Source: an optimization exercise on an open RTL-to-GDS flow (aim: small area and a short achievable clock period). Production flows keep margins and buffers that such runs may drop.
Not every run is shown, and edits may drop behaviour that the tests do not exercise.
No run shown here included a check of the RTL's function; only the layout flow was run.

**Run 1: metal 1**

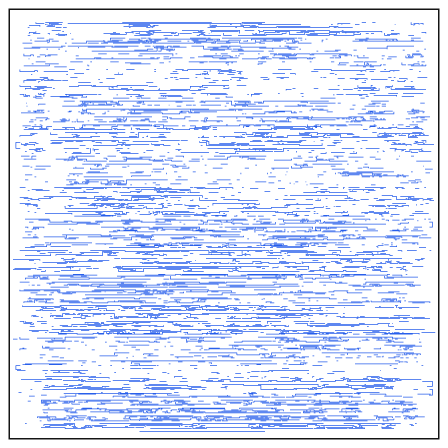
**Run 1: metal 2**

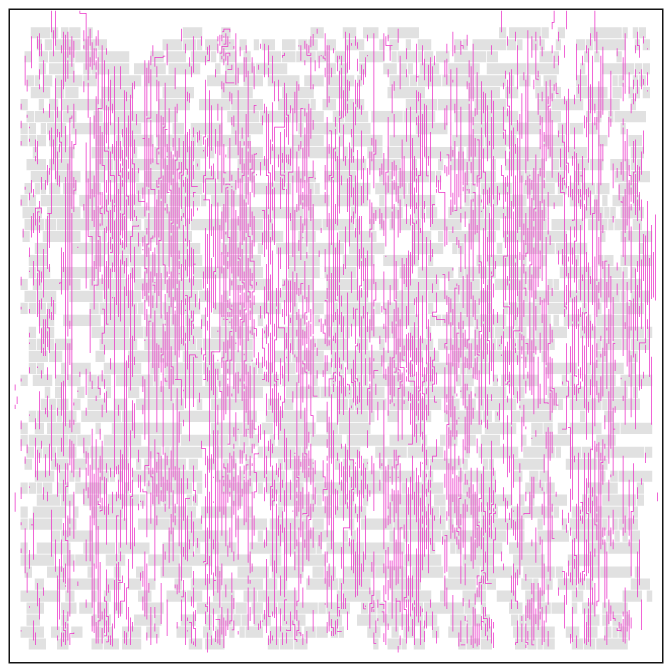
**Run 1: signal wires on met3**

Bar = 50 um.
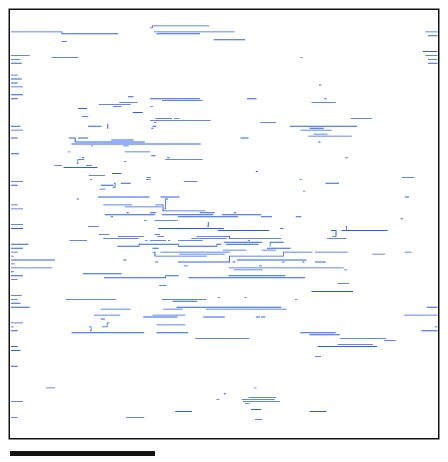
`config.mk`:
```
export PLATFORM = sky130hd
export DESIGN_NAME = top_module
export DESIGN_NICKNAME = top_module
export VERILOG_FILES = /design/flow/design.v
export SDC_FILE = /design/flow/constraint.sdc
export NUM_CORES = 4
export LEC_CHECK = 0
export CAP_MARGIN = 20
export CORE_MARGIN = 2
export CORE_UTILIZATION = 60
export SLEW_MARGIN = 20
export SYNTH_HIERARCHICAL = 1
```
`constraint.sdc`:
```
create_clock -name core_clock -period 16.0 [get_ports {clk}]
set_input_delay 3.2000 -clock core_clock [delete_from_list [all_inputs] [get_ports {clk}]]
set_output_delay 3.2000 -clock core_clock [all_outputs]
set_load 0.01 [all_outputs]
```
`design.v`:
```
`default_nettype none
module top_module(
    input [11:0] angleIn,
    input [11:0] setPoint,
    input [7:0] kp,
    input [7:0] ki,
    input [7:0] kd,
    input clk,
    input rst,
    output signed [8:0] dutyCycleOut
    );
    reg signed [12:0] e_r;       
    reg [12:0] pen_r;            
    reg [8:0] kpd_r;             
    reg [7:0] kd_r, ki_r;
    reg rst_r;                   
    reg [20:0] in_r;             
    reg [8:0] ylo_r;             
    reg inr_r;                   
    reg pos_r;                   
    wire signed [20:0] integ = ~in_r;
    wire w1;
    wire w2;
    wire w3;
    wire w4;
    wire w5;
    wire w6;
    wire w7;
    wire w8;
    wire w9;
    wire w10;
    wire w11;
    wire w12;
    wire w13;
    wire w14;
    wire w15;
    wire w16;
    wire w17;
    wire w18;
    wire w19;
    wire w20;
    wire w21;
    wire w22;
    wire w23;
    wire w24;
    wire w25;
    wire w26;
    wire w27;
    wire w28;
    wire w29;
    wire w30;
    wire w31;
    wire w32;
    wire w33;
    wire w34;
    wire w35;
    wire w36;
    wire w37;
    wire w38;
    wire w39;
    wire w40;
    wire w41;
    wire w42;
    wire w43;
    wire w44;
    wire w45;
    wire w46;
    wire w47;
    wire w48;
    wire w49;
    wire w50;
    wire w51;
    wire w52;
    wire w53;
    wire w54;
    wire w55;
    wire w56;
    wire w57;
    wire w58;
    wire w59;
    wire w60;
    wire w61;
    wire w62;
    wire w63;
    wire w64;
    wire w65;
    wire w66;
    wire w67;
    wire w68;
    wire w69;
    wire w70;
    wire w71;
    wire w72;
    wire w73;
    wire w74;
    wire w75;
    wire w76;
    wire w77;
    wire w78;
    wire w79;
    wire w80;
    wire w81;
    wire w82;
    wire w83;
    wire w84;
    wire w85;
    wire w86;
    wire w87;
    wire w88;
    wire w89;
    wire w90;
    wire w91;
    wire w92;
    wire w93;
    wire w94;
    wire w95;
    wire w96;
    wire w97;
    wire w98;
    wire w99;
    wire w100;
    wire w101;
    wire w102;
    wire w103;
    wire w104;
    wire w105;
    wire w106;
    wire w107;
    wire w108;
    wire w109;
    wire w110;
    wire w111;
    wire w112;
    wire w113;
    wire w114;
    wire w115;
    wire w116;
    wire w117;
    wire w118;
    wire w119;
    wire w120;
    wire w121;
    wire w122;
    wire w123;
    wire w124;
    wire w125;
    wire w126;
    wire w127;
    wire w128;
    wire w129;
    wire w130;
    wire w131;
    wire w132;
    wire w133;
    wire w134;
    wire w135;
    wire w136;
    wire w137;
    wire w138;
    wire w139;
    wire w140;
    wire w141;
    wire w142;
    wire w143;
    wire w144;
    wire w145;
    wire w146;
    wire w147;
    wire w148;
    wire w149;
    wire w150;
    wire w151;
    wire w152;
    wire w153;
    wire w154;
    wire w155;
    wire w156;
    wire w157;
    wire w158;
    wire w159;
    wire w160;
    wire w161;
    wire w162;
    wire w163;
    wire w164;
    wire w165;
    wire w166;
    wire w167;
    wire w168;
    wire w169;
    wire w170;
    wire w171;
    wire w172;
    wire w173;
    wire w174;
    wire w175;
    wire w176;
    wire w177;
    wire w178;
    wire w179;
    wire w180;
    wire w181;
    wire w182;
    wire w183;
    wire w184;
    wire w185;
    wire w186;
    wire w187;
    wire w188;
    wire w189;
    wire w190;
    wire w191;
    wire w192;
    wire w193;
    wire w194;
    wire w195;
    wire w196;
    wire w197;
    wire w198;
    wire w199;
    wire w200;
    wire w201;
    wire w202;
    wire w203;
    wire w204;
    wire w205;
    wire w206;
    wire w207;
    wire w208;
    wire w209;
    wire w210;
    wire w211;
    wire w212;
    wire w213;
    wire w214;
    wire w215;
    wire w216;
    wire w217;
    wire w218;
    wire w219;
    wire w220;
    wire w221;
    wire w222;
    wire w223;
    wire w224;
    wire w225;
    wire w226;
    wire w227;
    wire w228;
    wire w229;
    wire w230;
    wire w231;
    wire w232;
    wire w233;
    wire w234;
    wire w235;
    wire w236;
    wire w237;
    wire w238;
    wire w239;
    wire w240;
    wire w241;
    wire w242;
    wire w243;
    wire w244;
    wire w245;
    wire w246;
    wire w247;
    wire w248;
    wire w249;
    wire w250;
    wire w251;
    wire w252;
    wire w253;
    wire w254;
    wire w255;
    wire w256;
    wire w257;
    wire w258;
    wire w259;
    wire w260;
    wire w261;
    wire w262;
    wire w263;
    wire w264;
    wire w265;
    wire w266;
    wire w267;
    wire w268;
    wire w269;
    wire w270;
    wire w271;
    wire w272;
    wire w273;
    wire w274;
    wire w275;
    wire w276;
    wire w277;
    wire w278;
    wire w279;
    wire w280;
    wire w281;
    wire w282;
    wire w283;
    wire w284;
    wire w285;
    wire w286;
    wire w287;
    wire w288;
    wire w289;
    wire w290;
    wire w291;
    wire w292;
    wire w293;
    wire w294;
    wire w295;
    wire w296;
    wire w297;
    wire w298;
    wire w299;
    wire w300;
    wire w301;
    wire w302;
    wire w303;
    wire w304;
    wire w305;
    wire w306;
    wire w307;
    wire w308;
    wire w309;
    wire w310;
    wire w311;
    wire w312;
    wire w313;
    wire w314;
    wire w315;
    wire w316;
    wire w317;
    wire w318;
    wire w319;
    wire w320;
    wire w321;
    wire w322;
    wire w323;
    wire w324;
    wire w325;
    wire w326;
    wire w327;
    wire w328;
    wire w329;
    wire w330;
    wire w331;
    wire w332;
    wire w333;
    wire w334;
    wire w335;
    wire w336;
    wire w337;
    wire w338;
    wire w339;
    wire w340;
    wire w341;
    wire w342;
    wire w343;
    wire w344;
    wire w345;
    wire w346;
    wire w347;
    wire w348;
    wire w349;
    wire w350;
    wire w351;
    wire w352;
    wire w353;
    wire w354;
    wire w355;
    wire w356;
    wire w357;
    wire w358;
    wire w359;
    wire w360;
    wire w361;
    wire w362;
    wire w363;
    wire w364;
    wire w365;
    wire w366;
    wire w367;
    wire w368;
    wire w369;
    wire w370;
    wire w371;
    wire w372;
    wire w373;
    wire w374;
    wire w375;
    wire w376;
    wire w377;
    wire w378;
    wire w379;
    wire w380;
    wire w381;
    wire w382;
    wire w383;
    wire w384;
    wire w385;
    wire w386;
    wire w387;
    wire w388;
    wire w389;
    wire w390;
    wire w391;
    wire w392;
    wire w393;
    wire w394;
    wire w395;
    wire w396;
    wire w397;
    wire w398;
    wire w399;
    wire w400;
    wire w401;
    wire w402;
    wire w403;
    wire w404;
    wire w405;
    wire w406;
    wire w407;
    wire w408;
    wire w409;
    wire w410;
    wire w411;
    wire w412;
    wire w413;
    wire w414;
    wire w415;
    wire w416;
    wire w417;
    wire w418;
    wire w419;
    wire w420;
    wire w421;
    wire w422;
    wire w423;
    wire w424;
    wire w425;
    wire w426;
    wire w427;
    wire w428;
    wire w429;
    wire w430;
    wire w431;
    wire w432;
    wire w433;
    wire w434;
    wire w435;
    wire w436;
    wire w437;
    wire w438;
    wire w439;
    wire w440;
    wire w441;
    wire w442;
    wire w443;
    wire w444;
    wire w445;
    wire w446;
    wire w447;
    wire w448;
    wire w449;
    wire w450;
    wire w451;
    wire w452;
    wire w453;
    wire w454;
    wire w455;
    wire w456;
    wire w457;
    wire w458;
    wire w459;
    wire w460;
    wire w461;
    wire w462;
    wire w463;
    wire w464;
    wire w465;
    wire w466;
    wire w467;
    wire w468;
    wire w469;
    wire w470;
    wire w471;
    wire w472;
    wire w473;
    wire w474;
    wire w475;
    wire w476;
    wire w477;
    wire w478;
    wire w479;
    wire w480;
    wire w481;
    wire w482;
    wire w483;
    wire w484;
    wire w485;
    wire w486;
    wire w487;
    wire w488;
    wire w489;
    wire w490;
    wire w491;
    wire w492;
    wire w493;
    wire w494;
    wire w495;
    wire w496;
    wire w497;
    wire w498;
    wire w499;
    wire w500;
    wire w501;
    wire w502;
    wire w503;
    wire w504;
    wire w505;
    wire w506;
    wire w507;
    wire w508;
    wire w509;
    wire w510;
    wire w511;
    wire w512;
    wire w513;
    wire w514;
    wire w515;
    wire w516;
    wire w517;
    wire w518;
    wire w519;
    wire w520;
    wire w521;
    wire w522;
    wire w523;
    wire w524;
    wire w525;
    wire w526;
    wire w527;
    wire w528;
    wire w529;
    wire w530;
    wire w531;
    wire w532;
    wire w533;
    wire w534;
    wire w535;
    wire w536;
    wire w537;
    wire w538;
    wire w539;
    wire w540;
    wire w541;
    wire w542;
    wire w543;
    wire w544;
    wire w545;
    wire w546;
    wire w547;
    wire w548;
    wire w549;
    wire w550;
    wire w551;
    wire w552;
    wire w553;
    wire w554;
    wire w555;
    wire w556;
    wire w557;
    wire w558;
    wire w559;
    wire w560;
    wire w561;
    wire w562;
    wire w563;
    wire w564;
    wire w565;
    wire w566;
    wire w567;
    wire w568;
    wire w569;
    wire w570;
    wire w571;
    wire w572;
    wire w573;
    wire w574;
    wire w575;
    wire w576;
    wire w577;
    wire w578;
    wire w579;
    wire w580;
    wire w581;
    wire w582;
    wire w583;
    wire w584;
    wire w585;
    wire w586;
    wire w587;
    wire w588;
    wire w589;
    wire w590;
    wire w591;
    wire w592;
    wire w593;
    wire w594;
    wire w595;
    wire w596;
    wire w597;
    wire w598;
    wire w599;
    wire w600;
    wire w601;
    wire w602;
    wire w603;
    wire w604;
    wire w605;
    wire w606;
    wire w607;
    wire w608;
    wire w609;
    wire w610;
    wire w611;
    wire w612;
    wire w613;
    wire w614;
    wire w615;
    wire w616;
    wire w617;
    wire w618;
    wire w619;
    wire w620;
    wire w621;
    wire w622;
    wire w623;
    wire w624;
    wire w625;
    wire w626;
    wire w627;
    wire w628;
    wire w629;
    wire w630;
    wire w631;
    wire w632;
    wire w633;
    wire w634;
    wire w635;
    wire w636;
    wire w637;
    wire w638;
    wire w639;
    wire w640;
    wire w641;
    wire w642;
    wire w643;
    wire w644;
    wire w645;
    wire w646;
    wire w647;
    wire w648;
    wire w649;
    wire w650;
    wire w651;
    wire w652;
    wire w653;
    wire w654;
    wire w655;
    wire w656;
    wire w657;
    wire w658;
    wire w659;
    wire w660;
    wire w661;
    wire w662;
    wire w663;
    wire w664;
    wire w665;
    wire w666;
    wire w667;
    wire w668;
    wire w669;
    wire w670;
    wire w671;
    wire w672;
    wire w673;
    wire w674;
    wire w675;
    wire w676;
    wire w677;
    wire w678;
    wire w679;
    wire w680;
    wire w681;
    wire w682;
    wire w683;
    wire w684;
    wire w685;
    wire w686;
    wire w687;
    wire w688;
    wire w689;
    wire w690;
    wire w691;
    wire w692;
    wire w693;
    wire w694;
    wire w695;
    wire w696;
    wire w697;
    wire w698;
    wire w699;
    wire w700;
    wire w701;
    wire w702;
    wire w703;
    wire w704;
    wire w705;
    wire w706;
    wire w707;
    wire w708;
    wire w709;
    wire w710;
    wire w711;
    wire w712;
    wire w713;
    wire w714;
    wire w715;
    wire w716;
    wire w717;
    wire w718;
    wire w719;
    wire w720;
    wire w721;
    wire w722;
    wire w723;
    wire w724;
    wire w725;
    wire w726;
    wire w727;
    wire w728;
    wire w729;
    wire w730;
    wire w731;
    wire w732;
    wire w733;
    wire w734;
    wire w735;
    wire w736;
    wire w737;
    wire w738;
    wire w739;
    wire w740;
    wire w741;
    wire w742;
    wire w743;
    wire w744;
    wire w745;
    wire w746;
    wire w747;
    wire w748;
    wire w749;
    wire w750;
    wire w751;
    wire w752;
    wire w753;
    wire w754;
    wire w755;
    wire w756;
    wire w757;
    wire w758;
    wire w759;
    wire w760;
    wire w761;
    wire w762;
    wire w763;
    wire w764;
    wire w765;
    wire w766;
    wire w767;
    wire w768;
    wire w769;
    wire w770;
    wire w771;
    wire w772;
    wire w773;
    wire w774;
    wire w775;
    wire w776;
    wire w777;
    wire w778;
    wire w779;
    wire w780;
    wire w781;
    wire w782;
    wire w783;
    wire w784;
    wire w785;
    wire w786;
    wire w787;
    wire w788;
    wire w789;
    wire w790;
    wire w791;
    wire w792;
    wire w793;
    wire w794;
    wire w795;
    wire w796;
    wire w797;
    wire w798;
    wire w799;
    wire w800;
    wire w801;
    wire w802;
    wire w803;
    wire w804;
    wire w805;
    wire w806;
    wire w807;
    wire w808;
    wire w809;
    wire w810;
    wire w811;
    wire w812;
    wire w813;
    wire w814;
    wire w815;
    wire w816;
    wire w817;
    wire w818;
    wire w819;
    wire w820;
    wire w821;
    wire w822;
    wire w823;
    wire w824;
    wire w825;
    wire w826;
    wire w827;
    wire w828;
    wire w829;
    wire w830;
    wire w831;
    wire w832;
    wire w833;
    wire w834;
    wire w835;
    wire w836;
    wire w837;
    wire w838;
    wire w839;
    wire w840;
    wire w841;
    wire w842;
    wire w843;
    wire w844;
    wire w845;
    wire w846;
    wire w847;
    wire w848;
    wire w849;
    wire w850;
    wire w851;
    wire w852;
    wire w853;
    wire w854;
    wire w855;
    wire w856;
    wire w857;
    wire w858;
    wire w859;
    wire [22:0] sca = {1'b0, w392, w433, w431, w428, w426, w424, w422, w420, w418, w416, w414, w412, w410, w408, w406, w404, w402, w400, w398, w396, w394, w351};
    wire [22:0] scb = {1'b1, w434, w432, w430, w429, w427, w425, w423, w421, w419, w417, w415, w413, w411, w409, w407, w405, w403, w401, w399, w397, w395, w393};
    assign w1 = ~(in_r[5] ^ ~kd_r[5]);
    assign w2 = in_r[5] | ~kd_r[5];
    pid_fa u_fa1 (.a(in_r[6]), .b(~kd_r[6]), .ci(~(e_r[6] & kpd_r[0])), .s(w3), .co(w4));
    pid_fa u_fa2 (.a(~(e_r[5] & kpd_r[1])), .b(~(e_r[4] & kpd_r[2])), .ci(~(e_r[3] & kpd_r[3])), .s(w5), .co(w6));
    pid_fa u_fa3 (.a(in_r[7]), .b(~kd_r[7]), .ci(~(e_r[7] & kpd_r[0])), .s(w7), .co(w8));
    pid_fa u_fa4 (.a(~(e_r[6] & kpd_r[1])), .b(~(e_r[5] & kpd_r[2])), .ci(~(e_r[4] & kpd_r[3])), .s(w9), .co(w10));
    pid_fa u_fa5 (.a(~(e_r[3] & kpd_r[4])), .b(~(e_r[2] & kpd_r[5])), .ci(~(e_r[1] & kpd_r[6])), .s(w11), .co(w12));
    assign w13 = ~(~(e_r[0] & kpd_r[7]) ^ ~(pen_r[7] & kd_r[0]));
    assign w14 = ~(e_r[0] & kpd_r[7]) | ~(pen_r[7] & kd_r[0]);
    pid_ha u_ha1 (.a(in_r[8]), .b(~(e_r[8] & kpd_r[0])), .s(w15), .co(w16));
    pid_fa u_fa6 (.a(~(e_r[7] & kpd_r[1])), .b(~(e_r[6] & kpd_r[2])), .ci(~(e_r[5] & kpd_r[3])), .s(w17), .co(w18));
    pid_fa u_fa7 (.a(~(e_r[4] & kpd_r[4])), .b(~(e_r[3] & kpd_r[5])), .ci(~(e_r[2] & kpd_r[6])), .s(w19), .co(w20));
    pid_fa u_fa8 (.a(~(e_r[1] & kpd_r[7])), .b(~(e_r[0] & kpd_r[8])), .ci(~(pen_r[8] & kd_r[0])), .s(w21), .co(w22));
    pid_fa u_fa9 (.a(~(pen_r[7] & kd_r[1])), .b(~(pen_r[6] & kd_r[2])), .ci(~(pen_r[5] & kd_r[3])), .s(w23), .co(w24));
    pid_fa u_fa10 (.a(in_r[9]), .b(~(e_r[9] & kpd_r[0])), .ci(~(e_r[8] & kpd_r[1])), .s(w25), .co(w26));
    pid_fa u_fa11 (.a(~(e_r[7] & kpd_r[2])), .b(~(e_r[6] & kpd_r[3])), .ci(~(e_r[5] & kpd_r[4])), .s(w27), .co(w28));
    pid_fa u_fa12 (.a(~(e_r[4] & kpd_r[5])), .b(~(e_r[3] & kpd_r[6])), .ci(~(e_r[2] & kpd_r[7])), .s(w29), .co(w30));
    pid_fa u_fa13 (.a(~(e_r[1] & kpd_r[8])), .b(~(pen_r[9] & kd_r[0])), .ci(~(pen_r[8] & kd_r[1])), .s(w31), .co(w32));
    pid_fa u_fa14 (.a(~(pen_r[7] & kd_r[2])), .b(~(pen_r[6] & kd_r[3])), .ci(~(pen_r[5] & kd_r[4])), .s(w33), .co(w34));
    pid_fa u_fa15 (.a(in_r[10]), .b(~(e_r[10] & kpd_r[0])), .ci(~(e_r[9] & kpd_r[1])), .s(w35), .co(w36));
    pid_fa u_fa16 (.a(~(e_r[8] & kpd_r[2])), .b(~(e_r[7] & kpd_r[3])), .ci(~(e_r[6] & kpd_r[4])), .s(w37), .co(w38));
    pid_fa u_fa17 (.a(~(e_r[5] & kpd_r[5])), .b(~(e_r[4] & kpd_r[6])), .ci(~(e_r[3] & kpd_r[7])), .s(w39), .co(w40));
    pid_fa u_fa18 (.a(~(e_r[2] & kpd_r[8])), .b(~(pen_r[10] & kd_r[0])), .ci(~(pen_r[9] & kd_r[1])), .s(w41), .co(w42));
    pid_fa u_fa19 (.a(~(pen_r[8] & kd_r[2])), .b(~(pen_r[7] & kd_r[3])), .ci(~(pen_r[6] & kd_r[4])), .s(w43), .co(w44));
    pid_fa u_fa20 (.a(in_r[11]), .b(~(e_r[11] & kpd_r[0])), .ci(~(e_r[10] & kpd_r[1])), .s(w45), .co(w46));
    pid_fa u_fa21 (.a(~(e_r[9] & kpd_r[2])), .b(~(e_r[8] & kpd_r[3])), .ci(~(e_r[7] & kpd_r[4])), .s(w47), .co(w48));
    pid_fa u_fa22 (.a(~(e_r[6] & kpd_r[5])), .b(~(e_r[5] & kpd_r[6])), .ci(~(e_r[4] & kpd_r[7])), .s(w49), .co(w50));
    pid_fa u_fa23 (.a(~(e_r[3] & kpd_r[8])), .b(~(pen_r[11] & kd_r[0])), .ci(~(pen_r[10] & kd_r[1])), .s(w51), .co(w52));
    pid_fa u_fa24 (.a(~(pen_r[9] & kd_r[2])), .b(~(pen_r[8] & kd_r[3])), .ci(~(pen_r[7] & kd_r[4])), .s(w53), .co(w54));
    pid_fa u_fa25 (.a(in_r[12]), .b((e_r[12] & kpd_r[0])), .ci(~(e_r[11] & kpd_r[1])), .s(w55), .co(w56));
    pid_fa u_fa26 (.a(~(e_r[10] & kpd_r[2])), .b(~(e_r[9] & kpd_r[3])), .ci(~(e_r[8] & kpd_r[4])), .s(w57), .co(w58));
    pid_fa u_fa27 (.a(~(e_r[7] & kpd_r[5])), .b(~(e_r[6] & kpd_r[6])), .ci(~(e_r[5] & kpd_r[7])), .s(w59), .co(w60));
    pid_fa u_fa28 (.a(~(e_r[4] & kpd_r[8])), .b((pen_r[12] & kd_r[0])), .ci(~(pen_r[11] & kd_r[1])), .s(w61), .co(w62));
    pid_fa u_fa29 (.a(~(pen_r[10] & kd_r[2])), .b(~(pen_r[9] & kd_r[3])), .ci(~(pen_r[8] & kd_r[4])), .s(w63), .co(w64));
    pid_ha u_ha2 (.a(in_r[13]), .b((e_r[12] & kpd_r[1])), .s(w65), .co(w66));
    pid_fa u_fa30 (.a(~(e_r[11] & kpd_r[2])), .b(~(e_r[10] & kpd_r[3])), .ci(~(e_r[9] & kpd_r[4])), .s(w67), .co(w68));
    pid_fa u_fa31 (.a(~(e_r[8] & kpd_r[5])), .b(~(e_r[7] & kpd_r[6])), .ci(~(e_r[6] & kpd_r[7])), .s(w69), .co(w70));
    pid_fa u_fa32 (.a(~(e_r[5] & kpd_r[8])), .b((pen_r[12] & kd_r[1])), .ci(~(pen_r[11] & kd_r[2])), .s(w71), .co(w72));
    assign w73 = ~(~(pen_r[10] & kd_r[3]) ^ ~(pen_r[9] & kd_r[4]));
    assign w74 = ~(pen_r[10] & kd_r[3]) | ~(pen_r[9] & kd_r[4]);
    pid_fa u_fa33 (.a(in_r[14]), .b((e_r[12] & kpd_r[2])), .ci(~(e_r[11] & kpd_r[3])), .s(w75), .co(w76));
    pid_fa u_fa34 (.a(~(e_r[10] & kpd_r[4])), .b(~(e_r[9] & kpd_r[5])), .ci(~(e_r[8] & kpd_r[6])), .s(w77), .co(w78));
    pid_fa u_fa35 (.a(~(e_r[7] & kpd_r[7])), .b(~(e_r[6] & kpd_r[8])), .ci((pen_r[12] & kd_r[2])), .s(w79), .co(w80));
    pid_fa u_fa36 (.a(in_r[15]), .b((e_r[12] & kpd_r[3])), .ci(~(e_r[11] & kpd_r[4])), .s(w81), .co(w82));
    assign w83 = ~(in_r[3] ^ ~kd_r[3]);
    assign w84 = in_r[3] | ~kd_r[3];
    pid_fa u_fa37 (.a(in_r[4]), .b(~kd_r[4]), .ci(~(e_r[4] & kpd_r[0])), .s(w85), .co(w86));
    pid_fa u_fa38 (.a(~(e_r[3] & kpd_r[1])), .b(~(e_r[2] & kpd_r[2])), .ci(~(e_r[1] & kpd_r[3])), .s(w87), .co(w88));
    pid_fa u_fa39 (.a(~(e_r[5] & kpd_r[0])), .b(~(e_r[4] & kpd_r[1])), .ci(~(e_r[3] & kpd_r[2])), .s(w89), .co(w90));
    pid_fa u_fa40 (.a(~(e_r[2] & kpd_r[3])), .b(~(e_r[1] & kpd_r[4])), .ci(~(e_r[0] & kpd_r[5])), .s(w91), .co(w92));
    pid_fa u_fa41 (.a(~(pen_r[5] & kd_r[0])), .b(~(pen_r[4] & kd_r[1])), .ci(~(pen_r[3] & kd_r[2])), .s(w93), .co(w94));
    pid_fa u_fa42 (.a(~(e_r[2] & kpd_r[4])), .b(~(e_r[1] & kpd_r[5])), .ci(~(e_r[0] & kpd_r[6])), .s(w95), .co(w96));
    pid_fa u_fa43 (.a(~(pen_r[6] & kd_r[0])), .b(~(pen_r[5] & kd_r[1])), .ci(~(pen_r[4] & kd_r[2])), .s(w97), .co(w98));
    pid_fa u_fa44 (.a(~(pen_r[3] & kd_r[3])), .b(~(pen_r[2] & kd_r[4])), .ci(~(pen_r[1] & kd_r[5])), .s(w99), .co(w100));
    assign w101 = ~(~(pen_r[0] & kd_r[6]) ^ w2);
    assign w102 = ~(pen_r[0] & kd_r[6]) | w2;
    pid_fa u_fa45 (.a(~(pen_r[6] & kd_r[1])), .b(~(pen_r[5] & kd_r[2])), .ci(~(pen_r[4] & kd_r[3])), .s(w103), .co(w104));
    pid_fa u_fa46 (.a(~(pen_r[3] & kd_r[4])), .b(~(pen_r[2] & kd_r[5])), .ci(~(pen_r[1] & kd_r[6])), .s(w105), .co(w106));
    pid_fa u_fa47 (.a(~(pen_r[0] & kd_r[7])), .b(w13), .ci(w4), .s(w107), .co(w108));
    pid_fa u_fa48 (.a(w6), .b(w7), .ci(w9), .s(w109), .co(w110));
    pid_fa u_fa49 (.a(~(pen_r[4] & kd_r[4])), .b(~(pen_r[3] & kd_r[5])), .ci(~(pen_r[2] & kd_r[6])), .s(w111), .co(w112));
    pid_fa u_fa50 (.a(~(pen_r[1] & kd_r[7])), .b(w14), .ci(w15), .s(w113), .co(w114));
    pid_fa u_fa51 (.a(w8), .b(w10), .ci(w12), .s(w115), .co(w116));
    pid_fa u_fa52 (.a(w17), .b(w19), .ci(w21), .s(w117), .co(w118));
    pid_fa u_fa53 (.a(~(pen_r[4] & kd_r[5])), .b(~(pen_r[3] & kd_r[6])), .ci(~(pen_r[2] & kd_r[7])), .s(w119), .co(w120));
    pid_fa u_fa54 (.a(w16), .b(w18), .ci(w20), .s(w121), .co(w122));
    pid_fa u_fa55 (.a(w22), .b(w24), .ci(w25), .s(w123), .co(w124));
    pid_fa u_fa56 (.a(w27), .b(w29), .ci(w31), .s(w125), .co(w126));
    pid_fa u_fa57 (.a(~(pen_r[5] & kd_r[5])), .b(~(pen_r[4] & kd_r[6])), .ci(~(pen_r[3] & kd_r[7])), .s(w127), .co(w128));
    pid_fa u_fa58 (.a(w26), .b(w28), .ci(w30), .s(w129), .co(w130));
    pid_fa u_fa59 (.a(w32), .b(w34), .ci(w35), .s(w131), .co(w132));
    pid_fa u_fa60 (.a(w37), .b(w39), .ci(w41), .s(w133), .co(w134));
    pid_fa u_fa61 (.a(~(pen_r[6] & kd_r[5])), .b(~(pen_r[5] & kd_r[6])), .ci(~(pen_r[4] & kd_r[7])), .s(w135), .co(w136));
    pid_fa u_fa62 (.a(w36), .b(w38), .ci(w40), .s(w137), .co(w138));
    pid_fa u_fa63 (.a(w42), .b(w44), .ci(w45), .s(w139), .co(w140));
    pid_fa u_fa64 (.a(w47), .b(w49), .ci(w51), .s(w141), .co(w142));
    pid_fa u_fa65 (.a(~(pen_r[7] & kd_r[5])), .b(~(pen_r[6] & kd_r[6])), .ci(~(pen_r[5] & kd_r[7])), .s(w143), .co(w144));
    pid_fa u_fa66 (.a(w46), .b(w48), .ci(w50), .s(w145), .co(w146));
    pid_fa u_fa67 (.a(w52), .b(w54), .ci(w55), .s(w147), .co(w148));
    pid_fa u_fa68 (.a(w57), .b(w59), .ci(w61), .s(w149), .co(w150));
    pid_fa u_fa69 (.a(~(pen_r[8] & kd_r[5])), .b(~(pen_r[7] & kd_r[6])), .ci(~(pen_r[6] & kd_r[7])), .s(w151), .co(w152));
    pid_fa u_fa70 (.a(w65), .b(w73), .ci(w56), .s(w153), .co(w154));
    pid_fa u_fa71 (.a(w58), .b(w60), .ci(w62), .s(w155), .co(w156));
    pid_fa u_fa72 (.a(w64), .b(w67), .ci(w69), .s(w157), .co(w158));
    pid_fa u_fa73 (.a(~(pen_r[11] & kd_r[3])), .b(~(pen_r[10] & kd_r[4])), .ci(~(pen_r[9] & kd_r[5])), .s(w159), .co(w160));
    pid_fa u_fa74 (.a(~(pen_r[8] & kd_r[6])), .b(~(pen_r[7] & kd_r[7])), .ci(w66), .s(w161), .co(w162));
    pid_fa u_fa75 (.a(w74), .b(w68), .ci(w70), .s(w163), .co(w164));
    pid_fa u_fa76 (.a(w72), .b(w75), .ci(w77), .s(w165), .co(w166));
    pid_fa u_fa77 (.a(~(e_r[10] & kpd_r[5])), .b(~(e_r[9] & kpd_r[6])), .ci(~(e_r[8] & kpd_r[7])), .s(w167), .co(w168));
    pid_fa u_fa78 (.a(~(e_r[7] & kpd_r[8])), .b((pen_r[12] & kd_r[3])), .ci(~(pen_r[11] & kd_r[4])), .s(w169), .co(w170));
    pid_fa u_fa79 (.a(~(pen_r[10] & kd_r[5])), .b(~(pen_r[9] & kd_r[6])), .ci(~(pen_r[8] & kd_r[7])), .s(w171), .co(w172));
    pid_fa u_fa80 (.a(w76), .b(w78), .ci(w80), .s(w173), .co(w174));
    pid_fa u_fa81 (.a(in_r[16]), .b((e_r[12] & kpd_r[4])), .ci(~(e_r[11] & kpd_r[5])), .s(w175), .co(w176));
    pid_fa u_fa82 (.a(~(e_r[10] & kpd_r[6])), .b(~(e_r[9] & kpd_r[7])), .ci(~(e_r[8] & kpd_r[8])), .s(w177), .co(w178));
    pid_fa u_fa83 (.a((pen_r[12] & kd_r[4])), .b(~(pen_r[11] & kd_r[5])), .ci(~(pen_r[10] & kd_r[6])), .s(w179), .co(w180));
    pid_fa u_fa84 (.a(in_r[17]), .b((e_r[12] & kpd_r[5])), .ci(~(e_r[11] & kpd_r[6])), .s(w181), .co(w182));
    pid_fa u_fa85 (.a(in_r[2]), .b(~kd_r[2]), .ci(~(e_r[2] & kpd_r[0])), .s(w183), .co(w184));
    pid_fa u_fa86 (.a(~(e_r[3] & kpd_r[0])), .b(~(e_r[2] & kpd_r[1])), .ci(~(e_r[1] & kpd_r[2])), .s(w185), .co(w186));
    pid_fa u_fa87 (.a(~(e_r[0] & kpd_r[3])), .b(~(pen_r[3] & kd_r[0])), .ci(~(pen_r[2] & kd_r[1])), .s(w187), .co(w188));
    pid_fa u_fa88 (.a(~(e_r[0] & kpd_r[4])), .b(~(pen_r[4] & kd_r[0])), .ci(~(pen_r[3] & kd_r[1])), .s(w189), .co(w190));
    pid_fa u_fa89 (.a(~(pen_r[2] & kd_r[2])), .b(~(pen_r[1] & kd_r[3])), .ci(~(pen_r[0] & kd_r[4])), .s(w191), .co(w192));
    assign w193 = ~(w84 ^ w85);
    assign w194 = w84 | w85;
    pid_fa u_fa90 (.a(~(pen_r[2] & kd_r[3])), .b(~(pen_r[1] & kd_r[4])), .ci(~(pen_r[0] & kd_r[5])), .s(w195), .co(w196));
    pid_fa u_fa91 (.a(w1), .b(w86), .ci(w88), .s(w197), .co(w198));
    pid_fa u_fa92 (.a(w89), .b(w91), .ci(w93), .s(w199), .co(w200));
    pid_fa u_fa93 (.a(w90), .b(w92), .ci(w94), .s(w201), .co(w202));
    pid_fa u_fa94 (.a(w95), .b(w97), .ci(w99), .s(w203), .co(w204));
    pid_fa u_fa95 (.a(w3), .b(w5), .ci(w101), .s(w205), .co(w206));
    pid_fa u_fa96 (.a(w96), .b(w98), .ci(w100), .s(w207), .co(w208));
    pid_fa u_fa97 (.a(w102), .b(w103), .ci(w105), .s(w209), .co(w210));
    pid_fa u_fa98 (.a(w11), .b(w107), .ci(w109), .s(w211), .co(w212));
    pid_fa u_fa99 (.a(w104), .b(w106), .ci(w111), .s(w213), .co(w214));
    pid_fa u_fa100 (.a(w23), .b(w113), .ci(w108), .s(w215), .co(w216));
    pid_fa u_fa101 (.a(w115), .b(w110), .ci(w117), .s(w217), .co(w218));
    pid_fa u_fa102 (.a(w112), .b(w119), .ci(w33), .s(w219), .co(w220));
    pid_fa u_fa103 (.a(w114), .b(w116), .ci(w121), .s(w221), .co(w222));
    pid_fa u_fa104 (.a(w118), .b(w123), .ci(w125), .s(w223), .co(w224));
    pid_fa u_fa105 (.a(w120), .b(w127), .ci(w43), .s(w225), .co(w226));
    pid_fa u_fa106 (.a(w122), .b(w129), .ci(w124), .s(w227), .co(w228));
    pid_fa u_fa107 (.a(w126), .b(w131), .ci(w133), .s(w229), .co(w230));
    pid_fa u_fa108 (.a(w128), .b(w135), .ci(w53), .s(w231), .co(w232));
    pid_fa u_fa109 (.a(w130), .b(w137), .ci(w132), .s(w233), .co(w234));
    pid_fa u_fa110 (.a(w134), .b(w139), .ci(w141), .s(w235), .co(w236));
    pid_fa u_fa111 (.a(w136), .b(w143), .ci(w63), .s(w237), .co(w238));
    pid_fa u_fa112 (.a(w138), .b(w145), .ci(w140), .s(w239), .co(w240));
    pid_fa u_fa113 (.a(w142), .b(w147), .ci(w149), .s(w241), .co(w242));
    pid_fa u_fa114 (.a(w144), .b(w151), .ci(w71), .s(w243), .co(w244));
    pid_fa u_fa115 (.a(w146), .b(w153), .ci(w155), .s(w245), .co(w246));
    pid_fa u_fa116 (.a(w148), .b(w150), .ci(w157), .s(w247), .co(w248));
    pid_fa u_fa117 (.a(w152), .b(w159), .ci(w79), .s(w249), .co(w250));
    pid_fa u_fa118 (.a(w161), .b(w154), .ci(w156), .s(w251), .co(w252));
    pid_fa u_fa119 (.a(w163), .b(w158), .ci(w165), .s(w253), .co(w254));
    pid_fa u_fa120 (.a(w160), .b(w167), .ci(w169), .s(w255), .co(w256));
    pid_fa u_fa121 (.a(w171), .b(w81), .ci(w162), .s(w257), .co(w258));
    pid_fa u_fa122 (.a(w164), .b(w173), .ci(w166), .s(w259), .co(w260));
    pid_fa u_fa123 (.a(~(pen_r[9] & kd_r[7])), .b(w168), .ci(w170), .s(w261), .co(w262));
    pid_fa u_fa124 (.a(w172), .b(w82), .ci(w175), .s(w263), .co(w264));
    pid_fa u_fa125 (.a(w177), .b(w179), .ci(w174), .s(w265), .co(w266));
    pid_fa u_fa126 (.a(~(e_r[10] & kpd_r[7])), .b(~(e_r[9] & kpd_r[8])), .ci((pen_r[12] & kd_r[5])), .s(w267), .co(w268));
    pid_fa u_fa127 (.a(~(pen_r[11] & kd_r[6])), .b(~(pen_r[10] & kd_r[7])), .ci(w176), .s(w269), .co(w270));
    pid_fa u_fa128 (.a(w178), .b(w180), .ci(w181), .s(w271), .co(w272));
    pid_fa u_fa129 (.a(in_r[18]), .b((e_r[12] & kpd_r[6])), .ci(~(e_r[11] & kpd_r[7])), .s(w273), .co(w274));
    pid_fa u_fa130 (.a(~(e_r[10] & kpd_r[8])), .b((pen_r[12] & kd_r[6])), .ci(~(pen_r[11] & kd_r[7])), .s(w275), .co(w276));
    pid_fa u_fa131 (.a(in_r[1]), .b(~kd_r[1]), .ci(~(e_r[1] & kpd_r[0])), .s(w277), .co(w278));
    pid_fa u_fa132 (.a(~(e_r[1] & kpd_r[1])), .b(~(e_r[0] & kpd_r[2])), .ci(~(pen_r[2] & kd_r[0])), .s(w279), .co(w280));
    assign w281 = ~(~(pen_r[1] & kd_r[1]) ^ ~(pen_r[0] & kd_r[2]));
    assign w282 = ~(pen_r[1] & kd_r[1]) | ~(pen_r[0] & kd_r[2]);
    pid_fa u_fa133 (.a(~(pen_r[1] & kd_r[2])), .b(~(pen_r[0] & kd_r[3])), .ci(w83), .s(w283), .co(w284));
    pid_fa u_fa134 (.a(w184), .b(w185), .ci(w187), .s(w285), .co(w286));
    pid_fa u_fa135 (.a(w186), .b(w188), .ci(w189), .s(w287), .co(w288));
    pid_fa u_fa136 (.a(w191), .b(w87), .ci(w193), .s(w289), .co(w290));
    pid_fa u_fa137 (.a(w190), .b(w192), .ci(w195), .s(w291), .co(w292));
    pid_fa u_fa138 (.a(w194), .b(w197), .ci(w199), .s(w293), .co(w294));
    pid_fa u_fa139 (.a(w196), .b(w198), .ci(w201), .s(w295), .co(w296));
    pid_fa u_fa140 (.a(w200), .b(w203), .ci(w205), .s(w297), .co(w298));
    pid_fa u_fa141 (.a(w202), .b(w207), .ci(w204), .s(w299), .co(w300));
    pid_fa u_fa142 (.a(w206), .b(w209), .ci(w211), .s(w301), .co(w302));
    pid_fa u_fa143 (.a(w208), .b(w210), .ci(w213), .s(w303), .co(w304));
    pid_fa u_fa144 (.a(w215), .b(w212), .ci(w217), .s(w305), .co(w306));
    pid_fa u_fa145 (.a(w214), .b(w219), .ci(w216), .s(w307), .co(w308));
    pid_fa u_fa146 (.a(w218), .b(w221), .ci(w223), .s(w309), .co(w310));
    pid_fa u_fa147 (.a(w220), .b(w225), .ci(w222), .s(w311), .co(w312));
    pid_fa u_fa148 (.a(w224), .b(w227), .ci(w229), .s(w313), .co(w314));
    pid_fa u_fa149 (.a(w226), .b(w231), .ci(w228), .s(w315), .co(w316));
    pid_fa u_fa150 (.a(w230), .b(w233), .ci(w235), .s(w317), .co(w318));
    pid_fa u_fa151 (.a(w232), .b(w237), .ci(w234), .s(w319), .co(w320));
    pid_fa u_fa152 (.a(w236), .b(w239), .ci(w241), .s(w321), .co(w322));
    pid_fa u_fa153 (.a(w238), .b(w243), .ci(w240), .s(w323), .co(w324));
    pid_fa u_fa154 (.a(w242), .b(w245), .ci(w247), .s(w325), .co(w326));
    pid_fa u_fa155 (.a(w244), .b(w249), .ci(w246), .s(w327), .co(w328));
    pid_fa u_fa156 (.a(w251), .b(w248), .ci(w253), .s(w329), .co(w330));
    pid_fa u_fa157 (.a(w250), .b(w255), .ci(w257), .s(w331), .co(w332));
    pid_fa u_fa158 (.a(w252), .b(w254), .ci(w259), .s(w333), .co(w334));
    pid_fa u_fa159 (.a(w261), .b(w256), .ci(w263), .s(w335), .co(w336));
    pid_fa u_fa160 (.a(w258), .b(w260), .ci(w265), .s(w337), .co(w338));
    pid_fa u_fa161 (.a(w267), .b(w262), .ci(w269), .s(w339), .co(w340));
    pid_fa u_fa162 (.a(w264), .b(w271), .ci(w266), .s(w341), .co(w342));
    pid_fa u_fa163 (.a(w268), .b(w182), .ci(w273), .s(w343), .co(w344));
    pid_fa u_fa164 (.a(w275), .b(w270), .ci(w272), .s(w345), .co(w346));
    pid_fa u_fa165 (.a(in_r[19]), .b((e_r[12] & kpd_r[7])), .ci(~(e_r[11] & kpd_r[8])), .s(w347), .co(w348));
    pid_fa u_fa166 (.a((pen_r[12] & kd_r[7])), .b(w274), .ci(w276), .s(w349), .co(w350));
    assign w351 = ~(in_r[0] ^ ~kd_r[0]);
    assign w352 = in_r[0] | ~kd_r[0];
    pid_fa u_fa167 (.a(~(e_r[0] & kpd_r[1])), .b(~(pen_r[1] & kd_r[0])), .ci(~(pen_r[0] & kd_r[1])), .s(w353), .co(w354));
    pid_fa u_fa168 (.a(w281), .b(w278), .ci(w279), .s(w355), .co(w356));
    pid_fa u_fa169 (.a(w282), .b(w280), .ci(w283), .s(w357), .co(w358));
    pid_fa u_fa170 (.a(w284), .b(w286), .ci(w287), .s(w359), .co(w360));
    pid_fa u_fa171 (.a(w288), .b(w291), .ci(w290), .s(w361), .co(w362));
    pid_fa u_fa172 (.a(w292), .b(w294), .ci(w295), .s(w363), .co(w364));
    pid_fa u_fa173 (.a(w296), .b(w299), .ci(w298), .s(w365), .co(w366));
    pid_fa u_fa174 (.a(w300), .b(w303), .ci(w302), .s(w367), .co(w368));
    pid_fa u_fa175 (.a(w304), .b(w307), .ci(w306), .s(w369), .co(w370));
    pid_fa u_fa176 (.a(w308), .b(w311), .ci(w310), .s(w371), .co(w372));
    pid_fa u_fa177 (.a(w312), .b(w315), .ci(w314), .s(w373), .co(w374));
    pid_fa u_fa178 (.a(w316), .b(w319), .ci(w318), .s(w375), .co(w376));
    pid_fa u_fa179 (.a(w320), .b(w323), .ci(w322), .s(w377), .co(w378));
    pid_fa u_fa180 (.a(w324), .b(w327), .ci(w326), .s(w379), .co(w380));
    pid_fa u_fa181 (.a(w331), .b(w328), .ci(w330), .s(w381), .co(w382));
    pid_fa u_fa182 (.a(w335), .b(w332), .ci(w337), .s(w383), .co(w384));
    pid_fa u_fa183 (.a(w336), .b(w339), .ci(w338), .s(w385), .co(w386));
    pid_fa u_fa184 (.a(w343), .b(w340), .ci(w345), .s(w387), .co(w388));
    pid_fa u_fa185 (.a(w347), .b(w349), .ci(w344), .s(w389), .co(w390));
    pid_fa u_fa186 (.a(~in_r[20]), .b((e_r[12] & kpd_r[8])), .ci(w348), .s(w391), .co(w392));
    assign w393 = ~(~(e_r[0] & kpd_r[0]) ^ ~(pen_r[0] & kd_r[0]));
    assign w394 = ~(e_r[0] & kpd_r[0]) | ~(pen_r[0] & kd_r[0]);
    pid_fa u_fa187 (.a(w352), .b(w353), .ci(w277), .s(w395), .co(w396));
    pid_fa u_fa188 (.a(w354), .b(w183), .ci(w355), .s(w397), .co(w398));
    pid_fa u_fa189 (.a(w356), .b(w285), .ci(w357), .s(w399), .co(w400));
    pid_fa u_fa190 (.a(w358), .b(w289), .ci(w359), .s(w401), .co(w402));
    pid_fa u_fa191 (.a(w360), .b(w293), .ci(w361), .s(w403), .co(w404));
    pid_fa u_fa192 (.a(w297), .b(w362), .ci(w363), .s(w405), .co(w406));
    pid_fa u_fa193 (.a(w364), .b(w365), .ci(w301), .s(w407), .co(w408));
    pid_fa u_fa194 (.a(w366), .b(w305), .ci(w367), .s(w409), .co(w410));
    pid_fa u_fa195 (.a(w309), .b(w368), .ci(w369), .s(w411), .co(w412));
    pid_fa u_fa196 (.a(w313), .b(w370), .ci(w371), .s(w413), .co(w414));
    pid_fa u_fa197 (.a(w317), .b(w372), .ci(w373), .s(w415), .co(w416));
    pid_fa u_fa198 (.a(w321), .b(w374), .ci(w375), .s(w417), .co(w418));
    pid_fa u_fa199 (.a(w325), .b(w376), .ci(w377), .s(w419), .co(w420));
    pid_fa u_fa200 (.a(w329), .b(w378), .ci(w379), .s(w421), .co(w422));
    pid_fa u_fa201 (.a(w333), .b(w380), .ci(w381), .s(w423), .co(w424));
    pid_fa u_fa202 (.a(w334), .b(w382), .ci(w383), .s(w425), .co(w426));
    pid_fa u_fa203 (.a(w341), .b(w384), .ci(w385), .s(w427), .co(w428));
    pid_fa u_fa204 (.a(w342), .b(w387), .ci(w386), .s(w429), .co(w430));
    pid_fa u_fa205 (.a(w346), .b(w389), .ci(w388), .s(w431), .co(w432));
    pid_fa u_fa206 (.a(w350), .b(w391), .ci(w390), .s(w433), .co(w434));
    assign w435 = ~(~in_r[8]);
    assign w436 = ~in_r[8];
    assign w437 = ~(~(e_r[9] & ki_r[0]));
    assign w438 = ~(e_r[9] & ki_r[0]);
    assign w439 = ~(~(e_r[10] & ki_r[0]));
    assign w440 = ~(e_r[10] & ki_r[0]);
    assign w441 = ~(~(e_r[11] & ki_r[0]));
    assign w442 = ~(e_r[11] & ki_r[0]);
    assign w443 = ~(in_r[5] ^ ~(e_r[5] & ki_r[0]));
    assign w444 = in_r[5] | ~(e_r[5] & ki_r[0]);
    pid_fa u_fa207 (.a(in_r[6]), .b(~(e_r[6] & ki_r[0])), .ci(~(e_r[5] & ki_r[1])), .s(w445), .co(w446));
    assign w447 = ~(~(e_r[4] & ki_r[2]) ^ ~(e_r[3] & ki_r[3]));
    assign w448 = ~(e_r[4] & ki_r[2]) | ~(e_r[3] & ki_r[3]);
    pid_fa u_fa208 (.a(in_r[7]), .b(~(e_r[7] & ki_r[0])), .ci(~(e_r[6] & ki_r[1])), .s(w449), .co(w450));
    pid_fa u_fa209 (.a(~(e_r[5] & ki_r[2])), .b(~(e_r[4] & ki_r[3])), .ci(~(e_r[3] & ki_r[4])), .s(w451), .co(w452));
    assign w453 = ~(~(e_r[2] & ki_r[5]) ^ ~(e_r[1] & ki_r[6]));
    assign w454 = ~(e_r[2] & ki_r[5]) | ~(e_r[1] & ki_r[6]);
    pid_fa u_fa210 (.a(~(e_r[8] & ki_r[0])), .b(~(e_r[7] & ki_r[1])), .ci(~(e_r[6] & ki_r[2])), .s(w455), .co(w456));
    pid_fa u_fa211 (.a(~(e_r[5] & ki_r[3])), .b(~(e_r[4] & ki_r[4])), .ci(~(e_r[3] & ki_r[5])), .s(w457), .co(w458));
    pid_fa u_fa212 (.a(~(e_r[2] & ki_r[6])), .b(~(e_r[1] & ki_r[7])), .ci(w435), .s(w459), .co(w460));
    pid_fa u_fa213 (.a(~(e_r[8] & ki_r[1])), .b(~(e_r[7] & ki_r[2])), .ci(~(e_r[6] & ki_r[3])), .s(w461), .co(w462));
    pid_fa u_fa214 (.a(~(e_r[5] & ki_r[4])), .b(~(e_r[4] & ki_r[5])), .ci(~(e_r[3] & ki_r[6])), .s(w463), .co(w464));
    pid_fa u_fa215 (.a(~(e_r[2] & ki_r[7])), .b(w436), .ci(w437), .s(w465), .co(w466));
    pid_fa u_fa216 (.a(~(e_r[9] & ki_r[1])), .b(~(e_r[8] & ki_r[2])), .ci(~(e_r[7] & ki_r[3])), .s(w467), .co(w468));
    pid_fa u_fa217 (.a(~(e_r[6] & ki_r[4])), .b(~(e_r[5] & ki_r[5])), .ci(~(e_r[4] & ki_r[6])), .s(w469), .co(w470));
    pid_fa u_fa218 (.a(~(e_r[3] & ki_r[7])), .b(w438), .ci(w439), .s(w471), .co(w472));
    pid_fa u_fa219 (.a(~(e_r[10] & ki_r[1])), .b(~(e_r[9] & ki_r[2])), .ci(~(e_r[8] & ki_r[3])), .s(w473), .co(w474));
    pid_fa u_fa220 (.a(~(e_r[7] & ki_r[4])), .b(~(e_r[6] & ki_r[5])), .ci(~(e_r[5] & ki_r[6])), .s(w475), .co(w476));
    pid_fa u_fa221 (.a(~(e_r[4] & ki_r[7])), .b(w440), .ci(w441), .s(w477), .co(w478));
    pid_fa u_fa222 (.a((e_r[12] & ki_r[0])), .b(~(e_r[11] & ki_r[1])), .ci(~(e_r[10] & ki_r[2])), .s(w479), .co(w480));
    pid_fa u_fa223 (.a(~(e_r[9] & ki_r[3])), .b(~(e_r[8] & ki_r[4])), .ci(~(e_r[7] & ki_r[5])), .s(w481), .co(w482));
    pid_fa u_fa224 (.a(~(e_r[6] & ki_r[6])), .b(~(e_r[5] & ki_r[7])), .ci(w442), .s(w483), .co(w484));
    pid_fa u_fa225 (.a((e_r[12] & ki_r[1])), .b(~(e_r[11] & ki_r[2])), .ci(~(e_r[10] & ki_r[3])), .s(w485), .co(w486));
    pid_fa u_fa226 (.a(~(e_r[9] & ki_r[4])), .b(~(e_r[8] & ki_r[5])), .ci(~(e_r[7] & ki_r[6])), .s(w487), .co(w488));
    pid_fa u_fa227 (.a((e_r[12] & ki_r[2])), .b(~(e_r[11] & ki_r[3])), .ci(~(e_r[10] & ki_r[4])), .s(w489), .co(w490));
    assign w491 = ~(in_r[3] ^ ~(e_r[3] & ki_r[0]));
    assign w492 = in_r[3] | ~(e_r[3] & ki_r[0]);
    pid_fa u_fa228 (.a(in_r[4]), .b(~(e_r[4] & ki_r[0])), .ci(~(e_r[3] & ki_r[1])), .s(w493), .co(w494));
    assign w495 = ~(~(e_r[2] & ki_r[2]) ^ ~(e_r[1] & ki_r[3]));
    assign w496 = ~(e_r[2] & ki_r[2]) | ~(e_r[1] & ki_r[3]);
    pid_fa u_fa229 (.a(~(e_r[4] & ki_r[1])), .b(~(e_r[3] & ki_r[2])), .ci(~(e_r[2] & ki_r[3])), .s(w497), .co(w498));
    pid_fa u_fa230 (.a(~(e_r[1] & ki_r[4])), .b(~(e_r[0] & ki_r[5])), .ci(w443), .s(w499), .co(w500));
    pid_fa u_fa231 (.a(~(e_r[2] & ki_r[4])), .b(~(e_r[1] & ki_r[5])), .ci(~(e_r[0] & ki_r[6])), .s(w501), .co(w502));
    pid_fa u_fa232 (.a(w444), .b(w447), .ci(w445), .s(w503), .co(w504));
    pid_fa u_fa233 (.a(~(e_r[0] & ki_r[7])), .b(w448), .ci(w453), .s(w505), .co(w506));
    pid_fa u_fa234 (.a(w446), .b(w449), .ci(w451), .s(w507), .co(w508));
    pid_fa u_fa235 (.a(w454), .b(w450), .ci(w452), .s(w509), .co(w510));
    pid_fa u_fa236 (.a(w455), .b(w457), .ci(w459), .s(w511), .co(w512));
    pid_fa u_fa237 (.a(w456), .b(w458), .ci(w461), .s(w513), .co(w514));
    pid_fa u_fa238 (.a(w463), .b(w460), .ci(w465), .s(w515), .co(w516));
    pid_fa u_fa239 (.a(w462), .b(w464), .ci(w467), .s(w517), .co(w518));
    pid_fa u_fa240 (.a(w469), .b(w466), .ci(w471), .s(w519), .co(w520));
    pid_fa u_fa241 (.a(w468), .b(w470), .ci(w473), .s(w521), .co(w522));
    pid_fa u_fa242 (.a(w475), .b(w472), .ci(w477), .s(w523), .co(w524));
    pid_fa u_fa243 (.a(w474), .b(w476), .ci(w479), .s(w525), .co(w526));
    pid_fa u_fa244 (.a(w481), .b(w478), .ci(w483), .s(w527), .co(w528));
    pid_fa u_fa245 (.a(~(e_r[6] & ki_r[7])), .b(w480), .ci(w482), .s(w529), .co(w530));
    pid_fa u_fa246 (.a(w485), .b(w487), .ci(w484), .s(w531), .co(w532));
    pid_fa u_fa247 (.a(~(e_r[9] & ki_r[5])), .b(~(e_r[8] & ki_r[6])), .ci(~(e_r[7] & ki_r[7])), .s(w533), .co(w534));
    pid_fa u_fa248 (.a(w486), .b(w488), .ci(w489), .s(w535), .co(w536));
    pid_fa u_fa249 (.a((e_r[12] & ki_r[3])), .b(~(e_r[11] & ki_r[4])), .ci(~(e_r[10] & ki_r[5])), .s(w537), .co(w538));
    pid_fa u_fa250 (.a(~(e_r[9] & ki_r[6])), .b(~(e_r[8] & ki_r[7])), .ci(w490), .s(w539), .co(w540));
    pid_fa u_fa251 (.a((e_r[12] & ki_r[4])), .b(~(e_r[11] & ki_r[5])), .ci(~(e_r[10] & ki_r[6])), .s(w541), .co(w542));
    assign w543 = ~(in_r[2] ^ ~(e_r[2] & ki_r[0]));
    assign w544 = in_r[2] | ~(e_r[2] & ki_r[0]);
    pid_fa u_fa252 (.a(~(e_r[2] & ki_r[1])), .b(~(e_r[1] & ki_r[2])), .ci(~(e_r[0] & ki_r[3])), .s(w545), .co(w546));
    pid_fa u_fa253 (.a(~(e_r[0] & ki_r[4])), .b(w492), .ci(w495), .s(w547), .co(w548));
    pid_fa u_fa254 (.a(w496), .b(w494), .ci(w497), .s(w549), .co(w550));
    pid_fa u_fa255 (.a(w498), .b(w501), .ci(w500), .s(w551), .co(w552));
    pid_fa u_fa256 (.a(w502), .b(w505), .ci(w504), .s(w553), .co(w554));
    pid_fa u_fa257 (.a(w506), .b(w509), .ci(w508), .s(w555), .co(w556));
    pid_fa u_fa258 (.a(w510), .b(w513), .ci(w512), .s(w557), .co(w558));
    pid_fa u_fa259 (.a(w514), .b(w517), .ci(w516), .s(w559), .co(w560));
    pid_fa u_fa260 (.a(w518), .b(w521), .ci(w520), .s(w561), .co(w562));
    pid_fa u_fa261 (.a(w522), .b(w525), .ci(w524), .s(w563), .co(w564));
    pid_fa u_fa262 (.a(w529), .b(w526), .ci(w531), .s(w565), .co(w566));
    pid_fa u_fa263 (.a(w533), .b(w530), .ci(w535), .s(w567), .co(w568));
    pid_fa u_fa264 (.a(w534), .b(w537), .ci(w539), .s(w569), .co(w570));
    pid_fa u_fa265 (.a(~(e_r[9] & ki_r[7])), .b(w538), .ci(w541), .s(w571), .co(w572));
    pid_fa u_fa266 (.a((e_r[12] & ki_r[5])), .b(~(e_r[11] & ki_r[6])), .ci(~(e_r[10] & ki_r[7])), .s(w573), .co(w574));
    assign w575 = ~(in_r[1] ^ ~(e_r[1] & ki_r[0]));
    assign w576 = in_r[1] | ~(e_r[1] & ki_r[0]);
    pid_fa u_fa267 (.a(~(e_r[1] & ki_r[1])), .b(~(e_r[0] & ki_r[2])), .ci(w543), .s(w577), .co(w578));
    pid_fa u_fa268 (.a(w544), .b(w491), .ci(w545), .s(w579), .co(w580));
    pid_fa u_fa269 (.a(w546), .b(w493), .ci(w547), .s(w581), .co(w582));
    pid_fa u_fa270 (.a(w548), .b(w499), .ci(w549), .s(w583), .co(w584));
    pid_fa u_fa271 (.a(w550), .b(w503), .ci(w551), .s(w585), .co(w586));
    pid_fa u_fa272 (.a(w507), .b(w552), .ci(w553), .s(w587), .co(w588));
    pid_fa u_fa273 (.a(w511), .b(w554), .ci(w555), .s(w589), .co(w590));
    pid_fa u_fa274 (.a(w515), .b(w556), .ci(w557), .s(w591), .co(w592));
    pid_fa u_fa275 (.a(w519), .b(w558), .ci(w559), .s(w593), .co(w594));
    pid_fa u_fa276 (.a(w523), .b(w560), .ci(w561), .s(w595), .co(w596));
    pid_fa u_fa277 (.a(w527), .b(w562), .ci(w563), .s(w597), .co(w598));
    pid_fa u_fa278 (.a(w528), .b(w564), .ci(w565), .s(w599), .co(w600));
    pid_fa u_fa279 (.a(w532), .b(w567), .ci(w566), .s(w601), .co(w602));
    pid_fa u_fa280 (.a(w536), .b(w568), .ci(w569), .s(w603), .co(w604));
    pid_fa u_fa281 (.a(w540), .b(w571), .ci(w570), .s(w605), .co(w606));
    pid_fa u_fa282 (.a(w542), .b(w573), .ci(w572), .s(w607), .co(w608));
    pid_fa u_fa283 (.a((e_r[12] & ki_r[6])), .b(~(e_r[11] & ki_r[7])), .ci(w574), .s(w609), .co(w610));
    pid_hao u_hao325 (.a(setPoint[0]), .b(~angleIn[0]), .s(w611), .co(w612));
    pid_ha u_ha3 (.a(setPoint[1]), .b(~angleIn[1]), .s(w613), .co(w614));
    assign w615 = setPoint[1] | ~angleIn[1];
    pid_ha u_ha4 (.a(setPoint[2]), .b(~angleIn[2]), .s(w616), .co(w617));
    assign w618 = setPoint[2] | ~angleIn[2];
    pid_ha u_ha5 (.a(setPoint[3]), .b(~angleIn[3]), .s(w619), .co(w620));
    assign w621 = setPoint[3] | ~angleIn[3];
    pid_ha u_ha6 (.a(setPoint[4]), .b(~angleIn[4]), .s(w622), .co(w623));
    assign w624 = setPoint[4] | ~angleIn[4];
    pid_ha u_ha7 (.a(setPoint[5]), .b(~angleIn[5]), .s(w625), .co(w626));
    assign w627 = setPoint[5] | ~angleIn[5];
    pid_ha u_ha8 (.a(setPoint[6]), .b(~angleIn[6]), .s(w628), .co(w629));
    assign w630 = setPoint[6] | ~angleIn[6];
    pid_ha u_ha9 (.a(setPoint[7]), .b(~angleIn[7]), .s(w631), .co(w632));
    assign w633 = setPoint[7] | ~angleIn[7];
    pid_ha u_ha10 (.a(setPoint[8]), .b(~angleIn[8]), .s(w634), .co(w635));
    assign w636 = setPoint[8] | ~angleIn[8];
    pid_ha u_ha11 (.a(setPoint[9]), .b(~angleIn[9]), .s(w637), .co(w638));
    assign w639 = setPoint[9] | ~angleIn[9];
    pid_ha u_ha12 (.a(setPoint[10]), .b(~angleIn[10]), .s(w640), .co(w641));
    assign w642 = setPoint[10] | ~angleIn[10];
    pid_ha u_ha13 (.a(setPoint[11]), .b(~angleIn[11]), .s(w643), .co(w644));
    assign w645 = setPoint[11] | ~angleIn[11];
    assign w646 = w611 ^ 1'b1;
    assign w647 = w613 ^ w612;
    assign w648 = w614 | (w615 & w612);
    assign w649 = w616 ^ w648;
    assign w650 = w617 | (w618 & w648);
    assign w651 = w619 ^ w650;
    assign w652 = w620 | (w621 & w617);
    assign w653 = w621 & w618;
    assign w654 = w652 | (w653 & w648);
    assign w655 = w622 ^ w654;
    assign w656 = w623 | (w624 & w654);
    assign w657 = w625 ^ w656;
    assign w658 = w626 | (w627 & w623);
    assign w659 = w627 & w624;
    assign w660 = w658 | (w659 & w654);
    assign w661 = w628 ^ w660;
    assign w662 = w629 | (w630 & w658);
    assign w663 = w630 & w659;
    assign w664 = w662 | (w663 & w654);
    assign w665 = w631 ^ w664;
    assign w666 = w632 | (w633 & w629);
    assign w667 = w633 & w630;
    assign w668 = w666 | (w667 & w658);
    assign w669 = w667 & w659;
    assign w670 = w668 | (w669 & w654);
    assign w671 = w634 ^ w670;
    assign w672 = w635 | (w636 & w670);
    assign w673 = w637 ^ w672;
    assign w674 = w638 | (w639 & w635);
    assign w675 = w639 & w636;
    assign w676 = w674 | (w675 & w670);
    assign w677 = w640 ^ w676;
    assign w678 = w641 | (w642 & w674);
    assign w679 = w642 & w675;
    assign w680 = w678 | (w679 & w670);
    assign w681 = w643 ^ w680;
    assign w682 = w644 | (w645 & w641);
    assign w683 = w645 & w642;
    assign w684 = w682 | (w683 & w674);
    assign w685 = w683 & w675;
    assign w686 = w684 | (w685 & w670);
    pid_ha u_ha14 (.a(kp[0]), .b(kd[0]), .s(w687), .co(w688));
    assign w689 = kp[0] | kd[0];
    pid_ha u_ha15 (.a(kp[1]), .b(kd[1]), .s(w690), .co(w691));
    assign w692 = kp[1] | kd[1];
    pid_ha u_ha16 (.a(kp[2]), .b(kd[2]), .s(w693), .co(w694));
    assign w695 = kp[2] | kd[2];
    pid_ha u_ha17 (.a(kp[3]), .b(kd[3]), .s(w696), .co(w697));
    assign w698 = kp[3] | kd[3];
    pid_ha u_ha18 (.a(kp[4]), .b(kd[4]), .s(w699), .co(w700));
    assign w701 = kp[4] | kd[4];
    pid_ha u_ha19 (.a(kp[5]), .b(kd[5]), .s(w702), .co(w703));
    assign w704 = kp[5] | kd[5];
    pid_ha u_ha20 (.a(kp[6]), .b(kd[6]), .s(w705), .co(w706));
    assign w707 = kp[6] | kd[6];
    pid_ha u_ha21 (.a(kp[7]), .b(kd[7]), .s(w708), .co(w709));
    assign w710 = kp[7] | kd[7];
    assign w711 = w687 ^ 1'b0;
    assign w712 = w690 ^ w688;
    assign w713 = w691 | (w692 & w688);
    assign w714 = w693 ^ w713;
    assign w715 = w694 | (w695 & w713);
    assign w716 = w696 ^ w715;
    assign w717 = w697 | (w698 & w694);
    assign w718 = w698 & w695;
    assign w719 = w717 | (w718 & w713);
    assign w720 = w699 ^ w719;
    assign w721 = w700 | (w701 & w719);
    assign w722 = w702 ^ w721;
    assign w723 = w703 | (w704 & w700);
    assign w724 = w704 & w701;
    assign w725 = w723 | (w724 & w719);
    assign w726 = w705 ^ w725;
    assign w727 = w706 | (w707 & w723);
    assign w728 = w707 & w724;
    assign w729 = w727 | (w728 & w719);
    assign w730 = w708 ^ w729;
    assign w731 = w709 | (w710 & w706);
    assign w732 = w710 & w707;
    assign w733 = w731 | (w732 & w723);
    assign w734 = w732 & w724;
    assign w735 = w733 | (w734 & w719);
    pid_hao u_hao430 (.a(sca[0]), .b(scb[0]), .s(w736), .co(w737));
    pid_ha u_ha22 (.a(sca[1]), .b(scb[1]), .s(w738), .co(w739));
    assign w740 = sca[1] | scb[1];
    pid_ha u_ha23 (.a(sca[2]), .b(scb[2]), .s(w741), .co(w742));
    assign w743 = sca[2] | scb[2];
    pid_ha u_ha24 (.a(sca[3]), .b(scb[3]), .s(w744), .co(w745));
    assign w746 = sca[3] | scb[3];
    pid_ha u_ha25 (.a(sca[4]), .b(scb[4]), .s(w747), .co(w748));
    assign w749 = sca[4] | scb[4];
    pid_ha u_ha26 (.a(sca[5]), .b(scb[5]), .s(w750), .co(w751));
    assign w752 = sca[5] | scb[5];
    pid_ha u_ha27 (.a(sca[6]), .b(scb[6]), .s(w753), .co(w754));
    assign w755 = sca[6] | scb[6];
    pid_ha u_ha28 (.a(sca[7]), .b(scb[7]), .s(w756), .co(w757));
    assign w758 = sca[7] | scb[7];
    pid_ha u_ha29 (.a(sca[8]), .b(scb[8]), .s(w759), .co(w760));
    assign w761 = sca[8] | scb[8];
    pid_ha u_ha30 (.a(sca[9]), .b(scb[9]), .s(w762), .co(w763));
    assign w764 = sca[9] | scb[9];
    pid_ha u_ha31 (.a(sca[10]), .b(scb[10]), .s(w765), .co(w766));
    assign w767 = sca[10] | scb[10];
    pid_ha u_ha32 (.a(sca[11]), .b(scb[11]), .s(w768), .co(w769));
    assign w770 = sca[11] | scb[11];
    pid_ha u_ha33 (.a(sca[12]), .b(scb[12]), .s(w771), .co(w772));
    assign w773 = sca[12] | scb[12];
    pid_ha u_ha34 (.a(sca[13]), .b(scb[13]), .s(w774), .co(w775));
    assign w776 = sca[13] | scb[13];
    pid_ha u_ha35 (.a(sca[14]), .b(scb[14]), .s(w777), .co(w778));
    assign w779 = sca[14] | scb[14];
    pid_ha u_ha36 (.a(sca[15]), .b(scb[15]), .s(w780), .co(w781));
    assign w782 = sca[15] | scb[15];
    pid_ha u_ha37 (.a(sca[16]), .b(scb[16]), .s(w783), .co(w784));
    assign w785 = sca[16] | scb[16];
    pid_ha u_ha38 (.a(sca[17]), .b(scb[17]), .s(w786), .co(w787));
    assign w788 = sca[17] | scb[17];
    pid_ha u_ha39 (.a(sca[18]), .b(scb[18]), .s(w789), .co(w790));
    assign w791 = sca[18] | scb[18];
    pid_ha u_ha40 (.a(sca[19]), .b(scb[19]), .s(w792), .co(w793));
    assign w794 = sca[19] | scb[19];
    pid_ha u_ha41 (.a(sca[20]), .b(scb[20]), .s(w795), .co(w796));
    assign w797 = sca[20] | scb[20];
    pid_ha u_ha42 (.a(sca[21]), .b(scb[21]), .s(w798), .co(w799));
    assign w800 = sca[21] | scb[21];
    pid_ha u_ha43 (.a(sca[22]), .b(scb[22]), .s(w801), .co(w802));
    assign w803 = sca[22] | scb[22];
    assign w804 = w736 ^ 1'b1;
    assign w805 = w738 ^ w737;
    assign w807 = w739 | (w740 & w737);
    assign w806 = w741 ^ w807;
    assign w809 = w742 | (w743 & w807);
    assign w808 = w744 ^ w809;
    assign w811 = w745 | (w746 & w742);
    assign w812 = w746 & w743;
    assign w813 = w811 | (w812 & w807);
    assign w810 = w747 ^ w813;
    assign w815 = w748 | (w749 & w813);
    assign w814 = w750 ^ w815;
    assign w817 = w751 | (w752 & w748);
    assign w818 = w752 & w749;
    assign w819 = w817 | (w818 & w813);
    assign w816 = w753 ^ w819;
    assign w821 = w754 | (w755 & w817);
    assign w822 = w755 & w818;
    assign w823 = w821 | (w822 & w813);
    assign w820 = w756 ^ w823;
    assign w825 = w757 | (w758 & w754);
    assign w826 = w758 & w755;
    assign w827 = w825 | (w826 & w817);
    assign w828 = w826 & w818;
    assign w829 = w827 | (w828 & w813);
    assign w824 = w759 ^ w829;
    assign w831 = w763 | (w764 & w760);
    assign w832 = w764 & w761;
    assign w833 = w769 | (w770 & w766);
    assign w834 = w770 & w767;
    assign w835 = w833 | (w834 & w831);
    assign w836 = w834 & w832;
    assign w837 = w775 | (w776 & w772);
    assign w838 = w776 & w773;
    assign w839 = w781 | (w782 & w778);
    assign w840 = w782 & w779;
    assign w841 = w839 | (w840 & w837);
    assign w842 = w840 & w838;
    assign w843 = w841 | (w842 & w835);
    assign w844 = w842 & w836;
    assign w845 = w843 | (w844 & w829);
    assign w846 = w787 | (w788 & w784);
    assign w847 = w788 & w785;
    assign w848 = w793 | (w794 & w790);
    assign w849 = w794 & w791;
    assign w850 = w848 | (w849 & w846);
    assign w851 = w849 & w847;
    assign w852 = w799 | (w800 & w796);
    assign w853 = w800 & w797;
    assign w854 = w852 | (w853 & w850);
    assign w855 = w853 & w851;
    assign w856 = w854 | (w855 & w845);
    assign w830 = w801 ^ w856;
    assign w857 = w760 | (w761 & w829);
    assign w858 = (w762 ^ w857) & (w765 ^ w763) & (w768 ^ w766) & (w771 ^ w769) & (w774 ^ w772) & (w777 ^ w775) & (w780 ^ w778) & (w783 ^ w781) & (w786 ^ w784) & (w789 ^ w787) & (w792 ^ w790) & (w795 ^ w793) & (w798 ^ w796) & (w801 ^ w799);
    assign w859 = ~w736 & (w738 ^ w737) & (w741 ^ w739) & (w744 ^ w742) & (w747 ^ w745) & (w750 ^ w748) & (w753 ^ w751) & (w756 ^ w754) & (w759 ^ w757);
    wire in_range = w858;                       
    wire s_pos = w830;                          
    wire [8:0] y_lo = {w824, ~w820, ~w816, ~w814, ~w810, ~w808, ~w806, ~w805, ~w804 | w859};
    wire [12:0] e = {~w686, w681, w677, w673, w671, w665, w661, w657, w655, w651, w649, w647, w646};           
    wire [8:0] kpd = {w735, w730, w726, w722, w720, w716, w714, w712, w711};        
    wire [20:0] ica = {1'b0, (e_r[12] & ki_r[7]), w609, w607, w604, w603, w600, w598, w596, w594, w592, w590, w588, w586, w584, w582, w580, w578, w576, ~(e_r[0] & ki_r[1]), in_r[0]};
    wire [20:0] icb = {1'b1, w610, w608, w606, w605, w602, w601, w599, w597, w595, w593, w591, w589, w587, w585, w583, w581, w579, w577, w575, ~(e_r[0] & ki_r[0])};
    wire [20:0] isum_n = ica + icb + 21'd1;    
    always @(posedge clk) begin
        rst_r <= rst;
        e_r <= e;
        pen_r <= rst_r ? 13'h1fff : ~e_r;    
        kpd_r <= kpd;
        kd_r <= kd;
        ki_r <= ki;
        if (rst_r) in_r <= ~21'd0;
        else if (integ > 255) in_r <= ~21'd255;
        else if (integ < -255) in_r <= ~(-21'sd255);
        else in_r <= isum_n;
        if (rst | rst_r) begin
            ylo_r <= 9'd0;
            inr_r <= 1'b1;
            pos_r <= 1'b0;
        end else begin
            ylo_r <= y_lo;
            inr_r <= in_range;
            pos_r <= s_pos;
        end
    end
    assign dutyCycleOut = inr_r ? ylo_r : pos_r ? 9'sd255 : -9'sd255;
endmodule
module pid_fa(input a, input b, input ci, output s, output co);
    assign s = a ^ b ^ ci;
    assign co = (a & b) | (ci & (a ^ b));
endmodule
module pid_ha(input a, input b, output s, output co);
    assign s = a ^ b;
    assign co = a & b;
endmodule
module pid_hao(input a, input b, output s, output co);
    assign s = a ^ b;
    assign co = a | b;
endmodule
```
`flow/run.sh`:
```
#!/bin/bash
# Standard layout, with timing repair aimed past the clock period (the SDC is
# unchanged) and ordinary buffers on the ports instead of delay cells.
set -euo pipefail
MARGIN=$(cat flow/margin.txt)
bash standard.sh SETUP_SLACK_MARGIN=$MARGIN \
  BUFFER_PORTS_ARGS="-buffer_cell sky130_fd_sc_hd__buf_2" MATCH_CELL_FOOTPRINT=0 finish > standard_make.log 2>&1
```
`flow/margin.txt`:
```
11.5
```
`standard.sh`:
```
#!/bin/bash
# synth_recipe.tcl (not shown) runs the flow's synth.tcl, then flattens the netlist and writes it again
# the make line also repeats each setting of config.mk as NAME=value (left out here)
make -C /OpenROAD-flow-scripts/flow DESIGN_CONFIG=/design/flow/config.mk WORK_HOME=/design/flow/orfs CLKGATE_MAP_FILE= SYNTH_SCRIPT=/design/flow/synth_recipe.tcl "${@:-finish}"
```
==> flow_summary.html, run 1 <==
<table>
<tr><th>Metric</th><th>Value</th></tr>
<tr><th colspan="2">Outcome</th></tr>
<tr><td>Status</td><td>timing/DRC/antenna clean</td></tr>
<tr><th colspan="2">Timing</th></tr>
<tr><td>Actual slew at the worst max-slew pin</td><td>0.9460 ns</td></tr>
<tr><td>Highest clock rate</td><td>around 0.21 GHz</td></tr>
<tr><td>Final-report hold violation count</td><td>0</td></tr>
<tr><td>Clock tree skew after final layout</td><td>0.009302 ns</td></tr>
<tr><td>Total of endpoints with negative setup slack in the final report</td><td>0</td></tr>
<tr><td>RSZ-0062 raised after global routing</td><td>true</td></tr>
<tr><td>Final sum of negative setup slack</td><td>0 ns</td></tr>
<tr><td>Ratio of final minimum period to clock period</td><td>0.3029</td></tr>
<tr><td>Max-Slew Margin vs Limit</td><td>0.3681</td></tr>
<tr><td>Worst hold slack after final layout</td><td>0.5193 ns</td></tr>
<tr><td>Fin crit period</td><td>4.847 ns</td></tr>
<tr><td>Max-slew violation count</td><td>0</td></tr>
<tr><th colspan="2">Cells and area</th></tr>
<tr><td>Fin nets</td><td>1,756</td></tr>
<tr><td>Layout cell share with drive strength beyond 1</td><td>0.2147</td></tr>
<tr><td>Area growth from synthesis to final layout</td><td>15.18%</td></tr>
<tr><td>ANT cells</td><td>0</td></tr>
<tr><td>Filler cells</td><td>roughly 1.6k</td></tr>
<tr><td>Number of non-filler instances in the completed layout</td><td>1,616</td></tr>
<tr><th colspan="2">Global routing</th></tr>
<tr><td>Wire length of the first global-routing pass</td><td>53,450 um</td></tr>
<tr><td>GR met2 Demand/Resource</td><td>0.5539</td></tr>
<tr><td>Via count of the first global-routing pass</td><td>10.21k</td></tr>
<tr><td>Total congestion overflow</td><td>0</td></tr>
<tr><td>Grt met3 use</td><td>0.03920</td></tr>
<tr><td>Most Used Layer, Global Route</td><td>met2</td></tr>
<tr><td>Antenna violations before repair</td><td>0</td></tr>
<tr><td>Maximum number of pins on one net before global-route repair</td><td>26</td></tr>
<tr><td>GRT Util Overall</td><td>0.3196</td></tr>
<tr><th colspan="2">Worst hold path</th></tr>
<tr><td>Min-Delay Startpoint</td><td>e_r[12]</td></tr>
<tr><td>Tightest Hold Check Type</td><td>flip-flop to flip-flop</td></tr>
<tr><th colspan="2">Floorplan</th></tr>
<tr><td>Standard cell core area</td><td>roughly 20,000 um2</td></tr>
<tr><td>Row Count</td><td>52</td></tr>
<tr><td>Total Die Area</td><td>approximately 22,000 um2</td></tr>
<tr><td>Vertical extent of the die</td><td>148.0 um</td></tr>
<tr><td>Initial cell density of the core</td><td>0.6127</td></tr>
<tr><td>Top Ports</td><td>59</td></tr>
<tr><td>Die width</td><td>148.0 um</td></tr>
<tr><th colspan="2">Route</th></tr>
<tr><td>Met3 wire length</td><td>1758 um</td></tr>
<tr><td>Detail Route met2 WL</td><td>16,560 um</td></tr>
<tr><td>Top metal layer carrying routed signals</td><td>met4</td></tr>
<tr><td>Wire length the detailed router placed on met1</td><td>13,100 um</td></tr>
<tr><td>Detail Route Antenna Nets</td><td>0</td></tr>
<tr><td>Drt first pass iters</td><td>5</td></tr>
<tr><td>Residual DRC count</td><td>0</td></tr>
<tr><td>Average wire per cell in the routed design</td><td>20.27 um</td></tr>
<tr><td>Number of vias per cell</td><td>5.887</td></tr>
<tr><td>Iteration-0 DRC Markers</td><td>588</td></tr>
<tr><th colspan="2">Place</th></tr>
<tr><td>Weighted congestion at the end of routability-driven global placement</td><td>between 0.9 and 1</td></tr>
<tr><td>Post-Place Cells</td><td>1,528</td></tr>
<tr><td>Post-detailed-placement half-perimeter wirelength</td><td>24,210 um</td></tr>
<tr><td>Port Buffers</td><td>58</td></tr>
<tr><th colspan="2">Clocking</th></tr>
<tr><td>Worst-path clk slew</td><td>0.08 ns</td></tr>
<tr><td>Setup bufs post-CTS</td><td>61</td></tr>
<tr><td>Clock Tree Buf Depth</td><td>2</td></tr>
<tr><td>Total of hold buffers inserted after clock tree synthesis</td><td>0</td></tr>
<tr><td>Number of sinks handled by clock tree synthesis</td><td>84</td></tr>
<tr><td>Clock latency on the worst-skew pair</td><td>0.36 ns</td></tr>
<tr><td>Maximum level of the CTS H-tree</td><td>3</td></tr>
<tr><td>CTS tree</td><td>built</td></tr>
<tr><td>Total CTS buffers</td><td>9</td></tr>
<tr><td>Clock root buffer master</td><td>sky130_fd_sc_hd__clkbuf_16</td></tr>
<tr><td>Post-cts repair resize count</td><td>122</td></tr>
<tr><th colspan="2">Synth</th></tr>
<tr><td>Synthesized net count</td><td>1,680</td></tr>
<tr><td>Per-instance average area after synthesis</td><td>9.832 um2</td></tr>
<tr><td>Number of warnings reported in the yosys synthesis log</td><td>7</td></tr>
<tr><td>Number of enable-type register cells in the synthesized netlist</td><td>0</td></tr>
<tr><td>#FFs+latches synth</td><td>between 80 and 90</td></tr>
<tr><td>Combinational family with the most area after synthesis</td><td>adder cells</td></tr>
<tr><td>Ranking of synthesized cells by area</td><td>sky130_fd_sc_hd__fa_1, sky130_fd_sc_hd__dfxtp_1, sky130_fd_sc_hd__nand2_1</td></tr>
<tr><td>Proportion of register bits with asynchronous set or reset after synthesis</td><td>0</td></tr>
<tr><td>Most frequent cells after synthesis</td><td>sky130_fd_sc_hd__nand2_1, sky130_fd_sc_hd__fa_1, sky130_fd_sc_hd__dfxtp_1, sky130_fd_sc_hd__ha_1, sky130_fd_sc_hd__inv_1</td></tr>
<tr><td>Synth Flop Type</td><td>sky130_fd_sc_hd__dfxtp_1</td></tr>
<tr><td>Sequential fraction of the synthesis area</td><td>0.1352</td></tr>
<tr><td>Synthesized-area fraction occupied by ao, oa, aoi and oai cells</td><td>0.06720</td></tr>
<tr><td>Largest area contributor in the netlist</td><td>sky130_fd_sc_hd__fa_1</td></tr>
<tr><td>Number of unique standard cell types used by synthesis</td><td>57</td></tr>
<tr><td>XOR/XNOR Fraction of Synth Area</td><td>0.04296</td></tr>
<tr><td>Post-synthesis cell area</td><td>12,440 um2</td></tr>
<tr><td>Cells after synthesis</td><td>1,265</td></tr>
<tr><td>Post-synthesis share of cell area spent on and, or, nand and nor gates</td><td>0.1700</td></tr>
<tr><td>Adder and majority gate portion of the synthesized area</td><td>0.5386</td></tr>
<tr><td>Mux cell area share after synthesis</td><td>0.001610</td></tr>
<tr><td>Yosys top cell area share</td><td>0.4571</td></tr>
<tr><td>Most repeated cell in the gate-level netlist after synthesis</td><td>sky130_fd_sc_hd__nand2_1</td></tr>
<tr><th colspan="2">Worst setup path</th></tr>
<tr><td>Worst flop-to-flop path startpoint</td><td>e_r[7]</td></tr>
<tr><td>Max stage delay on crit path</td><td>0.55 ns</td></tr>
<tr><td>Critical Path End Type</td><td>flip-flop</td></tr>
<tr><td>Critical path buffer and inverter count</td><td>3</td></tr>
<tr><td>Arrival time at the worst endpoint</td><td>between 5 and 6 ns</td></tr>
<tr><td>CP Launch Point</td><td>e_r[7]</td></tr>
<tr><td>Required time at the worst-slack endpoint</td><td>between 15 and 20 ns</td></tr>
<tr><td>Slowest stage cell, crit path</td><td>sky130_fd_sc_hd__fa_1</td></tr>
<tr><td>Critical path start-end classification</td><td>flip-flop to flip-flop</td></tr>
<tr><td>Maximum fanout encountered on the critical timing path</td><td>7</td></tr>
<tr><td>Cells along the critical path</td><td>buf_6 &gt; buf_6 &gt; buf_6 &gt; nand2_2 &gt; fa_1 &gt; fa_1 &gt; fa_1 &gt; fa_1 &gt; ha_4 &gt; a21o_1 &gt; a211oi_2 &gt; o31ai_4 &gt; or2_4 &gt; a221o_1 &gt; xnor2_1 &gt; o21ai_1</td></tr>
<tr><td>Most used cell along the critical path</td><td>sky130_fd_sc_hd__fa_1</td></tr>
<tr><td>Startpoint Class</td><td>flip-flop</td></tr>
<tr><td>Family of cells with the greatest summed delay on the critical path</td><td>adder cells</td></tr>
<tr><th colspan="2">Run</th></tr>
<tr><td>Max Cap Violations</td><td>0</td></tr>
</table>
-- 'metal 1' (at the start) --
main direction: horizontal
nets with wire on the layer: 1,547
longest straight run: 59.8 um
wire length on this layer: 13,100 um
DR vias: 9,513
met1 track utilization from global routing: 0.4132
total length of routed wires: 32,760 um

-- 'metal 2' (at the start) --
longest straight run: 58.0 um
share of all routed wire: 51%
nets with wire on the layer: 1,575
main direction: vertical

-- 'signal wires on met3' (at the start) --
longest straight run: 44.4 um
wire length on this layer: 1,760 um
nets with wire on the layer: 178
share of all routed wire: 5.4%

-- run 1: registers in the layout, summed over array words and instances, names as in the netlist --
| register | cells |
|---|---|
| ki_r | 8 |
| pen_r | 13 |
| kd_r | 8 |
| ylo_r | 9 |
| inr_r | 1 |
| in_r | 21 |
| rst_r | 1 |
| pos_r | 1 |
| kpd_r | 9 |
| e_r | 13 |
-- run 1: Yosys stat by module, one instance, submodules excluded --
module / cells / flops+latches / area, um2 / times used
pid_fa: 1 / 0 / 20.02 / 283
pid_ha: 1 / 0 / 12.51 / 43
pid_hao: 4 / 0 / 23.77 / 2
top_module: 931 / 84 / 6186 / 1
-- run 1: cell usage in the layout (no fill, tap or decap), types with 28 or more instances in the layout --
cell	instances
sky130_fd_sc_hd__nand2_1	299
sky130_fd_sc_hd__fa_1	262
sky130_fd_sc_hd__inv_1	70
sky130_fd_sc_hd__buf_4	67
sky130_fd_sc_hd__ha_1	64
sky130_fd_sc_hd__buf_2	56
sky130_fd_sc_hd__and2_1	47
sky130_fd_sc_hd__nor2_1	39
sky130_fd_sc_hd__dfxtp_1	39
sky130_fd_sc_hd__nand2b_1	33
sky130_fd_sc_hd__xnor2_1	31
sky130_fd_sc_hd__dfxtp_4	30
sky130_fd_sc_hd__xor2_1	28
-- run 1: final timing paths --
check | end | slack [ns] | cells past startpoint
max | in_r[16] | 11.15 | 16
min | pen_r[12] | 0.52 | 1
max reg2reg | in_r[16] | 11.15 | 16
min reg2reg | pen_r[12] | 0.52 | 1
-- run 1: final cells by class --
type | instances | area [um2] | area share
clock buffer | 9 | 225.2 | 0.01572
sequential | 84 | 1813 | 0.1266
multi-input combinational | 1036 | 10650 | 0.7432
timing repair buffer | 134 | 928.4 | 0.06481
inverter | 76 | 302.8 | 0.02114
tap | 270 | 337.8 | 0.02358
clock inverter | 7 | 71.32 | 0.004979
-- run 1: stage by stage --
step	setup slack, ns	instance area [um2]	utilization
after global placement	10.80	12930	0.6368
after detailed placement	10.72	12930	0.6368
final	11.15	14330	0.7057
after CTS	11.26	14020	0.6907
after global routing	11.03	14330	0.7057
after floorplan	11.30	12710	-
==> run 2: a larger rewrite; changed files in full <==
removed: flow/run.sh
removed: flow/margin.txt
removed: standard.sh
==> design.v <==
`default_nettype none
module top_module(
    input [11:0] angleIn,
    input [11:0] setPoint,
    input [7:0] kp,
    input [7:0] ki,
    input [7:0] kd,
    input clk,
    input rst,
    output signed [8:0] dutyCycleOut
    );
    reg signed [12:0] e_r;       
    reg [12:0] pen_r;            
    reg [8:0] kpd_r;             
    reg [7:0] kd_r, ki_r;
    reg rst_r;                   
    reg [20:0] in_r;             
    reg signed [8:0] y_r;
    wire signed [12:0] e = $signed({1'b0, setPoint}) - $signed({1'b0, angleIn});
    wire signed [20:0] integ = ~in_r;
    wire w1;
    wire w2;
    wire w3;
    wire w4;
    wire w5;
    wire w6;
    wire w7;
    wire w8;
    wire w9;
    wire w10;
    wire w11;
    wire w12;
    wire w13;
    wire w14;
    wire w15;
    wire w16;
    wire w17;
    wire w18;
    wire w19;
    wire w20;
    wire w21;
    wire w22;
    wire w23;
    wire w24;
    wire w25;
    wire w26;
    wire w27;
    wire w28;
    wire w29;
    wire w30;
    wire w31;
    wire w32;
    wire w33;
    wire w34;
    wire w35;
    wire w36;
    wire w37;
    wire w38;
    wire w39;
    wire w40;
    wire w41;
    wire w42;
    wire w43;
    wire w44;
    wire w45;
    wire w46;
    wire w47;
    wire w48;
    wire w49;
    wire w50;
    wire w51;
    wire w52;
    wire w53;
    wire w54;
    wire w55;
    wire w56;
    wire w57;
    wire w58;
    wire w59;
    wire w60;
    wire w61;
    wire w62;
    wire w63;
    wire w64;
    wire w65;
    wire w66;
    wire w67;
    wire w68;
    wire w69;
    wire w70;
    wire w71;
    wire w72;
    wire w73;
    wire w74;
    wire w75;
    wire w76;
    wire w77;
    wire w78;
    wire w79;
    wire w80;
    wire w81;
    wire w82;
    wire w83;
    wire w84;
    wire w85;
    wire w86;
    wire w87;
    wire w88;
    wire w89;
    wire w90;
    wire w91;
    wire w92;
    wire w93;
    wire w94;
    wire w95;
    wire w96;
    wire w97;
    wire w98;
    wire w99;
    wire w100;
    wire w101;
    wire w102;
    wire w103;
    wire w104;
    wire w105;
    wire w106;
    wire w107;
    wire w108;
    wire w109;
    wire w110;
    wire w111;
    wire w112;
    wire w113;
    wire w114;
    wire w115;
    wire w116;
    wire w117;
    wire w118;
    wire w119;
    wire w120;
    wire w121;
    wire w122;
    wire w123;
    wire w124;
    wire w125;
    wire w126;
    wire w127;
    wire w128;
    wire w129;
    wire w130;
    wire w131;
    wire w132;
    wire w133;
    wire w134;
    wire w135;
    wire w136;
    wire w137;
    wire w138;
    wire w139;
    wire w140;
    wire w141;
    wire w142;
    wire w143;
    wire w144;
    wire w145;
    wire w146;
    wire w147;
    wire w148;
    wire w149;
    wire w150;
    wire w151;
    wire w152;
    wire w153;
    wire w154;
    wire w155;
    wire w156;
    wire w157;
    wire w158;
    wire w159;
    wire w160;
    wire w161;
    wire w162;
    wire w163;
    wire w164;
    wire w165;
    wire w166;
    wire w167;
    wire w168;
    wire w169;
    wire w170;
    wire w171;
    wire w172;
    wire w173;
    wire w174;
    wire w175;
    wire w176;
    wire w177;
    wire w178;
    wire w179;
    wire w180;
    wire w181;
    wire w182;
    wire w183;
    wire w184;
    wire w185;
    wire w186;
    wire w187;
    wire w188;
    wire w189;
    wire w190;
    wire w191;
    wire w192;
    wire w193;
    wire w194;
    wire w195;
    wire w196;
    wire w197;
    wire w198;
    wire w199;
    wire w200;
    wire w201;
    wire w202;
    wire w203;
    wire w204;
    wire w205;
    wire w206;
    wire w207;
    wire w208;
    wire w209;
    wire w210;
    wire w211;
    wire w212;
    wire w213;
    wire w214;
    wire w215;
    wire w216;
    wire w217;
    wire w218;
    wire w219;
    wire w220;
    wire w221;
    wire w222;
    wire w223;
    wire w224;
    wire w225;
    wire w226;
    wire w227;
    wire w228;
    wire w229;
    wire w230;
    wire w231;
    wire w232;
    wire w233;
    wire w234;
    wire w235;
    wire w236;
    wire w237;
    wire w238;
    wire w239;
    wire w240;
    wire w241;
    wire w242;
    wire w243;
    wire w244;
    wire w245;
    wire w246;
    wire w247;
    wire w248;
    wire w249;
    wire w250;
    wire w251;
    wire w252;
    wire w253;
    wire w254;
    wire w255;
    wire w256;
    wire w257;
    wire w258;
    wire w259;
    wire w260;
    wire w261;
    wire w262;
    wire w263;
    wire w264;
    wire w265;
    wire w266;
    wire w267;
    wire w268;
    wire w269;
    wire w270;
    wire w271;
    wire w272;
    wire w273;
    wire w274;
    wire w275;
    wire w276;
    wire w277;
    wire w278;
    wire w279;
    wire w280;
    wire w281;
    wire w282;
    wire w283;
    wire w284;
    wire w285;
    wire w286;
    wire w287;
    wire w288;
    wire w289;
    wire w290;
    wire w291;
    wire w292;
    wire w293;
    wire w294;
    wire w295;
    wire w296;
    wire w297;
    wire w298;
    wire w299;
    wire w300;
    wire w301;
    wire w302;
    wire w303;
    wire w304;
    wire w305;
    wire w306;
    wire w307;
    wire w308;
    wire w309;
    wire w310;
    wire w311;
    wire w312;
    wire w313;
    wire w314;
    wire w315;
    wire w316;
    wire w317;
    wire w318;
    wire w319;
    wire w320;
    wire w321;
    wire w322;
    wire w323;
    wire w324;
    wire w325;
    wire w326;
    wire w327;
    wire w328;
    wire w329;
    wire w330;
    wire w331;
    wire w332;
    wire w333;
    wire w334;
    wire w335;
    wire w336;
    wire w337;
    wire w338;
    wire w339;
    wire w340;
    wire w341;
    wire w342;
    wire w343;
    wire w344;
    wire w345;
    wire w346;
    wire w347;
    wire w348;
    wire w349;
    wire w350;
    wire w351;
    wire w352;
    wire w353;
    wire w354;
    wire w355;
    wire w356;
    wire w357;
    wire w358;
    wire w359;
    wire w360;
    wire w361;
    wire w362;
    wire w363;
    wire w364;
    wire w365;
    wire w366;
    wire w367;
    wire w368;
    wire w369;
    wire w370;
    wire w371;
    wire w372;
    wire w373;
    wire w374;
    wire w375;
    wire w376;
    wire w377;
    wire w378;
    wire w379;
    wire w380;
    wire w381;
    wire w382;
    wire w383;
    wire w384;
    wire w385;
    wire w386;
    wire w387;
    wire w388;
    wire w389;
    wire w390;
    wire w391;
    wire w392;
    wire w393;
    wire w394;
    wire w395;
    wire w396;
    wire w397;
    wire w398;
    wire w399;
    wire w400;
    wire w401;
    wire w402;
    wire w403;
    wire w404;
    wire w405;
    wire w406;
    wire w407;
    wire w408;
    wire w409;
    wire w410;
    wire w411;
    wire w412;
    wire w413;
    wire w414;
    wire w415;
    wire w416;
    wire w417;
    wire w418;
    wire w419;
    wire w420;
    wire w421;
    wire w422;
    wire w423;
    wire w424;
    wire w425;
    wire w426;
    wire w427;
    wire w428;
    wire w429;
    wire w430;
    wire w431;
    wire w432;
    wire w433;
    wire w434;
    wire w435;
    wire w436;
    wire w437;
    wire w438;
    wire w439;
    wire w440;
    wire w441;
    wire w442;
    wire w443;
    wire w444;
    wire w445;
    wire w446;
    wire w447;
    wire w448;
    wire w449;
    wire w450;
    wire w451;
    wire w452;
    wire w453;
    wire w454;
    wire w455;
    wire w456;
    wire w457;
    wire w458;
    wire w459;
    wire w460;
    wire w461;
    wire w462;
    wire w463;
    wire w464;
    wire w465;
    wire w466;
    wire w467;
    wire w468;
    wire w469;
    wire w470;
    wire w471;
    wire w472;
    wire w473;
    wire w474;
    wire w475;
    wire w476;
    wire w477;
    wire w478;
    wire w479;
    wire w480;
    wire w481;
    wire w482;
    wire w483;
    wire w484;
    wire w485;
    wire w486;
    wire w487;
    wire w488;
    wire w489;
    wire w490;
    wire w491;
    wire w492;
    wire w493;
    wire w494;
    wire w495;
    wire w496;
    wire w497;
    wire w498;
    wire w499;
    wire w500;
    wire w501;
    wire w502;
    wire w503;
    wire w504;
    wire w505;
    wire w506;
    wire w507;
    wire w508;
    wire w509;
    wire w510;
    wire w511;
    wire w512;
    wire w513;
    wire w514;
    wire w515;
    wire w516;
    wire w517;
    wire w518;
    wire w519;
    wire w520;
    wire w521;
    wire w522;
    wire w523;
    wire w524;
    wire w525;
    wire w526;
    wire w527;
    wire w528;
    wire w529;
    wire w530;
    wire w531;
    wire w532;
    wire w533;
    wire w534;
    wire w535;
    wire w536;
    wire w537;
    wire w538;
    wire w539;
    wire w540;
    wire w541;
    wire w542;
    wire w543;
    wire w544;
    wire w545;
    wire w546;
    wire w547;
    wire w548;
    wire w549;
    wire w550;
    wire w551;
    wire w552;
    wire w553;
    wire w554;
    wire w555;
    wire w556;
    wire w557;
    wire w558;
    wire w559;
    wire w560;
    wire w561;
    wire w562;
    wire w563;
    wire w564;
    wire w565;
    wire w566;
    wire w567;
    wire w568;
    wire w569;
    wire w570;
    wire w571;
    wire w572;
    wire w573;
    wire w574;
    wire w575;
    wire w576;
    wire w577;
    wire w578;
    wire w579;
    wire w580;
    wire w581;
    wire w582;
    wire w583;
    wire w584;
    wire w585;
    wire w586;
    wire w587;
    wire w588;
    wire w589;
    wire w590;
    wire w591;
    wire w592;
    wire w593;
    wire w594;
    wire w595;
    wire w596;
    wire w597;
    wire w598;
    wire w599;
    wire w600;
    wire w601;
    wire w602;
    wire w603;
    wire w604;
    wire w605;
    wire w606;
    wire w607;
    wire w608;
    wire w609;
    wire w610;
    wire w611;
    wire w612;
    wire w613;
    wire w614;
    wire w615;
    wire w616;
    wire w617;
    wire w618;
    assign w1 = ~(in_r[5] ^ ~kd_r[5]);
    assign w2 = in_r[5] | ~kd_r[5];
    pid_fa u_fa1 (.a(in_r[6]), .b(~kd_r[6]), .ci(~(e_r[6] & kpd_r[0])), .s(w3), .co(w4));
    pid_fa u_fa2 (.a(~(e_r[5] & kpd_r[1])), .b(~(e_r[4] & kpd_r[2])), .ci(~(e_r[3] & kpd_r[3])), .s(w5), .co(w6));
    pid_fa u_fa3 (.a(in_r[7]), .b(~kd_r[7]), .ci(~(e_r[7] & kpd_r[0])), .s(w7), .co(w8));
    pid_fa u_fa4 (.a(~(e_r[6] & kpd_r[1])), .b(~(e_r[5] & kpd_r[2])), .ci(~(e_r[4] & kpd_r[3])), .s(w9), .co(w10));
    pid_fa u_fa5 (.a(~(e_r[3] & kpd_r[4])), .b(~(e_r[2] & kpd_r[5])), .ci(~(e_r[1] & kpd_r[6])), .s(w11), .co(w12));
    assign w13 = ~(~(e_r[0] & kpd_r[7]) ^ ~(pen_r[7] & kd_r[0]));
    assign w14 = ~(e_r[0] & kpd_r[7]) | ~(pen_r[7] & kd_r[0]);
    pid_fa u_fa6 (.a(in_r[8]), .b(~(e_r[8] & kpd_r[0])), .ci(~(e_r[7] & kpd_r[1])), .s(w15), .co(w16));
    pid_fa u_fa7 (.a(~(e_r[6] & kpd_r[2])), .b(~(e_r[5] & kpd_r[3])), .ci(~(e_r[4] & kpd_r[4])), .s(w17), .co(w18));
    pid_fa u_fa8 (.a(~(e_r[3] & kpd_r[5])), .b(~(e_r[2] & kpd_r[6])), .ci(~(e_r[1] & kpd_r[7])), .s(w19), .co(w20));
    pid_fa u_fa9 (.a(~(e_r[0] & kpd_r[8])), .b(~(pen_r[8] & kd_r[0])), .ci(~(pen_r[7] & kd_r[1])), .s(w21), .co(w22));
    assign w23 = ~(~(pen_r[6] & kd_r[2]) ^ ~(pen_r[5] & kd_r[3]));
    assign w24 = ~(pen_r[6] & kd_r[2]) | ~(pen_r[5] & kd_r[3]);
    pid_fa u_fa10 (.a(in_r[9]), .b(~(e_r[9] & kpd_r[0])), .ci(~(e_r[8] & kpd_r[1])), .s(w25), .co(w26));
    pid_fa u_fa11 (.a(~(e_r[7] & kpd_r[2])), .b(~(e_r[6] & kpd_r[3])), .ci(~(e_r[5] & kpd_r[4])), .s(w27), .co(w28));
    pid_fa u_fa12 (.a(~(e_r[4] & kpd_r[5])), .b(~(e_r[3] & kpd_r[6])), .ci(~(e_r[2] & kpd_r[7])), .s(w29), .co(w30));
    pid_fa u_fa13 (.a(~(e_r[1] & kpd_r[8])), .b(~(pen_r[9] & kd_r[0])), .ci(~(pen_r[8] & kd_r[1])), .s(w31), .co(w32));
    pid_fa u_fa14 (.a(~(pen_r[7] & kd_r[2])), .b(~(pen_r[6] & kd_r[3])), .ci(~(pen_r[5] & kd_r[4])), .s(w33), .co(w34));
    pid_fa u_fa15 (.a(in_r[10]), .b(~(e_r[10] & kpd_r[0])), .ci(~(e_r[9] & kpd_r[1])), .s(w35), .co(w36));
    pid_fa u_fa16 (.a(~(e_r[8] & kpd_r[2])), .b(~(e_r[7] & kpd_r[3])), .ci(~(e_r[6] & kpd_r[4])), .s(w37), .co(w38));
    pid_fa u_fa17 (.a(~(e_r[5] & kpd_r[5])), .b(~(e_r[4] & kpd_r[6])), .ci(~(e_r[3] & kpd_r[7])), .s(w39), .co(w40));
    pid_fa u_fa18 (.a(~(e_r[2] & kpd_r[8])), .b(~(pen_r[10] & kd_r[0])), .ci(~(pen_r[9] & kd_r[1])), .s(w41), .co(w42));
    pid_fa u_fa19 (.a(~(pen_r[8] & kd_r[2])), .b(~(pen_r[7] & kd_r[3])), .ci(~(pen_r[6] & kd_r[4])), .s(w43), .co(w44));
    pid_fa u_fa20 (.a(in_r[11]), .b(~(e_r[11] & kpd_r[0])), .ci(~(e_r[10] & kpd_r[1])), .s(w45), .co(w46));
    pid_fa u_fa21 (.a(~(e_r[9] & kpd_r[2])), .b(~(e_r[8] & kpd_r[3])), .ci(~(e_r[7] & kpd_r[4])), .s(w47), .co(w48));
    pid_fa u_fa22 (.a(~(e_r[6] & kpd_r[5])), .b(~(e_r[5] & kpd_r[6])), .ci(~(e_r[4] & kpd_r[7])), .s(w49), .co(w50));
    pid_fa u_fa23 (.a(~(e_r[3] & kpd_r[8])), .b(~(pen_r[11] & kd_r[0])), .ci(~(pen_r[10] & kd_r[1])), .s(w51), .co(w52));
    pid_fa u_fa24 (.a(~(pen_r[9] & kd_r[2])), .b(~(pen_r[8] & kd_r[3])), .ci(~(pen_r[7] & kd_r[4])), .s(w53), .co(w54));
    pid_fa u_fa25 (.a(in_r[12]), .b((e_r[12] & kpd_r[0])), .ci(~(e_r[11] & kpd_r[1])), .s(w55), .co(w56));
    pid_fa u_fa26 (.a(~(e_r[10] & kpd_r[2])), .b(~(e_r[9] & kpd_r[3])), .ci(~(e_r[8] & kpd_r[4])), .s(w57), .co(w58));
    pid_fa u_fa27 (.a(~(e_r[7] & kpd_r[5])), .b(~(e_r[6] & kpd_r[6])), .ci(~(e_r[5] & kpd_r[7])), .s(w59), .co(w60));
    pid_fa u_fa28 (.a(~(e_r[4] & kpd_r[8])), .b((pen_r[12] & kd_r[0])), .ci(~(pen_r[11] & kd_r[1])), .s(w61), .co(w62));
    pid_fa u_fa29 (.a(~(pen_r[10] & kd_r[2])), .b(~(pen_r[9] & kd_r[3])), .ci(~(pen_r[8] & kd_r[4])), .s(w63), .co(w64));
    pid_ha u_ha1 (.a(in_r[13]), .b((e_r[12] & kpd_r[1])), .s(w65), .co(w66));
    pid_fa u_fa30 (.a(~(e_r[11] & kpd_r[2])), .b(~(e_r[10] & kpd_r[3])), .ci(~(e_r[9] & kpd_r[4])), .s(w67), .co(w68));
    pid_fa u_fa31 (.a(~(e_r[8] & kpd_r[5])), .b(~(e_r[7] & kpd_r[6])), .ci(~(e_r[6] & kpd_r[7])), .s(w69), .co(w70));
    pid_fa u_fa32 (.a(~(e_r[5] & kpd_r[8])), .b((pen_r[12] & kd_r[1])), .ci(~(pen_r[11] & kd_r[2])), .s(w71), .co(w72));
    assign w73 = ~(~(pen_r[10] & kd_r[3]) ^ ~(pen_r[9] & kd_r[4]));
    assign w74 = ~(pen_r[10] & kd_r[3]) | ~(pen_r[9] & kd_r[4]);
    pid_fa u_fa33 (.a(in_r[14]), .b((e_r[12] & kpd_r[2])), .ci(~(e_r[11] & kpd_r[3])), .s(w75), .co(w76));
    pid_fa u_fa34 (.a(~(e_r[10] & kpd_r[4])), .b(~(e_r[9] & kpd_r[5])), .ci(~(e_r[8] & kpd_r[6])), .s(w77), .co(w78));
    pid_fa u_fa35 (.a(~(e_r[7] & kpd_r[7])), .b(~(e_r[6] & kpd_r[8])), .ci((pen_r[12] & kd_r[2])), .s(w79), .co(w80));
    pid_fa u_fa36 (.a(in_r[15]), .b((e_r[12] & kpd_r[3])), .ci(~(e_r[11] & kpd_r[4])), .s(w81), .co(w82));
    assign w83 = ~(in_r[3] ^ ~kd_r[3]);
    assign w84 = in_r[3] | ~kd_r[3];
    pid_fa u_fa37 (.a(in_r[4]), .b(~kd_r[4]), .ci(~(e_r[4] & kpd_r[0])), .s(w85), .co(w86));
    pid_fa u_fa38 (.a(~(e_r[3] & kpd_r[1])), .b(~(e_r[2] & kpd_r[2])), .ci(~(e_r[1] & kpd_r[3])), .s(w87), .co(w88));
    pid_fa u_fa39 (.a(~(e_r[5] & kpd_r[0])), .b(~(e_r[4] & kpd_r[1])), .ci(~(e_r[3] & kpd_r[2])), .s(w89), .co(w90));
    pid_fa u_fa40 (.a(~(e_r[2] & kpd_r[3])), .b(~(e_r[1] & kpd_r[4])), .ci(~(e_r[0] & kpd_r[5])), .s(w91), .co(w92));
    pid_fa u_fa41 (.a(~(pen_r[5] & kd_r[0])), .b(~(pen_r[4] & kd_r[1])), .ci(~(pen_r[3] & kd_r[2])), .s(w93), .co(w94));
    pid_fa u_fa42 (.a(~(e_r[2] & kpd_r[4])), .b(~(e_r[1] & kpd_r[5])), .ci(~(e_r[0] & kpd_r[6])), .s(w95), .co(w96));
    pid_fa u_fa43 (.a(~(pen_r[6] & kd_r[0])), .b(~(pen_r[5] & kd_r[1])), .ci(~(pen_r[4] & kd_r[2])), .s(w97), .co(w98));
    pid_fa u_fa44 (.a(~(pen_r[3] & kd_r[3])), .b(~(pen_r[2] & kd_r[4])), .ci(~(pen_r[1] & kd_r[5])), .s(w99), .co(w100));
    assign w101 = ~(~(pen_r[0] & kd_r[6]) ^ w2);
    assign w102 = ~(pen_r[0] & kd_r[6]) | w2;
    pid_fa u_fa45 (.a(~(pen_r[6] & kd_r[1])), .b(~(pen_r[5] & kd_r[2])), .ci(~(pen_r[4] & kd_r[3])), .s(w103), .co(w104));
    pid_fa u_fa46 (.a(~(pen_r[3] & kd_r[4])), .b(~(pen_r[2] & kd_r[5])), .ci(~(pen_r[1] & kd_r[6])), .s(w105), .co(w106));
    pid_fa u_fa47 (.a(~(pen_r[0] & kd_r[7])), .b(w13), .ci(w4), .s(w107), .co(w108));
    pid_fa u_fa48 (.a(w6), .b(w7), .ci(w9), .s(w109), .co(w110));
    pid_fa u_fa49 (.a(~(pen_r[4] & kd_r[4])), .b(~(pen_r[3] & kd_r[5])), .ci(~(pen_r[2] & kd_r[6])), .s(w111), .co(w112));
    pid_fa u_fa50 (.a(~(pen_r[1] & kd_r[7])), .b(w14), .ci(w23), .s(w113), .co(w114));
    pid_fa u_fa51 (.a(w8), .b(w10), .ci(w12), .s(w115), .co(w116));
    pid_fa u_fa52 (.a(w15), .b(w17), .ci(w19), .s(w117), .co(w118));
    pid_fa u_fa53 (.a(~(pen_r[4] & kd_r[5])), .b(~(pen_r[3] & kd_r[6])), .ci(~(pen_r[2] & kd_r[7])), .s(w119), .co(w120));
    pid_fa u_fa54 (.a(w24), .b(w16), .ci(w18), .s(w121), .co(w122));
    pid_fa u_fa55 (.a(w20), .b(w22), .ci(w25), .s(w123), .co(w124));
    pid_fa u_fa56 (.a(w27), .b(w29), .ci(w31), .s(w125), .co(w126));
    pid_fa u_fa57 (.a(~(pen_r[5] & kd_r[5])), .b(~(pen_r[4] & kd_r[6])), .ci(~(pen_r[3] & kd_r[7])), .s(w127), .co(w128));
    pid_fa u_fa58 (.a(w26), .b(w28), .ci(w30), .s(w129), .co(w130));
    pid_fa u_fa59 (.a(w32), .b(w34), .ci(w35), .s(w131), .co(w132));
    pid_fa u_fa60 (.a(w37), .b(w39), .ci(w41), .s(w133), .co(w134));
    pid_fa u_fa61 (.a(~(pen_r[6] & kd_r[5])), .b(~(pen_r[5] & kd_r[6])), .ci(~(pen_r[4] & kd_r[7])), .s(w135), .co(w136));
    pid_fa u_fa62 (.a(w36), .b(w38), .ci(w40), .s(w137), .co(w138));
    pid_fa u_fa63 (.a(w42), .b(w44), .ci(w45), .s(w139), .co(w140));
    pid_fa u_fa64 (.a(w47), .b(w49), .ci(w51), .s(w141), .co(w142));
    pid_fa u_fa65 (.a(~(pen_r[7] & kd_r[5])), .b(~(pen_r[6] & kd_r[6])), .ci(~(pen_r[5] & kd_r[7])), .s(w143), .co(w144));
    pid_fa u_fa66 (.a(w46), .b(w48), .ci(w50), .s(w145), .co(w146));
    pid_fa u_fa67 (.a(w52), .b(w54), .ci(w55), .s(w147), .co(w148));
    pid_fa u_fa68 (.a(w57), .b(w59), .ci(w61), .s(w149), .co(w150));
    pid_fa u_fa69 (.a(~(pen_r[8] & kd_r[5])), .b(~(pen_r[7] & kd_r[6])), .ci(~(pen_r[6] & kd_r[7])), .s(w151), .co(w152));
    pid_fa u_fa70 (.a(w65), .b(w73), .ci(w56), .s(w153), .co(w154));
    pid_fa u_fa71 (.a(w58), .b(w60), .ci(w62), .s(w155), .co(w156));
    pid_fa u_fa72 (.a(w64), .b(w67), .ci(w69), .s(w157), .co(w158));
    pid_fa u_fa73 (.a(~(pen_r[11] & kd_r[3])), .b(~(pen_r[10] & kd_r[4])), .ci(~(pen_r[9] & kd_r[5])), .s(w159), .co(w160));
    pid_fa u_fa74 (.a(~(pen_r[8] & kd_r[6])), .b(~(pen_r[7] & kd_r[7])), .ci(w66), .s(w161), .co(w162));
    pid_fa u_fa75 (.a(w74), .b(w68), .ci(w70), .s(w163), .co(w164));
    pid_fa u_fa76 (.a(w72), .b(w75), .ci(w77), .s(w165), .co(w166));
    pid_fa u_fa77 (.a(~(e_r[10] & kpd_r[5])), .b(~(e_r[9] & kpd_r[6])), .ci(~(e_r[8] & kpd_r[7])), .s(w167), .co(w168));
    pid_fa u_fa78 (.a(~(e_r[7] & kpd_r[8])), .b((pen_r[12] & kd_r[3])), .ci(~(pen_r[11] & kd_r[4])), .s(w169), .co(w170));
    pid_fa u_fa79 (.a(~(pen_r[10] & kd_r[5])), .b(~(pen_r[9] & kd_r[6])), .ci(~(pen_r[8] & kd_r[7])), .s(w171), .co(w172));
    pid_fa u_fa80 (.a(w76), .b(w78), .ci(w80), .s(w173), .co(w174));
    pid_fa u_fa81 (.a(in_r[16]), .b((e_r[12] & kpd_r[4])), .ci(~(e_r[11] & kpd_r[5])), .s(w175), .co(w176));
    pid_fa u_fa82 (.a(~(e_r[10] & kpd_r[6])), .b(~(e_r[9] & kpd_r[7])), .ci(~(e_r[8] & kpd_r[8])), .s(w177), .co(w178));
    pid_fa u_fa83 (.a((pen_r[12] & kd_r[4])), .b(~(pen_r[11] & kd_r[5])), .ci(~(pen_r[10] & kd_r[6])), .s(w179), .co(w180));
    pid_fa u_fa84 (.a(in_r[17]), .b((e_r[12] & kpd_r[5])), .ci(~(e_r[11] & kpd_r[6])), .s(w181), .co(w182));
    pid_fa u_fa85 (.a(in_r[2]), .b(~kd_r[2]), .ci(~(e_r[2] & kpd_r[0])), .s(w183), .co(w184));
    pid_fa u_fa86 (.a(~(e_r[3] & kpd_r[0])), .b(~(e_r[2] & kpd_r[1])), .ci(~(e_r[1] & kpd_r[2])), .s(w185), .co(w186));
    pid_fa u_fa87 (.a(~(e_r[0] & kpd_r[3])), .b(~(pen_r[3] & kd_r[0])), .ci(~(pen_r[2] & kd_r[1])), .s(w187), .co(w188));
    pid_fa u_fa88 (.a(~(e_r[0] & kpd_r[4])), .b(~(pen_r[4] & kd_r[0])), .ci(~(pen_r[3] & kd_r[1])), .s(w189), .co(w190));
    pid_fa u_fa89 (.a(~(pen_r[2] & kd_r[2])), .b(~(pen_r[1] & kd_r[3])), .ci(~(pen_r[0] & kd_r[4])), .s(w191), .co(w192));
    assign w193 = ~(w84 ^ w85);
    assign w194 = w84 | w85;
    pid_fa u_fa90 (.a(~(pen_r[2] & kd_r[3])), .b(~(pen_r[1] & kd_r[4])), .ci(~(pen_r[0] & kd_r[5])), .s(w195), .co(w196));
    pid_fa u_fa91 (.a(w1), .b(w86), .ci(w88), .s(w197), .co(w198));
    pid_fa u_fa92 (.a(w89), .b(w91), .ci(w93), .s(w199), .co(w200));
    pid_fa u_fa93 (.a(w90), .b(w92), .ci(w94), .s(w201), .co(w202));
    pid_fa u_fa94 (.a(w95), .b(w97), .ci(w99), .s(w203), .co(w204));
    pid_fa u_fa95 (.a(w3), .b(w5), .ci(w101), .s(w205), .co(w206));
    pid_fa u_fa96 (.a(w96), .b(w98), .ci(w100), .s(w207), .co(w208));
    pid_fa u_fa97 (.a(w102), .b(w103), .ci(w105), .s(w209), .co(w210));
    pid_fa u_fa98 (.a(w11), .b(w107), .ci(w109), .s(w211), .co(w212));
    pid_fa u_fa99 (.a(w104), .b(w106), .ci(w111), .s(w213), .co(w214));
    pid_fa u_fa100 (.a(w21), .b(w113), .ci(w108), .s(w215), .co(w216));
    pid_fa u_fa101 (.a(w115), .b(w110), .ci(w117), .s(w217), .co(w218));
    pid_fa u_fa102 (.a(w112), .b(w119), .ci(w33), .s(w219), .co(w220));
    pid_fa u_fa103 (.a(w114), .b(w116), .ci(w121), .s(w221), .co(w222));
    pid_fa u_fa104 (.a(w118), .b(w123), .ci(w125), .s(w223), .co(w224));
    pid_fa u_fa105 (.a(w120), .b(w127), .ci(w43), .s(w225), .co(w226));
    pid_fa u_fa106 (.a(w122), .b(w129), .ci(w124), .s(w227), .co(w228));
    pid_fa u_fa107 (.a(w126), .b(w131), .ci(w133), .s(w229), .co(w230));
    pid_fa u_fa108 (.a(w128), .b(w135), .ci(w53), .s(w231), .co(w232));
    pid_fa u_fa109 (.a(w130), .b(w137), .ci(w132), .s(w233), .co(w234));
    pid_fa u_fa110 (.a(w134), .b(w139), .ci(w141), .s(w235), .co(w236));
    pid_fa u_fa111 (.a(w136), .b(w143), .ci(w63), .s(w237), .co(w238));
    pid_fa u_fa112 (.a(w138), .b(w145), .ci(w140), .s(w239), .co(w240));
    pid_fa u_fa113 (.a(w142), .b(w147), .ci(w149), .s(w241), .co(w242));
    pid_fa u_fa114 (.a(w144), .b(w151), .ci(w71), .s(w243), .co(w244));
    pid_fa u_fa115 (.a(w146), .b(w153), .ci(w155), .s(w245), .co(w246));
    pid_fa u_fa116 (.a(w148), .b(w150), .ci(w157), .s(w247), .co(w248));
    pid_fa u_fa117 (.a(w152), .b(w159), .ci(w79), .s(w249), .co(w250));
    pid_fa u_fa118 (.a(w161), .b(w154), .ci(w156), .s(w251), .co(w252));
    pid_fa u_fa119 (.a(w163), .b(w158), .ci(w165), .s(w253), .co(w254));
    pid_fa u_fa120 (.a(w160), .b(w167), .ci(w169), .s(w255), .co(w256));
    pid_fa u_fa121 (.a(w171), .b(w81), .ci(w162), .s(w257), .co(w258));
    pid_fa u_fa122 (.a(w164), .b(w173), .ci(w166), .s(w259), .co(w260));
    pid_fa u_fa123 (.a(~(pen_r[9] & kd_r[7])), .b(w168), .ci(w170), .s(w261), .co(w262));
    pid_fa u_fa124 (.a(w172), .b(w82), .ci(w175), .s(w263), .co(w264));
    pid_fa u_fa125 (.a(w177), .b(w179), .ci(w174), .s(w265), .co(w266));
    pid_fa u_fa126 (.a(~(e_r[10] & kpd_r[7])), .b(~(e_r[9] & kpd_r[8])), .ci((pen_r[12] & kd_r[5])), .s(w267), .co(w268));
    pid_fa u_fa127 (.a(~(pen_r[11] & kd_r[6])), .b(~(pen_r[10] & kd_r[7])), .ci(w176), .s(w269), .co(w270));
    pid_fa u_fa128 (.a(w178), .b(w180), .ci(w181), .s(w271), .co(w272));
    pid_fa u_fa129 (.a(in_r[18]), .b((e_r[12] & kpd_r[6])), .ci(~(e_r[11] & kpd_r[7])), .s(w273), .co(w274));
    pid_fa u_fa130 (.a(~(e_r[10] & kpd_r[8])), .b((pen_r[12] & kd_r[6])), .ci(~(pen_r[11] & kd_r[7])), .s(w275), .co(w276));
    pid_fa u_fa131 (.a(in_r[1]), .b(~kd_r[1]), .ci(~(e_r[1] & kpd_r[0])), .s(w277), .co(w278));
    pid_fa u_fa132 (.a(~(e_r[1] & kpd_r[1])), .b(~(e_r[0] & kpd_r[2])), .ci(~(pen_r[2] & kd_r[0])), .s(w279), .co(w280));
    assign w281 = ~(~(pen_r[1] & kd_r[1]) ^ ~(pen_r[0] & kd_r[2]));
    assign w282 = ~(pen_r[1] & kd_r[1]) | ~(pen_r[0] & kd_r[2]);
    pid_fa u_fa133 (.a(~(pen_r[1] & kd_r[2])), .b(~(pen_r[0] & kd_r[3])), .ci(w83), .s(w283), .co(w284));
    pid_fa u_fa134 (.a(w184), .b(w185), .ci(w187), .s(w285), .co(w286));
    pid_fa u_fa135 (.a(w186), .b(w188), .ci(w189), .s(w287), .co(w288));
    pid_fa u_fa136 (.a(w191), .b(w87), .ci(w193), .s(w289), .co(w290));
    pid_fa u_fa137 (.a(w190), .b(w192), .ci(w195), .s(w291), .co(w292));
    pid_fa u_fa138 (.a(w194), .b(w197), .ci(w199), .s(w293), .co(w294));
    pid_fa u_fa139 (.a(w196), .b(w198), .ci(w201), .s(w295), .co(w296));
    pid_fa u_fa140 (.a(w200), .b(w203), .ci(w205), .s(w297), .co(w298));
    pid_fa u_fa141 (.a(w202), .b(w207), .ci(w204), .s(w299), .co(w300));
    pid_fa u_fa142 (.a(w206), .b(w209), .ci(w211), .s(w301), .co(w302));
    pid_fa u_fa143 (.a(w208), .b(w210), .ci(w213), .s(w303), .co(w304));
    pid_fa u_fa144 (.a(w215), .b(w212), .ci(w217), .s(w305), .co(w306));
    pid_fa u_fa145 (.a(w214), .b(w219), .ci(w216), .s(w307), .co(w308));
    pid_fa u_fa146 (.a(w218), .b(w221), .ci(w223), .s(w309), .co(w310));
    pid_fa u_fa147 (.a(w220), .b(w225), .ci(w222), .s(w311), .co(w312));
    pid_fa u_fa148 (.a(w224), .b(w227), .ci(w229), .s(w313), .co(w314));
    pid_fa u_fa149 (.a(w226), .b(w231), .ci(w228), .s(w315), .co(w316));
    pid_fa u_fa150 (.a(w230), .b(w233), .ci(w235), .s(w317), .co(w318));
    pid_fa u_fa151 (.a(w232), .b(w237), .ci(w234), .s(w319), .co(w320));
    pid_fa u_fa152 (.a(w236), .b(w239), .ci(w241), .s(w321), .co(w322));
    pid_fa u_fa153 (.a(w238), .b(w243), .ci(w240), .s(w323), .co(w324));
    pid_fa u_fa154 (.a(w242), .b(w245), .ci(w247), .s(w325), .co(w326));
    pid_fa u_fa155 (.a(w244), .b(w249), .ci(w246), .s(w327), .co(w328));
    pid_fa u_fa156 (.a(w251), .b(w248), .ci(w253), .s(w329), .co(w330));
    pid_fa u_fa157 (.a(w250), .b(w255), .ci(w257), .s(w331), .co(w332));
    pid_fa u_fa158 (.a(w252), .b(w254), .ci(w259), .s(w333), .co(w334));
    pid_fa u_fa159 (.a(w261), .b(w256), .ci(w263), .s(w335), .co(w336));
    pid_fa u_fa160 (.a(w258), .b(w260), .ci(w265), .s(w337), .co(w338));
    pid_fa u_fa161 (.a(w267), .b(w262), .ci(w269), .s(w339), .co(w340));
    pid_fa u_fa162 (.a(w264), .b(w271), .ci(w266), .s(w341), .co(w342));
    pid_fa u_fa163 (.a(w268), .b(w182), .ci(w273), .s(w343), .co(w344));
    pid_fa u_fa164 (.a(w275), .b(w270), .ci(w272), .s(w345), .co(w346));
    pid_fa u_fa165 (.a(in_r[19]), .b((e_r[12] & kpd_r[7])), .ci(~(e_r[11] & kpd_r[8])), .s(w347), .co(w348));
    pid_fa u_fa166 (.a((pen_r[12] & kd_r[7])), .b(w274), .ci(w276), .s(w349), .co(w350));
    assign w351 = ~(in_r[0] ^ ~kd_r[0]);
    assign w352 = in_r[0] | ~kd_r[0];
    pid_fa u_fa167 (.a(~(e_r[0] & kpd_r[1])), .b(~(pen_r[1] & kd_r[0])), .ci(~(pen_r[0] & kd_r[1])), .s(w353), .co(w354));
    pid_fa u_fa168 (.a(w281), .b(w278), .ci(w279), .s(w355), .co(w356));
    pid_fa u_fa169 (.a(w282), .b(w280), .ci(w283), .s(w357), .co(w358));
    pid_fa u_fa170 (.a(w284), .b(w286), .ci(w287), .s(w359), .co(w360));
    pid_fa u_fa171 (.a(w288), .b(w291), .ci(w290), .s(w361), .co(w362));
    pid_fa u_fa172 (.a(w292), .b(w294), .ci(w295), .s(w363), .co(w364));
    pid_fa u_fa173 (.a(w296), .b(w299), .ci(w298), .s(w365), .co(w366));
    pid_fa u_fa174 (.a(w300), .b(w303), .ci(w302), .s(w367), .co(w368));
    pid_fa u_fa175 (.a(w304), .b(w307), .ci(w306), .s(w369), .co(w370));
    pid_fa u_fa176 (.a(w308), .b(w311), .ci(w310), .s(w371), .co(w372));
    pid_fa u_fa177 (.a(w312), .b(w315), .ci(w314), .s(w373), .co(w374));
    pid_fa u_fa178 (.a(w316), .b(w319), .ci(w318), .s(w375), .co(w376));
    pid_fa u_fa179 (.a(w320), .b(w323), .ci(w322), .s(w377), .co(w378));
    pid_fa u_fa180 (.a(w324), .b(w327), .ci(w326), .s(w379), .co(w380));
    pid_fa u_fa181 (.a(w331), .b(w328), .ci(w330), .s(w381), .co(w382));
    pid_fa u_fa182 (.a(w335), .b(w332), .ci(w337), .s(w383), .co(w384));
    pid_fa u_fa183 (.a(w336), .b(w339), .ci(w338), .s(w385), .co(w386));
    pid_fa u_fa184 (.a(w343), .b(w340), .ci(w345), .s(w387), .co(w388));
    pid_fa u_fa185 (.a(w347), .b(w349), .ci(w344), .s(w389), .co(w390));
    pid_fa u_fa186 (.a(~in_r[20]), .b((e_r[12] & kpd_r[8])), .ci(w348), .s(w391), .co(w392));
    assign w393 = ~(~(e_r[0] & kpd_r[0]) ^ ~(pen_r[0] & kd_r[0]));
    assign w394 = ~(e_r[0] & kpd_r[0]) | ~(pen_r[0] & kd_r[0]);
    pid_fa u_fa187 (.a(w352), .b(w353), .ci(w277), .s(w395), .co(w396));
    pid_fa u_fa188 (.a(w354), .b(w183), .ci(w355), .s(w397), .co(w398));
    pid_fa u_fa189 (.a(w356), .b(w285), .ci(w357), .s(w399), .co(w400));
    pid_fa u_fa190 (.a(w358), .b(w289), .ci(w359), .s(w401), .co(w402));
    pid_fa u_fa191 (.a(w360), .b(w293), .ci(w361), .s(w403), .co(w404));
    pid_fa u_fa192 (.a(w297), .b(w362), .ci(w363), .s(w405), .co(w406));
    pid_fa u_fa193 (.a(w364), .b(w365), .ci(w301), .s(w407), .co(w408));
    pid_fa u_fa194 (.a(w366), .b(w305), .ci(w367), .s(w409), .co(w410));
    pid_fa u_fa195 (.a(w309), .b(w368), .ci(w369), .s(w411), .co(w412));
    pid_fa u_fa196 (.a(w313), .b(w370), .ci(w371), .s(w413), .co(w414));
    pid_fa u_fa197 (.a(w317), .b(w372), .ci(w373), .s(w415), .co(w416));
    pid_fa u_fa198 (.a(w321), .b(w374), .ci(w375), .s(w417), .co(w418));
    pid_fa u_fa199 (.a(w325), .b(w376), .ci(w377), .s(w419), .co(w420));
    pid_fa u_fa200 (.a(w329), .b(w378), .ci(w379), .s(w421), .co(w422));
    pid_fa u_fa201 (.a(w333), .b(w380), .ci(w381), .s(w423), .co(w424));
    pid_fa u_fa202 (.a(w334), .b(w382), .ci(w383), .s(w425), .co(w426));
    pid_fa u_fa203 (.a(w341), .b(w384), .ci(w385), .s(w427), .co(w428));
    pid_fa u_fa204 (.a(w342), .b(w387), .ci(w386), .s(w429), .co(w430));
    pid_fa u_fa205 (.a(w346), .b(w389), .ci(w388), .s(w431), .co(w432));
    pid_fa u_fa206 (.a(w350), .b(w391), .ci(w390), .s(w433), .co(w434));
    assign w435 = ~in_r[12];
    assign w436 = in_r[12];
    assign w437 = ~(in_r[5] ^ ~(e_r[5] & ki_r[0]));
    assign w438 = in_r[5] | ~(e_r[5] & ki_r[0]);
    pid_fa u_fa207 (.a(in_r[6]), .b(~(e_r[6] & ki_r[0])), .ci(~(e_r[5] & ki_r[1])), .s(w439), .co(w440));
    assign w441 = ~(~(e_r[4] & ki_r[2]) ^ ~(e_r[3] & ki_r[3]));
    assign w442 = ~(e_r[4] & ki_r[2]) | ~(e_r[3] & ki_r[3]);
    pid_fa u_fa208 (.a(in_r[7]), .b(~(e_r[7] & ki_r[0])), .ci(~(e_r[6] & ki_r[1])), .s(w443), .co(w444));
    pid_fa u_fa209 (.a(~(e_r[5] & ki_r[2])), .b(~(e_r[4] & ki_r[3])), .ci(~(e_r[3] & ki_r[4])), .s(w445), .co(w446));
    assign w447 = ~(~(e_r[2] & ki_r[5]) ^ ~(e_r[1] & ki_r[6]));
    assign w448 = ~(e_r[2] & ki_r[5]) | ~(e_r[1] & ki_r[6]);
    pid_fa u_fa210 (.a(in_r[8]), .b(~(e_r[8] & ki_r[0])), .ci(~(e_r[7] & ki_r[1])), .s(w449), .co(w450));
    pid_fa u_fa211 (.a(~(e_r[6] & ki_r[2])), .b(~(e_r[5] & ki_r[3])), .ci(~(e_r[4] & ki_r[4])), .s(w451), .co(w452));
    pid_fa u_fa212 (.a(~(e_r[3] & ki_r[5])), .b(~(e_r[2] & ki_r[6])), .ci(~(e_r[1] & ki_r[7])), .s(w453), .co(w454));
    pid_fa u_fa213 (.a(in_r[9]), .b(~(e_r[9] & ki_r[0])), .ci(~(e_r[8] & ki_r[1])), .s(w455), .co(w456));
    pid_fa u_fa214 (.a(~(e_r[7] & ki_r[2])), .b(~(e_r[6] & ki_r[3])), .ci(~(e_r[5] & ki_r[4])), .s(w457), .co(w458));
    pid_fa u_fa215 (.a(~(e_r[4] & ki_r[5])), .b(~(e_r[3] & ki_r[6])), .ci(~(e_r[2] & ki_r[7])), .s(w459), .co(w460));
    pid_fa u_fa216 (.a(in_r[10]), .b(~(e_r[10] & ki_r[0])), .ci(~(e_r[9] & ki_r[1])), .s(w461), .co(w462));
    pid_fa u_fa217 (.a(~(e_r[8] & ki_r[2])), .b(~(e_r[7] & ki_r[3])), .ci(~(e_r[6] & ki_r[4])), .s(w463), .co(w464));
    pid_fa u_fa218 (.a(~(e_r[5] & ki_r[5])), .b(~(e_r[4] & ki_r[6])), .ci(~(e_r[3] & ki_r[7])), .s(w465), .co(w466));
    pid_fa u_fa219 (.a(in_r[11]), .b(~(e_r[11] & ki_r[0])), .ci(~(e_r[10] & ki_r[1])), .s(w467), .co(w468));
    pid_fa u_fa220 (.a(~(e_r[9] & ki_r[2])), .b(~(e_r[8] & ki_r[3])), .ci(~(e_r[7] & ki_r[4])), .s(w469), .co(w470));
    pid_fa u_fa221 (.a(~(e_r[6] & ki_r[5])), .b(~(e_r[5] & ki_r[6])), .ci(~(e_r[4] & ki_r[7])), .s(w471), .co(w472));
    pid_fa u_fa222 (.a((e_r[12] & ki_r[0])), .b(~(e_r[11] & ki_r[1])), .ci(~(e_r[10] & ki_r[2])), .s(w473), .co(w474));
    pid_fa u_fa223 (.a(~(e_r[9] & ki_r[3])), .b(~(e_r[8] & ki_r[4])), .ci(~(e_r[7] & ki_r[5])), .s(w475), .co(w476));
    pid_fa u_fa224 (.a(~(e_r[6] & ki_r[6])), .b(~(e_r[5] & ki_r[7])), .ci(w435), .s(w477), .co(w478));
    pid_fa u_fa225 (.a(in_r[13]), .b((e_r[12] & ki_r[1])), .ci(~(e_r[11] & ki_r[2])), .s(w479), .co(w480));
    pid_fa u_fa226 (.a(~(e_r[10] & ki_r[3])), .b(~(e_r[9] & ki_r[4])), .ci(~(e_r[8] & ki_r[5])), .s(w481), .co(w482));
    pid_fa u_fa227 (.a(~(e_r[7] & ki_r[6])), .b(~(e_r[6] & ki_r[7])), .ci(w436), .s(w483), .co(w484));
    pid_fa u_fa228 (.a(in_r[14]), .b((e_r[12] & ki_r[2])), .ci(~(e_r[11] & ki_r[3])), .s(w485), .co(w486));
    pid_fa u_fa229 (.a(~(e_r[10] & ki_r[4])), .b(~(e_r[9] & ki_r[5])), .ci(~(e_r[8] & ki_r[6])), .s(w487), .co(w488));
    pid_fa u_fa230 (.a(in_r[15]), .b((e_r[12] & ki_r[3])), .ci(~(e_r[11] & ki_r[4])), .s(w489), .co(w490));
    assign w491 = ~(in_r[3] ^ ~(e_r[3] & ki_r[0]));
    assign w492 = in_r[3] | ~(e_r[3] & ki_r[0]);
    pid_fa u_fa231 (.a(in_r[4]), .b(~(e_r[4] & ki_r[0])), .ci(~(e_r[3] & ki_r[1])), .s(w493), .co(w494));
    assign w495 = ~(~(e_r[2] & ki_r[2]) ^ ~(e_r[1] & ki_r[3]));
    assign w496 = ~(e_r[2] & ki_r[2]) | ~(e_r[1] & ki_r[3]);
    pid_fa u_fa232 (.a(~(e_r[4] & ki_r[1])), .b(~(e_r[3] & ki_r[2])), .ci(~(e_r[2] & ki_r[3])), .s(w497), .co(w498));
    pid_fa u_fa233 (.a(~(e_r[1] & ki_r[4])), .b(~(e_r[0] & ki_r[5])), .ci(w437), .s(w499), .co(w500));
    pid_fa u_fa234 (.a(~(e_r[2] & ki_r[4])), .b(~(e_r[1] & ki_r[5])), .ci(~(e_r[0] & ki_r[6])), .s(w501), .co(w502));
    pid_fa u_fa235 (.a(w438), .b(w441), .ci(w439), .s(w503), .co(w504));
    pid_fa u_fa236 (.a(~(e_r[0] & ki_r[7])), .b(w442), .ci(w447), .s(w505), .co(w506));
    pid_fa u_fa237 (.a(w440), .b(w443), .ci(w445), .s(w507), .co(w508));
    pid_fa u_fa238 (.a(w448), .b(w444), .ci(w446), .s(w509), .co(w510));
    pid_fa u_fa239 (.a(w449), .b(w451), .ci(w453), .s(w511), .co(w512));
    pid_fa u_fa240 (.a(w450), .b(w452), .ci(w454), .s(w513), .co(w514));
    pid_fa u_fa241 (.a(w455), .b(w457), .ci(w459), .s(w515), .co(w516));
    pid_fa u_fa242 (.a(w456), .b(w458), .ci(w460), .s(w517), .co(w518));
    pid_fa u_fa243 (.a(w461), .b(w463), .ci(w465), .s(w519), .co(w520));
    pid_fa u_fa244 (.a(w462), .b(w464), .ci(w466), .s(w521), .co(w522));
    pid_fa u_fa245 (.a(w467), .b(w469), .ci(w471), .s(w523), .co(w524));
    pid_fa u_fa246 (.a(w468), .b(w470), .ci(w472), .s(w525), .co(w526));
    pid_fa u_fa247 (.a(w473), .b(w475), .ci(w477), .s(w527), .co(w528));
    pid_fa u_fa248 (.a(w474), .b(w476), .ci(w479), .s(w529), .co(w530));
    pid_fa u_fa249 (.a(w481), .b(w478), .ci(w483), .s(w531), .co(w532));
    pid_fa u_fa250 (.a(~(e_r[7] & ki_r[7])), .b(w480), .ci(w482), .s(w533), .co(w534));
    pid_fa u_fa251 (.a(w485), .b(w487), .ci(w484), .s(w535), .co(w536));
    pid_fa u_fa252 (.a(~(e_r[10] & ki_r[5])), .b(~(e_r[9] & ki_r[6])), .ci(~(e_r[8] & ki_r[7])), .s(w537), .co(w538));
    pid_fa u_fa253 (.a(w486), .b(w488), .ci(w489), .s(w539), .co(w540));
    pid_fa u_fa254 (.a(in_r[16]), .b((e_r[12] & ki_r[4])), .ci(~(e_r[11] & ki_r[5])), .s(w541), .co(w542));
    pid_fa u_fa255 (.a(~(e_r[10] & ki_r[6])), .b(~(e_r[9] & ki_r[7])), .ci(w490), .s(w543), .co(w544));
    pid_fa u_fa256 (.a(in_r[17]), .b((e_r[12] & ki_r[5])), .ci(~(e_r[11] & ki_r[6])), .s(w545), .co(w546));
    assign w547 = ~(in_r[2] ^ ~(e_r[2] & ki_r[0]));
    assign w548 = in_r[2] | ~(e_r[2] & ki_r[0]);
    pid_fa u_fa257 (.a(~(e_r[2] & ki_r[1])), .b(~(e_r[1] & ki_r[2])), .ci(~(e_r[0] & ki_r[3])), .s(w549), .co(w550));
    pid_fa u_fa258 (.a(~(e_r[0] & ki_r[4])), .b(w492), .ci(w495), .s(w551), .co(w552));
    pid_fa u_fa259 (.a(w496), .b(w494), .ci(w497), .s(w553), .co(w554));
    pid_fa u_fa260 (.a(w498), .b(w501), .ci(w500), .s(w555), .co(w556));
    pid_fa u_fa261 (.a(w502), .b(w505), .ci(w504), .s(w557), .co(w558));
    pid_fa u_fa262 (.a(w506), .b(w509), .ci(w508), .s(w559), .co(w560));
    pid_fa u_fa263 (.a(w510), .b(w513), .ci(w512), .s(w561), .co(w562));
    pid_fa u_fa264 (.a(w514), .b(w517), .ci(w516), .s(w563), .co(w564));
    pid_fa u_fa265 (.a(w518), .b(w521), .ci(w520), .s(w565), .co(w566));
    pid_fa u_fa266 (.a(w522), .b(w525), .ci(w524), .s(w567), .co(w568));
    pid_fa u_fa267 (.a(w526), .b(w529), .ci(w528), .s(w569), .co(w570));
    pid_fa u_fa268 (.a(w533), .b(w530), .ci(w532), .s(w571), .co(w572));
    pid_fa u_fa269 (.a(w537), .b(w534), .ci(w539), .s(w573), .co(w574));
    pid_fa u_fa270 (.a(w538), .b(w541), .ci(w543), .s(w575), .co(w576));
    pid_fa u_fa271 (.a(~(e_r[10] & ki_r[7])), .b(w542), .ci(w545), .s(w577), .co(w578));
    pid_fa u_fa272 (.a(in_r[18]), .b((e_r[12] & ki_r[6])), .ci(~(e_r[11] & ki_r[7])), .s(w579), .co(w580));
    assign w581 = ~(in_r[1] ^ ~(e_r[1] & ki_r[0]));
    assign w582 = in_r[1] | ~(e_r[1] & ki_r[0]);
    pid_fa u_fa273 (.a(~(e_r[1] & ki_r[1])), .b(~(e_r[0] & ki_r[2])), .ci(w547), .s(w583), .co(w584));
    pid_fa u_fa274 (.a(w548), .b(w491), .ci(w549), .s(w585), .co(w586));
    pid_fa u_fa275 (.a(w550), .b(w493), .ci(w551), .s(w587), .co(w588));
    pid_fa u_fa276 (.a(w552), .b(w499), .ci(w553), .s(w589), .co(w590));
    pid_fa u_fa277 (.a(w554), .b(w503), .ci(w555), .s(w591), .co(w592));
    pid_fa u_fa278 (.a(w507), .b(w556), .ci(w557), .s(w593), .co(w594));
    pid_fa u_fa279 (.a(w511), .b(w558), .ci(w559), .s(w595), .co(w596));
    pid_fa u_fa280 (.a(w515), .b(w560), .ci(w561), .s(w597), .co(w598));
    pid_fa u_fa281 (.a(w519), .b(w562), .ci(w563), .s(w599), .co(w600));
    pid_fa u_fa282 (.a(w523), .b(w564), .ci(w565), .s(w601), .co(w602));
    pid_fa u_fa283 (.a(w527), .b(w566), .ci(w567), .s(w603), .co(w604));
    pid_fa u_fa284 (.a(w531), .b(w568), .ci(w569), .s(w605), .co(w606));
    pid_fa u_fa285 (.a(w535), .b(w570), .ci(w571), .s(w607), .co(w608));
    pid_fa u_fa286 (.a(w536), .b(w573), .ci(w572), .s(w609), .co(w610));
    pid_fa u_fa287 (.a(w540), .b(w574), .ci(w575), .s(w611), .co(w612));
    pid_fa u_fa288 (.a(w544), .b(w577), .ci(w576), .s(w613), .co(w614));
    pid_fa u_fa289 (.a(w546), .b(w579), .ci(w578), .s(w615), .co(w616));
    pid_fa u_fa290 (.a(in_r[19]), .b((e_r[12] & ki_r[7])), .ci(w580), .s(w617), .co(w618));
    wire [22:0] sca = {1'b0, w392, w433, w431, w428, w426, w424, w422, w420, w418, w416, w414, w412, w410, w408, w406, w404, w402, w400, w398, w396, w394, w351};
    wire [22:0] scb = {1'b1, w434, w432, w430, w429, w427, w425, w423, w421, w419, w417, w415, w413, w411, w409, w407, w405, w403, w401, w399, w397, w395, w393};
    wire signed [22:0] s = ~sca + ~scb;
    wire [20:0] ica = {~in_r[20], w617, w615, w612, w611, w609, w606, w604, w602, w600, w598, w596, w594, w592, w590, w588, w586, w584, w582, ~(e_r[0] & ki_r[1]), in_r[0]};
    wire [20:0] icb = {w618, w616, w614, w613, w610, w608, w607, w605, w603, w601, w599, w597, w595, w593, w591, w589, w587, w585, w583, w581, ~(e_r[0] & ki_r[0])};
    wire signed [20:0] isum = ~ica + ~icb;
    always @(posedge clk) begin
        rst_r <= rst;
        e_r <= rst ? 13'sd0 : e;
        pen_r <= ~e_r;
        kpd_r <= kp + kd;
        kd_r <= kd;
        ki_r <= ki;
        if (rst_r) in_r <= ~21'd0;
        else if (integ > 255) in_r <= ~21'd255;
        else if (integ < -255) in_r <= ~(-21'sd255);
        else in_r <= ~isum;
        if (rst | rst_r) y_r <= 9'sd0;
        else if (s > 255) y_r <= 9'sd255;
        else if (s < -255) y_r <= -9'sd255;
        else y_r <= s[8:0];
    end
    assign dutyCycleOut = y_r;
endmodule
module pid_fa(input a, input b, input ci, output s, output co);
    assign s = a ^ b ^ ci;
    assign co = (a & b) | (ci & (a ^ b));
endmodule
module pid_ha(input a, input b, output s, output co);
    assign s = a ^ b;
    assign co = a & b;
endmodule
==> run.sh <==
#!/bin/bash
# synth_recipe.tcl (not shown) runs the flow's synth.tcl, then flattens the netlist and writes it again
# the make line also repeats each setting of config.mk as NAME=value (left out here)
make -C /OpenROAD-flow-scripts/flow DESIGN_CONFIG=/design/flow/config.mk WORK_HOME=/design/flow/orfs CLKGATE_MAP_FILE= SYNTH_SCRIPT=/design/flow/synth_recipe.tcl finish
==> config.mk <==
export PLATFORM = sky130hd
export DESIGN_NAME = top_module
export DESIGN_NICKNAME = top_module
export VERILOG_FILES = /design/flow/design.v
export SDC_FILE = /design/flow/constraint.sdc
export NUM_CORES = 4
export LEC_CHECK = 0
export CAP_MARGIN = 20
export CORE_MARGIN = 2
export CORE_UTILIZATION = 40
export SLEW_MARGIN = 20
export SYNTH_HIERARCHICAL = 1
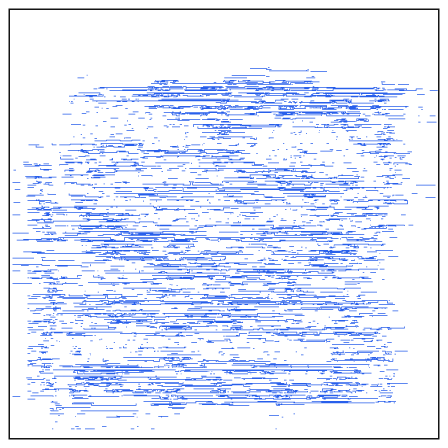
**Above:** run 2 (metal 1).
longest straight run: 63.9 um
main direction: horizontal
wire length on this layer: 13,700 um
nets with wire on the layer: 1,617
total length of routed wires: 32,410 um
DR vias: 9,566
met1 track utilization from global routing: 0.2677

==> run 2 against run 1 <==
Still clean on timing, DRC and antenna; die area rose by 56%; clock skew grew 0.0045 ns; synthesized area rose by 5.3%; non-clock buffer count fell by 73; critical endpoint is now y_r[0].
==> flow_summary.html, run 2 <==
<table>
<tr><th>Metric</th><th>Value</th></tr>
<tr><th colspan="2">Outcome</th></tr>
<tr><td>Status</td><td>timing/DRC/antenna clean</td></tr>
<tr><th colspan="2">Synth</th></tr>
<tr><td>Number of enable-type register cells in the synthesized netlist</td><td>0 (unchanged)</td></tr>
<tr><td>Synth Flop Type</td><td>sky130_fd_sc_hd__dfxtp_1</td></tr>
<tr><td>Proportion of register bits with asynchronous set or reset after synthesis</td><td>0 (unchanged)</td></tr>
<tr><td>Per-instance average area after synthesis</td><td>9.372 um2 (-4.7%)</td></tr>
<tr><td>Cells after synthesis</td><td>1,397 (+10%)</td></tr>
<tr><td>Ranking of synthesized cells by area</td><td>sky130_fd_sc_hd__fa_1, sky130_fd_sc_hd__dfxtp_1, sky130_fd_sc_hd__nand2_1</td></tr>
<tr><td>Largest area contributor in the netlist</td><td>sky130_fd_sc_hd__fa_1</td></tr>
<tr><td>Post-synthesis cell area</td><td>13,090 um2 (+5.3%)</td></tr>
<tr><td>Number of warnings reported in the yosys synthesis log</td><td>7 (unchanged)</td></tr>
<tr><td>Number of unique standard cell types used by synthesis</td><td>56 (-1.8%)</td></tr>
<tr><td>Most repeated cell in the gate-level netlist after synthesis</td><td>sky130_fd_sc_hd__nand2_1</td></tr>
<tr><td>#FFs+latches synth</td><td>82 (-2.4%)</td></tr>
<tr><td>Synthesized net count</td><td>1,821 (+8.4%)</td></tr>
<tr><td>Yosys top cell area share</td><td>0.4495 (-0.007602)</td></tr>
<tr><td>Most frequent cells after synthesis</td><td>sky130_fd_sc_hd__nand2_1, sky130_fd_sc_hd__fa_1, sky130_fd_sc_hd__inv_1, sky130_fd_sc_hd__dfxtp_1, sky130_fd_sc_hd__ha_1</td></tr>
<tr><td>Sequential fraction of the synthesis area</td><td>0.1254 (-0.009829)</td></tr>
<tr><th colspan="2">Clocking</th></tr>
<tr><td>Worst-path clk slew</td><td>0.08 ns (about the same)</td></tr>
<tr><td>Number of sinks handled by clock tree synthesis</td><td>82 (-2.4%)</td></tr>
<tr><td>CTS tree</td><td>built</td></tr>
<tr><td>Clock latency on the worst-skew pair</td><td>0.37 ns (about the same)</td></tr>
<tr><td>Clock root buffer master</td><td>sky130_fd_sc_hd__clkbuf_16</td></tr>
<tr><td>Post-cts repair resize count</td><td>0 (-100%)</td></tr>
<tr><td>Maximum level of the CTS H-tree</td><td>3 (unchanged)</td></tr>
<tr><td>Total of hold buffers inserted after clock tree synthesis</td><td>0 (unchanged)</td></tr>
<tr><td>Setup bufs post-CTS</td><td>0 (-100%)</td></tr>
<tr><td>Clock Tree Buf Depth</td><td>2 (unchanged)</td></tr>
<tr><td>Total CTS buffers</td><td>9 (unchanged)</td></tr>
<tr><th colspan="2">Worst setup path</th></tr>
<tr><td>Worst flop-to-flop path startpoint</td><td>e_r[7]</td></tr>
<tr><td>Startpoint Class</td><td>flip-flop</td></tr>
<tr><td>Max stage delay on crit path</td><td>0.82 ns (+0.27 ns)</td></tr>
<tr><td>Critical path start-end classification</td><td>flip-flop to flip-flop</td></tr>
<tr><td>Arrival time at the worst endpoint</td><td>7.57 ns (+2.54 ns)</td></tr>
<tr><td>Required time at the worst-slack endpoint</td><td>16.24 ns (+0.06 ns)</td></tr>
<tr><td>Maximum fanout encountered on the critical timing path</td><td>18 (+11)</td></tr>
<tr><td>Flop2flop setup slack</td><td>8.67 ns (-2.48 ns)</td></tr>
<tr><td>Most used cell along the critical path</td><td>sky130_fd_sc_hd__fa_1</td></tr>
<tr><td>Critical Path End Type</td><td>flip-flop</td></tr>
<tr><td>Register-to-Register Path Depth</td><td>20 (+4)</td></tr>
<tr><td>Slowest stage cell, crit path</td><td>sky130_fd_sc_hd__dfxtp_1</td></tr>
<tr><td>FF-to-FF End</td><td>y_r[0]</td></tr>
<tr><td>CP Launch Point</td><td>e_r[7]</td></tr>
<tr><td>Endpoint of the worst setup timing path</td><td>y_r[0]</td></tr>
<tr><td>Cells along the critical path</td><td>nand2_1 &gt; fa_1 &gt; fa_1 &gt; fa_1 &gt; fa_1 &gt; fa_1 &gt; fa_1 &gt; inv_1 &gt; ha_1 &gt; a211oi_1 &gt; nand2_1 &gt; o211a_1 &gt; nor2_1 &gt; o211ai_1 &gt; a311oi_1 &gt; nand4_1 &gt; or4_4 &gt; mux2i_1 &gt; a21oi_2 &gt; o41a_1</td></tr>
<tr><th colspan="2">Timing</th></tr>
<tr><td>Least setup slack across all paths after layout</td><td>8.673 ns (-2.480 ns)</td></tr>
<tr><td>Fin crit period</td><td>7.327 ns (+2.480 ns)</td></tr>
<tr><td>RSZ-0062 raised after global routing</td><td>false</td></tr>
<tr><td>Ratio of final minimum period to clock period</td><td>0.4579 (+0.1550)</td></tr>
<tr><td>Final-report hold violation count</td><td>0 (unchanged)</td></tr>
<tr><td>Actual slew at the worst max-slew pin</td><td>0.8690 ns (-0.07697 ns)</td></tr>
<tr><td>Final sum of negative setup slack</td><td>0 ns (unchanged)</td></tr>
<tr><td>Max-Slew Margin vs Limit</td><td>0.4195 (+0.05142)</td></tr>
<tr><td>Total of endpoints with negative setup slack in the final report</td><td>0 (unchanged)</td></tr>
<tr><td>Clock tree skew after final layout</td><td>0.01384 ns (+0.004542 ns)</td></tr>
<tr><td>Highest clock rate</td><td>0.1365 GHz (-34%)</td></tr>
<tr><td>Max-slew violation count</td><td>0 (unchanged)</td></tr>
<tr><th colspan="2">Place</th></tr>
<tr><td>Port Buffers</td><td>58 (unchanged)</td></tr>
<tr><td>Pre-CTS WS</td><td>8.739 ns (-1.978 ns)</td></tr>
<tr><td>Post-detailed-placement half-perimeter wirelength</td><td>26,650 um (+10%)</td></tr>
<tr><td>Weighted congestion at the end of routability-driven global placement</td><td>0.8487 (-6.5%)</td></tr>
<tr><th colspan="2">Route</th></tr>
<tr><td>Detail Route Antenna Nets</td><td>0 (unchanged)</td></tr>
<tr><td>Iteration-0 DRC Markers</td><td>664 (+13%)</td></tr>
<tr><td>Drt first pass iters</td><td>5 (unchanged)</td></tr>
<tr><td>Average wire per cell in the routed design</td><td>17.58 um (-13%)</td></tr>
<tr><td>Residual DRC count</td><td>0 (unchanged)</td></tr>
<tr><td>Number of vias per cell</td><td>5.188 (-12%)</td></tr>
<tr><th colspan="2">Global routing</th></tr>
<tr><td>Maximum number of pins on one net before global-route repair</td><td>26 (unchanged)</td></tr>
<tr><td>Wire length of the first global-routing pass</td><td>53,680 um (+0.43%)</td></tr>
<tr><td>GRT Util Overall</td><td>0.2051 (-0.1145)</td></tr>
<tr><td>Via count of the first global-routing pass</td><td>10.34k (+1.3%)</td></tr>
<tr><td>Antenna violations before repair</td><td>0 (unchanged)</td></tr>
<tr><td>Total congestion overflow</td><td>0 (unchanged)</td></tr>
<tr><th colspan="2">Cells and area</th></tr>
<tr><td>Multi-input combinational cell area</td><td>10,530 um2 (-1.1%)</td></tr>
<tr><td>Regs by FF count</td><td>in_r: 21 flops, e_r: 13 flops, pen_r: 13 flops</td></tr>
<tr><td>ANT cells</td><td>0 (unchanged)</td></tr>
<tr><td>Commonest cells after routing, fill and taps aside</td><td>sky130_fd_sc_hd__nand2_1, sky130_fd_sc_hd__fa_1, sky130_fd_sc_hd__inv_1, sky130_fd_sc_hd__dfxtp_1, sky130_fd_sc_hd__ha_1</td></tr>
<tr><td>Filler cells</td><td>3,171 (+98%)</td></tr>
<tr><td>Layout cell share with drive strength beyond 1</td><td>0.02568 (-0.1890)</td></tr>
<tr><td>Largest register by flop count</td><td>in_r</td></tr>
<tr><td>Area growth from synthesis to final layout</td><td>9.060%</td></tr>
<tr><td>Max reg flops</td><td>21 (unchanged)</td></tr>
<tr><td>Most common cell after layout, fill and taps aside</td><td>sky130_fd_sc_hd__nand2_1</td></tr>
<tr><td>Fin nets</td><td>1,821 (+3.7%)</td></tr>
<tr><td>Register cell area after layout</td><td>1642 um2 (-9.5%)</td></tr>
<tr><th colspan="2">Floorplan</th></tr>
<tr><td>Initial cell density of the core</td><td>0.4045 (-0.2082)</td></tr>
<tr><td>Standard cell core area</td><td>32,370 um2 (+59%)</td></tr>
<tr><td>Die width</td><td>184.9 um (+25%)</td></tr>
<tr><td>Top Ports</td><td>59 (unchanged)</td></tr>
<tr><td>Row Count</td><td>66 (+27%)</td></tr>
<tr><td>Total Die Area</td><td>34,200 um2 (+56%)</td></tr>
<tr><td>Vertical extent of the die</td><td>184.9 um (+25%)</td></tr>
<tr><th colspan="2">Worst hold path</th></tr>
<tr><td>Tightest Hold Check Type</td><td>flip-flop to flip-flop</td></tr>
<tr><th colspan="2">Run</th></tr>
<tr><td>Max Cap Violations</td><td>0 (unchanged)</td></tr>
</table>
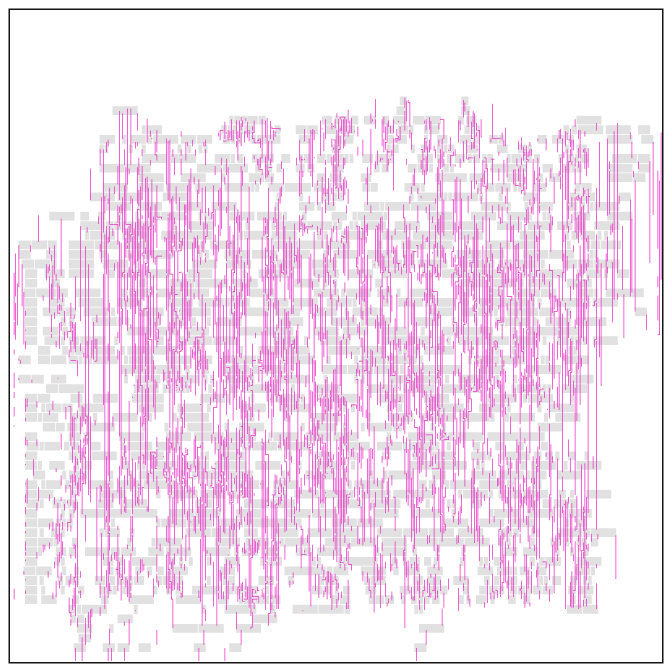
**Above:** run 2 (metal 2).
wire length on this layer: 16,100 um
share of all routed wire: 50%

-- run 2: metal layers --
| layer | up-vias | GRT usage | share of wire |
|---|---|---|---|
| met3 | 45 | 0.03401 | 0.057 |
| met5 | - | 0 | 0 |
| met1 | 4863 | 0.2677 | 0.42 |
| li1 | 4353 | - | - |
| met4 | 0 | 0.05365 | 0.023 |
| met2 | 305 | 0.3542 | 0.50 |
-- run 2: logic make-up after synthesis --
group,synth area share
AO/OA/AOI/OAI,0.08171
adder cells (fa/ha/maj),0.5260
AND/OR/NAND/NOR,0.1648
XOR/XNOR,0.02810
buffers and inverters,0.07101
multiplexers,0.003058
flip-flops,0.1254
-- run 2: layout make-up --
cell class | count | area share
Clock buffer | 9 | 0.01577
Tap cell | 442 | 0.03873
Timing Repair Buffer | 61 | 0.04224
Inverter | 175 | 0.04600
Sequential cell | 82 | 0.1150
Multi-Input combinational cell | 1068 | 0.7372
Clock inverter | 7 | 0.005082
-- run 2: worst min-delay path by stage --
stage,startpoint,endpoint,cells past startpoint
after floorplan,e_r[12],pen_r[12],2
after global placement,e_r[12],pen_r[12],1
after detailed placement,e_r[12],pen_r[12],1
after CTS,e_r[12],pen_r[12],1
after global routing,e_r[12],pen_r[12],1
final,e_r[12],pen_r[12],1
-- run 2: per-module statistics from Yosys, one instance, submodules excluded --
module	area, um2	cells
top_module	7274	1106
pid_fa	20.02	1
pid_ha	12.51	1
-- run 2: through the flow --
step / hold WS (ns) / cell area [um2] / cells / utilization
after global routing: 0.7056 / 14280 / 1844 / 0.4411
after CTS: 0.6445 / 14270 / 1844 / 0.4409
after detailed placement: 0.6277 / 13980 / 1828 / 0.4317
final: 0.6457 / 14280 / 1844 / 0.4411
after floorplan: 0.5635 / 13090 / 1397 / -
after global placement: 0.6273 / 13980 / 1828 / 0.4317
-- run 2: worst max-delay path: cells and delay by family, from the launching register on --
kind / cells / cell delay (ns)
adders and majority gates: 7 / 3.18
muxes: 1 / 0.20
and+or+nand+nor: 5 / 1.12
DFF: 1 / 0.82
buffers and inverters: 1 / 0.04
AOI/OAI and AO/OA: 6 / 1.85
==> run 3, diff against run 2 <==
==> flow/run.sh (new file) <==
#!/bin/bash
# Standard layout, with timing repair aimed past the clock period (the SDC is
# unchanged) and ordinary buffers on the ports instead of delay cells.
set -euo pipefail
MARGIN=$(cat flow/margin.txt)
bash standard.sh SETUP_SLACK_MARGIN=$MARGIN \
  BUFFER_PORTS_ARGS="-buffer_cell sky130_fd_sc_hd__buf_2" finish > standard_make.log 2>&1
==> flow/margin.txt (new file) <==
10
==> standard.sh (new file) <==
#!/bin/bash
# synth_recipe.tcl (not shown) runs the flow's synth.tcl, then flattens the netlist and writes it again
# the make line also repeats each setting of config.mk as NAME=value (left out here)
make -C /OpenROAD-flow-scripts/flow DESIGN_CONFIG=/design/flow/config.mk WORK_HOME=/design/flow/orfs CLKGATE_MAP_FILE= SYNTH_SCRIPT=/design/flow/synth_recipe.tcl "${@:-finish}"
removed: run.sh
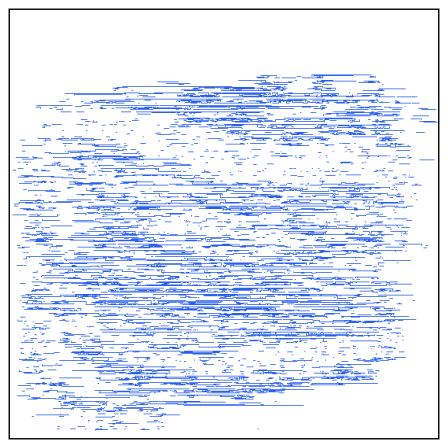
**Above:** run 3 (metal 1).
main direction: horizontal
longest straight run: 79.1 um
share of all routed wire: 43%
nets with wire on the layer: 1,709
wire length on this layer: 14,700 um

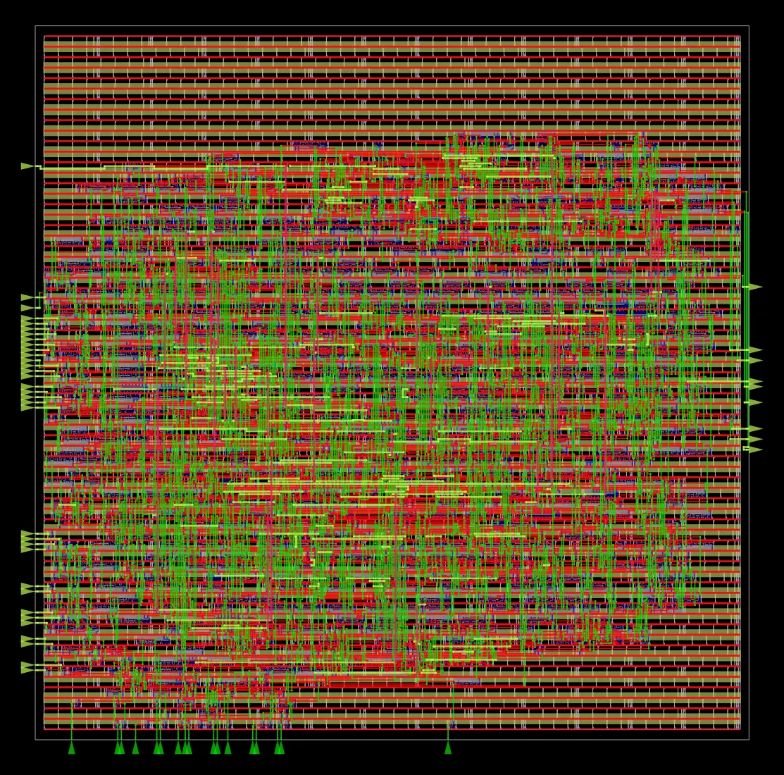
**Above:** run 3 (signal routing as the flow saved it).
DR vias: 10.02k
total length of routed wires: 34,230 um
Detail Route met2 WL: 16,790 um
wire length the detailed router placed on met1: 14,700 um

==> run 3 against run 2 <==
Still clean on timing, DRC and antenna; cell count is 3.5% higher; worst setup slack improved by 0.92 ns; routed wire length up 5.6%; synthesized area is the same; worst hold slack got worse by 0.15 ns; highest routed layer unchanged.
==> flow_summary.html, run 3 <==
<table>
<tr><th>Metric</th><th>Value</th></tr>
<tr><th colspan="2">Timing</th></tr>
<tr><td>Fin crit period</td><td>6.411 ns (-0.9157 ns)</td></tr>
<tr><td>Highest clock rate</td><td>0.1560 GHz (+14%)</td></tr>
<tr><td>Clock tree skew after final layout</td><td>0.01372 ns (-0.0001290 ns)</td></tr>
<tr><td>Worst hold slack after final layout</td><td>0.4923 ns (-0.1534 ns)</td></tr>
<tr><td>Max-Slew Margin vs Limit</td><td>0.3191 (-0.1003)</td></tr>
<tr><td>Final sum of negative setup slack</td><td>0 ns (unchanged)</td></tr>
<tr><td>RSZ-0062 raised after global routing</td><td>true</td></tr>
<tr><td>Final-report hold violation count</td><td>0 (unchanged)</td></tr>
<tr><td>Actual slew at the worst max-slew pin</td><td>1.019 ns (+0.1502 ns)</td></tr>
<tr><td>Total of endpoints with negative setup slack in the final report</td><td>0 (unchanged)</td></tr>
<tr><td>Ratio of final minimum period to clock period</td><td>0.4007 (-0.05723)</td></tr>
<tr><td>Max-slew violation count</td><td>0 (unchanged)</td></tr>
<tr><th colspan="2">Worst setup path</th></tr>
<tr><td>Cells along the critical path</td><td>buf_4 &gt; nand2_4 &gt; fa_1 &gt; fa_1 &gt; fa_1 &gt; fa_2 &gt; fa_1 &gt; fa_1 &gt; inv_2 &gt; ha_4 &gt; a211oi_2 &gt; nand2_1 &gt; o211a_1 &gt; nor2_2 &gt; o211ai_1 &gt; a311oi_2 &gt; nand4_1 &gt; or4_4 &gt; mux2i_2 &gt; a21oi_2 &gt; o41a_1</td></tr>
<tr><td>Critical path buffer and inverter count</td><td>2 (+1)</td></tr>
<tr><td>Critical Path End Type</td><td>flip-flop</td></tr>
<tr><td>Register-to-Register Path Depth</td><td>21 (+5.0%)</td></tr>
<tr><td>Arrival time at the worst endpoint</td><td>6.67 ns (-0.90 ns)</td></tr>
<tr><td>Family of cells with the greatest summed delay on the critical path</td><td>adder cells</td></tr>
<tr><td>Critical path start-end classification</td><td>flip-flop to flip-flop</td></tr>
<tr><td>Max stage delay on crit path</td><td>0.58 ns (-0.24 ns)</td></tr>
<tr><td>Slowest stage cell, crit path</td><td>sky130_fd_sc_hd__fa_1</td></tr>
<tr><td>Flop2flop setup slack</td><td>9.59 ns (+0.92 ns)</td></tr>
<tr><td>Startpoint Class</td><td>flip-flop</td></tr>
<tr><td>Path length in cells of the critical path</td><td>21 (+5.0%)</td></tr>
<tr><td>Required time at the worst-slack endpoint</td><td>16.26 ns (+0.02 ns)</td></tr>
<tr><td>Maximum fanout encountered on the critical timing path</td><td>6 (-12)</td></tr>
<tr><td>Most used cell along the critical path</td><td>sky130_fd_sc_hd__fa_1</td></tr>
<tr><th colspan="2">Clocking</th></tr>
<tr><td>Total CTS buffers</td><td>9 (unchanged)</td></tr>
<tr><td>Clock root buffer master</td><td>sky130_fd_sc_hd__clkbuf_16</td></tr>
<tr><td>Maximum level of the CTS H-tree</td><td>3 (unchanged)</td></tr>
<tr><td>Clock latency on the worst-skew pair</td><td>0.37 ns (about the same)</td></tr>
<tr><td>Clock Tree Buf Depth</td><td>2 (unchanged)</td></tr>
<tr><td>Worst-path clk slew</td><td>0.07 ns (about the same)</td></tr>
<tr><td>CTS tree</td><td>built</td></tr>
<tr><td>Total of hold buffers inserted after clock tree synthesis</td><td>0 (unchanged)</td></tr>
<tr><td>Number of sinks handled by clock tree synthesis</td><td>82 (unchanged)</td></tr>
<tr><th colspan="2">Floorplan</th></tr>
<tr><td>Vertical extent of the die</td><td>184.9 um (unchanged)</td></tr>
<tr><td>Standard cell core area</td><td>32,370 um2 (unchanged)</td></tr>
<tr><td>Die width</td><td>184.9 um (unchanged)</td></tr>
<tr><td>Initial cell density of the core</td><td>0.4045 (unchanged)</td></tr>
<tr><td>Top Ports</td><td>59 (unchanged)</td></tr>
<tr><td>Row Count</td><td>66 (unchanged)</td></tr>
<tr><td>Total Die Area</td><td>34,200 um2 (unchanged)</td></tr>
<tr><th colspan="2">Cells and area</th></tr>
<tr><td>Layout cell share with drive strength beyond 1</td><td>0.1772 (+0.1516)</td></tr>
<tr><td>Regs by FF count</td><td>in_r: 21 flops, e_r: 13 flops, pen_r: 13 flops</td></tr>
<tr><td>Register cell area after layout</td><td>1754 um2 (+6.9%)</td></tr>
<tr><td>Max reg flops</td><td>21 (unchanged)</td></tr>
<tr><td>Most common cell after layout, fill and taps aside</td><td>sky130_fd_sc_hd__nand2_1</td></tr>
<tr><td>Largest register by flop count</td><td>in_r</td></tr>
<tr><td>Area growth from synthesis to final layout</td><td>14.71%</td></tr>
<tr><td>Multi-input combinational cell area</td><td>10,890 um2 (+3.4%)</td></tr>
<tr><td>Commonest cells after routing, fill and taps aside</td><td>sky130_fd_sc_hd__nand2_1, sky130_fd_sc_hd__fa_1, sky130_fd_sc_hd__inv_1, sky130_fd_sc_hd__ha_1, sky130_fd_sc_hd__buf_4</td></tr>
<tr><td>Fin nets</td><td>1,886 (+3.6%)</td></tr>
<tr><td>ANT cells</td><td>0 (unchanged)</td></tr>
<tr><td>Filler cells</td><td>3,088 (-2.6%)</td></tr>
<tr><th colspan="2">Place</th></tr>
<tr><td>Port Buffers</td><td>58 (unchanged)</td></tr>
<tr><td>Post-detailed-placement half-perimeter wirelength</td><td>26,520 um (-0.52%)</td></tr>
<tr><td>Weighted congestion at the end of routability-driven global placement</td><td>0.8989 (+5.9%)</td></tr>
<tr><th colspan="2">Route</th></tr>
<tr><td>Iteration-0 DRC Markers</td><td>765 (+15%)</td></tr>
<tr><td>Drt first pass iters</td><td>5 (unchanged)</td></tr>
<tr><td>Number of vias per cell</td><td>5.248 (+1.2%)</td></tr>
<tr><td>Detail Route Antenna Nets</td><td>0 (unchanged)</td></tr>
<tr><td>Average wire per cell in the routed design</td><td>17.93 um (+2.0%)</td></tr>
<tr><td>Residual DRC count</td><td>0 (unchanged)</td></tr>
<tr><th colspan="2">Worst hold path</th></tr>
<tr><td>Count of cells along the worst hold path</td><td>1 (unchanged)</td></tr>
<tr><td>Tightest Hold Check Type</td><td>flip-flop to flip-flop</td></tr>
<tr><th colspan="2">Synth</th></tr>
<tr><td>Post-synthesis cell area</td><td>13,090 um2 (unchanged)</td></tr>
<tr><td>Synth Flop Type</td><td>sky130_fd_sc_hd__dfxtp_1</td></tr>
<tr><td>Number of enable-type register cells in the synthesized netlist</td><td>0 (unchanged)</td></tr>
<tr><td>Synthesized net count</td><td>1,821 (unchanged)</td></tr>
<tr><td>Cells after synthesis</td><td>1,397 (unchanged)</td></tr>
<tr><td>Sequential fraction of the synthesis area</td><td>0.1254 (unchanged)</td></tr>
<tr><td>Yosys top cell area share</td><td>0.4495 (unchanged)</td></tr>
<tr><td>#FFs+latches synth</td><td>82 (unchanged)</td></tr>
<tr><td>Number of warnings reported in the yosys synthesis log</td><td>7 (unchanged)</td></tr>
<tr><td>Largest area contributor in the netlist</td><td>sky130_fd_sc_hd__fa_1</td></tr>
<tr><td>Ranking of synthesized cells by area</td><td>sky130_fd_sc_hd__fa_1, sky130_fd_sc_hd__dfxtp_1, sky130_fd_sc_hd__nand2_1</td></tr>
<tr><td>Most frequent cells after synthesis</td><td>sky130_fd_sc_hd__nand2_1, sky130_fd_sc_hd__fa_1, sky130_fd_sc_hd__inv_1, sky130_fd_sc_hd__dfxtp_1, sky130_fd_sc_hd__ha_1</td></tr>
<tr><td>Number of unique standard cell types used by synthesis</td><td>56 (unchanged)</td></tr>
<tr><td>Most repeated cell in the gate-level netlist after synthesis</td><td>sky130_fd_sc_hd__nand2_1</td></tr>
<tr><td>Proportion of register bits with asynchronous set or reset after synthesis</td><td>0 (unchanged)</td></tr>
<tr><td>Per-instance average area after synthesis</td><td>9.372 um2 (unchanged)</td></tr>
<tr><th colspan="2">Global routing</th></tr>
<tr><td>Most Used Layer, Global Route</td><td>met2</td></tr>
<tr><td>Grt met3 use</td><td>0.03598 (+0.001966)</td></tr>
<tr><td>Met1 track utilization from global routing</td><td>0.2769 (+0.009128)</td></tr>
<tr><td>GR met2 Demand/Resource</td><td>0.3636 (+0.009438)</td></tr>
<tr><td>Antenna violations before repair</td><td>0 (unchanged)</td></tr>
<tr><td>GRT Util Overall</td><td>0.2129 (+0.007847)</td></tr>
<tr><td>Via count of the first global-routing pass</td><td>10.79k (+4.4%)</td></tr>
<tr><td>Wire length of the first global-routing pass</td><td>55,900 um (+4.2%)</td></tr>
<tr><td>Total congestion overflow</td><td>0 (unchanged)</td></tr>
<tr><td>Maximum number of pins on one net before global-route repair</td><td>26 (unchanged)</td></tr>
<tr><th colspan="2">Outcome</th></tr>
<tr><td>Status</td><td>timing/DRC/antenna clean</td></tr>
<tr><th colspan="2">Run</th></tr>
<tr><td>Max Cap Violations</td><td>0 (unchanged)</td></tr>
</table>
==> run 3: cell counts after synthesis <==
Identical to the previous run, type by type.
==> run 3: per-stage QoR <==
step	instances	area [um2]	utilization	setup slack [ns]
floorplan	1397	13340	-	9.869
global placement	1827	13750	0.4248	9.093
detailed placement	1827	13750	0.4248	8.960
CTS	1893	14790	0.4569	9.662
global route	1909	15020	0.4639	9.432
finish	1909	15020	0.4639	9.589
==> run 3: layer usage <==
metal,up-vias,routed length (um),share of wire
met3,67,1863,0.054
met4,0,878,0.026
met5,-,0,0
li1,4485,-,-
met1,5139,14700,0.43
met2,327,16790,0.49
==> run 3: final timing paths <==
kind              startpoint       end
setup / recovery    kpd_r[2]    y_r[0]
hold / removal        e_r[9]  pen_r[9]
setup reg to reg    kpd_r[2]    y_r[0]
hold reg to reg       e_r[9]  pen_r[9]
==> run 3: Yosys stat by module, one instance, submodules excluded <==
module	times used	cell area, um2	flip-flops and latches
top_module	1	7274	82
pid_fa	290	20.02	0
pid_ha	1	12.51	0
==> run 3: final cells by class <==
class                      instances  area share
multi-input combinational       1068      0.7249
timing repair buffer             126     0.05732
clock buffer                       9     0.01500
clock inverter                     7    0.005415
inverter                         175     0.04374
tap                              442     0.03682
sequential                        82      0.1168
==> run 3: cells by family after synthesis <==
kind of cell	after synthesis	synth area share
compound gates	167	0.08171
mux	4	0.003058
xor+xnor	42	0.02810
fa+ha+maj	374	0.5260
flops	82	0.1254
buf+inv	247	0.07101
simple gates	481	0.1648
==> run 3: timing repair <==
item,in CTS,in global routing
pin swaps,23,24
cloned,0,0
endpoints found under the setup margin,9,9
gates resized for setup,111,30
setup buffers,50,16
==> run 4, diff against run 3 <==
==> flow/margin.txt (replaced) <==
11.5
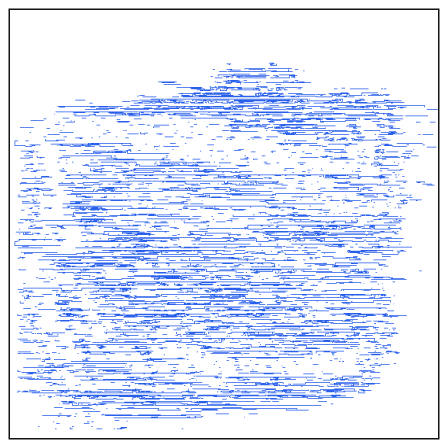
**Above:** run 4 (metal 1).
main direction: horizontal
share of all routed wire: 42%

==> run 4 against run 3 <==
Still clean on timing, DRC and antenna; flip-flop and latch count unchanged; synthesized cell count unchanged.
==> flow_summary.html, run 4 <==
<table>
<tr><th>Metric</th><th>Value</th></tr>
<tr><th colspan="2">Synth</th></tr>
<tr><td>Synthesized-area fraction occupied by ao, oa, aoi and oai cells</td><td>0.08171 (unchanged)</td></tr>
<tr><td>Synth Flop Type</td><td>sky130_fd_sc_hd__dfxtp_1</td></tr>
<tr><td>Cells after synthesis</td><td>1,397 (unchanged)</td></tr>
<tr><td>Synthesized net count</td><td>1,821 (unchanged)</td></tr>
<tr><td>Combinational family with the most area after synthesis</td><td>adder cells</td></tr>
<tr><td>Number of enable-type register cells in the synthesized netlist</td><td>0 (unchanged)</td></tr>
<tr><td>Number of warnings reported in the yosys synthesis log</td><td>7 (unchanged)</td></tr>
<tr><td>Yosys top cell area share</td><td>0.4495 (unchanged)</td></tr>
<tr><td>Per-instance average area after synthesis</td><td>9.372 um2 (unchanged)</td></tr>
<tr><td>Proportion of register bits with asynchronous set or reset after synthesis</td><td>0 (unchanged)</td></tr>
<tr><td>Number of unique standard cell types used by synthesis</td><td>56 (unchanged)</td></tr>
<tr><td>Mux cell area share after synthesis</td><td>0.003058 (unchanged)</td></tr>
<tr><td>Most frequent cells after synthesis</td><td>sky130_fd_sc_hd__nand2_1, sky130_fd_sc_hd__fa_1, sky130_fd_sc_hd__inv_1, sky130_fd_sc_hd__dfxtp_1, sky130_fd_sc_hd__ha_1</td></tr>
<tr><td>Largest area contributor in the netlist</td><td>sky130_fd_sc_hd__fa_1</td></tr>
<tr><td>#FFs+latches synth</td><td>82 (unchanged)</td></tr>
<tr><td>Sequential fraction of the synthesis area</td><td>0.1254 (unchanged)</td></tr>
<tr><td>XOR/XNOR Fraction of Synth Area</td><td>0.02810 (unchanged)</td></tr>
<tr><td>Post-synthesis cell area</td><td>13,090 um2 (unchanged)</td></tr>
<tr><td>Most repeated cell in the gate-level netlist after synthesis</td><td>sky130_fd_sc_hd__nand2_1</td></tr>
<tr><td>Adder and majority gate portion of the synthesized area</td><td>0.5260 (unchanged)</td></tr>
<tr><td>Ranking of synthesized cells by area</td><td>sky130_fd_sc_hd__fa_1, sky130_fd_sc_hd__dfxtp_1, sky130_fd_sc_hd__nand2_1</td></tr>
<tr><td>Post-synthesis share of cell area spent on and, or, nand and nor gates</td><td>0.1648 (unchanged)</td></tr>
<tr><th colspan="2">Cells and area</th></tr>
<tr><td>Register fraction of the total cell area</td><td>0.1112 (-0.005579)</td></tr>
<tr><td>Multi-input combinational cell area</td><td>11,320 um2 (+4.0%)</td></tr>
<tr><td>Commonest cells after routing, fill and taps aside</td><td>sky130_fd_sc_hd__nand2_1, sky130_fd_sc_hd__fa_1, sky130_fd_sc_hd__inv_1, sky130_fd_sc_hd__buf_4, sky130_fd_sc_hd__ha_1</td></tr>
<tr><td>Inverters excl. clock</td><td>175 (unchanged)</td></tr>
<tr><td>ANT cells</td><td>0 (unchanged)</td></tr>
<tr><td>Most common cell after layout, fill and taps aside</td><td>sky130_fd_sc_hd__nand2_1</td></tr>
<tr><td>Regs by FF count</td><td>in_r: 21 flops, e_r: 13 flops, pen_r: 13 flops</td></tr>
<tr><td>Area fraction of clock buffers and clock inverters</td><td>0.02199 (+0.001581)</td></tr>
<tr><td>Layout clock buffer count</td><td>9 (unchanged)</td></tr>
<tr><td>Layout cell share with drive strength beyond 1</td><td>0.2537 (+0.07645)</td></tr>
<tr><td>Number of multi-input combinational cells in the layout</td><td>1,068 (unchanged)</td></tr>
<tr><td>Fin nets</td><td>1,913 (+1.4%)</td></tr>
<tr><td>Area growth from synthesis to final layout</td><td>21.23%</td></tr>
<tr><td>Register cell area after layout</td><td>1765 um2 (+0.64%)</td></tr>
<tr><td>Sequential cell count of the final layout</td><td>82 (unchanged)</td></tr>
<tr><td>Largest register by flop count</td><td>in_r</td></tr>
<tr><td>Filler cells</td><td>3,027 (-2.0%)</td></tr>
<tr><td>Max reg flops</td><td>21 (unchanged)</td></tr>
<tr><td>Layout buffer count excluding clock buffers</td><td>153 (+21%)</td></tr>
<tr><td>Multi-input combinational area share</td><td>0.7130 (-0.01191)</td></tr>
<tr><td>Number of non-filler instances in the completed layout</td><td>1,936 (+1.4%)</td></tr>
<tr><td>Non-clock buffer share</td><td>0.07630 (+0.01899)</td></tr>
<tr><td>Largest area class, layout</td><td>multi-input gates</td></tr>
<tr><th colspan="2">Worst setup path</th></tr>
<tr><td>Required time at the worst-slack endpoint</td><td>16.24 ns (-0.02 ns)</td></tr>
<tr><td>Max stage delay on crit path</td><td>0.55 ns (-0.03 ns)</td></tr>
<tr><td>Critical path buffer and inverter count</td><td>2 (unchanged)</td></tr>
<tr><td>Most used cell along the critical path</td><td>sky130_fd_sc_hd__fa_1</td></tr>
<tr><td>Register-to-Register Path Depth</td><td>21 (unchanged)</td></tr>
<tr><td>Critical path start-end classification</td><td>flip-flop to flip-flop</td></tr>
<tr><td>Cells along the critical path</td><td>buf_12 &gt; nand2_4 &gt; fa_1 &gt; fa_1 &gt; fa_1 &gt; fa_2 &gt; fa_1 &gt; fa_1 &gt; inv_2 &gt; ha_4 &gt; a211oi_4 &gt; nand2_2 &gt; o211a_4 &gt; nor2_4 &gt; o211ai_1 &gt; a311oi_1 &gt; nand4_1 &gt; or4_4 &gt; mux2i_1 &gt; a21oi_2 &gt; o41a_1</td></tr>
<tr><td>Path length in cells of the critical path</td><td>21 (unchanged)</td></tr>
<tr><td>Arrival time at the worst endpoint</td><td>6.58 ns (-0.09 ns)</td></tr>
<tr><td>Slowest stage cell, crit path</td><td>sky130_fd_sc_hd__fa_1</td></tr>
<tr><td>Critical Path End Type</td><td>flip-flop</td></tr>
<tr><td>Maximum fanout encountered on the critical timing path</td><td>5 (-1)</td></tr>
<tr><td>Startpoint Class</td><td>flip-flop</td></tr>
<tr><td>Family of cells with the greatest summed delay on the critical path</td><td>adder cells</td></tr>
<tr><th colspan="2">Clocking</th></tr>
<tr><td>Total CTS buffers</td><td>9 (unchanged)</td></tr>
<tr><td>Clock latency on the worst-skew pair</td><td>0.37 ns (about the same)</td></tr>
<tr><td>CTS tree</td><td>built</td></tr>
<tr><td>Total of hold buffers inserted after clock tree synthesis</td><td>0 (unchanged)</td></tr>
<tr><td>Clock root buffer master</td><td>sky130_fd_sc_hd__clkbuf_16</td></tr>
<tr><td>Maximum level of the CTS H-tree</td><td>3 (unchanged)</td></tr>
<tr><td>Worst-path clk slew</td><td>0.06 ns (about the same)</td></tr>
<tr><td>Clock Tree Buf Depth</td><td>2 (unchanged)</td></tr>
<tr><td>Number of sinks handled by clock tree synthesis</td><td>82 (unchanged)</td></tr>
<tr><th colspan="2">Timing</th></tr>
<tr><td>Max-Slew Margin vs Limit</td><td>0.3209 (+0.001708)</td></tr>
<tr><td>Highest clock rate</td><td>0.1576 GHz (+1.1%)</td></tr>
<tr><td>Actual slew at the worst max-slew pin</td><td>1.017 ns (-0.002558 ns)</td></tr>
<tr><td>Fin crit period</td><td>6.344 ns (-0.06711 ns)</td></tr>
<tr><td>Final sum of negative setup slack</td><td>0 ns (unchanged)</td></tr>
<tr><td>Ratio of final minimum period to clock period</td><td>0.3965 (-0.004194)</td></tr>
<tr><td>Final-report hold violation count</td><td>0 (unchanged)</td></tr>
<tr><td>Max-slew violation count</td><td>0 (unchanged)</td></tr>
<tr><td>RSZ-0062 raised after global routing</td><td>true</td></tr>
<tr><td>Total of endpoints with negative setup slack in the final report</td><td>0 (unchanged)</td></tr>
<tr><td>Clock tree skew after final layout</td><td>0.01829 ns (+0.004572 ns)</td></tr>
<tr><th colspan="2">Global routing</th></tr>
<tr><td>Via count of the first global-routing pass</td><td>10.80k (+0.065%)</td></tr>
<tr><td>Total congestion overflow</td><td>0 (unchanged)</td></tr>
<tr><td>Antenna violations before repair</td><td>0 (unchanged)</td></tr>
<tr><td>GRT Util Overall</td><td>0.2194 (+0.006424)</td></tr>
<tr><td>Wire length of the first global-routing pass</td><td>57,060 um (+2.1%)</td></tr>
<tr><td>Maximum number of pins on one net before global-route repair</td><td>26 (unchanged)</td></tr>
<tr><th colspan="2">Route</th></tr>
<tr><td>Number of vias per cell</td><td>5.229 (-0.36%)</td></tr>
<tr><td>Average wire per cell in the routed design</td><td>18.43 um (+2.8%)</td></tr>
<tr><td>Detail Route Antenna Nets</td><td>0 (unchanged)</td></tr>
<tr><td>Iteration-0 DRC Markers</td><td>759 (-0.78%)</td></tr>
<tr><td>Residual DRC count</td><td>0 (unchanged)</td></tr>
<tr><td>Drt first pass iters</td><td>7 (+2)</td></tr>
<tr><th colspan="2">Floorplan</th></tr>
<tr><td>Initial cell density of the core</td><td>0.4045 (unchanged)</td></tr>
<tr><td>Die width</td><td>184.9 um (unchanged)</td></tr>
<tr><td>Total Die Area</td><td>34,200 um2 (unchanged)</td></tr>
<tr><td>Number of well taps</td><td>442 (unchanged)</td></tr>
<tr><td>Row Count</td><td>66 (unchanged)</td></tr>
<tr><td>Vertical extent of the die</td><td>184.9 um (unchanged)</td></tr>
<tr><td>Top Ports</td><td>59 (unchanged)</td></tr>
<tr><td>Standard cell core area</td><td>32,370 um2 (unchanged)</td></tr>
<tr><th colspan="2">Place</th></tr>
<tr><td>Post-detailed-placement half-perimeter wirelength</td><td>26,420 um (-0.35%)</td></tr>
<tr><td>Weighted congestion at the end of routability-driven global placement</td><td>0.8811 (-2.0%)</td></tr>
<tr><td>Post-Place Cells</td><td>1,829 (+0.11%)</td></tr>
<tr><td>Port Buffers</td><td>58 (unchanged)</td></tr>
<tr><th colspan="2">Outcome</th></tr>
<tr><td>Status</td><td>timing/DRC/antenna clean</td></tr>
<tr><th colspan="2">Worst hold path</th></tr>
<tr><td>Tightest Hold Check Type</td><td>flip-flop to flip-flop</td></tr>
<tr><td>Count of cells along the worst hold path</td><td>1 (unchanged)</td></tr>
<tr><th colspan="2">Run</th></tr>
<tr><td>Max Cap Violations</td><td>0 (unchanged)</td></tr>
</table>
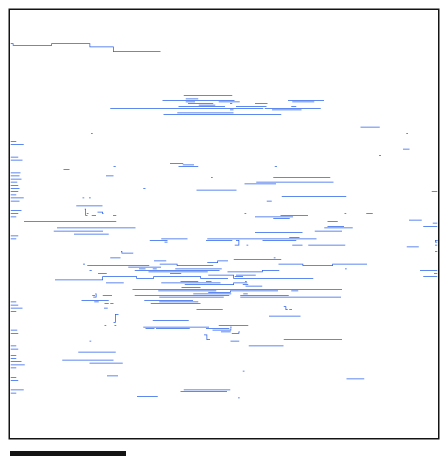
**Above:** run 4 (signal wires on met3).
Bar = 50 um.
wire length on this layer: 2,210 um
main direction: horizontal
total length of routed wires: 35,690 um
grt met3 use: 0.03107
DR vias: 10.12k

[run 4: cell types whose count changed in the layout (fill, tap and decap cells not counted), moves of 8 or more]
| cell | delta |
|---|---|
| sky130_fd_sc_hd__inv_1 | -8 |
| sky130_fd_sc_hd__fa_1 | -18 |
| sky130_fd_sc_hd__o21ai_2 | +11 |
| sky130_fd_sc_hd__a21oi_1 | -9 |
| sky130_fd_sc_hd__ha_4 | +8 |
| sky130_fd_sc_hd__fa_2 | +18 |
| sky130_fd_sc_hd__o21ai_0 | -14 |
| sky130_fd_sc_hd__a21oi_2 | +9 |
| sky130_fd_sc_hd__buf_4 | +11 |
| sky130_fd_sc_hd__nand2_1 | -11 |
| sky130_fd_sc_hd__buf_6 | +10 |
| sky130_fd_sc_hd__ha_1 | -12 |
[run 4: path summary, 6_finish.rpt]
path,endpoint,slack (ns),start
hold / removal,pen_r[12],0.50,e_r[12]
hold reg to reg,pen_r[12],0.50,e_r[12]
setup reg to reg,y_r[0],9.66,kpd_r[2]
setup / recovery,y_r[0],9.66,kpd_r[2]
[run 4: per-module statistics from Yosys (local to each module, per instance)]
| module | cells inside | area (um2) | times used |
|---|---|---|---|
| pid_ha | 1 | 12.51 | 1 |
| top_module | 1106 | 7274 | 1 |
| pid_fa | 1 | 20.02 | 290 |
[run 4: timing repair]
action	4_1_cts	5_1_grt
pin swaps	55	76
buffers inserted	67	24
endpoints found under the setup margin	24	24
resized for setup	174	94
[run 4: stage by stage]
step	hold WS, ns	setup WS (ns)	area [um2]	util
floorplan	0.5480	9.902	13460	-
global placement	0.5945	8.986	13870	0.4284
detailed placement	0.6061	9.016	13870	0.4284
CTS	0.5045	9.727	15370	0.4747
global route	0.5245	9.455	15870	0.4903
finish	0.5046	9.656	15870	0.4903
[run 4: metal layers]
metal | GRT usage | wire length (um) | share of wire
met1 | 0.2886 | 14960 | 0.42
met2 | 0.3768 | 17720 | 0.50
met3 | 0.03107 | 2209 | 0.062
met4 | 0.06444 | 793 | 0.022
met5 | 0 | 0 | 0
==> run 5, diff against run 4 <==
--- a/design.v
+++ b/design.v
@@ -966,8 +966,12 @@
     wire [22:0] sca = {1'b0, w392, w433, w431, w428, w426, w424, w422, w420, w418, w416, w414, w412, w410, w408, w406, w404, w402, w400, w398, w396, w394, w351};
     wire [22:0] scb = {1'b1, w434, w432, w430, w429, w427, w425, w423, w421, w419, w417, w415, w413, w411, w409, w407, w405, w403, w401, w399, w397, w395, w393};
-    wire signed [22:0] s = ~sca + ~scb;
+    wire [8:0] s_lo = ~(sca[8:0] + scb[8:0] + 9'd1);
+    wire [22:0] t_hi = sca + scb + 23'd257;
+    wire [22:0] t_lo = sca + scb - 23'd254;
+    wire s_pos = t_hi[22];       
+    wire s_neg = ~t_lo[22];      
     wire [20:0] ica = {~in_r[20], w617, w615, w612, w611, w609, w606, w604, w602, w600, w598, w596, w594, w592, w590, w588, w586, w584, w582, ~(e_r[0] & ki_r[1]), in_r[0]};
     wire [20:0] icb = {w618, w616, w614, w613, w610, w608, w607, w605, w603, w601, w599, w597, w595, w593, w591, w589, w587, w585, w583, w581, ~(e_r[0] & ki_r[0])};
-    wire signed [20:0] isum = ~ica + ~icb;
+    wire [20:0] isum_n = ica + icb + 21'd1;    
     always @(posedge clk) begin
         rst_r <= rst;
@@ -980,9 +984,9 @@
         else if (integ > 255) in_r <= ~21'd255;
         else if (integ < -255) in_r <= ~(-21'sd255);
-        else in_r <= ~isum;
+        else in_r <= isum_n;
         if (rst | rst_r) y_r <= 9'sd0;
-        else if (s > 255) y_r <= 9'sd255;
-        else if (s < -255) y_r <= -9'sd255;
-        else y_r <= s[8:0];
+        else if (s_pos) y_r <= 9'sd255;
+        else if (s_neg) y_r <= -9'sd255;
+        else y_r <= s_lo;
     end
     assign dutyCycleOut = y_r;
==> run 5 against run 4 <==
Synthesized cell count fell by 5.3%; via count decreased by 1.2%; non-clock buffer count increased by 35; still clean on timing, DRC and antenna; critical endpoint is now y_r[8]; highest routed layer unchanged; maximum frequency grew 6.1%.
==> flow_summary.html, run 5 <==
<table>
<tr><th>Metric</th><th>Value</th></tr>
<tr><th colspan="2">Cells and area</th></tr>
<tr><td>Filler cells</td><td>2,906 (-4.0%)</td></tr>
<tr><td>Layout cell share with drive strength beyond 1</td><td>0.2740 (+0.02036)</td></tr>
<tr><td>Area growth from synthesis to final layout</td><td>22.73%</td></tr>
<tr><td>ANT cells</td><td>0 (unchanged)</td></tr>
<tr><td>Largest register by flop count</td><td>in_r</td></tr>
<tr><td>Max reg flops</td><td>21 (unchanged)</td></tr>
<tr><td>Fin nets</td><td>1,877 (-1.9%)</td></tr>
<tr><td>Most common cell after layout, fill and taps aside</td><td>sky130_fd_sc_hd__nand2_1</td></tr>
<tr><td>Finished Core Util</td><td>0.5012 (+0.01082)</td></tr>
<tr><th colspan="2">Floorplan</th></tr>
<tr><td>Die width</td><td>184.2 um (-0.40%)</td></tr>
<tr><td>Total Die Area</td><td>33,920 um2 (-0.80%)</td></tr>
<tr><td>Row Count</td><td>65 (-1.5%)</td></tr>
<tr><td>Initial cell density of the core</td><td>0.4083 (+0.003889)</td></tr>
<tr><td>Standard cell core area</td><td>31,800 um2 (-1.8%)</td></tr>
<tr><td>Top Ports</td><td>59 (unchanged)</td></tr>
<tr><td>Vertical extent of the die</td><td>184.2 um (-0.40%)</td></tr>
<tr><th colspan="2">Synth</th></tr>
<tr><td>Number of enable-type register cells in the synthesized netlist</td><td>0 (unchanged)</td></tr>
<tr><td>Per-instance average area after synthesis</td><td>9.815 um2 (+4.7%)</td></tr>
<tr><td>Number of warnings reported in the yosys synthesis log</td><td>7 (unchanged)</td></tr>
<tr><td>Sequential fraction of the synthesis area</td><td>0.1264 (+0.001039)</td></tr>
<tr><td>Number of unique standard cell types used by synthesis</td><td>64 (+14%)</td></tr>
<tr><td>Post-synthesis cell area</td><td>12,980 um2 (-0.82%)</td></tr>
<tr><td>Most frequent cells after synthesis</td><td>sky130_fd_sc_hd__nand2_1, sky130_fd_sc_hd__fa_1, sky130_fd_sc_hd__inv_1, sky130_fd_sc_hd__dfxtp_1, sky130_fd_sc_hd__ha_1</td></tr>
<tr><td>Proportion of register bits with asynchronous set or reset after synthesis</td><td>0 (unchanged)</td></tr>
<tr><td>Synthesized net count</td><td>1,749 (-4.0%)</td></tr>
<tr><td>Most repeated cell in the gate-level netlist after synthesis</td><td>sky130_fd_sc_hd__nand2_1</td></tr>
<tr><td>Ranking of synthesized cells by area</td><td>sky130_fd_sc_hd__fa_1, sky130_fd_sc_hd__dfxtp_1, sky130_fd_sc_hd__nand2_1</td></tr>
<tr><td>Yosys top cell area share</td><td>0.4548 (+0.005267)</td></tr>
<tr><th colspan="2">Clocking</th></tr>
<tr><td>CTS tree</td><td>built</td></tr>
<tr><td>Clock Tree Buf Depth</td><td>2 (unchanged)</td></tr>
<tr><td>Total of hold buffers inserted after clock tree synthesis</td><td>0 (unchanged)</td></tr>
<tr><td>Maximum level of the CTS H-tree</td><td>3 (unchanged)</td></tr>
<tr><td>Number of sinks handled by clock tree synthesis</td><td>82 (unchanged)</td></tr>
<tr><td>Total CTS buffers</td><td>9 (unchanged)</td></tr>
<tr><td>Clock root buffer master</td><td>sky130_fd_sc_hd__clkbuf_16</td></tr>
<tr><td>Clock latency on the worst-skew pair</td><td>0.38 ns (about the same)</td></tr>
<tr><th colspan="2">Timing</th></tr>
<tr><td>Max-Slew Margin vs Limit</td><td>0.2829 (-0.03792)</td></tr>
<tr><td>Final-report hold violation count</td><td>0 (unchanged)</td></tr>
<tr><td>Final sum of negative setup slack</td><td>0 ns (unchanged)</td></tr>
<tr><td>Total of endpoints with negative setup slack in the final report</td><td>0 (unchanged)</td></tr>
<tr><td>Highest clock rate</td><td>0.1672 GHz (+6.1%)</td></tr>
<tr><td>RSZ-0062 raised after global routing</td><td>true</td></tr>
<tr><td>Clock tree skew after final layout</td><td>0.02024 ns (+0.001950 ns)</td></tr>
<tr><td>Max-slew violation count</td><td>0 (unchanged)</td></tr>
<tr><td>Fin crit period</td><td>5.980 ns (-0.3643 ns)</td></tr>
<tr><th colspan="2">Worst setup path</th></tr>
<tr><td>Cells along the critical path</td><td>clkbuf_4 &gt; buf_4 &gt; and2_1 &gt; ha_1 &gt; inv_1 &gt; fa_1 &gt; fa_1 &gt; fa_1 &gt; fa_1 &gt; fa_1 &gt; ha_4 &gt; a21oi_1 &gt; o21ai_2 &gt; a22o_1 &gt; a211o_1 &gt; a21oi_2 &gt; xnor2_2 &gt; nand4_1 &gt; and4b_4 &gt; xnor2_4 &gt; and3_1</td></tr>
<tr><td>FF-to-FF End</td><td>y_r[8]</td></tr>
<tr><td>Most used cell along the critical path</td><td>sky130_fd_sc_hd__fa_1</td></tr>
<tr><td>Worst flop-to-flop path startpoint</td><td>kpd_r[7]</td></tr>
<tr><td>Slowest stage cell, crit path</td><td>sky130_fd_sc_hd__fa_1</td></tr>
<tr><td>Arrival time at the worst endpoint</td><td>6.24 ns (-0.34 ns)</td></tr>
<tr><td>Required time at the worst-slack endpoint</td><td>16.26 ns (+0.02 ns)</td></tr>
<tr><td>CP Launch Point</td><td>kpd_r[7]</td></tr>
<tr><td>Path length in cells of the critical path</td><td>21 (unchanged)</td></tr>
<tr><td>Startpoint Class</td><td>flip-flop</td></tr>
<tr><td>Critical path buffer and inverter count</td><td>3 (+1)</td></tr>
<tr><td>Critical Path End Type</td><td>flip-flop</td></tr>
<tr><td>Critical path start-end classification</td><td>flip-flop to flip-flop</td></tr>
<tr><td>Register-to-Register Path Depth</td><td>21 (unchanged)</td></tr>
<tr><td>Family of cells with the greatest summed delay on the critical path</td><td>adder cells</td></tr>
<tr><td>Max stage delay on crit path</td><td>0.54 ns (about the same)</td></tr>
<tr><td>Maximum fanout encountered on the critical timing path</td><td>8 (+3)</td></tr>
<tr><td>Flop2flop setup slack</td><td>10.02 ns (+0.36 ns)</td></tr>
<tr><th colspan="2">Route</th></tr>
<tr><td>Total length of routed wires</td><td>34,600 um (-3.0%)</td></tr>
<tr><td>Wire length the detailed router placed on met1</td><td>14,140 um (-5.5%)</td></tr>
<tr><td>Detail Route Antenna Nets</td><td>0 (unchanged)</td></tr>
<tr><td>Detail Route met2 WL</td><td>17,020 um (-4.0%)</td></tr>
<tr><td>Drt first pass iters</td><td>5 (-2)</td></tr>
<tr><td>Residual DRC count</td><td>0 (unchanged)</td></tr>
<tr><td>Average wire per cell in the routed design</td><td>18.30 um (-0.73%)</td></tr>
<tr><td>Met3 wire length</td><td>2367 um (+7.2%)</td></tr>
<tr><td>Top metal layer carrying routed signals</td><td>met4</td></tr>
<tr><td>Iteration-0 DRC Markers</td><td>671 (-12%)</td></tr>
<tr><th colspan="2">Global routing</th></tr>
<tr><td>Most Used Layer, Global Route</td><td>met2</td></tr>
<tr><td>Via count of the first global-routing pass</td><td>11.03k (+2.2%)</td></tr>
<tr><td>Maximum number of pins on one net before global-route repair</td><td>17 (-35%)</td></tr>
<tr><td>Total congestion overflow</td><td>0 (unchanged)</td></tr>
<tr><td>Grt met3 use</td><td>0.04900 (+0.01794)</td></tr>
<tr><td>GR met2 Demand/Resource</td><td>0.3689 (-0.007873)</td></tr>
<tr><td>GRT Util Overall</td><td>0.2178 (-0.001550)</td></tr>
<tr><th colspan="2">Run</th></tr>
<tr><td>Max Cap Violations</td><td>0 (unchanged)</td></tr>
<tr><th colspan="2">Outcome</th></tr>
<tr><td>Status</td><td>timing/DRC/antenna clean</td></tr>
<tr><th colspan="2">Place</th></tr>
<tr><td>Weighted congestion at the end of routability-driven global placement</td><td>0.8859 (+0.54%)</td></tr>
<tr><td>Port Buffers</td><td>58 (unchanged)</td></tr>
<tr><td>Post-detailed-placement half-perimeter wirelength</td><td>25,700 um (-2.7%)</td></tr>
<tr><th colspan="2">Worst hold path</th></tr>
<tr><td>Tightest Hold Check Type</td><td>flip-flop to flip-flop</td></tr>
</table>
[run 5: cell types whose count changed after synthesis, moves of 5 or more]
cell and change:
sky130_fd_sc_hd__inv_1 -84, sky130_fd_sc_hd__o21ai_0 -9, sky130_fd_sc_hd__a21o_1 +7, sky130_fd_sc_hd__nor3_1 -7, sky130_fd_sc_hd__xor2_1 +6, sky130_fd_sc_hd__o211ai_1 -5
[run 5: how the worst min path moves through the flow]
stage / start / end / slack, ns / cells past startpoint
floorplan: rst_r / in_r[0] / 0.48 / 2
global placement: rst_r / in_r[0] / 0.51 / 2
detailed placement: rst_r / in_r[0] / 0.52 / 2
CTS: rst_r / in_r[0] / 0.53 / 2
global route: rst_r / in_r[0] / 0.61 / 2
finish: rst_r / in_r[0] / 0.53 / 2
[run 5: cells by family after synthesis]
kind of cell,count (synthesis),synth area share
adders and majority gates,376,0.5329
DFF,82,0.1264
xor gates and xnor gates,48,0.03382
and+or+nand+nor,472,0.1627
AOI/OAI and AO/OA,181,0.09424
buffers and inverters,162,0.04837
muxes,2,0.001542
[run 5: through the flow]
stage | instances | instance area [um2] | hold WS, ns | worst slack (ns)
after floorplan | 1323 | 13440 | 0.4791 | 10.22
after global placement | 1748 | 13800 | 0.5124 | 9.336
after detailed placement | 1748 | 13800 | 0.5216 | 9.262
after CTS | 1871 | 15530 | 0.5343 | 10.10
after global routing | 1891 | 15940 | 0.6107 | 9.812
final | 1891 | 15940 | 0.5346 | 10.02
[run 5: cell type report]
cell class	instances	area, um2	area share
Sequential cell	82	1770	0.1111
Inverter	91	366.6	0.02300
Tap cell	435	544.3	0.03415
Timing Repair Buffer	188	1478	0.09272
Clock buffer	9	225.2	0.01413
Multi-Input combinational cell	1079	11470	0.7196
Clock inverter	7	85.08	0.005339
[run 5: modules after synthesis, one instance, submodules excluded]
module | flops+latches | cells inside | area, um2
top_module | 82 | 1032 | 7167
pid_fa | 0 | 1 | 20.02
pid_ha | 0 | 1 | 12.51
[run 5: what timing repair did]
action                                  4_1_cts  5_1_grt
gates resized for setup                     181       57
gates cloned                                  0        0
setup buffers                               107       20
pin swaps                                    55       46
endpoints found under the setup margin       25       25
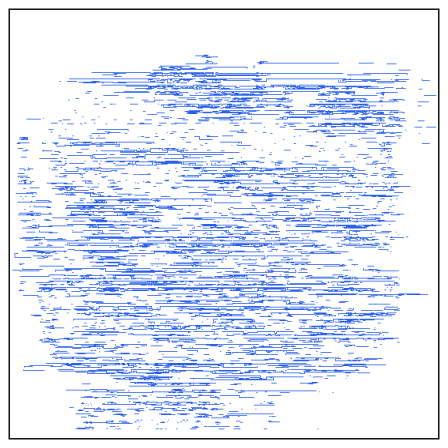
**Above:** run 5 (metal 1).
main direction: horizontal
share of all routed wire: 41%
wire length on this layer: 14,100 um
longest straight run: 54.3 um
met1 track utilization from global routing: 0.2739
DR vias: 9,998

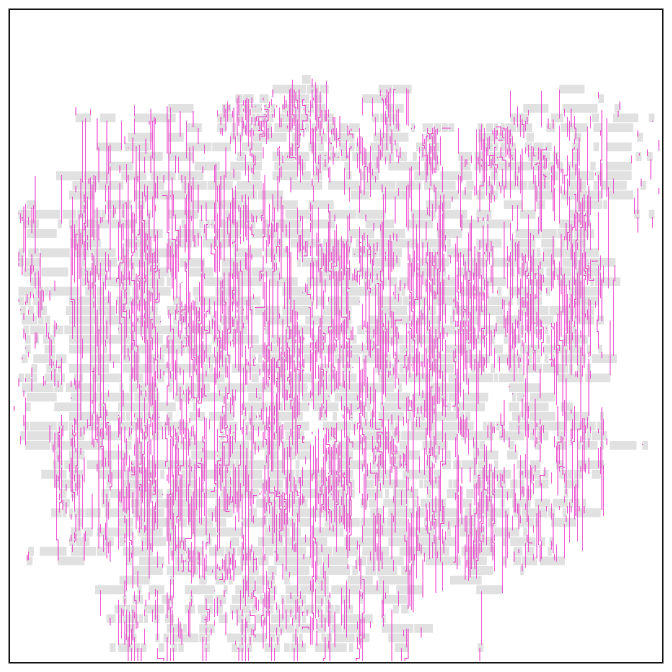
**Above:** run 5 (metal 2).
share of all routed wire: 49%
longest straight run: 62.7 um
wire length on this layer: 17,000 um
nets with wire on the layer: 1,685

==> run 6, diff against run 5 <==
--- a/flow/run.sh
+++ b/flow/run.sh
@@ -5,3 +5,3 @@
 MARGIN=$(cat flow/margin.txt)
 bash standard.sh SETUP_SLACK_MARGIN=$MARGIN \
-  BUFFER_PORTS_ARGS="-buffer_cell sky130_fd_sc_hd__buf_2" finish > standard_make.log 2>&1
+  BUFFER_PORTS_ARGS="-buffer_cell sky130_fd_sc_hd__buf_2" MATCH_CELL_FOOTPRINT=0 finish > standard_make.log 2>&1
==> run 6 against run 5 <==
Core utilization fell by 0.83 points; design area fell by 1.6%; clock skew fell by 0.011 ns; synthesized area did not move; maximum frequency barely moved; highest routed layer unchanged; die area did not move; worst setup slack got worse by 0.0039 ns; critical path depth fell by 2; first-iteration DRC count rose by 5.8%.
==> flow_summary.html, run 6 <==
<table>
<tr><th>Metric</th><th>Value</th></tr>
<tr><th colspan="2">Global routing</th></tr>
<tr><td>Antenna violations before repair</td><td>0</td></tr>
<tr><td>GRT Util Overall</td><td>0.2166 (-0.001233)</td></tr>
<tr><td>Total congestion overflow</td><td>0 (unchanged)</td></tr>
<tr><td>Via count of the first global-routing pass</td><td>10.71k (-2.9%)</td></tr>
<tr><td>Maximum number of pins on one net before global-route repair</td><td>19 (+2)</td></tr>
<tr><td>Wire length of the first global-routing pass</td><td>56,330 um</td></tr>
<tr><th colspan="2">Place</th></tr>
<tr><td>Post-detailed-placement half-perimeter wirelength</td><td>25,840 um (+0.52%)</td></tr>
<tr><td>Port Buffers</td><td>58 (unchanged)</td></tr>
<tr><td>Placed inst area</td><td>13,790 um2 (about the same)</td></tr>
<tr><td>Post-Place Cells</td><td>1,747 (-0.057%)</td></tr>
<tr><td>Weighted congestion at the end of routability-driven global placement</td><td>0.8631 (-2.6%)</td></tr>
<tr><th colspan="2">Timing</th></tr>
<tr><td>Highest clock rate</td><td>0.1671 GHz (about the same)</td></tr>
<tr><td>RSZ-0062 raised after global routing</td><td>true</td></tr>
<tr><td>Max-Slew Margin vs Limit</td><td>0.3112 (+0.02824)</td></tr>
<tr><td>Fin crit period</td><td>5.984 ns (+0.003900 ns)</td></tr>
<tr><td>Worst hold slack after final layout</td><td>0.5148 ns (-0.01980 ns)</td></tr>
<tr><td>Final sum of negative setup slack</td><td>0 ns (unchanged)</td></tr>
<tr><td>Max-slew violation count</td><td>0 (unchanged)</td></tr>
<tr><td>Actual slew at the worst max-slew pin</td><td>1.029 ns</td></tr>
<tr><td>Final-report hold violation count</td><td>0 (unchanged)</td></tr>
<tr><td>Ratio of final minimum period to clock period</td><td>0.3740</td></tr>
<tr><td>Total of endpoints with negative setup slack in the final report</td><td>0 (unchanged)</td></tr>
<tr><td>Clock tree skew after final layout</td><td>0.008740 ns (-0.01150 ns)</td></tr>
<tr><th colspan="2">Clocking</th></tr>
<tr><td>Total CTS buffers</td><td>9 (unchanged)</td></tr>
<tr><td>Number of sinks handled by clock tree synthesis</td><td>82 (unchanged)</td></tr>
<tr><td>CTS tree</td><td>built</td></tr>
<tr><td>Worst-path clk slew</td><td>~0.070 ns</td></tr>
<tr><td>Clock Tree Buf Depth</td><td>2 (unchanged)</td></tr>
<tr><td>Clock latency on the worst-skew pair</td><td>0.36 ns (-0.02 ns)</td></tr>
<tr><td>Maximum level of the CTS H-tree</td><td>3 (unchanged)</td></tr>
<tr><td>Clock root buffer master</td><td>sky130_fd_sc_hd__clkbuf_16</td></tr>
<tr><th colspan="2">Outcome</th></tr>
<tr><td>Status</td><td>timing/DRC/antenna clean</td></tr>
<tr><th colspan="2">Run</th></tr>
<tr><td>Max Cap Violations</td><td>0 (unchanged)</td></tr>
<tr><th colspan="2">Worst setup path</th></tr>
<tr><td>Cells along the critical path</td><td>buf_8 &gt; and2_1 &gt; fa_2 &gt; fa_1 &gt; fa_1 &gt; fa_2 &gt; fa_1 &gt; fa_1 &gt; ha_4 &gt; and3_4 &gt; a221oi_4 &gt; nor2_1 &gt; a211oi_1 &gt; o21ai_2 &gt; xnor2_2 &gt; a2111oi_2 &gt; and4b_4 &gt; xnor2_4 &gt; and3_1</td></tr>
<tr><td>Most used cell along the critical path</td><td>sky130_fd_sc_hd__fa_1</td></tr>
<tr><td>Maximum fanout encountered on the critical timing path</td><td>8 (unchanged)</td></tr>
<tr><td>Arrival time at the worst endpoint</td><td>6.24 ns (about the same)</td></tr>
<tr><td>Startpoint Class</td><td>flip-flop</td></tr>
<tr><td>Critical Path End Type</td><td>flip-flop</td></tr>
<tr><td>Required time at the worst-slack endpoint</td><td>16.26 ns (about the same)</td></tr>
<tr><td>Slowest stage cell, crit path</td><td>sky130_fd_sc_hd__fa_2</td></tr>
<tr><td>Max stage delay on crit path</td><td>0.55 ns (about the same)</td></tr>
<tr><td>Critical path start-end classification</td><td>flip-flop to flip-flop</td></tr>
<tr><th colspan="2">Cells and area</th></tr>
<tr><td>Post-route cell area</td><td>15,670 um2 (-1.6%)</td></tr>
<tr><td>Regs by FF count</td><td>in_r: 21 flops, e_r: 13 flops, pen_r: 13 flops</td></tr>
<tr><td>Filler cells</td><td>2,869 (-1.3%)</td></tr>
<tr><td>Max reg flops</td><td>21 (unchanged)</td></tr>
<tr><td>Fin nets</td><td>1,845 (-1.7%)</td></tr>
<tr><td>Register cell area after layout</td><td>1773 um2 (+0.14%)</td></tr>
<tr><td>ANT cells</td><td>0 (unchanged)</td></tr>
<tr><td>Commonest cells after routing, fill and taps aside</td><td>sky130_fd_sc_hd__nand2_1, sky130_fd_sc_hd__fa_1, sky130_fd_sc_hd__inv_1, sky130_fd_sc_hd__buf_4, sky130_fd_sc_hd__ha_1</td></tr>
<tr><td>Multi-input combinational cell area</td><td>11,460 um2 (about the same)</td></tr>
<tr><td>Most common cell after layout, fill and taps aside</td><td>sky130_fd_sc_hd__nand2_1</td></tr>
<tr><td>Largest register by flop count</td><td>in_r</td></tr>
<tr><td>Area growth from synthesis to final layout</td><td>20.71%</td></tr>
<tr><td>Number of non-filler instances in the completed layout</td><td>1,859 (-1.7%)</td></tr>
<tr><td>Layout cell share with drive strength beyond 1</td><td>0.2514 (-0.02263)</td></tr>
<tr><th colspan="2">Floorplan</th></tr>
<tr><td>Total Die Area</td><td>33,920 um2 (unchanged)</td></tr>
<tr><td>Initial cell density of the core</td><td>0.4083 (unchanged)</td></tr>
<tr><td>Row Count</td><td>65 (unchanged)</td></tr>
<tr><td>Standard cell core area</td><td>31,800 um2 (unchanged)</td></tr>
<tr><td>Top Ports</td><td>59 (unchanged)</td></tr>
<tr><td>Die width</td><td>184.2 um (unchanged)</td></tr>
<tr><td>Vertical extent of the die</td><td>184.2 um (unchanged)</td></tr>
<tr><th colspan="2">Synth</th></tr>
<tr><td>Sequential fraction of the synthesis area</td><td>0.1264 (unchanged)</td></tr>
<tr><td>Per-instance average area after synthesis</td><td>9.815 um2 (unchanged)</td></tr>
<tr><td>Largest area contributor in the netlist</td><td>sky130_fd_sc_hd__fa_1</td></tr>
<tr><td>#FFs+latches synth</td><td>82</td></tr>
<tr><td>Most repeated cell in the gate-level netlist after synthesis</td><td>sky130_fd_sc_hd__nand2_1</td></tr>
<tr><td>Ranking of synthesized cells by area</td><td>sky130_fd_sc_hd__fa_1, sky130_fd_sc_hd__dfxtp_1, sky130_fd_sc_hd__nand2_1</td></tr>
<tr><td>Most frequent cells after synthesis</td><td>sky130_fd_sc_hd__nand2_1, sky130_fd_sc_hd__fa_1, sky130_fd_sc_hd__inv_1, sky130_fd_sc_hd__dfxtp_1, sky130_fd_sc_hd__ha_1</td></tr>
<tr><td>Synth Flop Type</td><td>sky130_fd_sc_hd__dfxtp_1</td></tr>
<tr><td>Number of warnings reported in the yosys synthesis log</td><td>7 (unchanged)</td></tr>
<tr><td>Proportion of register bits with asynchronous set or reset after synthesis</td><td>0 (unchanged)</td></tr>
<tr><td>Post-synthesis cell area</td><td>12,980 um2 (unchanged)</td></tr>
<tr><td>Yosys top cell area share</td><td>0.4548 (unchanged)</td></tr>
<tr><td>Number of enable-type register cells in the synthesized netlist</td><td>0 (unchanged)</td></tr>
<tr><td>Synthesized net count</td><td>1,749 (unchanged)</td></tr>
<tr><td>Cells after synthesis</td><td>1,323</td></tr>
<tr><td>Number of unique standard cell types used by synthesis</td><td>64 (unchanged)</td></tr>
<tr><th colspan="2">Route</th></tr>
<tr><td>Iteration-0 DRC Markers</td><td>710 (+5.8%)</td></tr>
<tr><td>Residual DRC count</td><td>0 (unchanged)</td></tr>
<tr><td>Detail Route Antenna Nets</td><td>0 (unchanged)</td></tr>
<tr><td>Number of vias per cell</td><td>5.308</td></tr>
<tr><td>Average wire per cell in the routed design</td><td>18.71 um (+2.2%)</td></tr>
<tr><td>Drt first pass iters</td><td>5 (unchanged)</td></tr>
<tr><th colspan="2">Worst hold path</th></tr>
<tr><td>Tightest Hold Check Type</td><td>flip-flop to flip-flop</td></tr>
</table>
-- run 6: cell count changes in the layout (fill, tap and decap cells not counted), sizes merged --
| cell | change |
|---|---|
| bufinv | +1 |
| inv | -1 |
| clkinvlp | -2 |
| clkinv | +1 |
| buf | -31 |
-- run 6: worst paths after layout --
path | start | end | slack [ns] | cells after the start
worst min-delay path | e_r[12] | pen_r[12] | 0.51 | 1
worst min register to register | e_r[12] | pen_r[12] | 0.51 | 1
worst max register to register | kpd_r[2] | y_r[8] | 10.02 | 19
worst max-delay path | kpd_r[2] | y_r[8] | 10.02 | 19
-- run 6: area by class of cell --
| type | count | share of cell area |
|---|---|---|
| well taps | 435 | 0.03472 |
| clock inverters | 6 | 0.006227 |
| inverters | 91 | 0.02275 |
| clock buffers | 10 | 0.01461 |
| multi-input cells | 1079 | 0.7311 |
| flip-flops and latches | 82 | 0.1131 |
| repair buffers | 156 | 0.07743 |
-- run 6: layer usage --
layer	up-vias	wire [um]	track usage
met3	71	1890	0.04051
met2	308	17230	0.3678
met1	5059	14660	0.2801
li1	4429	-	-
met5	-	0	0
met4	0	1005	0.06944
-- run 6: per-stage QoR --
step / setup slack, ns / util
after floorplan: 10.28 / -
after global placement: 9.246 / 0.4335
after detailed placement: 9.132 / 0.4335
after CTS: 10.04 / 0.4790
after global routing: 9.822 / 0.4929
final: 10.02 / 0.4929
-- run 6: timing repair --
| item | CTS | global route |
|---|---|---|
| pin swaps | 48 | 33 |
| setup endpoints to repair | 24 | 23 |
| gates resized for setup | 154 | 59 |
| hold buffers | 0 | 0 |
| buffers inserted | 74 | 22 |
-- run 6: worst max-delay path: cells and delay by family (launching register included) --
family          cells  cell delay (ns)
fa+ha+maj           7             3.09
simple gates        5             1.03
compound gates      4             0.93
flops               1             0.38
xor+xnor            2             0.30
buf+inv             1             0.15
-- run 6: kinds of logic after synthesis --
logic type / after synthesis / synth area share
flops: 82 / 0.1264
fa+ha+maj: 376 / 0.5329
simple gates: 472 / 0.1627
compound gates: 181 / 0.09424
mux: 2 / 0.001542
buf+inv: 162 / 0.04837
xor+xnor: 48 / 0.03382
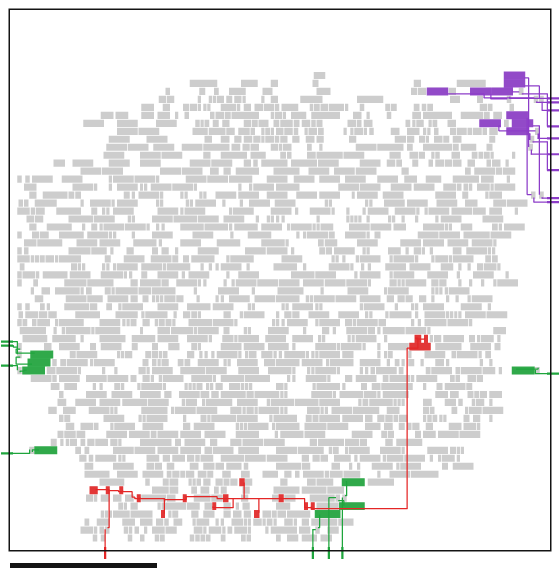
**Above:** run 6 (port wiring).
Bar = 50 um.
[ki] green | bits: 8 | direction: input | end cells: 8 | buffers: 8 | wire: 116 um
[rst] red | bits: 1 | direction: input | end cells: 16 | buffers: 1 | wire: 227 um
[dutyCycleOut] purple | bits: 9 | direction: output | end cells: 9 | buffers: 9 | wire: 225 um

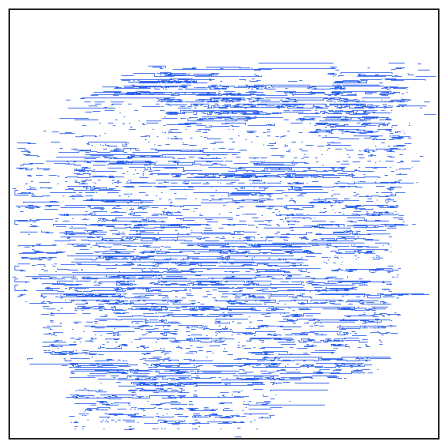
**Above:** run 6 (metal 1).
share of all routed wire: 42%
wire length on this layer: 14,700 um
main direction: horizontal
nets with wire on the layer: 1,656
total length of routed wires: 34,780 um
DR vias: 9,867
met1 track utilization from global routing: 0.2801

==> run 7, diff against run 6 <==
--- a/design.v
+++ b/design.v
@@ -16,5 +16,7 @@
     reg rst_r;                   
     reg [20:0] in_r;             
-    reg signed [8:0] y_r;
+    reg [8:0] ylo_r;             
+    reg inr_r;                   
+    reg pos_r;                   
     wire signed [12:0] e = $signed({1'b0, setPoint}) - $signed({1'b0, angleIn});
     wire signed [20:0] integ = ~in_r;
@@ -637,4 +639,108 @@
     wire w617;
     wire w618;
+    wire w619;
+    wire w620;
+    wire w621;
+    wire w622;
+    wire w623;
+    wire w624;
+    wire w625;
+    wire w626;
+    wire w627;
+    wire w628;
+    wire w629;
+    wire w630;
+    wire w631;
+    wire w632;
+    wire w633;
+    wire w634;
+    wire w635;
+    wire w636;
+    wire w637;
+    wire w638;
+    wire w639;
+    wire w640;
+    wire w641;
+    wire w642;
+    wire w643;
+    wire w644;
+    wire w645;
+    wire w646;
+    wire w647;
+    wire w648;
+    wire w649;
+    wire w650;
+    wire w651;
+    wire w652;
+    wire w653;
+    wire w654;
+    wire w655;
+    wire w656;
+    wire w657;
+    wire w658;
+    wire w659;
+    wire w660;
+    wire w661;
+    wire w662;
+    wire w663;
+    wire w664;
+    wire w665;
+    wire w666;
+    wire w667;
+    wire w668;
+    wire w669;
+    wire w670;
+    wire w671;
+    wire w672;
+    wire w673;
+    wire w674;
+    wire w675;
+    wire w676;
+    wire w677;
+    wire w678;
+    wire w679;
+    wire w680;
+    wire w681;
+    wire w682;
+    wire w683;
+    wire w684;
+    wire w685;
+    wire w686;
+    wire w687;
+    wire w688;
+    wire w689;
+    wire w690;
+    wire w691;
+    wire w692;
+    wire w693;
+    wire w694;
+    wire w695;
+    wire w696;
+    wire w697;
+    wire w698;
+    wire w699;
+    wire w700;
+    wire w701;
+    wire w702;
+    wire w703;
+    wire w704;
+    wire w705;
+    wire w706;
+    wire w707;
+    wire w708;
+    wire w709;
+    wire w710;
+    wire w711;
+    wire w712;
+    wire w713;
+    wire w714;
+    wire w715;
+    wire w716;
+    wire w717;
+    wire w718;
+    wire w719;
+    wire w720;
+    wire [22:0] sca = {1'b0, w392, w433, w431, w428, w426, w424, w422, w420, w418, w416, w414, w412, w410, w408, w406, w404, w402, w400, w398, w396, w394, w351};
+    wire [22:0] scb = {1'b1, w434, w432, w430, w429, w427, w425, w423, w421, w419, w417, w415, w413, w411, w409, w407, w405, w403, w401, w399, w397, w395, w393};
     assign w1 = ~(in_r[5] ^ ~kd_r[5]);
     assign w2 = in_r[5] | ~kd_r[5];
@@ -646,10 +752,9 @@
     assign w13 = ~(~(e_r[0] & kpd_r[7]) ^ ~(pen_r[7] & kd_r[0]));
     assign w14 = ~(e_r[0] & kpd_r[7]) | ~(pen_r[7] & kd_r[0]);
-    pid_fa u_fa6 (.a(in_r[8]), .b(~(e_r[8] & kpd_r[0])), .ci(~(e_r[7] & kpd_r[1])), .s(w15), .co(w16));
-    pid_fa u_fa7 (.a(~(e_r[6] & kpd_r[2])), .b(~(e_r[5] & kpd_r[3])), .ci(~(e_r[4] & kpd_r[4])), .s(w17), .co(w18));
-    pid_fa u_fa8 (.a(~(e_r[3] & kpd_r[5])), .b(~(e_r[2] & kpd_r[6])), .ci(~(e_r[1] & kpd_r[7])), .s(w19), .co(w20));
-    pid_fa u_fa9 (.a(~(e_r[0] & kpd_r[8])), .b(~(pen_r[8] & kd_r[0])), .ci(~(pen_r[7] & kd_r[1])), .s(w21), .co(w22));
-    assign w23 = ~(~(pen_r[6] & kd_r[2]) ^ ~(pen_r[5] & kd_r[3]));
-    assign w24 = ~(pen_r[6] & kd_r[2]) | ~(pen_r[5] & kd_r[3]);
+    pid_ha u_ha1 (.a(in_r[8]), .b(~(e_r[8] & kpd_r[0])), .s(w15), .co(w16));
+    pid_fa u_fa6 (.a(~(e_r[7] & kpd_r[1])), .b(~(e_r[6] & kpd_r[2])), .ci(~(e_r[5] & kpd_r[3])), .s(w17), .co(w18));
+    pid_fa u_fa7 (.a(~(e_r[4] & kpd_r[4])), .b(~(e_r[3] & kpd_r[5])), .ci(~(e_r[2] & kpd_r[6])), .s(w19), .co(w20));
+    pid_fa u_fa8 (.a(~(e_r[1] & kpd_r[7])), .b(~(e_r[0] & kpd_r[8])), .ci(~(pen_r[8] & kd_r[0])), .s(w21), .co(w22));
+    pid_fa u_fa9 (.a(~(pen_r[7] & kd_r[1])), .b(~(pen_r[6] & kd_r[2])), .ci(~(pen_r[5] & kd_r[3])), .s(w23), .co(w24));
     pid_fa u_fa10 (.a(in_r[9]), .b(~(e_r[9] & kpd_r[0])), .ci(~(e_r[8] & kpd_r[1])), .s(w25), .co(w26));
     pid_fa u_fa11 (.a(~(e_r[7] & kpd_r[2])), .b(~(e_r[6] & kpd_r[3])), .ci(~(e_r[5] & kpd_r[4])), .s(w27), .co(w28));
@@ -672,5 +777,5 @@
     pid_fa u_fa28 (.a(~(e_r[4] & kpd_r[8])), .b((pen_r[12] & kd_r[0])), .ci(~(pen_r[11] & kd_r[1])), .s(w61), .co(w62));
     pid_fa u_fa29 (.a(~(pen_r[10] & kd_r[2])), .b(~(pen_r[9] & kd_r[3])), .ci(~(pen_r[8] & kd_r[4])), .s(w63), .co(w64));
-    pid_ha u_ha1 (.a(in_r[13]), .b((e_r[12] & kpd_r[1])), .s(w65), .co(w66));
+    pid_ha u_ha2 (.a(in_r[13]), .b((e_r[12] & kpd_r[1])), .s(w65), .co(w66));
     pid_fa u_fa30 (.a(~(e_r[11] & kpd_r[2])), .b(~(e_r[10] & kpd_r[3])), .ci(~(e_r[9] & kpd_r[4])), .s(w67), .co(w68));
     pid_fa u_fa31 (.a(~(e_r[8] & kpd_r[5])), .b(~(e_r[7] & kpd_r[6])), .ci(~(e_r[6] & kpd_r[7])), .s(w69), .co(w70));
@@ -699,10 +804,10 @@
     pid_fa u_fa48 (.a(w6), .b(w7), .ci(w9), .s(w109), .co(w110));
     pid_fa u_fa49 (.a(~(pen_r[4] & kd_r[4])), .b(~(pen_r[3] & kd_r[5])), .ci(~(pen_r[2] & kd_r[6])), .s(w111), .co(w112));
-    pid_fa u_fa50 (.a(~(pen_r[1] & kd_r[7])), .b(w14), .ci(w23), .s(w113), .co(w114));
+    pid_fa u_fa50 (.a(~(pen_r[1] & kd_r[7])), .b(w14), .ci(w15), .s(w113), .co(w114));
     pid_fa u_fa51 (.a(w8), .b(w10), .ci(w12), .s(w115), .co(w116));
-    pid_fa u_fa52 (.a(w15), .b(w17), .ci(w19), .s(w117), .co(w118));
+    pid_fa u_fa52 (.a(w17), .b(w19), .ci(w21), .s(w117), .co(w118));
     pid_fa u_fa53 (.a(~(pen_r[4] & kd_r[5])), .b(~(pen_r[3] & kd_r[6])), .ci(~(pen_r[2] & kd_r[7])), .s(w119), .co(w120));
-    pid_fa u_fa54 (.a(w24), .b(w16), .ci(w18), .s(w121), .co(w122));
-    pid_fa u_fa55 (.a(w20), .b(w22), .ci(w25), .s(w123), .co(w124));
+    pid_fa u_fa54 (.a(w16), .b(w18), .ci(w20), .s(w121), .co(w122));
+    pid_fa u_fa55 (.a(w22), .b(w24), .ci(w25), .s(w123), .co(w124));
     pid_fa u_fa56 (.a(w27), .b(w29), .ci(w31), .s(w125), .co(w126));
     pid_fa u_fa57 (.a(~(pen_r[5] & kd_r[5])), .b(~(pen_r[4] & kd_r[6])), .ci(~(pen_r[3] & kd_r[7])), .s(w127), .co(w128));
@@ -751,5 +856,5 @@
     pid_fa u_fa98 (.a(w11), .b(w107), .ci(w109), .s(w211), .co(w212));
     pid_fa u_fa99 (.a(w104), .b(w106), .ci(w111), .s(w213), .co(w214));
-    pid_fa u_fa100 (.a(w21), .b(w113), .ci(w108), .s(w215), .co(w216));
+    pid_fa u_fa100 (.a(w23), .b(w113), .ci(w108), .s(w215), .co(w216));
     pid_fa u_fa101 (.a(w115), .b(w110), .ci(w117), .s(w217), .co(w218));
     pid_fa u_fa102 (.a(w112), .b(w119), .ci(w33), .s(w219), .co(w220));
@@ -964,11 +1069,109 @@
     pid_fa u_fa289 (.a(w546), .b(w579), .ci(w578), .s(w615), .co(w616));
     pid_fa u_fa290 (.a(in_r[19]), .b((e_r[12] & ki_r[7])), .ci(w580), .s(w617), .co(w618));
-    wire [22:0] sca = {1'b0, w392, w433, w431, w428, w426, w424, w422, w420, w418, w416, w414, w412, w410, w408, w406, w404, w402, w400, w398, w396, w394, w351};
-    wire [22:0] scb = {1'b1, w434, w432, w430, w429, w427, w425, w423, w421, w419, w417, w415, w413, w411, w409, w407, w405, w403, w401, w399, w397, w395, w393};
-    wire [8:0] s_lo = ~(sca[8:0] + scb[8:0] + 9'd1);
-    wire [22:0] t_hi = sca + scb + 23'd257;
-    wire [22:0] t_lo = sca + scb - 23'd254;
-    wire s_pos = t_hi[22];       
-    wire s_neg = ~t_lo[22];      
+    assign w620 = sca[0] ^ scb[0];
+    assign w619 = sca[0] | scb[0];       
+    assign w622 = sca[1] ^ scb[1];
+    assign w621 = sca[1] & scb[1];
+    assign w624 = sca[2] ^ scb[2];
+    assign w623 = sca[2] & scb[2];
+    assign w626 = sca[3] ^ scb[3];
+    assign w625 = sca[3] & scb[3];
+    assign w628 = sca[4] ^ scb[4];
+    assign w627 = sca[4] & scb[4];
+    assign w630 = sca[5] ^ scb[5];
+    assign w629 = sca[5] & scb[5];
+    assign w632 = sca[6] ^ scb[6];
+    assign w631 = sca[6] & scb[6];
+    assign w634 = sca[7] ^ scb[7];
+    assign w633 = sca[7] & scb[7];
+    assign w636 = sca[8] ^ scb[8];
+    assign w635 = sca[8] & scb[8];
+    assign w638 = sca[9] ^ scb[9];
+    assign w637 = sca[9] & scb[9];
+    assign w640 = sca[10] ^ scb[10];
+    assign w639 = sca[10] & scb[10];
+    assign w642 = sca[11] ^ scb[11];
+    assign w641 = sca[11] & scb[11];
+    assign w644 = sca[12] ^ scb[12];
+    assign w643 = sca[12] & scb[12];
+    assign w646 = sca[13] ^ scb[13];
+    assign w645 = sca[13] & scb[13];
+    assign w648 = sca[14] ^ scb[14];
+    assign w647 = sca[14] & scb[14];
+    assign w650 = sca[15] ^ scb[15];
+    assign w649 = sca[15] & scb[15];
+    assign w652 = sca[16] ^ scb[16];
+    assign w651 = sca[16] & scb[16];
+    assign w654 = sca[17] ^ scb[17];
+    assign w653 = sca[17] & scb[17];
+    assign w656 = sca[18] ^ scb[18];
+    assign w655 = sca[18] & scb[18];
+    assign w658 = sca[19] ^ scb[19];
+    assign w657 = sca[19] & scb[19];
+    assign w660 = sca[20] ^ scb[20];
+    assign w659 = sca[20] & scb[20];
+    assign w662 = sca[21] ^ scb[21];
+    assign w661 = sca[21] & scb[21];
+    assign w664 = sca[22] ^ scb[22];
+    assign w663 = sca[22] & scb[22];
+    assign w665 = w620 ^ 1'b1;
+    assign w666 = w622 ^ w619;
+    assign w668 = w621 | (w622 & w619);
+    assign w667 = w624 ^ w668;
+    assign w670 = w623 | (w624 & w668);
+    assign w669 = w626 ^ w670;
+    assign w672 = w625 | (w626 & w623);
+    assign w673 = w626 & w624;
+    assign w674 = w672 | (w673 & w668);
+    assign w671 = w628 ^ w674;
+    assign w676 = w627 | (w628 & w674);
+    assign w675 = w630 ^ w676;
+    assign w678 = w629 | (w630 & w627);
+    assign w679 = w630 & w628;
+    assign w680 = w678 | (w679 & w674);
+    assign w677 = w632 ^ w680;
+    assign w682 = w631 | (w632 & w678);
+    assign w683 = w632 & w679;
+    assign w684 = w682 | (w683 & w674);
+    assign w681 = w634 ^ w684;
+    assign w686 = w633 | (w634 & w631);
+    assign w687 = w634 & w632;
+    assign w688 = w686 | (w687 & w678);
+    assign w689 = w687 & w679;
+    assign w690 = w688 | (w689 & w674);
+    assign w685 = w636 ^ w690;
+    assign w692 = w637 | (w638 & w635);
+    assign w693 = w638 & w636;
+    assign w694 = w641 | (w642 & w639);
+    assign w695 = w642 & w640;
+    assign w696 = w694 | (w695 & w692);
+    assign w697 = w695 & w693;
+    assign w698 = w645 | (w646 & w643);
+    assign w699 = w646 & w644;
+    assign w700 = w649 | (w650 & w647);
+    assign w701 = w650 & w648;
+    assign w702 = w700 | (w701 & w698);
+    assign w703 = w701 & w699;
+    assign w704 = w702 | (w703 & w696);
+    assign w705 = w703 & w697;
+    assign w706 = w704 | (w705 & w690);
+    assign w707 = w653 | (w654 & w651);
+    assign w708 = w654 & w652;
+    assign w709 = w657 | (w658 & w655);
+    assign w710 = w658 & w656;
+    assign w711 = w709 | (w710 & w707);
+    assign w712 = w710 & w708;
+    assign w713 = w661 | (w662 & w659);
+    assign w714 = w662 & w660;
+    assign w715 = w713 | (w714 & w711);
+    assign w716 = w714 & w712;
+    assign w717 = w715 | (w716 & w706);
+    assign w691 = w664 ^ w717;
+    assign w718 = w635 | (w636 & w690);
+    assign w719 = (w638 ^ w718) & (w640 ^ w637) & (w642 ^ w639) & (w644 ^ w641) & (w646 ^ w643) & (w648 ^ w645) & (w650 ^ w647) & (w652 ^ w649) & (w654 ^ w651) & (w656 ^ w653) & (w658 ^ w655) & (w660 ^ w657) & (w662 ^ w659) & (w664 ^ w661);
+    assign w720 = ~w620 & (w622 ^ w619) & (w624 ^ w621) & (w626 ^ w623) & (w628 ^ w625) & (w630 ^ w627) & (w632 ^ w629) & (w634 ^ w631) & (w636 ^ w633);
+    wire in_range = w719;                       
+    wire s_pos = w691;                          
+    wire [8:0] y_lo = {w685, ~w681, ~w677, ~w675, ~w671, ~w669, ~w667, ~w666, ~w665 | w720};
     wire [20:0] ica = {~in_r[20], w617, w615, w612, w611, w609, w606, w604, w602, w600, w598, w596, w594, w592, w590, w588, w586, w584, w582, ~(e_r[0] & ki_r[1]), in_r[0]};
     wire [20:0] icb = {w618, w616, w614, w613, w610, w608, w607, w605, w603, w601, w599, w597, w595, w593, w591, w589, w587, w585, w583, w581, ~(e_r[0] & ki_r[0])};
@@ -985,10 +1188,15 @@
         else if (integ < -255) in_r <= ~(-21'sd255);
         else in_r <= isum_n;
-        if (rst | rst_r) y_r <= 9'sd0;
-        else if (s_pos) y_r <= 9'sd255;
-        else if (s_neg) y_r <= -9'sd255;
-        else y_r <= s_lo;
+        if (rst | rst_r) begin
+            ylo_r <= 9'd0;
+            inr_r <= 1'b1;
+            pos_r <= 1'b0;
+        end else begin
+            ylo_r <= y_lo;
+            inr_r <= in_range;
+            pos_r <= s_pos;
+        end
     end
-    assign dutyCycleOut = y_r;
+    assign dutyCycleOut = inr_r ? ylo_r : pos_r ? 9'sd255 : -9'sd255;
 endmodule
 module pid_fa(input a, input b, input ci, output s, output co);
==> run.sh (new file) <==
#!/bin/bash
# synth_recipe.tcl (not shown) runs the flow's synth.tcl, then flattens the netlist and writes it again
# the make line also repeats each setting of config.mk as NAME=value (left out here)
make -C /OpenROAD-flow-scripts/flow DESIGN_CONFIG=/design/flow/config.mk WORK_HOME=/design/flow/orfs CLKGATE_MAP_FILE= SYNTH_SCRIPT=/design/flow/synth_recipe.tcl finish
removed: flow/run.sh
removed: flow/margin.txt
removed: standard.sh
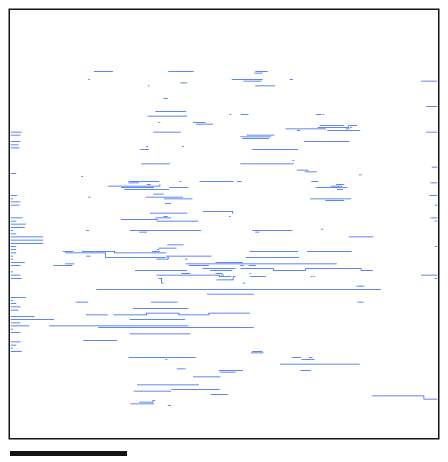
**Above:** run 7 (signal wires on met3).
Bar = 50 um.
share of all routed wire: 6.2%
wire length on this layer: 1,980 um
main direction: horizontal
longest straight run: 121 um

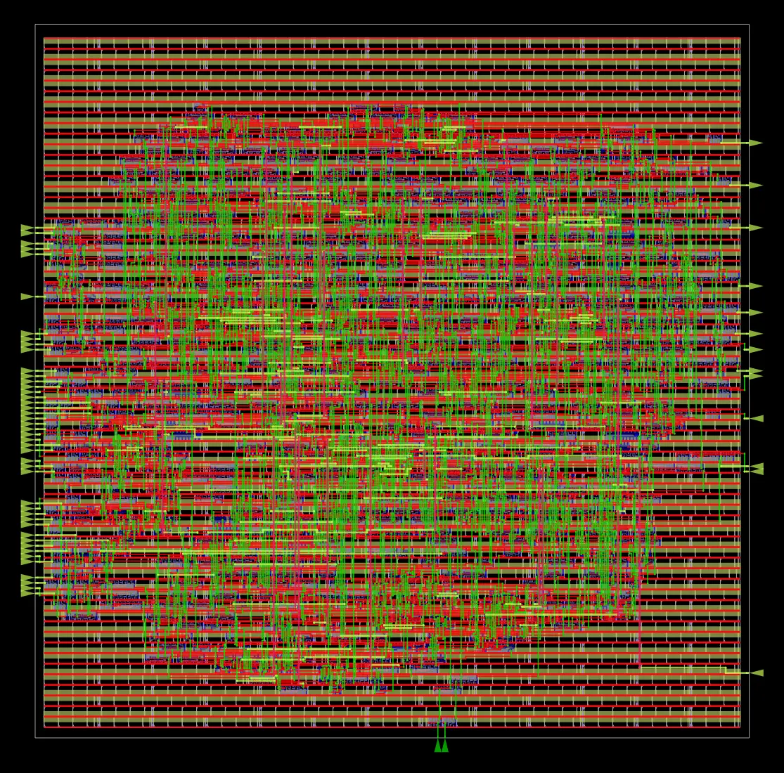
**Above:** run 7 (signal routing as the flow saved it).
average wire per cell in the routed design: 18.80 um
top metal layer carrying routed signals: met4
DR vias: 9,120
Detail Route met2 WL: 15,140 um

==> run 7 against run 6 <==
Still clean on timing, DRC and antenna; register-to-register slack gained 0.44 ns; critical path depth shrank 5; worst hold slack gained 0.092 ns.
==> flow_summary.html, run 7 <==
<table>
<tr><th>Metric</th><th>Value</th></tr>
<tr><th colspan="2">Cells and area</th></tr>
<tr><td>Most common cell after layout, fill and taps aside</td><td>sky130_fd_sc_hd__nand2_1</td></tr>
<tr><td>Fin nets</td><td>1,720 (-6.8%)</td></tr>
<tr><td>Commonest cells after routing, fill and taps aside</td><td>sky130_fd_sc_hd__nand2_1, sky130_fd_sc_hd__fa_1, sky130_fd_sc_hd__inv_1, sky130_fd_sc_hd__dfxtp_1, sky130_fd_sc_hd__ha_1</td></tr>
<tr><td>ANT cells</td><td>0 (unchanged)</td></tr>
<tr><td>Max reg flops</td><td>21 (unchanged)</td></tr>
<tr><td>Finished Core Util</td><td>0.4425 (-0.05035)</td></tr>
<tr><td>Largest register by flop count</td><td>in_r</td></tr>
<tr><td>Post-route cell area</td><td>13,960 um2 (-11%)</td></tr>
<tr><td>Regs by FF count</td><td>in_r: 21 flops, e_r: 13 flops, pen_r: 13 flops</td></tr>
<tr><td>Area growth from synthesis to final layout</td><td>8.813%</td></tr>
<tr><td>Layout cell share with drive strength beyond 1</td><td>0.03413 (-0.2173)</td></tr>
<tr><th colspan="2">Timing</th></tr>
<tr><td>Max-Slew Margin vs Limit</td><td>0.3510 (+0.03986)</td></tr>
<tr><td>Max-slew violation count</td><td>0 (unchanged)</td></tr>
<tr><td>Least setup slack across all paths after layout</td><td>10.45 ns (+0.4369 ns)</td></tr>
<tr><td>Final-report hold violation count</td><td>0 (unchanged)</td></tr>
<tr><td>Fin crit period</td><td>5.547 ns (-0.4369 ns)</td></tr>
<tr><td>Final sum of negative setup slack</td><td>0 ns (unchanged)</td></tr>
<tr><td>Total of endpoints with negative setup slack in the final report</td><td>0 (unchanged)</td></tr>
<tr><td>Ratio of final minimum period to clock period</td><td>0.3467 (-0.02731)</td></tr>
<tr><td>Clock tree skew after final layout</td><td>0.01105 ns (+0.002309 ns)</td></tr>
<tr><td>Actual slew at the worst max-slew pin</td><td>0.9670 ns (-0.06247 ns)</td></tr>
<tr><td>RSZ-0062 raised after global routing</td><td>false</td></tr>
<tr><td>Highest clock rate</td><td>0.1803 GHz (+7.9%)</td></tr>
<tr><th colspan="2">Place</th></tr>
<tr><td>Placed inst area</td><td>13,660 um2 (-0.89%)</td></tr>
<tr><td>Post-detailed-placement half-perimeter wirelength</td><td>25,490 um (-1.4%)</td></tr>
<tr><td>Port Buffers</td><td>58 (unchanged)</td></tr>
<tr><td>Pre-CTS WS</td><td>10.38 ns (+1.250 ns)</td></tr>
<tr><td>Weighted congestion at the end of routability-driven global placement</td><td>0.8408 (-2.6%)</td></tr>
<tr><th colspan="2">Floorplan</th></tr>
<tr><td>Initial cell density of the core</td><td>0.4067 (-0.001641)</td></tr>
<tr><td>Total Die Area</td><td>33,530 um2 (-1.1%)</td></tr>
<tr><td>Row Count</td><td>65 (unchanged)</td></tr>
<tr><td>Top Ports</td><td>59 (unchanged)</td></tr>
<tr><td>Standard cell core area</td><td>31,560 um2 (-0.77%)</td></tr>
<tr><td>Vertical extent of the die</td><td>183.1 um (-0.57%)</td></tr>
<tr><td>Die width</td><td>183.1 um (-0.57%)</td></tr>
<tr><th colspan="2">Route</th></tr>
<tr><td>Number of vias per cell</td><td>5.393 (+1.6%)</td></tr>
<tr><td>Residual DRC count</td><td>0 (unchanged)</td></tr>
<tr><td>Iteration-0 DRC Markers</td><td>564 (-21%)</td></tr>
<tr><td>Detail Route Antenna Nets</td><td>0 (unchanged)</td></tr>
<tr><td>Drt first pass iters</td><td>5 (unchanged)</td></tr>
<tr><td>Total length of routed wires</td><td>31,790 um (-8.6%)</td></tr>
<tr><th colspan="2">Clocking</th></tr>
<tr><td>Total of hold buffers inserted after clock tree synthesis</td><td>0 (unchanged)</td></tr>
<tr><td>Maximum level of the CTS H-tree</td><td>3 (unchanged)</td></tr>
<tr><td>CTS tree</td><td>built</td></tr>
<tr><td>Setup bufs post-CTS</td><td>0 (-100%)</td></tr>
<tr><td>Worst-path clk slew</td><td>0.08 ns (about the same)</td></tr>
<tr><td>Total CTS buffers</td><td>9 (unchanged)</td></tr>
<tr><td>Number of sinks handled by clock tree synthesis</td><td>84 (+2.4%)</td></tr>
<tr><td>Post-cts repair resize count</td><td>0 (-100%)</td></tr>
<tr><td>Clock root buffer master</td><td>sky130_fd_sc_hd__clkbuf_16</td></tr>
<tr><td>Clock Tree Buf Depth</td><td>2 (unchanged)</td></tr>
<tr><td>Clock latency on the worst-skew pair</td><td>0.36 ns (about the same)</td></tr>
<tr><th colspan="2">Outcome</th></tr>
<tr><td>Status</td><td>timing/DRC/antenna clean</td></tr>
<tr><th colspan="2">Worst setup path</th></tr>
<tr><td>Maximum fanout encountered on the critical timing path</td><td>18 (+10)</td></tr>
<tr><td>Arrival time at the worst endpoint</td><td>5.84 ns (-0.40 ns)</td></tr>
<tr><td>Critical path start-end classification</td><td>flip-flop to flip-flop</td></tr>
<tr><td>Critical Path End Type</td><td>flip-flop</td></tr>
<tr><td>Required time at the worst-slack endpoint</td><td>16.29 ns (+0.03 ns)</td></tr>
<tr><td>Register-to-Register Path Depth</td><td>14 (-5)</td></tr>
<tr><td>Startpoint Class</td><td>flip-flop</td></tr>
<tr><th colspan="2">Synth</th></tr>
<tr><td>Number of unique standard cell types used by synthesis</td><td>66 (+3.1%)</td></tr>
<tr><td>Proportion of register bits with asynchronous set or reset after synthesis</td><td>0 (unchanged)</td></tr>
<tr><td>Sequential fraction of the synthesis area</td><td>0.1310 (+0.004611)</td></tr>
<tr><td>Yosys top cell area share</td><td>0.4773 (+0.02252)</td></tr>
<tr><td>Largest area contributor in the netlist</td><td>sky130_fd_sc_hd__fa_1</td></tr>
<tr><td>Synthesized net count</td><td>1,719 (-1.7%)</td></tr>
<tr><td>Most repeated cell in the gate-level netlist after synthesis</td><td>sky130_fd_sc_hd__nand2_1</td></tr>
<tr><td>#FFs+latches synth</td><td>84 (+2.4%)</td></tr>
<tr><td>Number of enable-type register cells in the synthesized netlist</td><td>0 (unchanged)</td></tr>
<tr><td>Most frequent cells after synthesis</td><td>sky130_fd_sc_hd__nand2_1, sky130_fd_sc_hd__fa_1, sky130_fd_sc_hd__inv_1, sky130_fd_sc_hd__dfxtp_1, sky130_fd_sc_hd__ha_1</td></tr>
<tr><td>Number of warnings reported in the yosys synthesis log</td><td>7 (unchanged)</td></tr>
<tr><td>Synth Flop Type</td><td>sky130_fd_sc_hd__dfxtp_1</td></tr>
<tr><td>Per-instance average area after synthesis</td><td>10.00 um2 (+1.9%)</td></tr>
<tr><td>Cells after synthesis</td><td>1,283 (-3.0%)</td></tr>
<tr><td>Ranking of synthesized cells by area</td><td>sky130_fd_sc_hd__fa_1, sky130_fd_sc_hd__dfxtp_1, sky130_fd_sc_hd__nand2_1</td></tr>
<tr><td>Post-synthesis cell area</td><td>12,830 um2 (-1.2%)</td></tr>
<tr><th colspan="2">Run</th></tr>
<tr><td>Max Cap Violations</td><td>0 (unchanged)</td></tr>
<tr><th colspan="2">Global routing</th></tr>
<tr><td>Maximum number of pins on one net before global-route repair</td><td>22 (+3)</td></tr>
<tr><td>Antenna violations before repair</td><td>0 (unchanged)</td></tr>
<tr><td>Total congestion overflow</td><td>0 (unchanged)</td></tr>
<tr><td>GR met2 Demand/Resource</td><td>0.3376 (-0.03027)</td></tr>
<tr><td>Wire length of the first global-routing pass</td><td>53,100 um (-5.7%)</td></tr>
<tr><td>Grt met3 use</td><td>0.03832 (-0.002182)</td></tr>
<tr><td>Via count of the first global-routing pass</td><td>9,936 (-7.2%)</td></tr>
<tr><td>GRT Util Overall</td><td>0.2058 (-0.01076)</td></tr>
<tr><td>Met1 track utilization from global routing</td><td>0.2732 (-0.006905)</td></tr>
<tr><td>Most Used Layer, Global Route</td><td>met2</td></tr>
<tr><th colspan="2">Worst hold path</th></tr>
<tr><td>Tightest Hold Check Type</td><td>flip-flop to flip-flop</td></tr>
<tr><td>Count of cells along the worst hold path</td><td>2 (+1)</td></tr>
</table>
[run 7: logic make-up after synthesis]
group | count (synthesis) | share of synthesized area
compound gates | 132 | 0.07458
xor+xnor | 32 | 0.02184
fa+ha+maj | 386 | 0.5553
buf+inv | 167 | 0.04933
flops | 84 | 0.1310
mux | 3 | 0.002632
simple gates | 479 | 0.1653
[run 7: final cells by class]
class,count,area [um2]
fill,3023,17590
sequential,84,1682
inverter,97,364.1
clock inverter,7,76.32
tap,402,503.0
timing repair buffer,60,595.6
multi-input combinational,1032,10520
clock buffer,9,225.2
[run 7: path summary, 6_finish.rpt]
check / from / end / slack [ns]
setup / recovery: e_r[11] / pos_r / 10.45
hold / removal: e_r[0] / pen_r[0] / 0.61
hold reg to reg: e_r[0] / pen_r[0] / 0.61
setup reg to reg: e_r[11] / pos_r / 10.45
[run 7: worst max-delay path, stage by stage, from the launching register on]
cell,delay [ns]
sky130_fd_sc_hd__dfxtp_1,0.85
sky130_fd_sc_hd__nand2_1,0.19
sky130_fd_sc_hd__fa_1,0.50
sky130_fd_sc_hd__fa_1,0.46
sky130_fd_sc_hd__fa_1,0.48
sky130_fd_sc_hd__fa_1,0.49
sky130_fd_sc_hd__fa_1,0.51
sky130_fd_sc_hd__fa_1,0.41
sky130_fd_sc_hd__ha_1,0.20
sky130_fd_sc_hd__fa_1,0.35
sky130_fd_sc_hd__a31oi_1,0.13
sky130_fd_sc_hd__nor2_1,0.09
sky130_fd_sc_hd__a2111oi_0,0.49
sky130_fd_sc_hd__o21ai_0,0.19
sky130_fd_sc_hd__o21ai_0,0.12
[run 7: routing by layer]
metal  part of all wire  wire length [um]
met5                  0                 0
met1               0.42             13500
met2               0.48             15140
met4              0.037              1167
met3              0.062              1981
[run 7: modules after synthesis (local to each module, per instance)]
module / flops+latches / area (um2)
top_module: 84 / 7003
pid_fa: 0 / 20.02
pid_ha: 0 / 12.51
[run 7: per-stage QoR]
stage,std cells,hold slack (ns)
3_5_place_dp,1675,0.5956
6_report,1691,0.6070
4_1_cts,1691,0.6105
5_1_grt,1691,0.6444
3_3_place_gp,1675,0.5955
2_1_floorplan,1283,0.5635
==> run 8, diff against run 7 <==
==> flow/run.sh (new file) <==
#!/bin/bash
# Standard layout, with timing repair aimed past the clock period (the SDC is
# unchanged) and ordinary buffers on the ports instead of delay cells.
set -euo pipefail
MARGIN=$(cat flow/margin.txt)
bash standard.sh SETUP_SLACK_MARGIN=$MARGIN \
  BUFFER_PORTS_ARGS="-buffer_cell sky130_fd_sc_hd__buf_2" MATCH_CELL_FOOTPRINT=0 finish > standard_make.log 2>&1
==> flow/margin.txt (new file) <==
11.5
==> standard.sh (new file) <==
#!/bin/bash
# synth_recipe.tcl (not shown) runs the flow's synth.tcl, then flattens the netlist and writes it again
# the make line also repeats each setting of config.mk as NAME=value (left out here)
make -C /OpenROAD-flow-scripts/flow DESIGN_CONFIG=/design/flow/config.mk WORK_HOME=/design/flow/orfs CLKGATE_MAP_FILE= SYNTH_SCRIPT=/design/flow/synth_recipe.tcl "${@:-finish}"
removed: run.sh
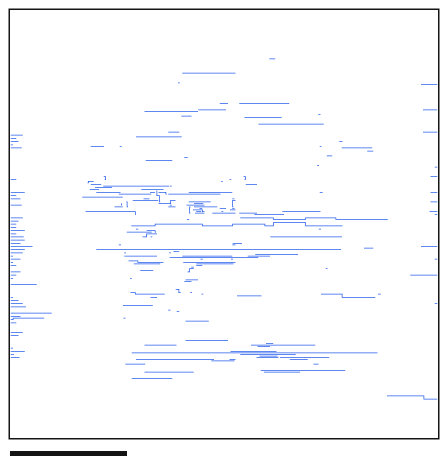
**Above:** run 8 (signal wires on met3).
Bar = 50 um.
main direction: horizontal
wire length on this layer: 1,760 um
longest straight run: 105 um
nets with wire on the layer: 154
DR vias: 9,379
total length of routed wires: 33,470 um
grt met3 use: 0.02701

==> run 8 against run 7 <==
Critical path depth shrank 1; register-to-register slack better by 0.79 ns; routed wire length rose by 5.3%; largest cell class unchanged.
==> flow_summary.html, run 8 <==
<table>
<tr><th>Metric</th><th>Value</th></tr>
<tr><th colspan="2">Cells and area</th></tr>
<tr><td>Layout cell share with drive strength beyond 1</td><td>0.1888 (+0.1547)</td></tr>
<tr><td>Area growth from synthesis to final layout</td><td>14.18%</td></tr>
<tr><td>Regs by FF count</td><td>in_r: 21 flops, e_r: 13 flops, pen_r: 13 flops</td></tr>
<tr><td>Filler cells</td><td>2,967 (-1.9%)</td></tr>
<tr><td>Most common cell after layout, fill and taps aside</td><td>sky130_fd_sc_hd__nand2_1</td></tr>
<tr><td>Max reg flops</td><td>21 (unchanged)</td></tr>
<tr><td>Commonest cells after routing, fill and taps aside</td><td>sky130_fd_sc_hd__nand2_1, sky130_fd_sc_hd__fa_1, sky130_fd_sc_hd__inv_1, sky130_fd_sc_hd__ha_1, sky130_fd_sc_hd__buf_2</td></tr>
<tr><td>ANT cells</td><td>0 (unchanged)</td></tr>
<tr><td>Fin nets</td><td>1,776 (+3.3%)</td></tr>
<tr><td>Largest register by flop count</td><td>in_r</td></tr>
<tr><th colspan="2">Synth</th></tr>
<tr><td>Most repeated cell in the gate-level netlist after synthesis</td><td>sky130_fd_sc_hd__nand2_1</td></tr>
<tr><td>Sequential fraction of the synthesis area</td><td>0.1310 (unchanged)</td></tr>
<tr><td>Number of enable-type register cells in the synthesized netlist</td><td>0 (unchanged)</td></tr>
<tr><td>Cells after synthesis</td><td>1,283 (unchanged)</td></tr>
<tr><td>Most frequent cells after synthesis</td><td>sky130_fd_sc_hd__nand2_1, sky130_fd_sc_hd__fa_1, sky130_fd_sc_hd__inv_1, sky130_fd_sc_hd__dfxtp_1, sky130_fd_sc_hd__ha_1</td></tr>
<tr><td>Per-instance average area after synthesis</td><td>10.00 um2 (unchanged)</td></tr>
<tr><td>Number of warnings reported in the yosys synthesis log</td><td>7 (unchanged)</td></tr>
<tr><td>Proportion of register bits with asynchronous set or reset after synthesis</td><td>0 (unchanged)</td></tr>
<tr><td>Largest area contributor in the netlist</td><td>sky130_fd_sc_hd__fa_1</td></tr>
<tr><td>Ranking of synthesized cells by area</td><td>sky130_fd_sc_hd__fa_1, sky130_fd_sc_hd__dfxtp_1, sky130_fd_sc_hd__nand2_1</td></tr>
<tr><td>Post-synthesis cell area</td><td>12,830 um2 (unchanged)</td></tr>
<tr><td>Number of unique standard cell types used by synthesis</td><td>66 (unchanged)</td></tr>
<tr><td>#FFs+latches synth</td><td>84 (unchanged)</td></tr>
<tr><td>Synthesized net count</td><td>1,719 (unchanged)</td></tr>
<tr><td>Synth Flop Type</td><td>sky130_fd_sc_hd__dfxtp_1</td></tr>
<tr><td>Yosys top cell area share</td><td>0.4773 (unchanged)</td></tr>
<tr><th colspan="2">Worst hold path</th></tr>
<tr><td>Count of cells along the worst hold path</td><td>1 (-1)</td></tr>
<tr><td>Tightest Hold Check Type</td><td>flip-flop to flip-flop</td></tr>
<tr><th colspan="2">Floorplan</th></tr>
<tr><td>Row Count</td><td>65 (unchanged)</td></tr>
<tr><td>Vertical extent of the die</td><td>183.1 um (unchanged)</td></tr>
<tr><td>Initial cell density of the core</td><td>0.4067 (unchanged)</td></tr>
<tr><td>Total Die Area</td><td>33,530 um2 (unchanged)</td></tr>
<tr><td>Die width</td><td>183.1 um (unchanged)</td></tr>
<tr><td>Top Ports</td><td>59 (unchanged)</td></tr>
<tr><td>Standard cell core area</td><td>31,560 um2 (unchanged)</td></tr>
<tr><th colspan="2">Clocking</th></tr>
<tr><td>Number of sinks handled by clock tree synthesis</td><td>84 (unchanged)</td></tr>
<tr><td>Total of hold buffers inserted after clock tree synthesis</td><td>0 (unchanged)</td></tr>
<tr><td>Total CTS buffers</td><td>9 (unchanged)</td></tr>
<tr><td>Clock Tree Buf Depth</td><td>2 (unchanged)</td></tr>
<tr><td>Clock latency on the worst-skew pair</td><td>0.37 ns (about the same)</td></tr>
<tr><td>CTS tree</td><td>built</td></tr>
<tr><td>Clock root buffer master</td><td>sky130_fd_sc_hd__clkbuf_16</td></tr>
<tr><td>Worst-path clk slew</td><td>0.08 ns (about the same)</td></tr>
<tr><td>Maximum level of the CTS H-tree</td><td>3 (unchanged)</td></tr>
<tr><th colspan="2">Place</th></tr>
<tr><td>Weighted congestion at the end of routability-driven global placement</td><td>0.8613 (+2.4%)</td></tr>
<tr><td>Post-detailed-placement half-perimeter wirelength</td><td>25,970 um (+1.9%)</td></tr>
<tr><td>Port Buffers</td><td>58 (unchanged)</td></tr>
<tr><th colspan="2">Timing</th></tr>
<tr><td>RSZ-0062 raised after global routing</td><td>true</td></tr>
<tr><td>Clock tree skew after final layout</td><td>0.009188 ns (-0.001861 ns)</td></tr>
<tr><td>Fin crit period</td><td>4.755 ns (-0.7916 ns)</td></tr>
<tr><td>Max-slew violation count</td><td>0 (unchanged)</td></tr>
<tr><td>Final sum of negative setup slack</td><td>0 ns (unchanged)</td></tr>
<tr><td>Max-Slew Margin vs Limit</td><td>0.4152 (+0.06413)</td></tr>
<tr><td>Ratio of final minimum period to clock period</td><td>0.2972 (-0.04948)</td></tr>
<tr><td>Final-report hold violation count</td><td>0 (unchanged)</td></tr>
<tr><td>Highest clock rate</td><td>0.2103 GHz (+17%)</td></tr>
<tr><td>Total of endpoints with negative setup slack in the final report</td><td>0 (unchanged)</td></tr>
<tr><td>Actual slew at the worst max-slew pin</td><td>0.8773 ns (-0.08970 ns)</td></tr>
<tr><th colspan="2">Worst setup path</th></tr>
<tr><td>Critical Path End Type</td><td>flip-flop</td></tr>
<tr><td>Family of cells with the greatest summed delay on the critical path</td><td>adder cells</td></tr>
<tr><td>Required time at the worst-slack endpoint</td><td>16.31 ns (+0.02 ns)</td></tr>
<tr><td>Critical path start-end classification</td><td>flip-flop to flip-flop</td></tr>
<tr><td>Startpoint Class</td><td>flip-flop</td></tr>
<tr><td>Arrival time at the worst endpoint</td><td>5.06 ns (-0.78 ns)</td></tr>
<tr><td>Path length in cells of the critical path</td><td>13 (-1)</td></tr>
<tr><td>Register-to-Register Path Depth</td><td>13 (-1)</td></tr>
<tr><td>Slowest stage cell, crit path</td><td>sky130_fd_sc_hd__fa_1</td></tr>
<tr><td>Max stage delay on crit path</td><td>0.55 ns (-0.30 ns)</td></tr>
<tr><td>Most used cell along the critical path</td><td>sky130_fd_sc_hd__fa_1</td></tr>
<tr><td>Critical path buffer and inverter count</td><td>1 (+1)</td></tr>
<tr><td>Cells along the critical path</td><td>buf_6 &gt; nand2_1 &gt; fa_1 &gt; fa_1 &gt; fa_1 &gt; fa_1 &gt; fa_2 &gt; fa_1 &gt; ha_1 &gt; fa_1 &gt; a2111oi_4 &gt; nand2_1 &gt; o21ai_2</td></tr>
<tr><td>Maximum fanout encountered on the critical timing path</td><td>6 (-12)</td></tr>
<tr><th colspan="2">Run</th></tr>
<tr><td>Max Cap Violations</td><td>0 (unchanged)</td></tr>
<tr><th colspan="2">Global routing</th></tr>
<tr><td>Maximum number of pins on one net before global-route repair</td><td>22 (unchanged)</td></tr>
<tr><td>Total congestion overflow</td><td>0 (unchanged)</td></tr>
<tr><td>Via count of the first global-routing pass</td><td>9,944 (+0.081%)</td></tr>
<tr><td>Wire length of the first global-routing pass</td><td>53,790 um (+1.3%)</td></tr>
<tr><td>Antenna violations before repair</td><td>0 (unchanged)</td></tr>
<tr><th colspan="2">Route</th></tr>
<tr><td>Number of vias per cell</td><td>5.369 (-0.46%)</td></tr>
<tr><td>Residual DRC count</td><td>0 (unchanged)</td></tr>
<tr><td>Detail Route Antenna Nets</td><td>0 (unchanged)</td></tr>
<tr><td>Iteration-0 DRC Markers</td><td>766 (+36%)</td></tr>
<tr><td>Drt first pass iters</td><td>7 (+2)</td></tr>
<tr><th colspan="2">Outcome</th></tr>
<tr><td>Status</td><td>timing/DRC/antenna clean</td></tr>
</table>
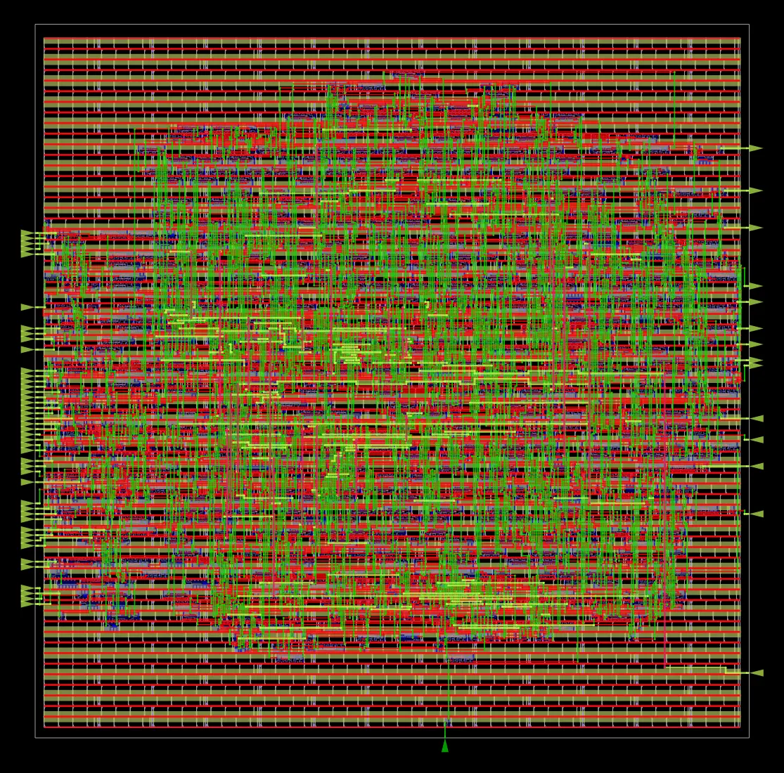
**Above:** run 8 (signal routing as the flow saved it).
average wire per cell in the routed design: 19.16 um
met3 wire length: 1758 um
GRT Util Overall: 0.2088

## run 8: metal layers
layer  global-route usage  wire [um]  vias up
li1                     -          -     4169
met3              0.02701       1758       52
met5                    0          0        -
met2               0.3582      16630      319
met1               0.2832      14430     4839
met4              0.04864        654        0
## run 8: final timing paths
check / start / to / slack [ns]
worst max register to register: kpd_r[2] / pos_r / 11.24
worst min register to register: e_r[5] / pen_r[5] / 0.50
worst max-delay path: kpd_r[2] / pos_r / 11.24
worst min-delay path: e_r[5] / pen_r[5] / 0.50
## run 8: cell type report
cell class | instances | area (um2) | area share
multi-input combinational | 1032 | 10830 | 0.7389
sequential | 84 | 1800 | 0.1229
timing repair buffer | 116 | 837.1 | 0.05713
tap | 402 | 503.0 | 0.03433
inverter | 97 | 384.1 | 0.02621
clock buffer | 9 | 225.2 | 0.01537
clock inverter | 7 | 76.32 | 0.005209
## run 8: logic make-up (layout without fill, tap and decap cells)
logic type	count (synthesis)	count (layout)	synth area share
buf+inv	167	229	0.04933
flops	84	84	0.1310
compound gates	132	132	0.07458
xor+xnor	32	32	0.02184
simple gates	479	479	0.1653
mux	3	3	0.002632
fa+ha+maj	386	386	0.5553
## run 8: Yosys stat by module (local to each module, per instance)
module / copies in the design / cells / area (um2)
pid_fa: 290 / 1 / 20.02
pid_ha: 2 / 1 / 12.51
top_module: 1 / 991 / 7003
## run 8: per-stage QoR
stage          area [um2]  hold WS [ns]  worst slack, ns    util  cells
2_1_floorplan       13010        0.5635            11.13       -   1283
3_3_place_gp        13480        0.5997            10.65  0.4272   1677
3_5_place_dp        13480        0.6082            10.58  0.4272   1677
4_1_cts             14210        0.5045            11.20  0.4504   1719
5_1_grt             14650        0.5216            11.08  0.4644   1747
6_report            14650        0.5037            11.24  0.4644   1747
## run 8: what timing repair did
| item | CTS | global route |
|---|---|---|
| buffers inserted | 26 | 28 |
| hold endpoints to repair | 0 | 0 |
| resized for setup | 99 | 51 |
| endpoints found under the setup margin | 26 | 26 |
| pin swaps | 11 | 18 |
## Run 9: large edit since run 8, in outline
design.v: 1209 -> 1422 lines; modules unchanged: 2
  top_module: edited, 1200 -> 1413 lines
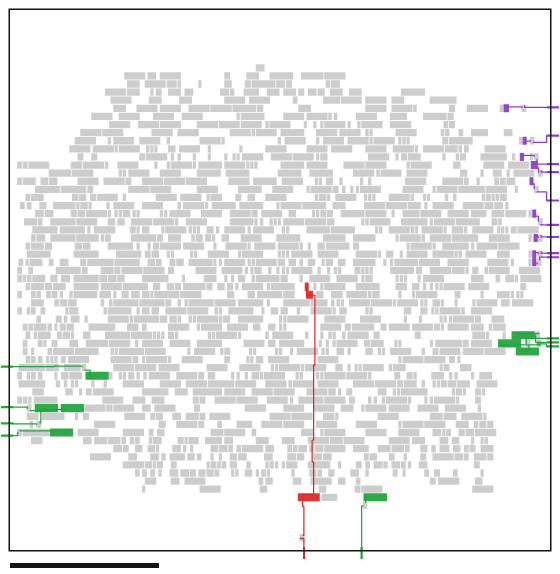
**Above:** run 9 (port wiring).
Bar = 50 um.
[dutyCycleOut] purple | bits: 9 | direction: output | end cells: 9 | buffers: 9 | wire: 66.6 um
[ki] green | bits: 8 | direction: input | end cells: 8 | buffers: 8 | wire: 140 um
[rst] red | bits: 1 | direction: input | end cells: 3 | buffers: 1 | wire: 97.8 um
Top Ports: 59
Port Buffers: 58

==> run 9 against run 8 <==
Largest cell class unchanged; clock skew rose by 0.0056 ns; sequential share of layout area is 0.10 points higher; maximum frequency decreased by 2.7%; flip-flop and latch count unchanged; cell count decreased by 1.4%; worst setup slack worse by 0.13 ns; critical path type unchanged; die area shrank 2.0%; synthesized cell count decreased by 3.7%; synthesized area down 2.1%; still clean on timing, DRC and antenna.
==> flow_summary.html, run 9 <==
<table>
<tr><th>Metric</th><th>Value</th></tr>
<tr><th colspan="2">Outcome</th></tr>
<tr><td>Status</td><td>timing/DRC/antenna clean</td></tr>
<tr><th colspan="2">Global routing</th></tr>
<tr><td>Via count of the first global-routing pass</td><td>10.06k (+1.1%)</td></tr>
<tr><td>Wire length of the first global-routing pass</td><td>53,390 um (-0.74%)</td></tr>
<tr><td>Antenna violations before repair</td><td>0 (unchanged)</td></tr>
<tr><td>Maximum number of pins on one net before global-route repair</td><td>27 (+23%)</td></tr>
<tr><td>Total congestion overflow</td><td>0 (unchanged)</td></tr>
<tr><td>GRT Util Overall</td><td>0.2117 (+0.002896)</td></tr>
<tr><th colspan="2">Timing</th></tr>
<tr><td>Final-report hold violation count</td><td>0 (unchanged)</td></tr>
<tr><td>Final sum of negative setup slack</td><td>0 ns (unchanged)</td></tr>
<tr><td>Total of endpoints with negative setup slack in the final report</td><td>0 (unchanged)</td></tr>
<tr><td>Ratio of final minimum period to clock period</td><td>0.3056 (+0.008375)</td></tr>
<tr><td>Max-slew violation count</td><td>0 (unchanged)</td></tr>
<tr><td>Fin crit period</td><td>4.889 ns (+0.1340 ns)</td></tr>
<tr><td>Max-Slew Margin vs Limit</td><td>0.3516 (-0.06357)</td></tr>
<tr><td>Clock tree skew after final layout</td><td>0.01480 ns (+0.005612 ns)</td></tr>
<tr><td>Actual slew at the worst max-slew pin</td><td>0.9668 ns (+0.08953 ns)</td></tr>
<tr><td>RSZ-0062 raised after global routing</td><td>true</td></tr>
<tr><td>Highest clock rate</td><td>0.2045 GHz (-2.7%)</td></tr>
<tr><th colspan="2">Route</th></tr>
<tr><td>Residual DRC count</td><td>0 (unchanged)</td></tr>
<tr><td>Average wire per cell in the routed design</td><td>19.19 um (+0.13%)</td></tr>
<tr><td>Iteration-0 DRC Markers</td><td>639 (-17%)</td></tr>
<tr><td>Drt first pass iters</td><td>5 (-2)</td></tr>
<tr><td>Number of vias per cell</td><td>5.284 (-1.6%)</td></tr>
<tr><td>Detail Route Antenna Nets</td><td>0 (unchanged)</td></tr>
<tr><th colspan="2">Synth</th></tr>
<tr><td>Number of warnings reported in the yosys synthesis log</td><td>7 (unchanged)</td></tr>
<tr><td>Proportion of register bits with asynchronous set or reset after synthesis</td><td>0 (unchanged)</td></tr>
<tr><td>Synthesized net count</td><td>1,675 (-2.6%)</td></tr>
<tr><td>Number of enable-type register cells in the synthesized netlist</td><td>0 (unchanged)</td></tr>
<tr><td>#FFs+latches synth</td><td>84 (unchanged)</td></tr>
<tr><td>Ranking of synthesized cells by area</td><td>sky130_fd_sc_hd__fa_1, sky130_fd_sc_hd__dfxtp_1, sky130_fd_sc_hd__nand2_1</td></tr>
<tr><td>Synth Flop Type</td><td>sky130_fd_sc_hd__dfxtp_1</td></tr>
<tr><td>Yosys top cell area share</td><td>0.4955 (+0.01814)</td></tr>
<tr><td>Sequential fraction of the synthesis area</td><td>0.1338 (+0.002792)</td></tr>
<tr><td>Largest area contributor in the netlist</td><td>sky130_fd_sc_hd__fa_1</td></tr>
<tr><td>Per-instance average area after synthesis</td><td>10.17 um2 (+1.6%)</td></tr>
<tr><td>Post-synthesis cell area</td><td>12,570 um2 (-2.1%)</td></tr>
<tr><td>Most frequent cells after synthesis</td><td>sky130_fd_sc_hd__nand2_1, sky130_fd_sc_hd__fa_1, sky130_fd_sc_hd__inv_1, sky130_fd_sc_hd__dfxtp_1, sky130_fd_sc_hd__ha_1</td></tr>
<tr><td>Most repeated cell in the gate-level netlist after synthesis</td><td>sky130_fd_sc_hd__nand2_1</td></tr>
<tr><td>Cells after synthesis</td><td>1,236 (-3.7%)</td></tr>
<tr><td>Number of unique standard cell types used by synthesis</td><td>54 (-18%)</td></tr>
<tr><th colspan="2">Place</th></tr>
<tr><td>Weighted congestion at the end of routability-driven global placement</td><td>0.8722 (+1.3%)</td></tr>
<tr><td>Post-detailed-placement half-perimeter wirelength</td><td>25,200 um (-3.0%)</td></tr>
<tr><th colspan="2">Worst hold path</th></tr>
<tr><td>Count of cells along the worst hold path</td><td>1 (unchanged)</td></tr>
<tr><td>Tightest Hold Check Type</td><td>flip-flop to flip-flop</td></tr>
<tr><th colspan="2">Worst setup path</th></tr>
<tr><td>Critical Path End Type</td><td>flip-flop</td></tr>
<tr><td>Critical path start-end classification</td><td>flip-flop to flip-flop</td></tr>
<tr><td>Startpoint Class</td><td>flip-flop</td></tr>
<tr><td>Path length in cells of the critical path</td><td>16 (+3)</td></tr>
<tr><td>Max stage delay on crit path</td><td>0.55 ns (about the same)</td></tr>
<tr><td>Maximum fanout encountered on the critical timing path</td><td>5 (-1)</td></tr>
<tr><td>Arrival time at the worst endpoint</td><td>5.16 ns (+0.10 ns)</td></tr>
<tr><td>Cells along the critical path</td><td>buf_4 &gt; buf_4 &gt; nand2_2 &gt; fa_2 &gt; fa_2 &gt; fa_2 &gt; fa_2 &gt; fa_2 &gt; fa_2 &gt; ha_2 &gt; fa_1 &gt; a31oi_1 &gt; nor4_1 &gt; nor3_1 &gt; o21ai_2 &gt; o41ai_2</td></tr>
<tr><td>Required time at the worst-slack endpoint</td><td>16.27 ns (-0.04 ns)</td></tr>
<tr><td>Critical path buffer and inverter count</td><td>2 (+1)</td></tr>
<tr><td>Register-to-Register Path Depth</td><td>16 (+3)</td></tr>
<tr><td>Family of cells with the greatest summed delay on the critical path</td><td>adder cells</td></tr>
<tr><td>Slowest stage cell, crit path</td><td>sky130_fd_sc_hd__fa_2</td></tr>
<tr><td>Most used cell along the critical path</td><td>sky130_fd_sc_hd__fa_2</td></tr>
<tr><th colspan="2">Cells and area</th></tr>
<tr><td>ANT cells</td><td>0 (unchanged)</td></tr>
<tr><td>Layout cell share with drive strength beyond 1</td><td>0.2200 (+0.03120)</td></tr>
<tr><td>Filler cells</td><td>2,846 (-4.1%)</td></tr>
<tr><td>Commonest cells after routing, fill and taps aside</td><td>sky130_fd_sc_hd__nand2_1, sky130_fd_sc_hd__fa_1, sky130_fd_sc_hd__inv_1, sky130_fd_sc_hd__buf_4, sky130_fd_sc_hd__ha_1</td></tr>
<tr><td>Regs by FF count</td><td>in_r: 21 flops, e_r: 13 flops, pen_r: 13 flops</td></tr>
<tr><td>Max reg flops</td><td>21 (unchanged)</td></tr>
<tr><td>Fin nets</td><td>1,761 (-0.84%)</td></tr>
<tr><td>Most common cell after layout, fill and taps aside</td><td>sky130_fd_sc_hd__nand2_1</td></tr>
<tr><td>Area growth from synthesis to final layout</td><td>16.52%</td></tr>
<tr><td>Largest register by flop count</td><td>in_r</td></tr>
<tr><th colspan="2">Clocking</th></tr>
<tr><td>Total CTS buffers</td><td>9 (unchanged)</td></tr>
<tr><td>Worst-path clk slew</td><td>0.08 ns (about the same)</td></tr>
<tr><td>Maximum level of the CTS H-tree</td><td>3 (unchanged)</td></tr>
<tr><td>Clock latency on the worst-skew pair</td><td>0.37 ns (about the same)</td></tr>
<tr><td>Clock root buffer master</td><td>sky130_fd_sc_hd__clkbuf_16</td></tr>
<tr><td>CTS tree</td><td>built</td></tr>
<tr><td>Total of hold buffers inserted after clock tree synthesis</td><td>0 (unchanged)</td></tr>
<tr><td>Clock Tree Buf Depth</td><td>2 (unchanged)</td></tr>
<tr><td>Number of sinks handled by clock tree synthesis</td><td>84 (unchanged)</td></tr>
<tr><th colspan="2">Floorplan</th></tr>
<tr><td>Standard cell core area</td><td>30,750 um2 (-2.6%)</td></tr>
<tr><td>Die width</td><td>181.2 um (-1.0%)</td></tr>
<tr><td>Row Count</td><td>64 (-1.5%)</td></tr>
<tr><td>Initial cell density of the core</td><td>0.4087 (+0.001950)</td></tr>
<tr><td>Vertical extent of the die</td><td>181.2 um (-1.0%)</td></tr>
<tr><td>Total Die Area</td><td>32,850 um2 (-2.0%)</td></tr>
<tr><th colspan="2">Run</th></tr>
<tr><td>Max Cap Violations</td><td>0 (unchanged)</td></tr>
</table>
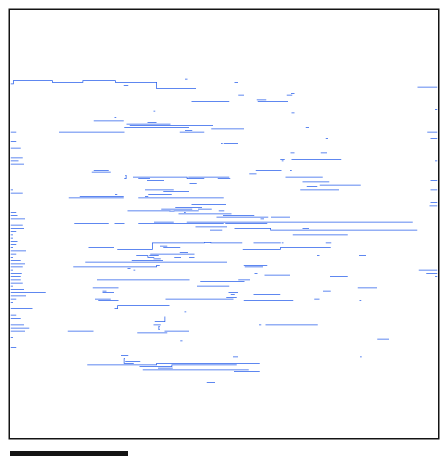
**Above:** run 9 (signal wires on met3).
Bar = 50 um.
main direction: horizontal
nets with wire on the layer: 158
share of all routed wire: 6.1%
longest straight run: 95.5 um
grt met3 use: 0.04556
total length of routed wires: 33,060 um
DR vias: 9,104

-- run 9: cells by family after synthesis --
| kind of cell | Yosys count | share of synthesized area |
|---|---|---|
| buf+inv | 155 | 0.04720 |
| xor+xnor | 37 | 0.02579 |
| compound gates | 110 | 0.05735 |
| mux | 1 | 0.0007966 |
| simple gates | 460 | 0.1619 |
| fa+ha+maj | 389 | 0.5731 |
| flops | 84 | 0.1338 |
-- run 9: worst paths after layout --
path / from / end / slack [ns]
setup / recovery: e_r[8] / pos_r / 11.11
hold / removal: e_r[10] / pen_r[10] / 0.50
setup reg to reg: e_r[8] / pos_r / 11.11
hold reg to reg: e_r[10] / pen_r[10] / 0.50
-- run 9: stage by stage --
step	cells	hold slack (ns)	worst slack, ns	utilization	instance area (um2)
finish	1723	0.5041	11.11	0.4762	14640
global route	1723	0.5296	10.95	0.4762	14640
CTS	1710	0.5105	11.11	0.4644	14280
detailed placement	1626	0.6198	10.50	0.4292	13200
global placement	1626	0.6133	10.56	0.4292	13200
floorplan	1236	0.4247	11.27	-	12720
-- run 9: what timing repair did --
| item | 4_1_cts | 5_1_grt |
|---|---|---|
| pin swaps | 16 | 38 |
| hold endpoints to repair | 0 | 0 |
| setup buffers | 68 | 13 |
| endpoints found under the setup margin | 22 | 27 |
| gates resized for setup | 109 | 65 |
-- run 9: routing by layer --
layer / track usage / wire length (um) / share of wire / vias to the layer above
met5: 0 / 0 / 0 / -
li1: - / - / - / 4036
met3: 0.04556 / 2021 / 0.061 / 54
met4: 0.06276 / 885 / 0.027 / 0
met2: 0.3632 / 16390 / 0.50 / 316
met1: 0.2692 / 13760 / 0.42 / 4698
-- run 9: modules after synthesis, one instance, submodules excluded --
module / area (um2) / cells inside / copies in the design / flops+latches
top_module: 6735 / 944 / 1 / 84
pid_fa: 20.02 / 1 / 290 / 0
pid_ha: 12.51 / 1 / 2 / 0
-- run 9: layout make-up --
class                           count  area, um2  share of cell area
Multi-Input combinational cell    997      10640              0.7269
Sequential cell                    84       1814              0.1239
Clock buffer                        9      225.2             0.01538
Timing Repair Buffer              144       1064             0.07264
Tap cell                          396      495.5             0.03384
Inverter                           86      330.3             0.02256
Clock inverter                      7      70.07            0.004786

what the ideal ports hide:
How much do the figures lean on ideal ports? The routed layouts below were timed once more, with nothing changed but the port constraints.
Step 1 (the two cells are an assumption about what drives the block):
set clk [get_ports {clk}]
set_driving_cell -lib_cell sky130_fd_sc_hd__clkbuf_16 $clk
set_driving_cell -lib_cell sky130_fd_sc_hd__buf_2 [delete_from_list [all_inputs] $clk]
Step 2 moves the port delays by t, midway between the first and last clock arrival at a register: inputs arrive t later, outputs are due t later. That takes back most of the time a late clock gives input paths.
Three values: ideal, step 1, step 2; two values: the first two.
run | t, ns | setup slack, ns | clock arrival spread, ns | slew at the worst register clock pin (ns) | worst slew at a driven data input, ns
run 1 | 0.408 | 11.153 / 11.153 / 11.018 | 0.010 / 0.010 | 0.08 / 0.08 | 0.05
run 2 | 0.410 | 8.673 / 8.673 / 8.673 | 0.014 / 0.014 | 0.08 / 0.08 | 0.03
run 3 | 0.414 | 9.589 / 9.589 / 9.589 | 0.015 / 0.014 | 0.08 / 0.08 | 0.03
run 4 | 0.414 | 9.656 / 9.656 / 9.656 | 0.019 / 0.019 | 0.08 / 0.08 | 0.06
run 5 | 0.415 | 10.020 / 10.020 / 10.020 | 0.020 / 0.020 | 0.08 / 0.08 | 0.07
run 6 | 0.408 | 10.016 / 10.016 / 10.016 | 0.008 / 0.009 | 0.07 / 0.07 | 0.05
run 7 | 0.404 | 10.453 / 10.453 / 10.323 | 0.012 / 0.011 | 0.08 / 0.08 | 0.05
run 8 | 0.416 | 11.245 / 11.245 / 10.877 | 0.010 / 0.009 | 0.08 / 0.08 | 0.05
run 9 | 0.409 | 11.111 / 11.111 / 11.075 | 0.015 / 0.015 | 0.08 / 0.08 | 0.04
After both steps every run listed still meets setup and hold. The setup slack of run 8, which loses most, moves by 0.000 ns with the drivers and by -0.368 ns with both steps.
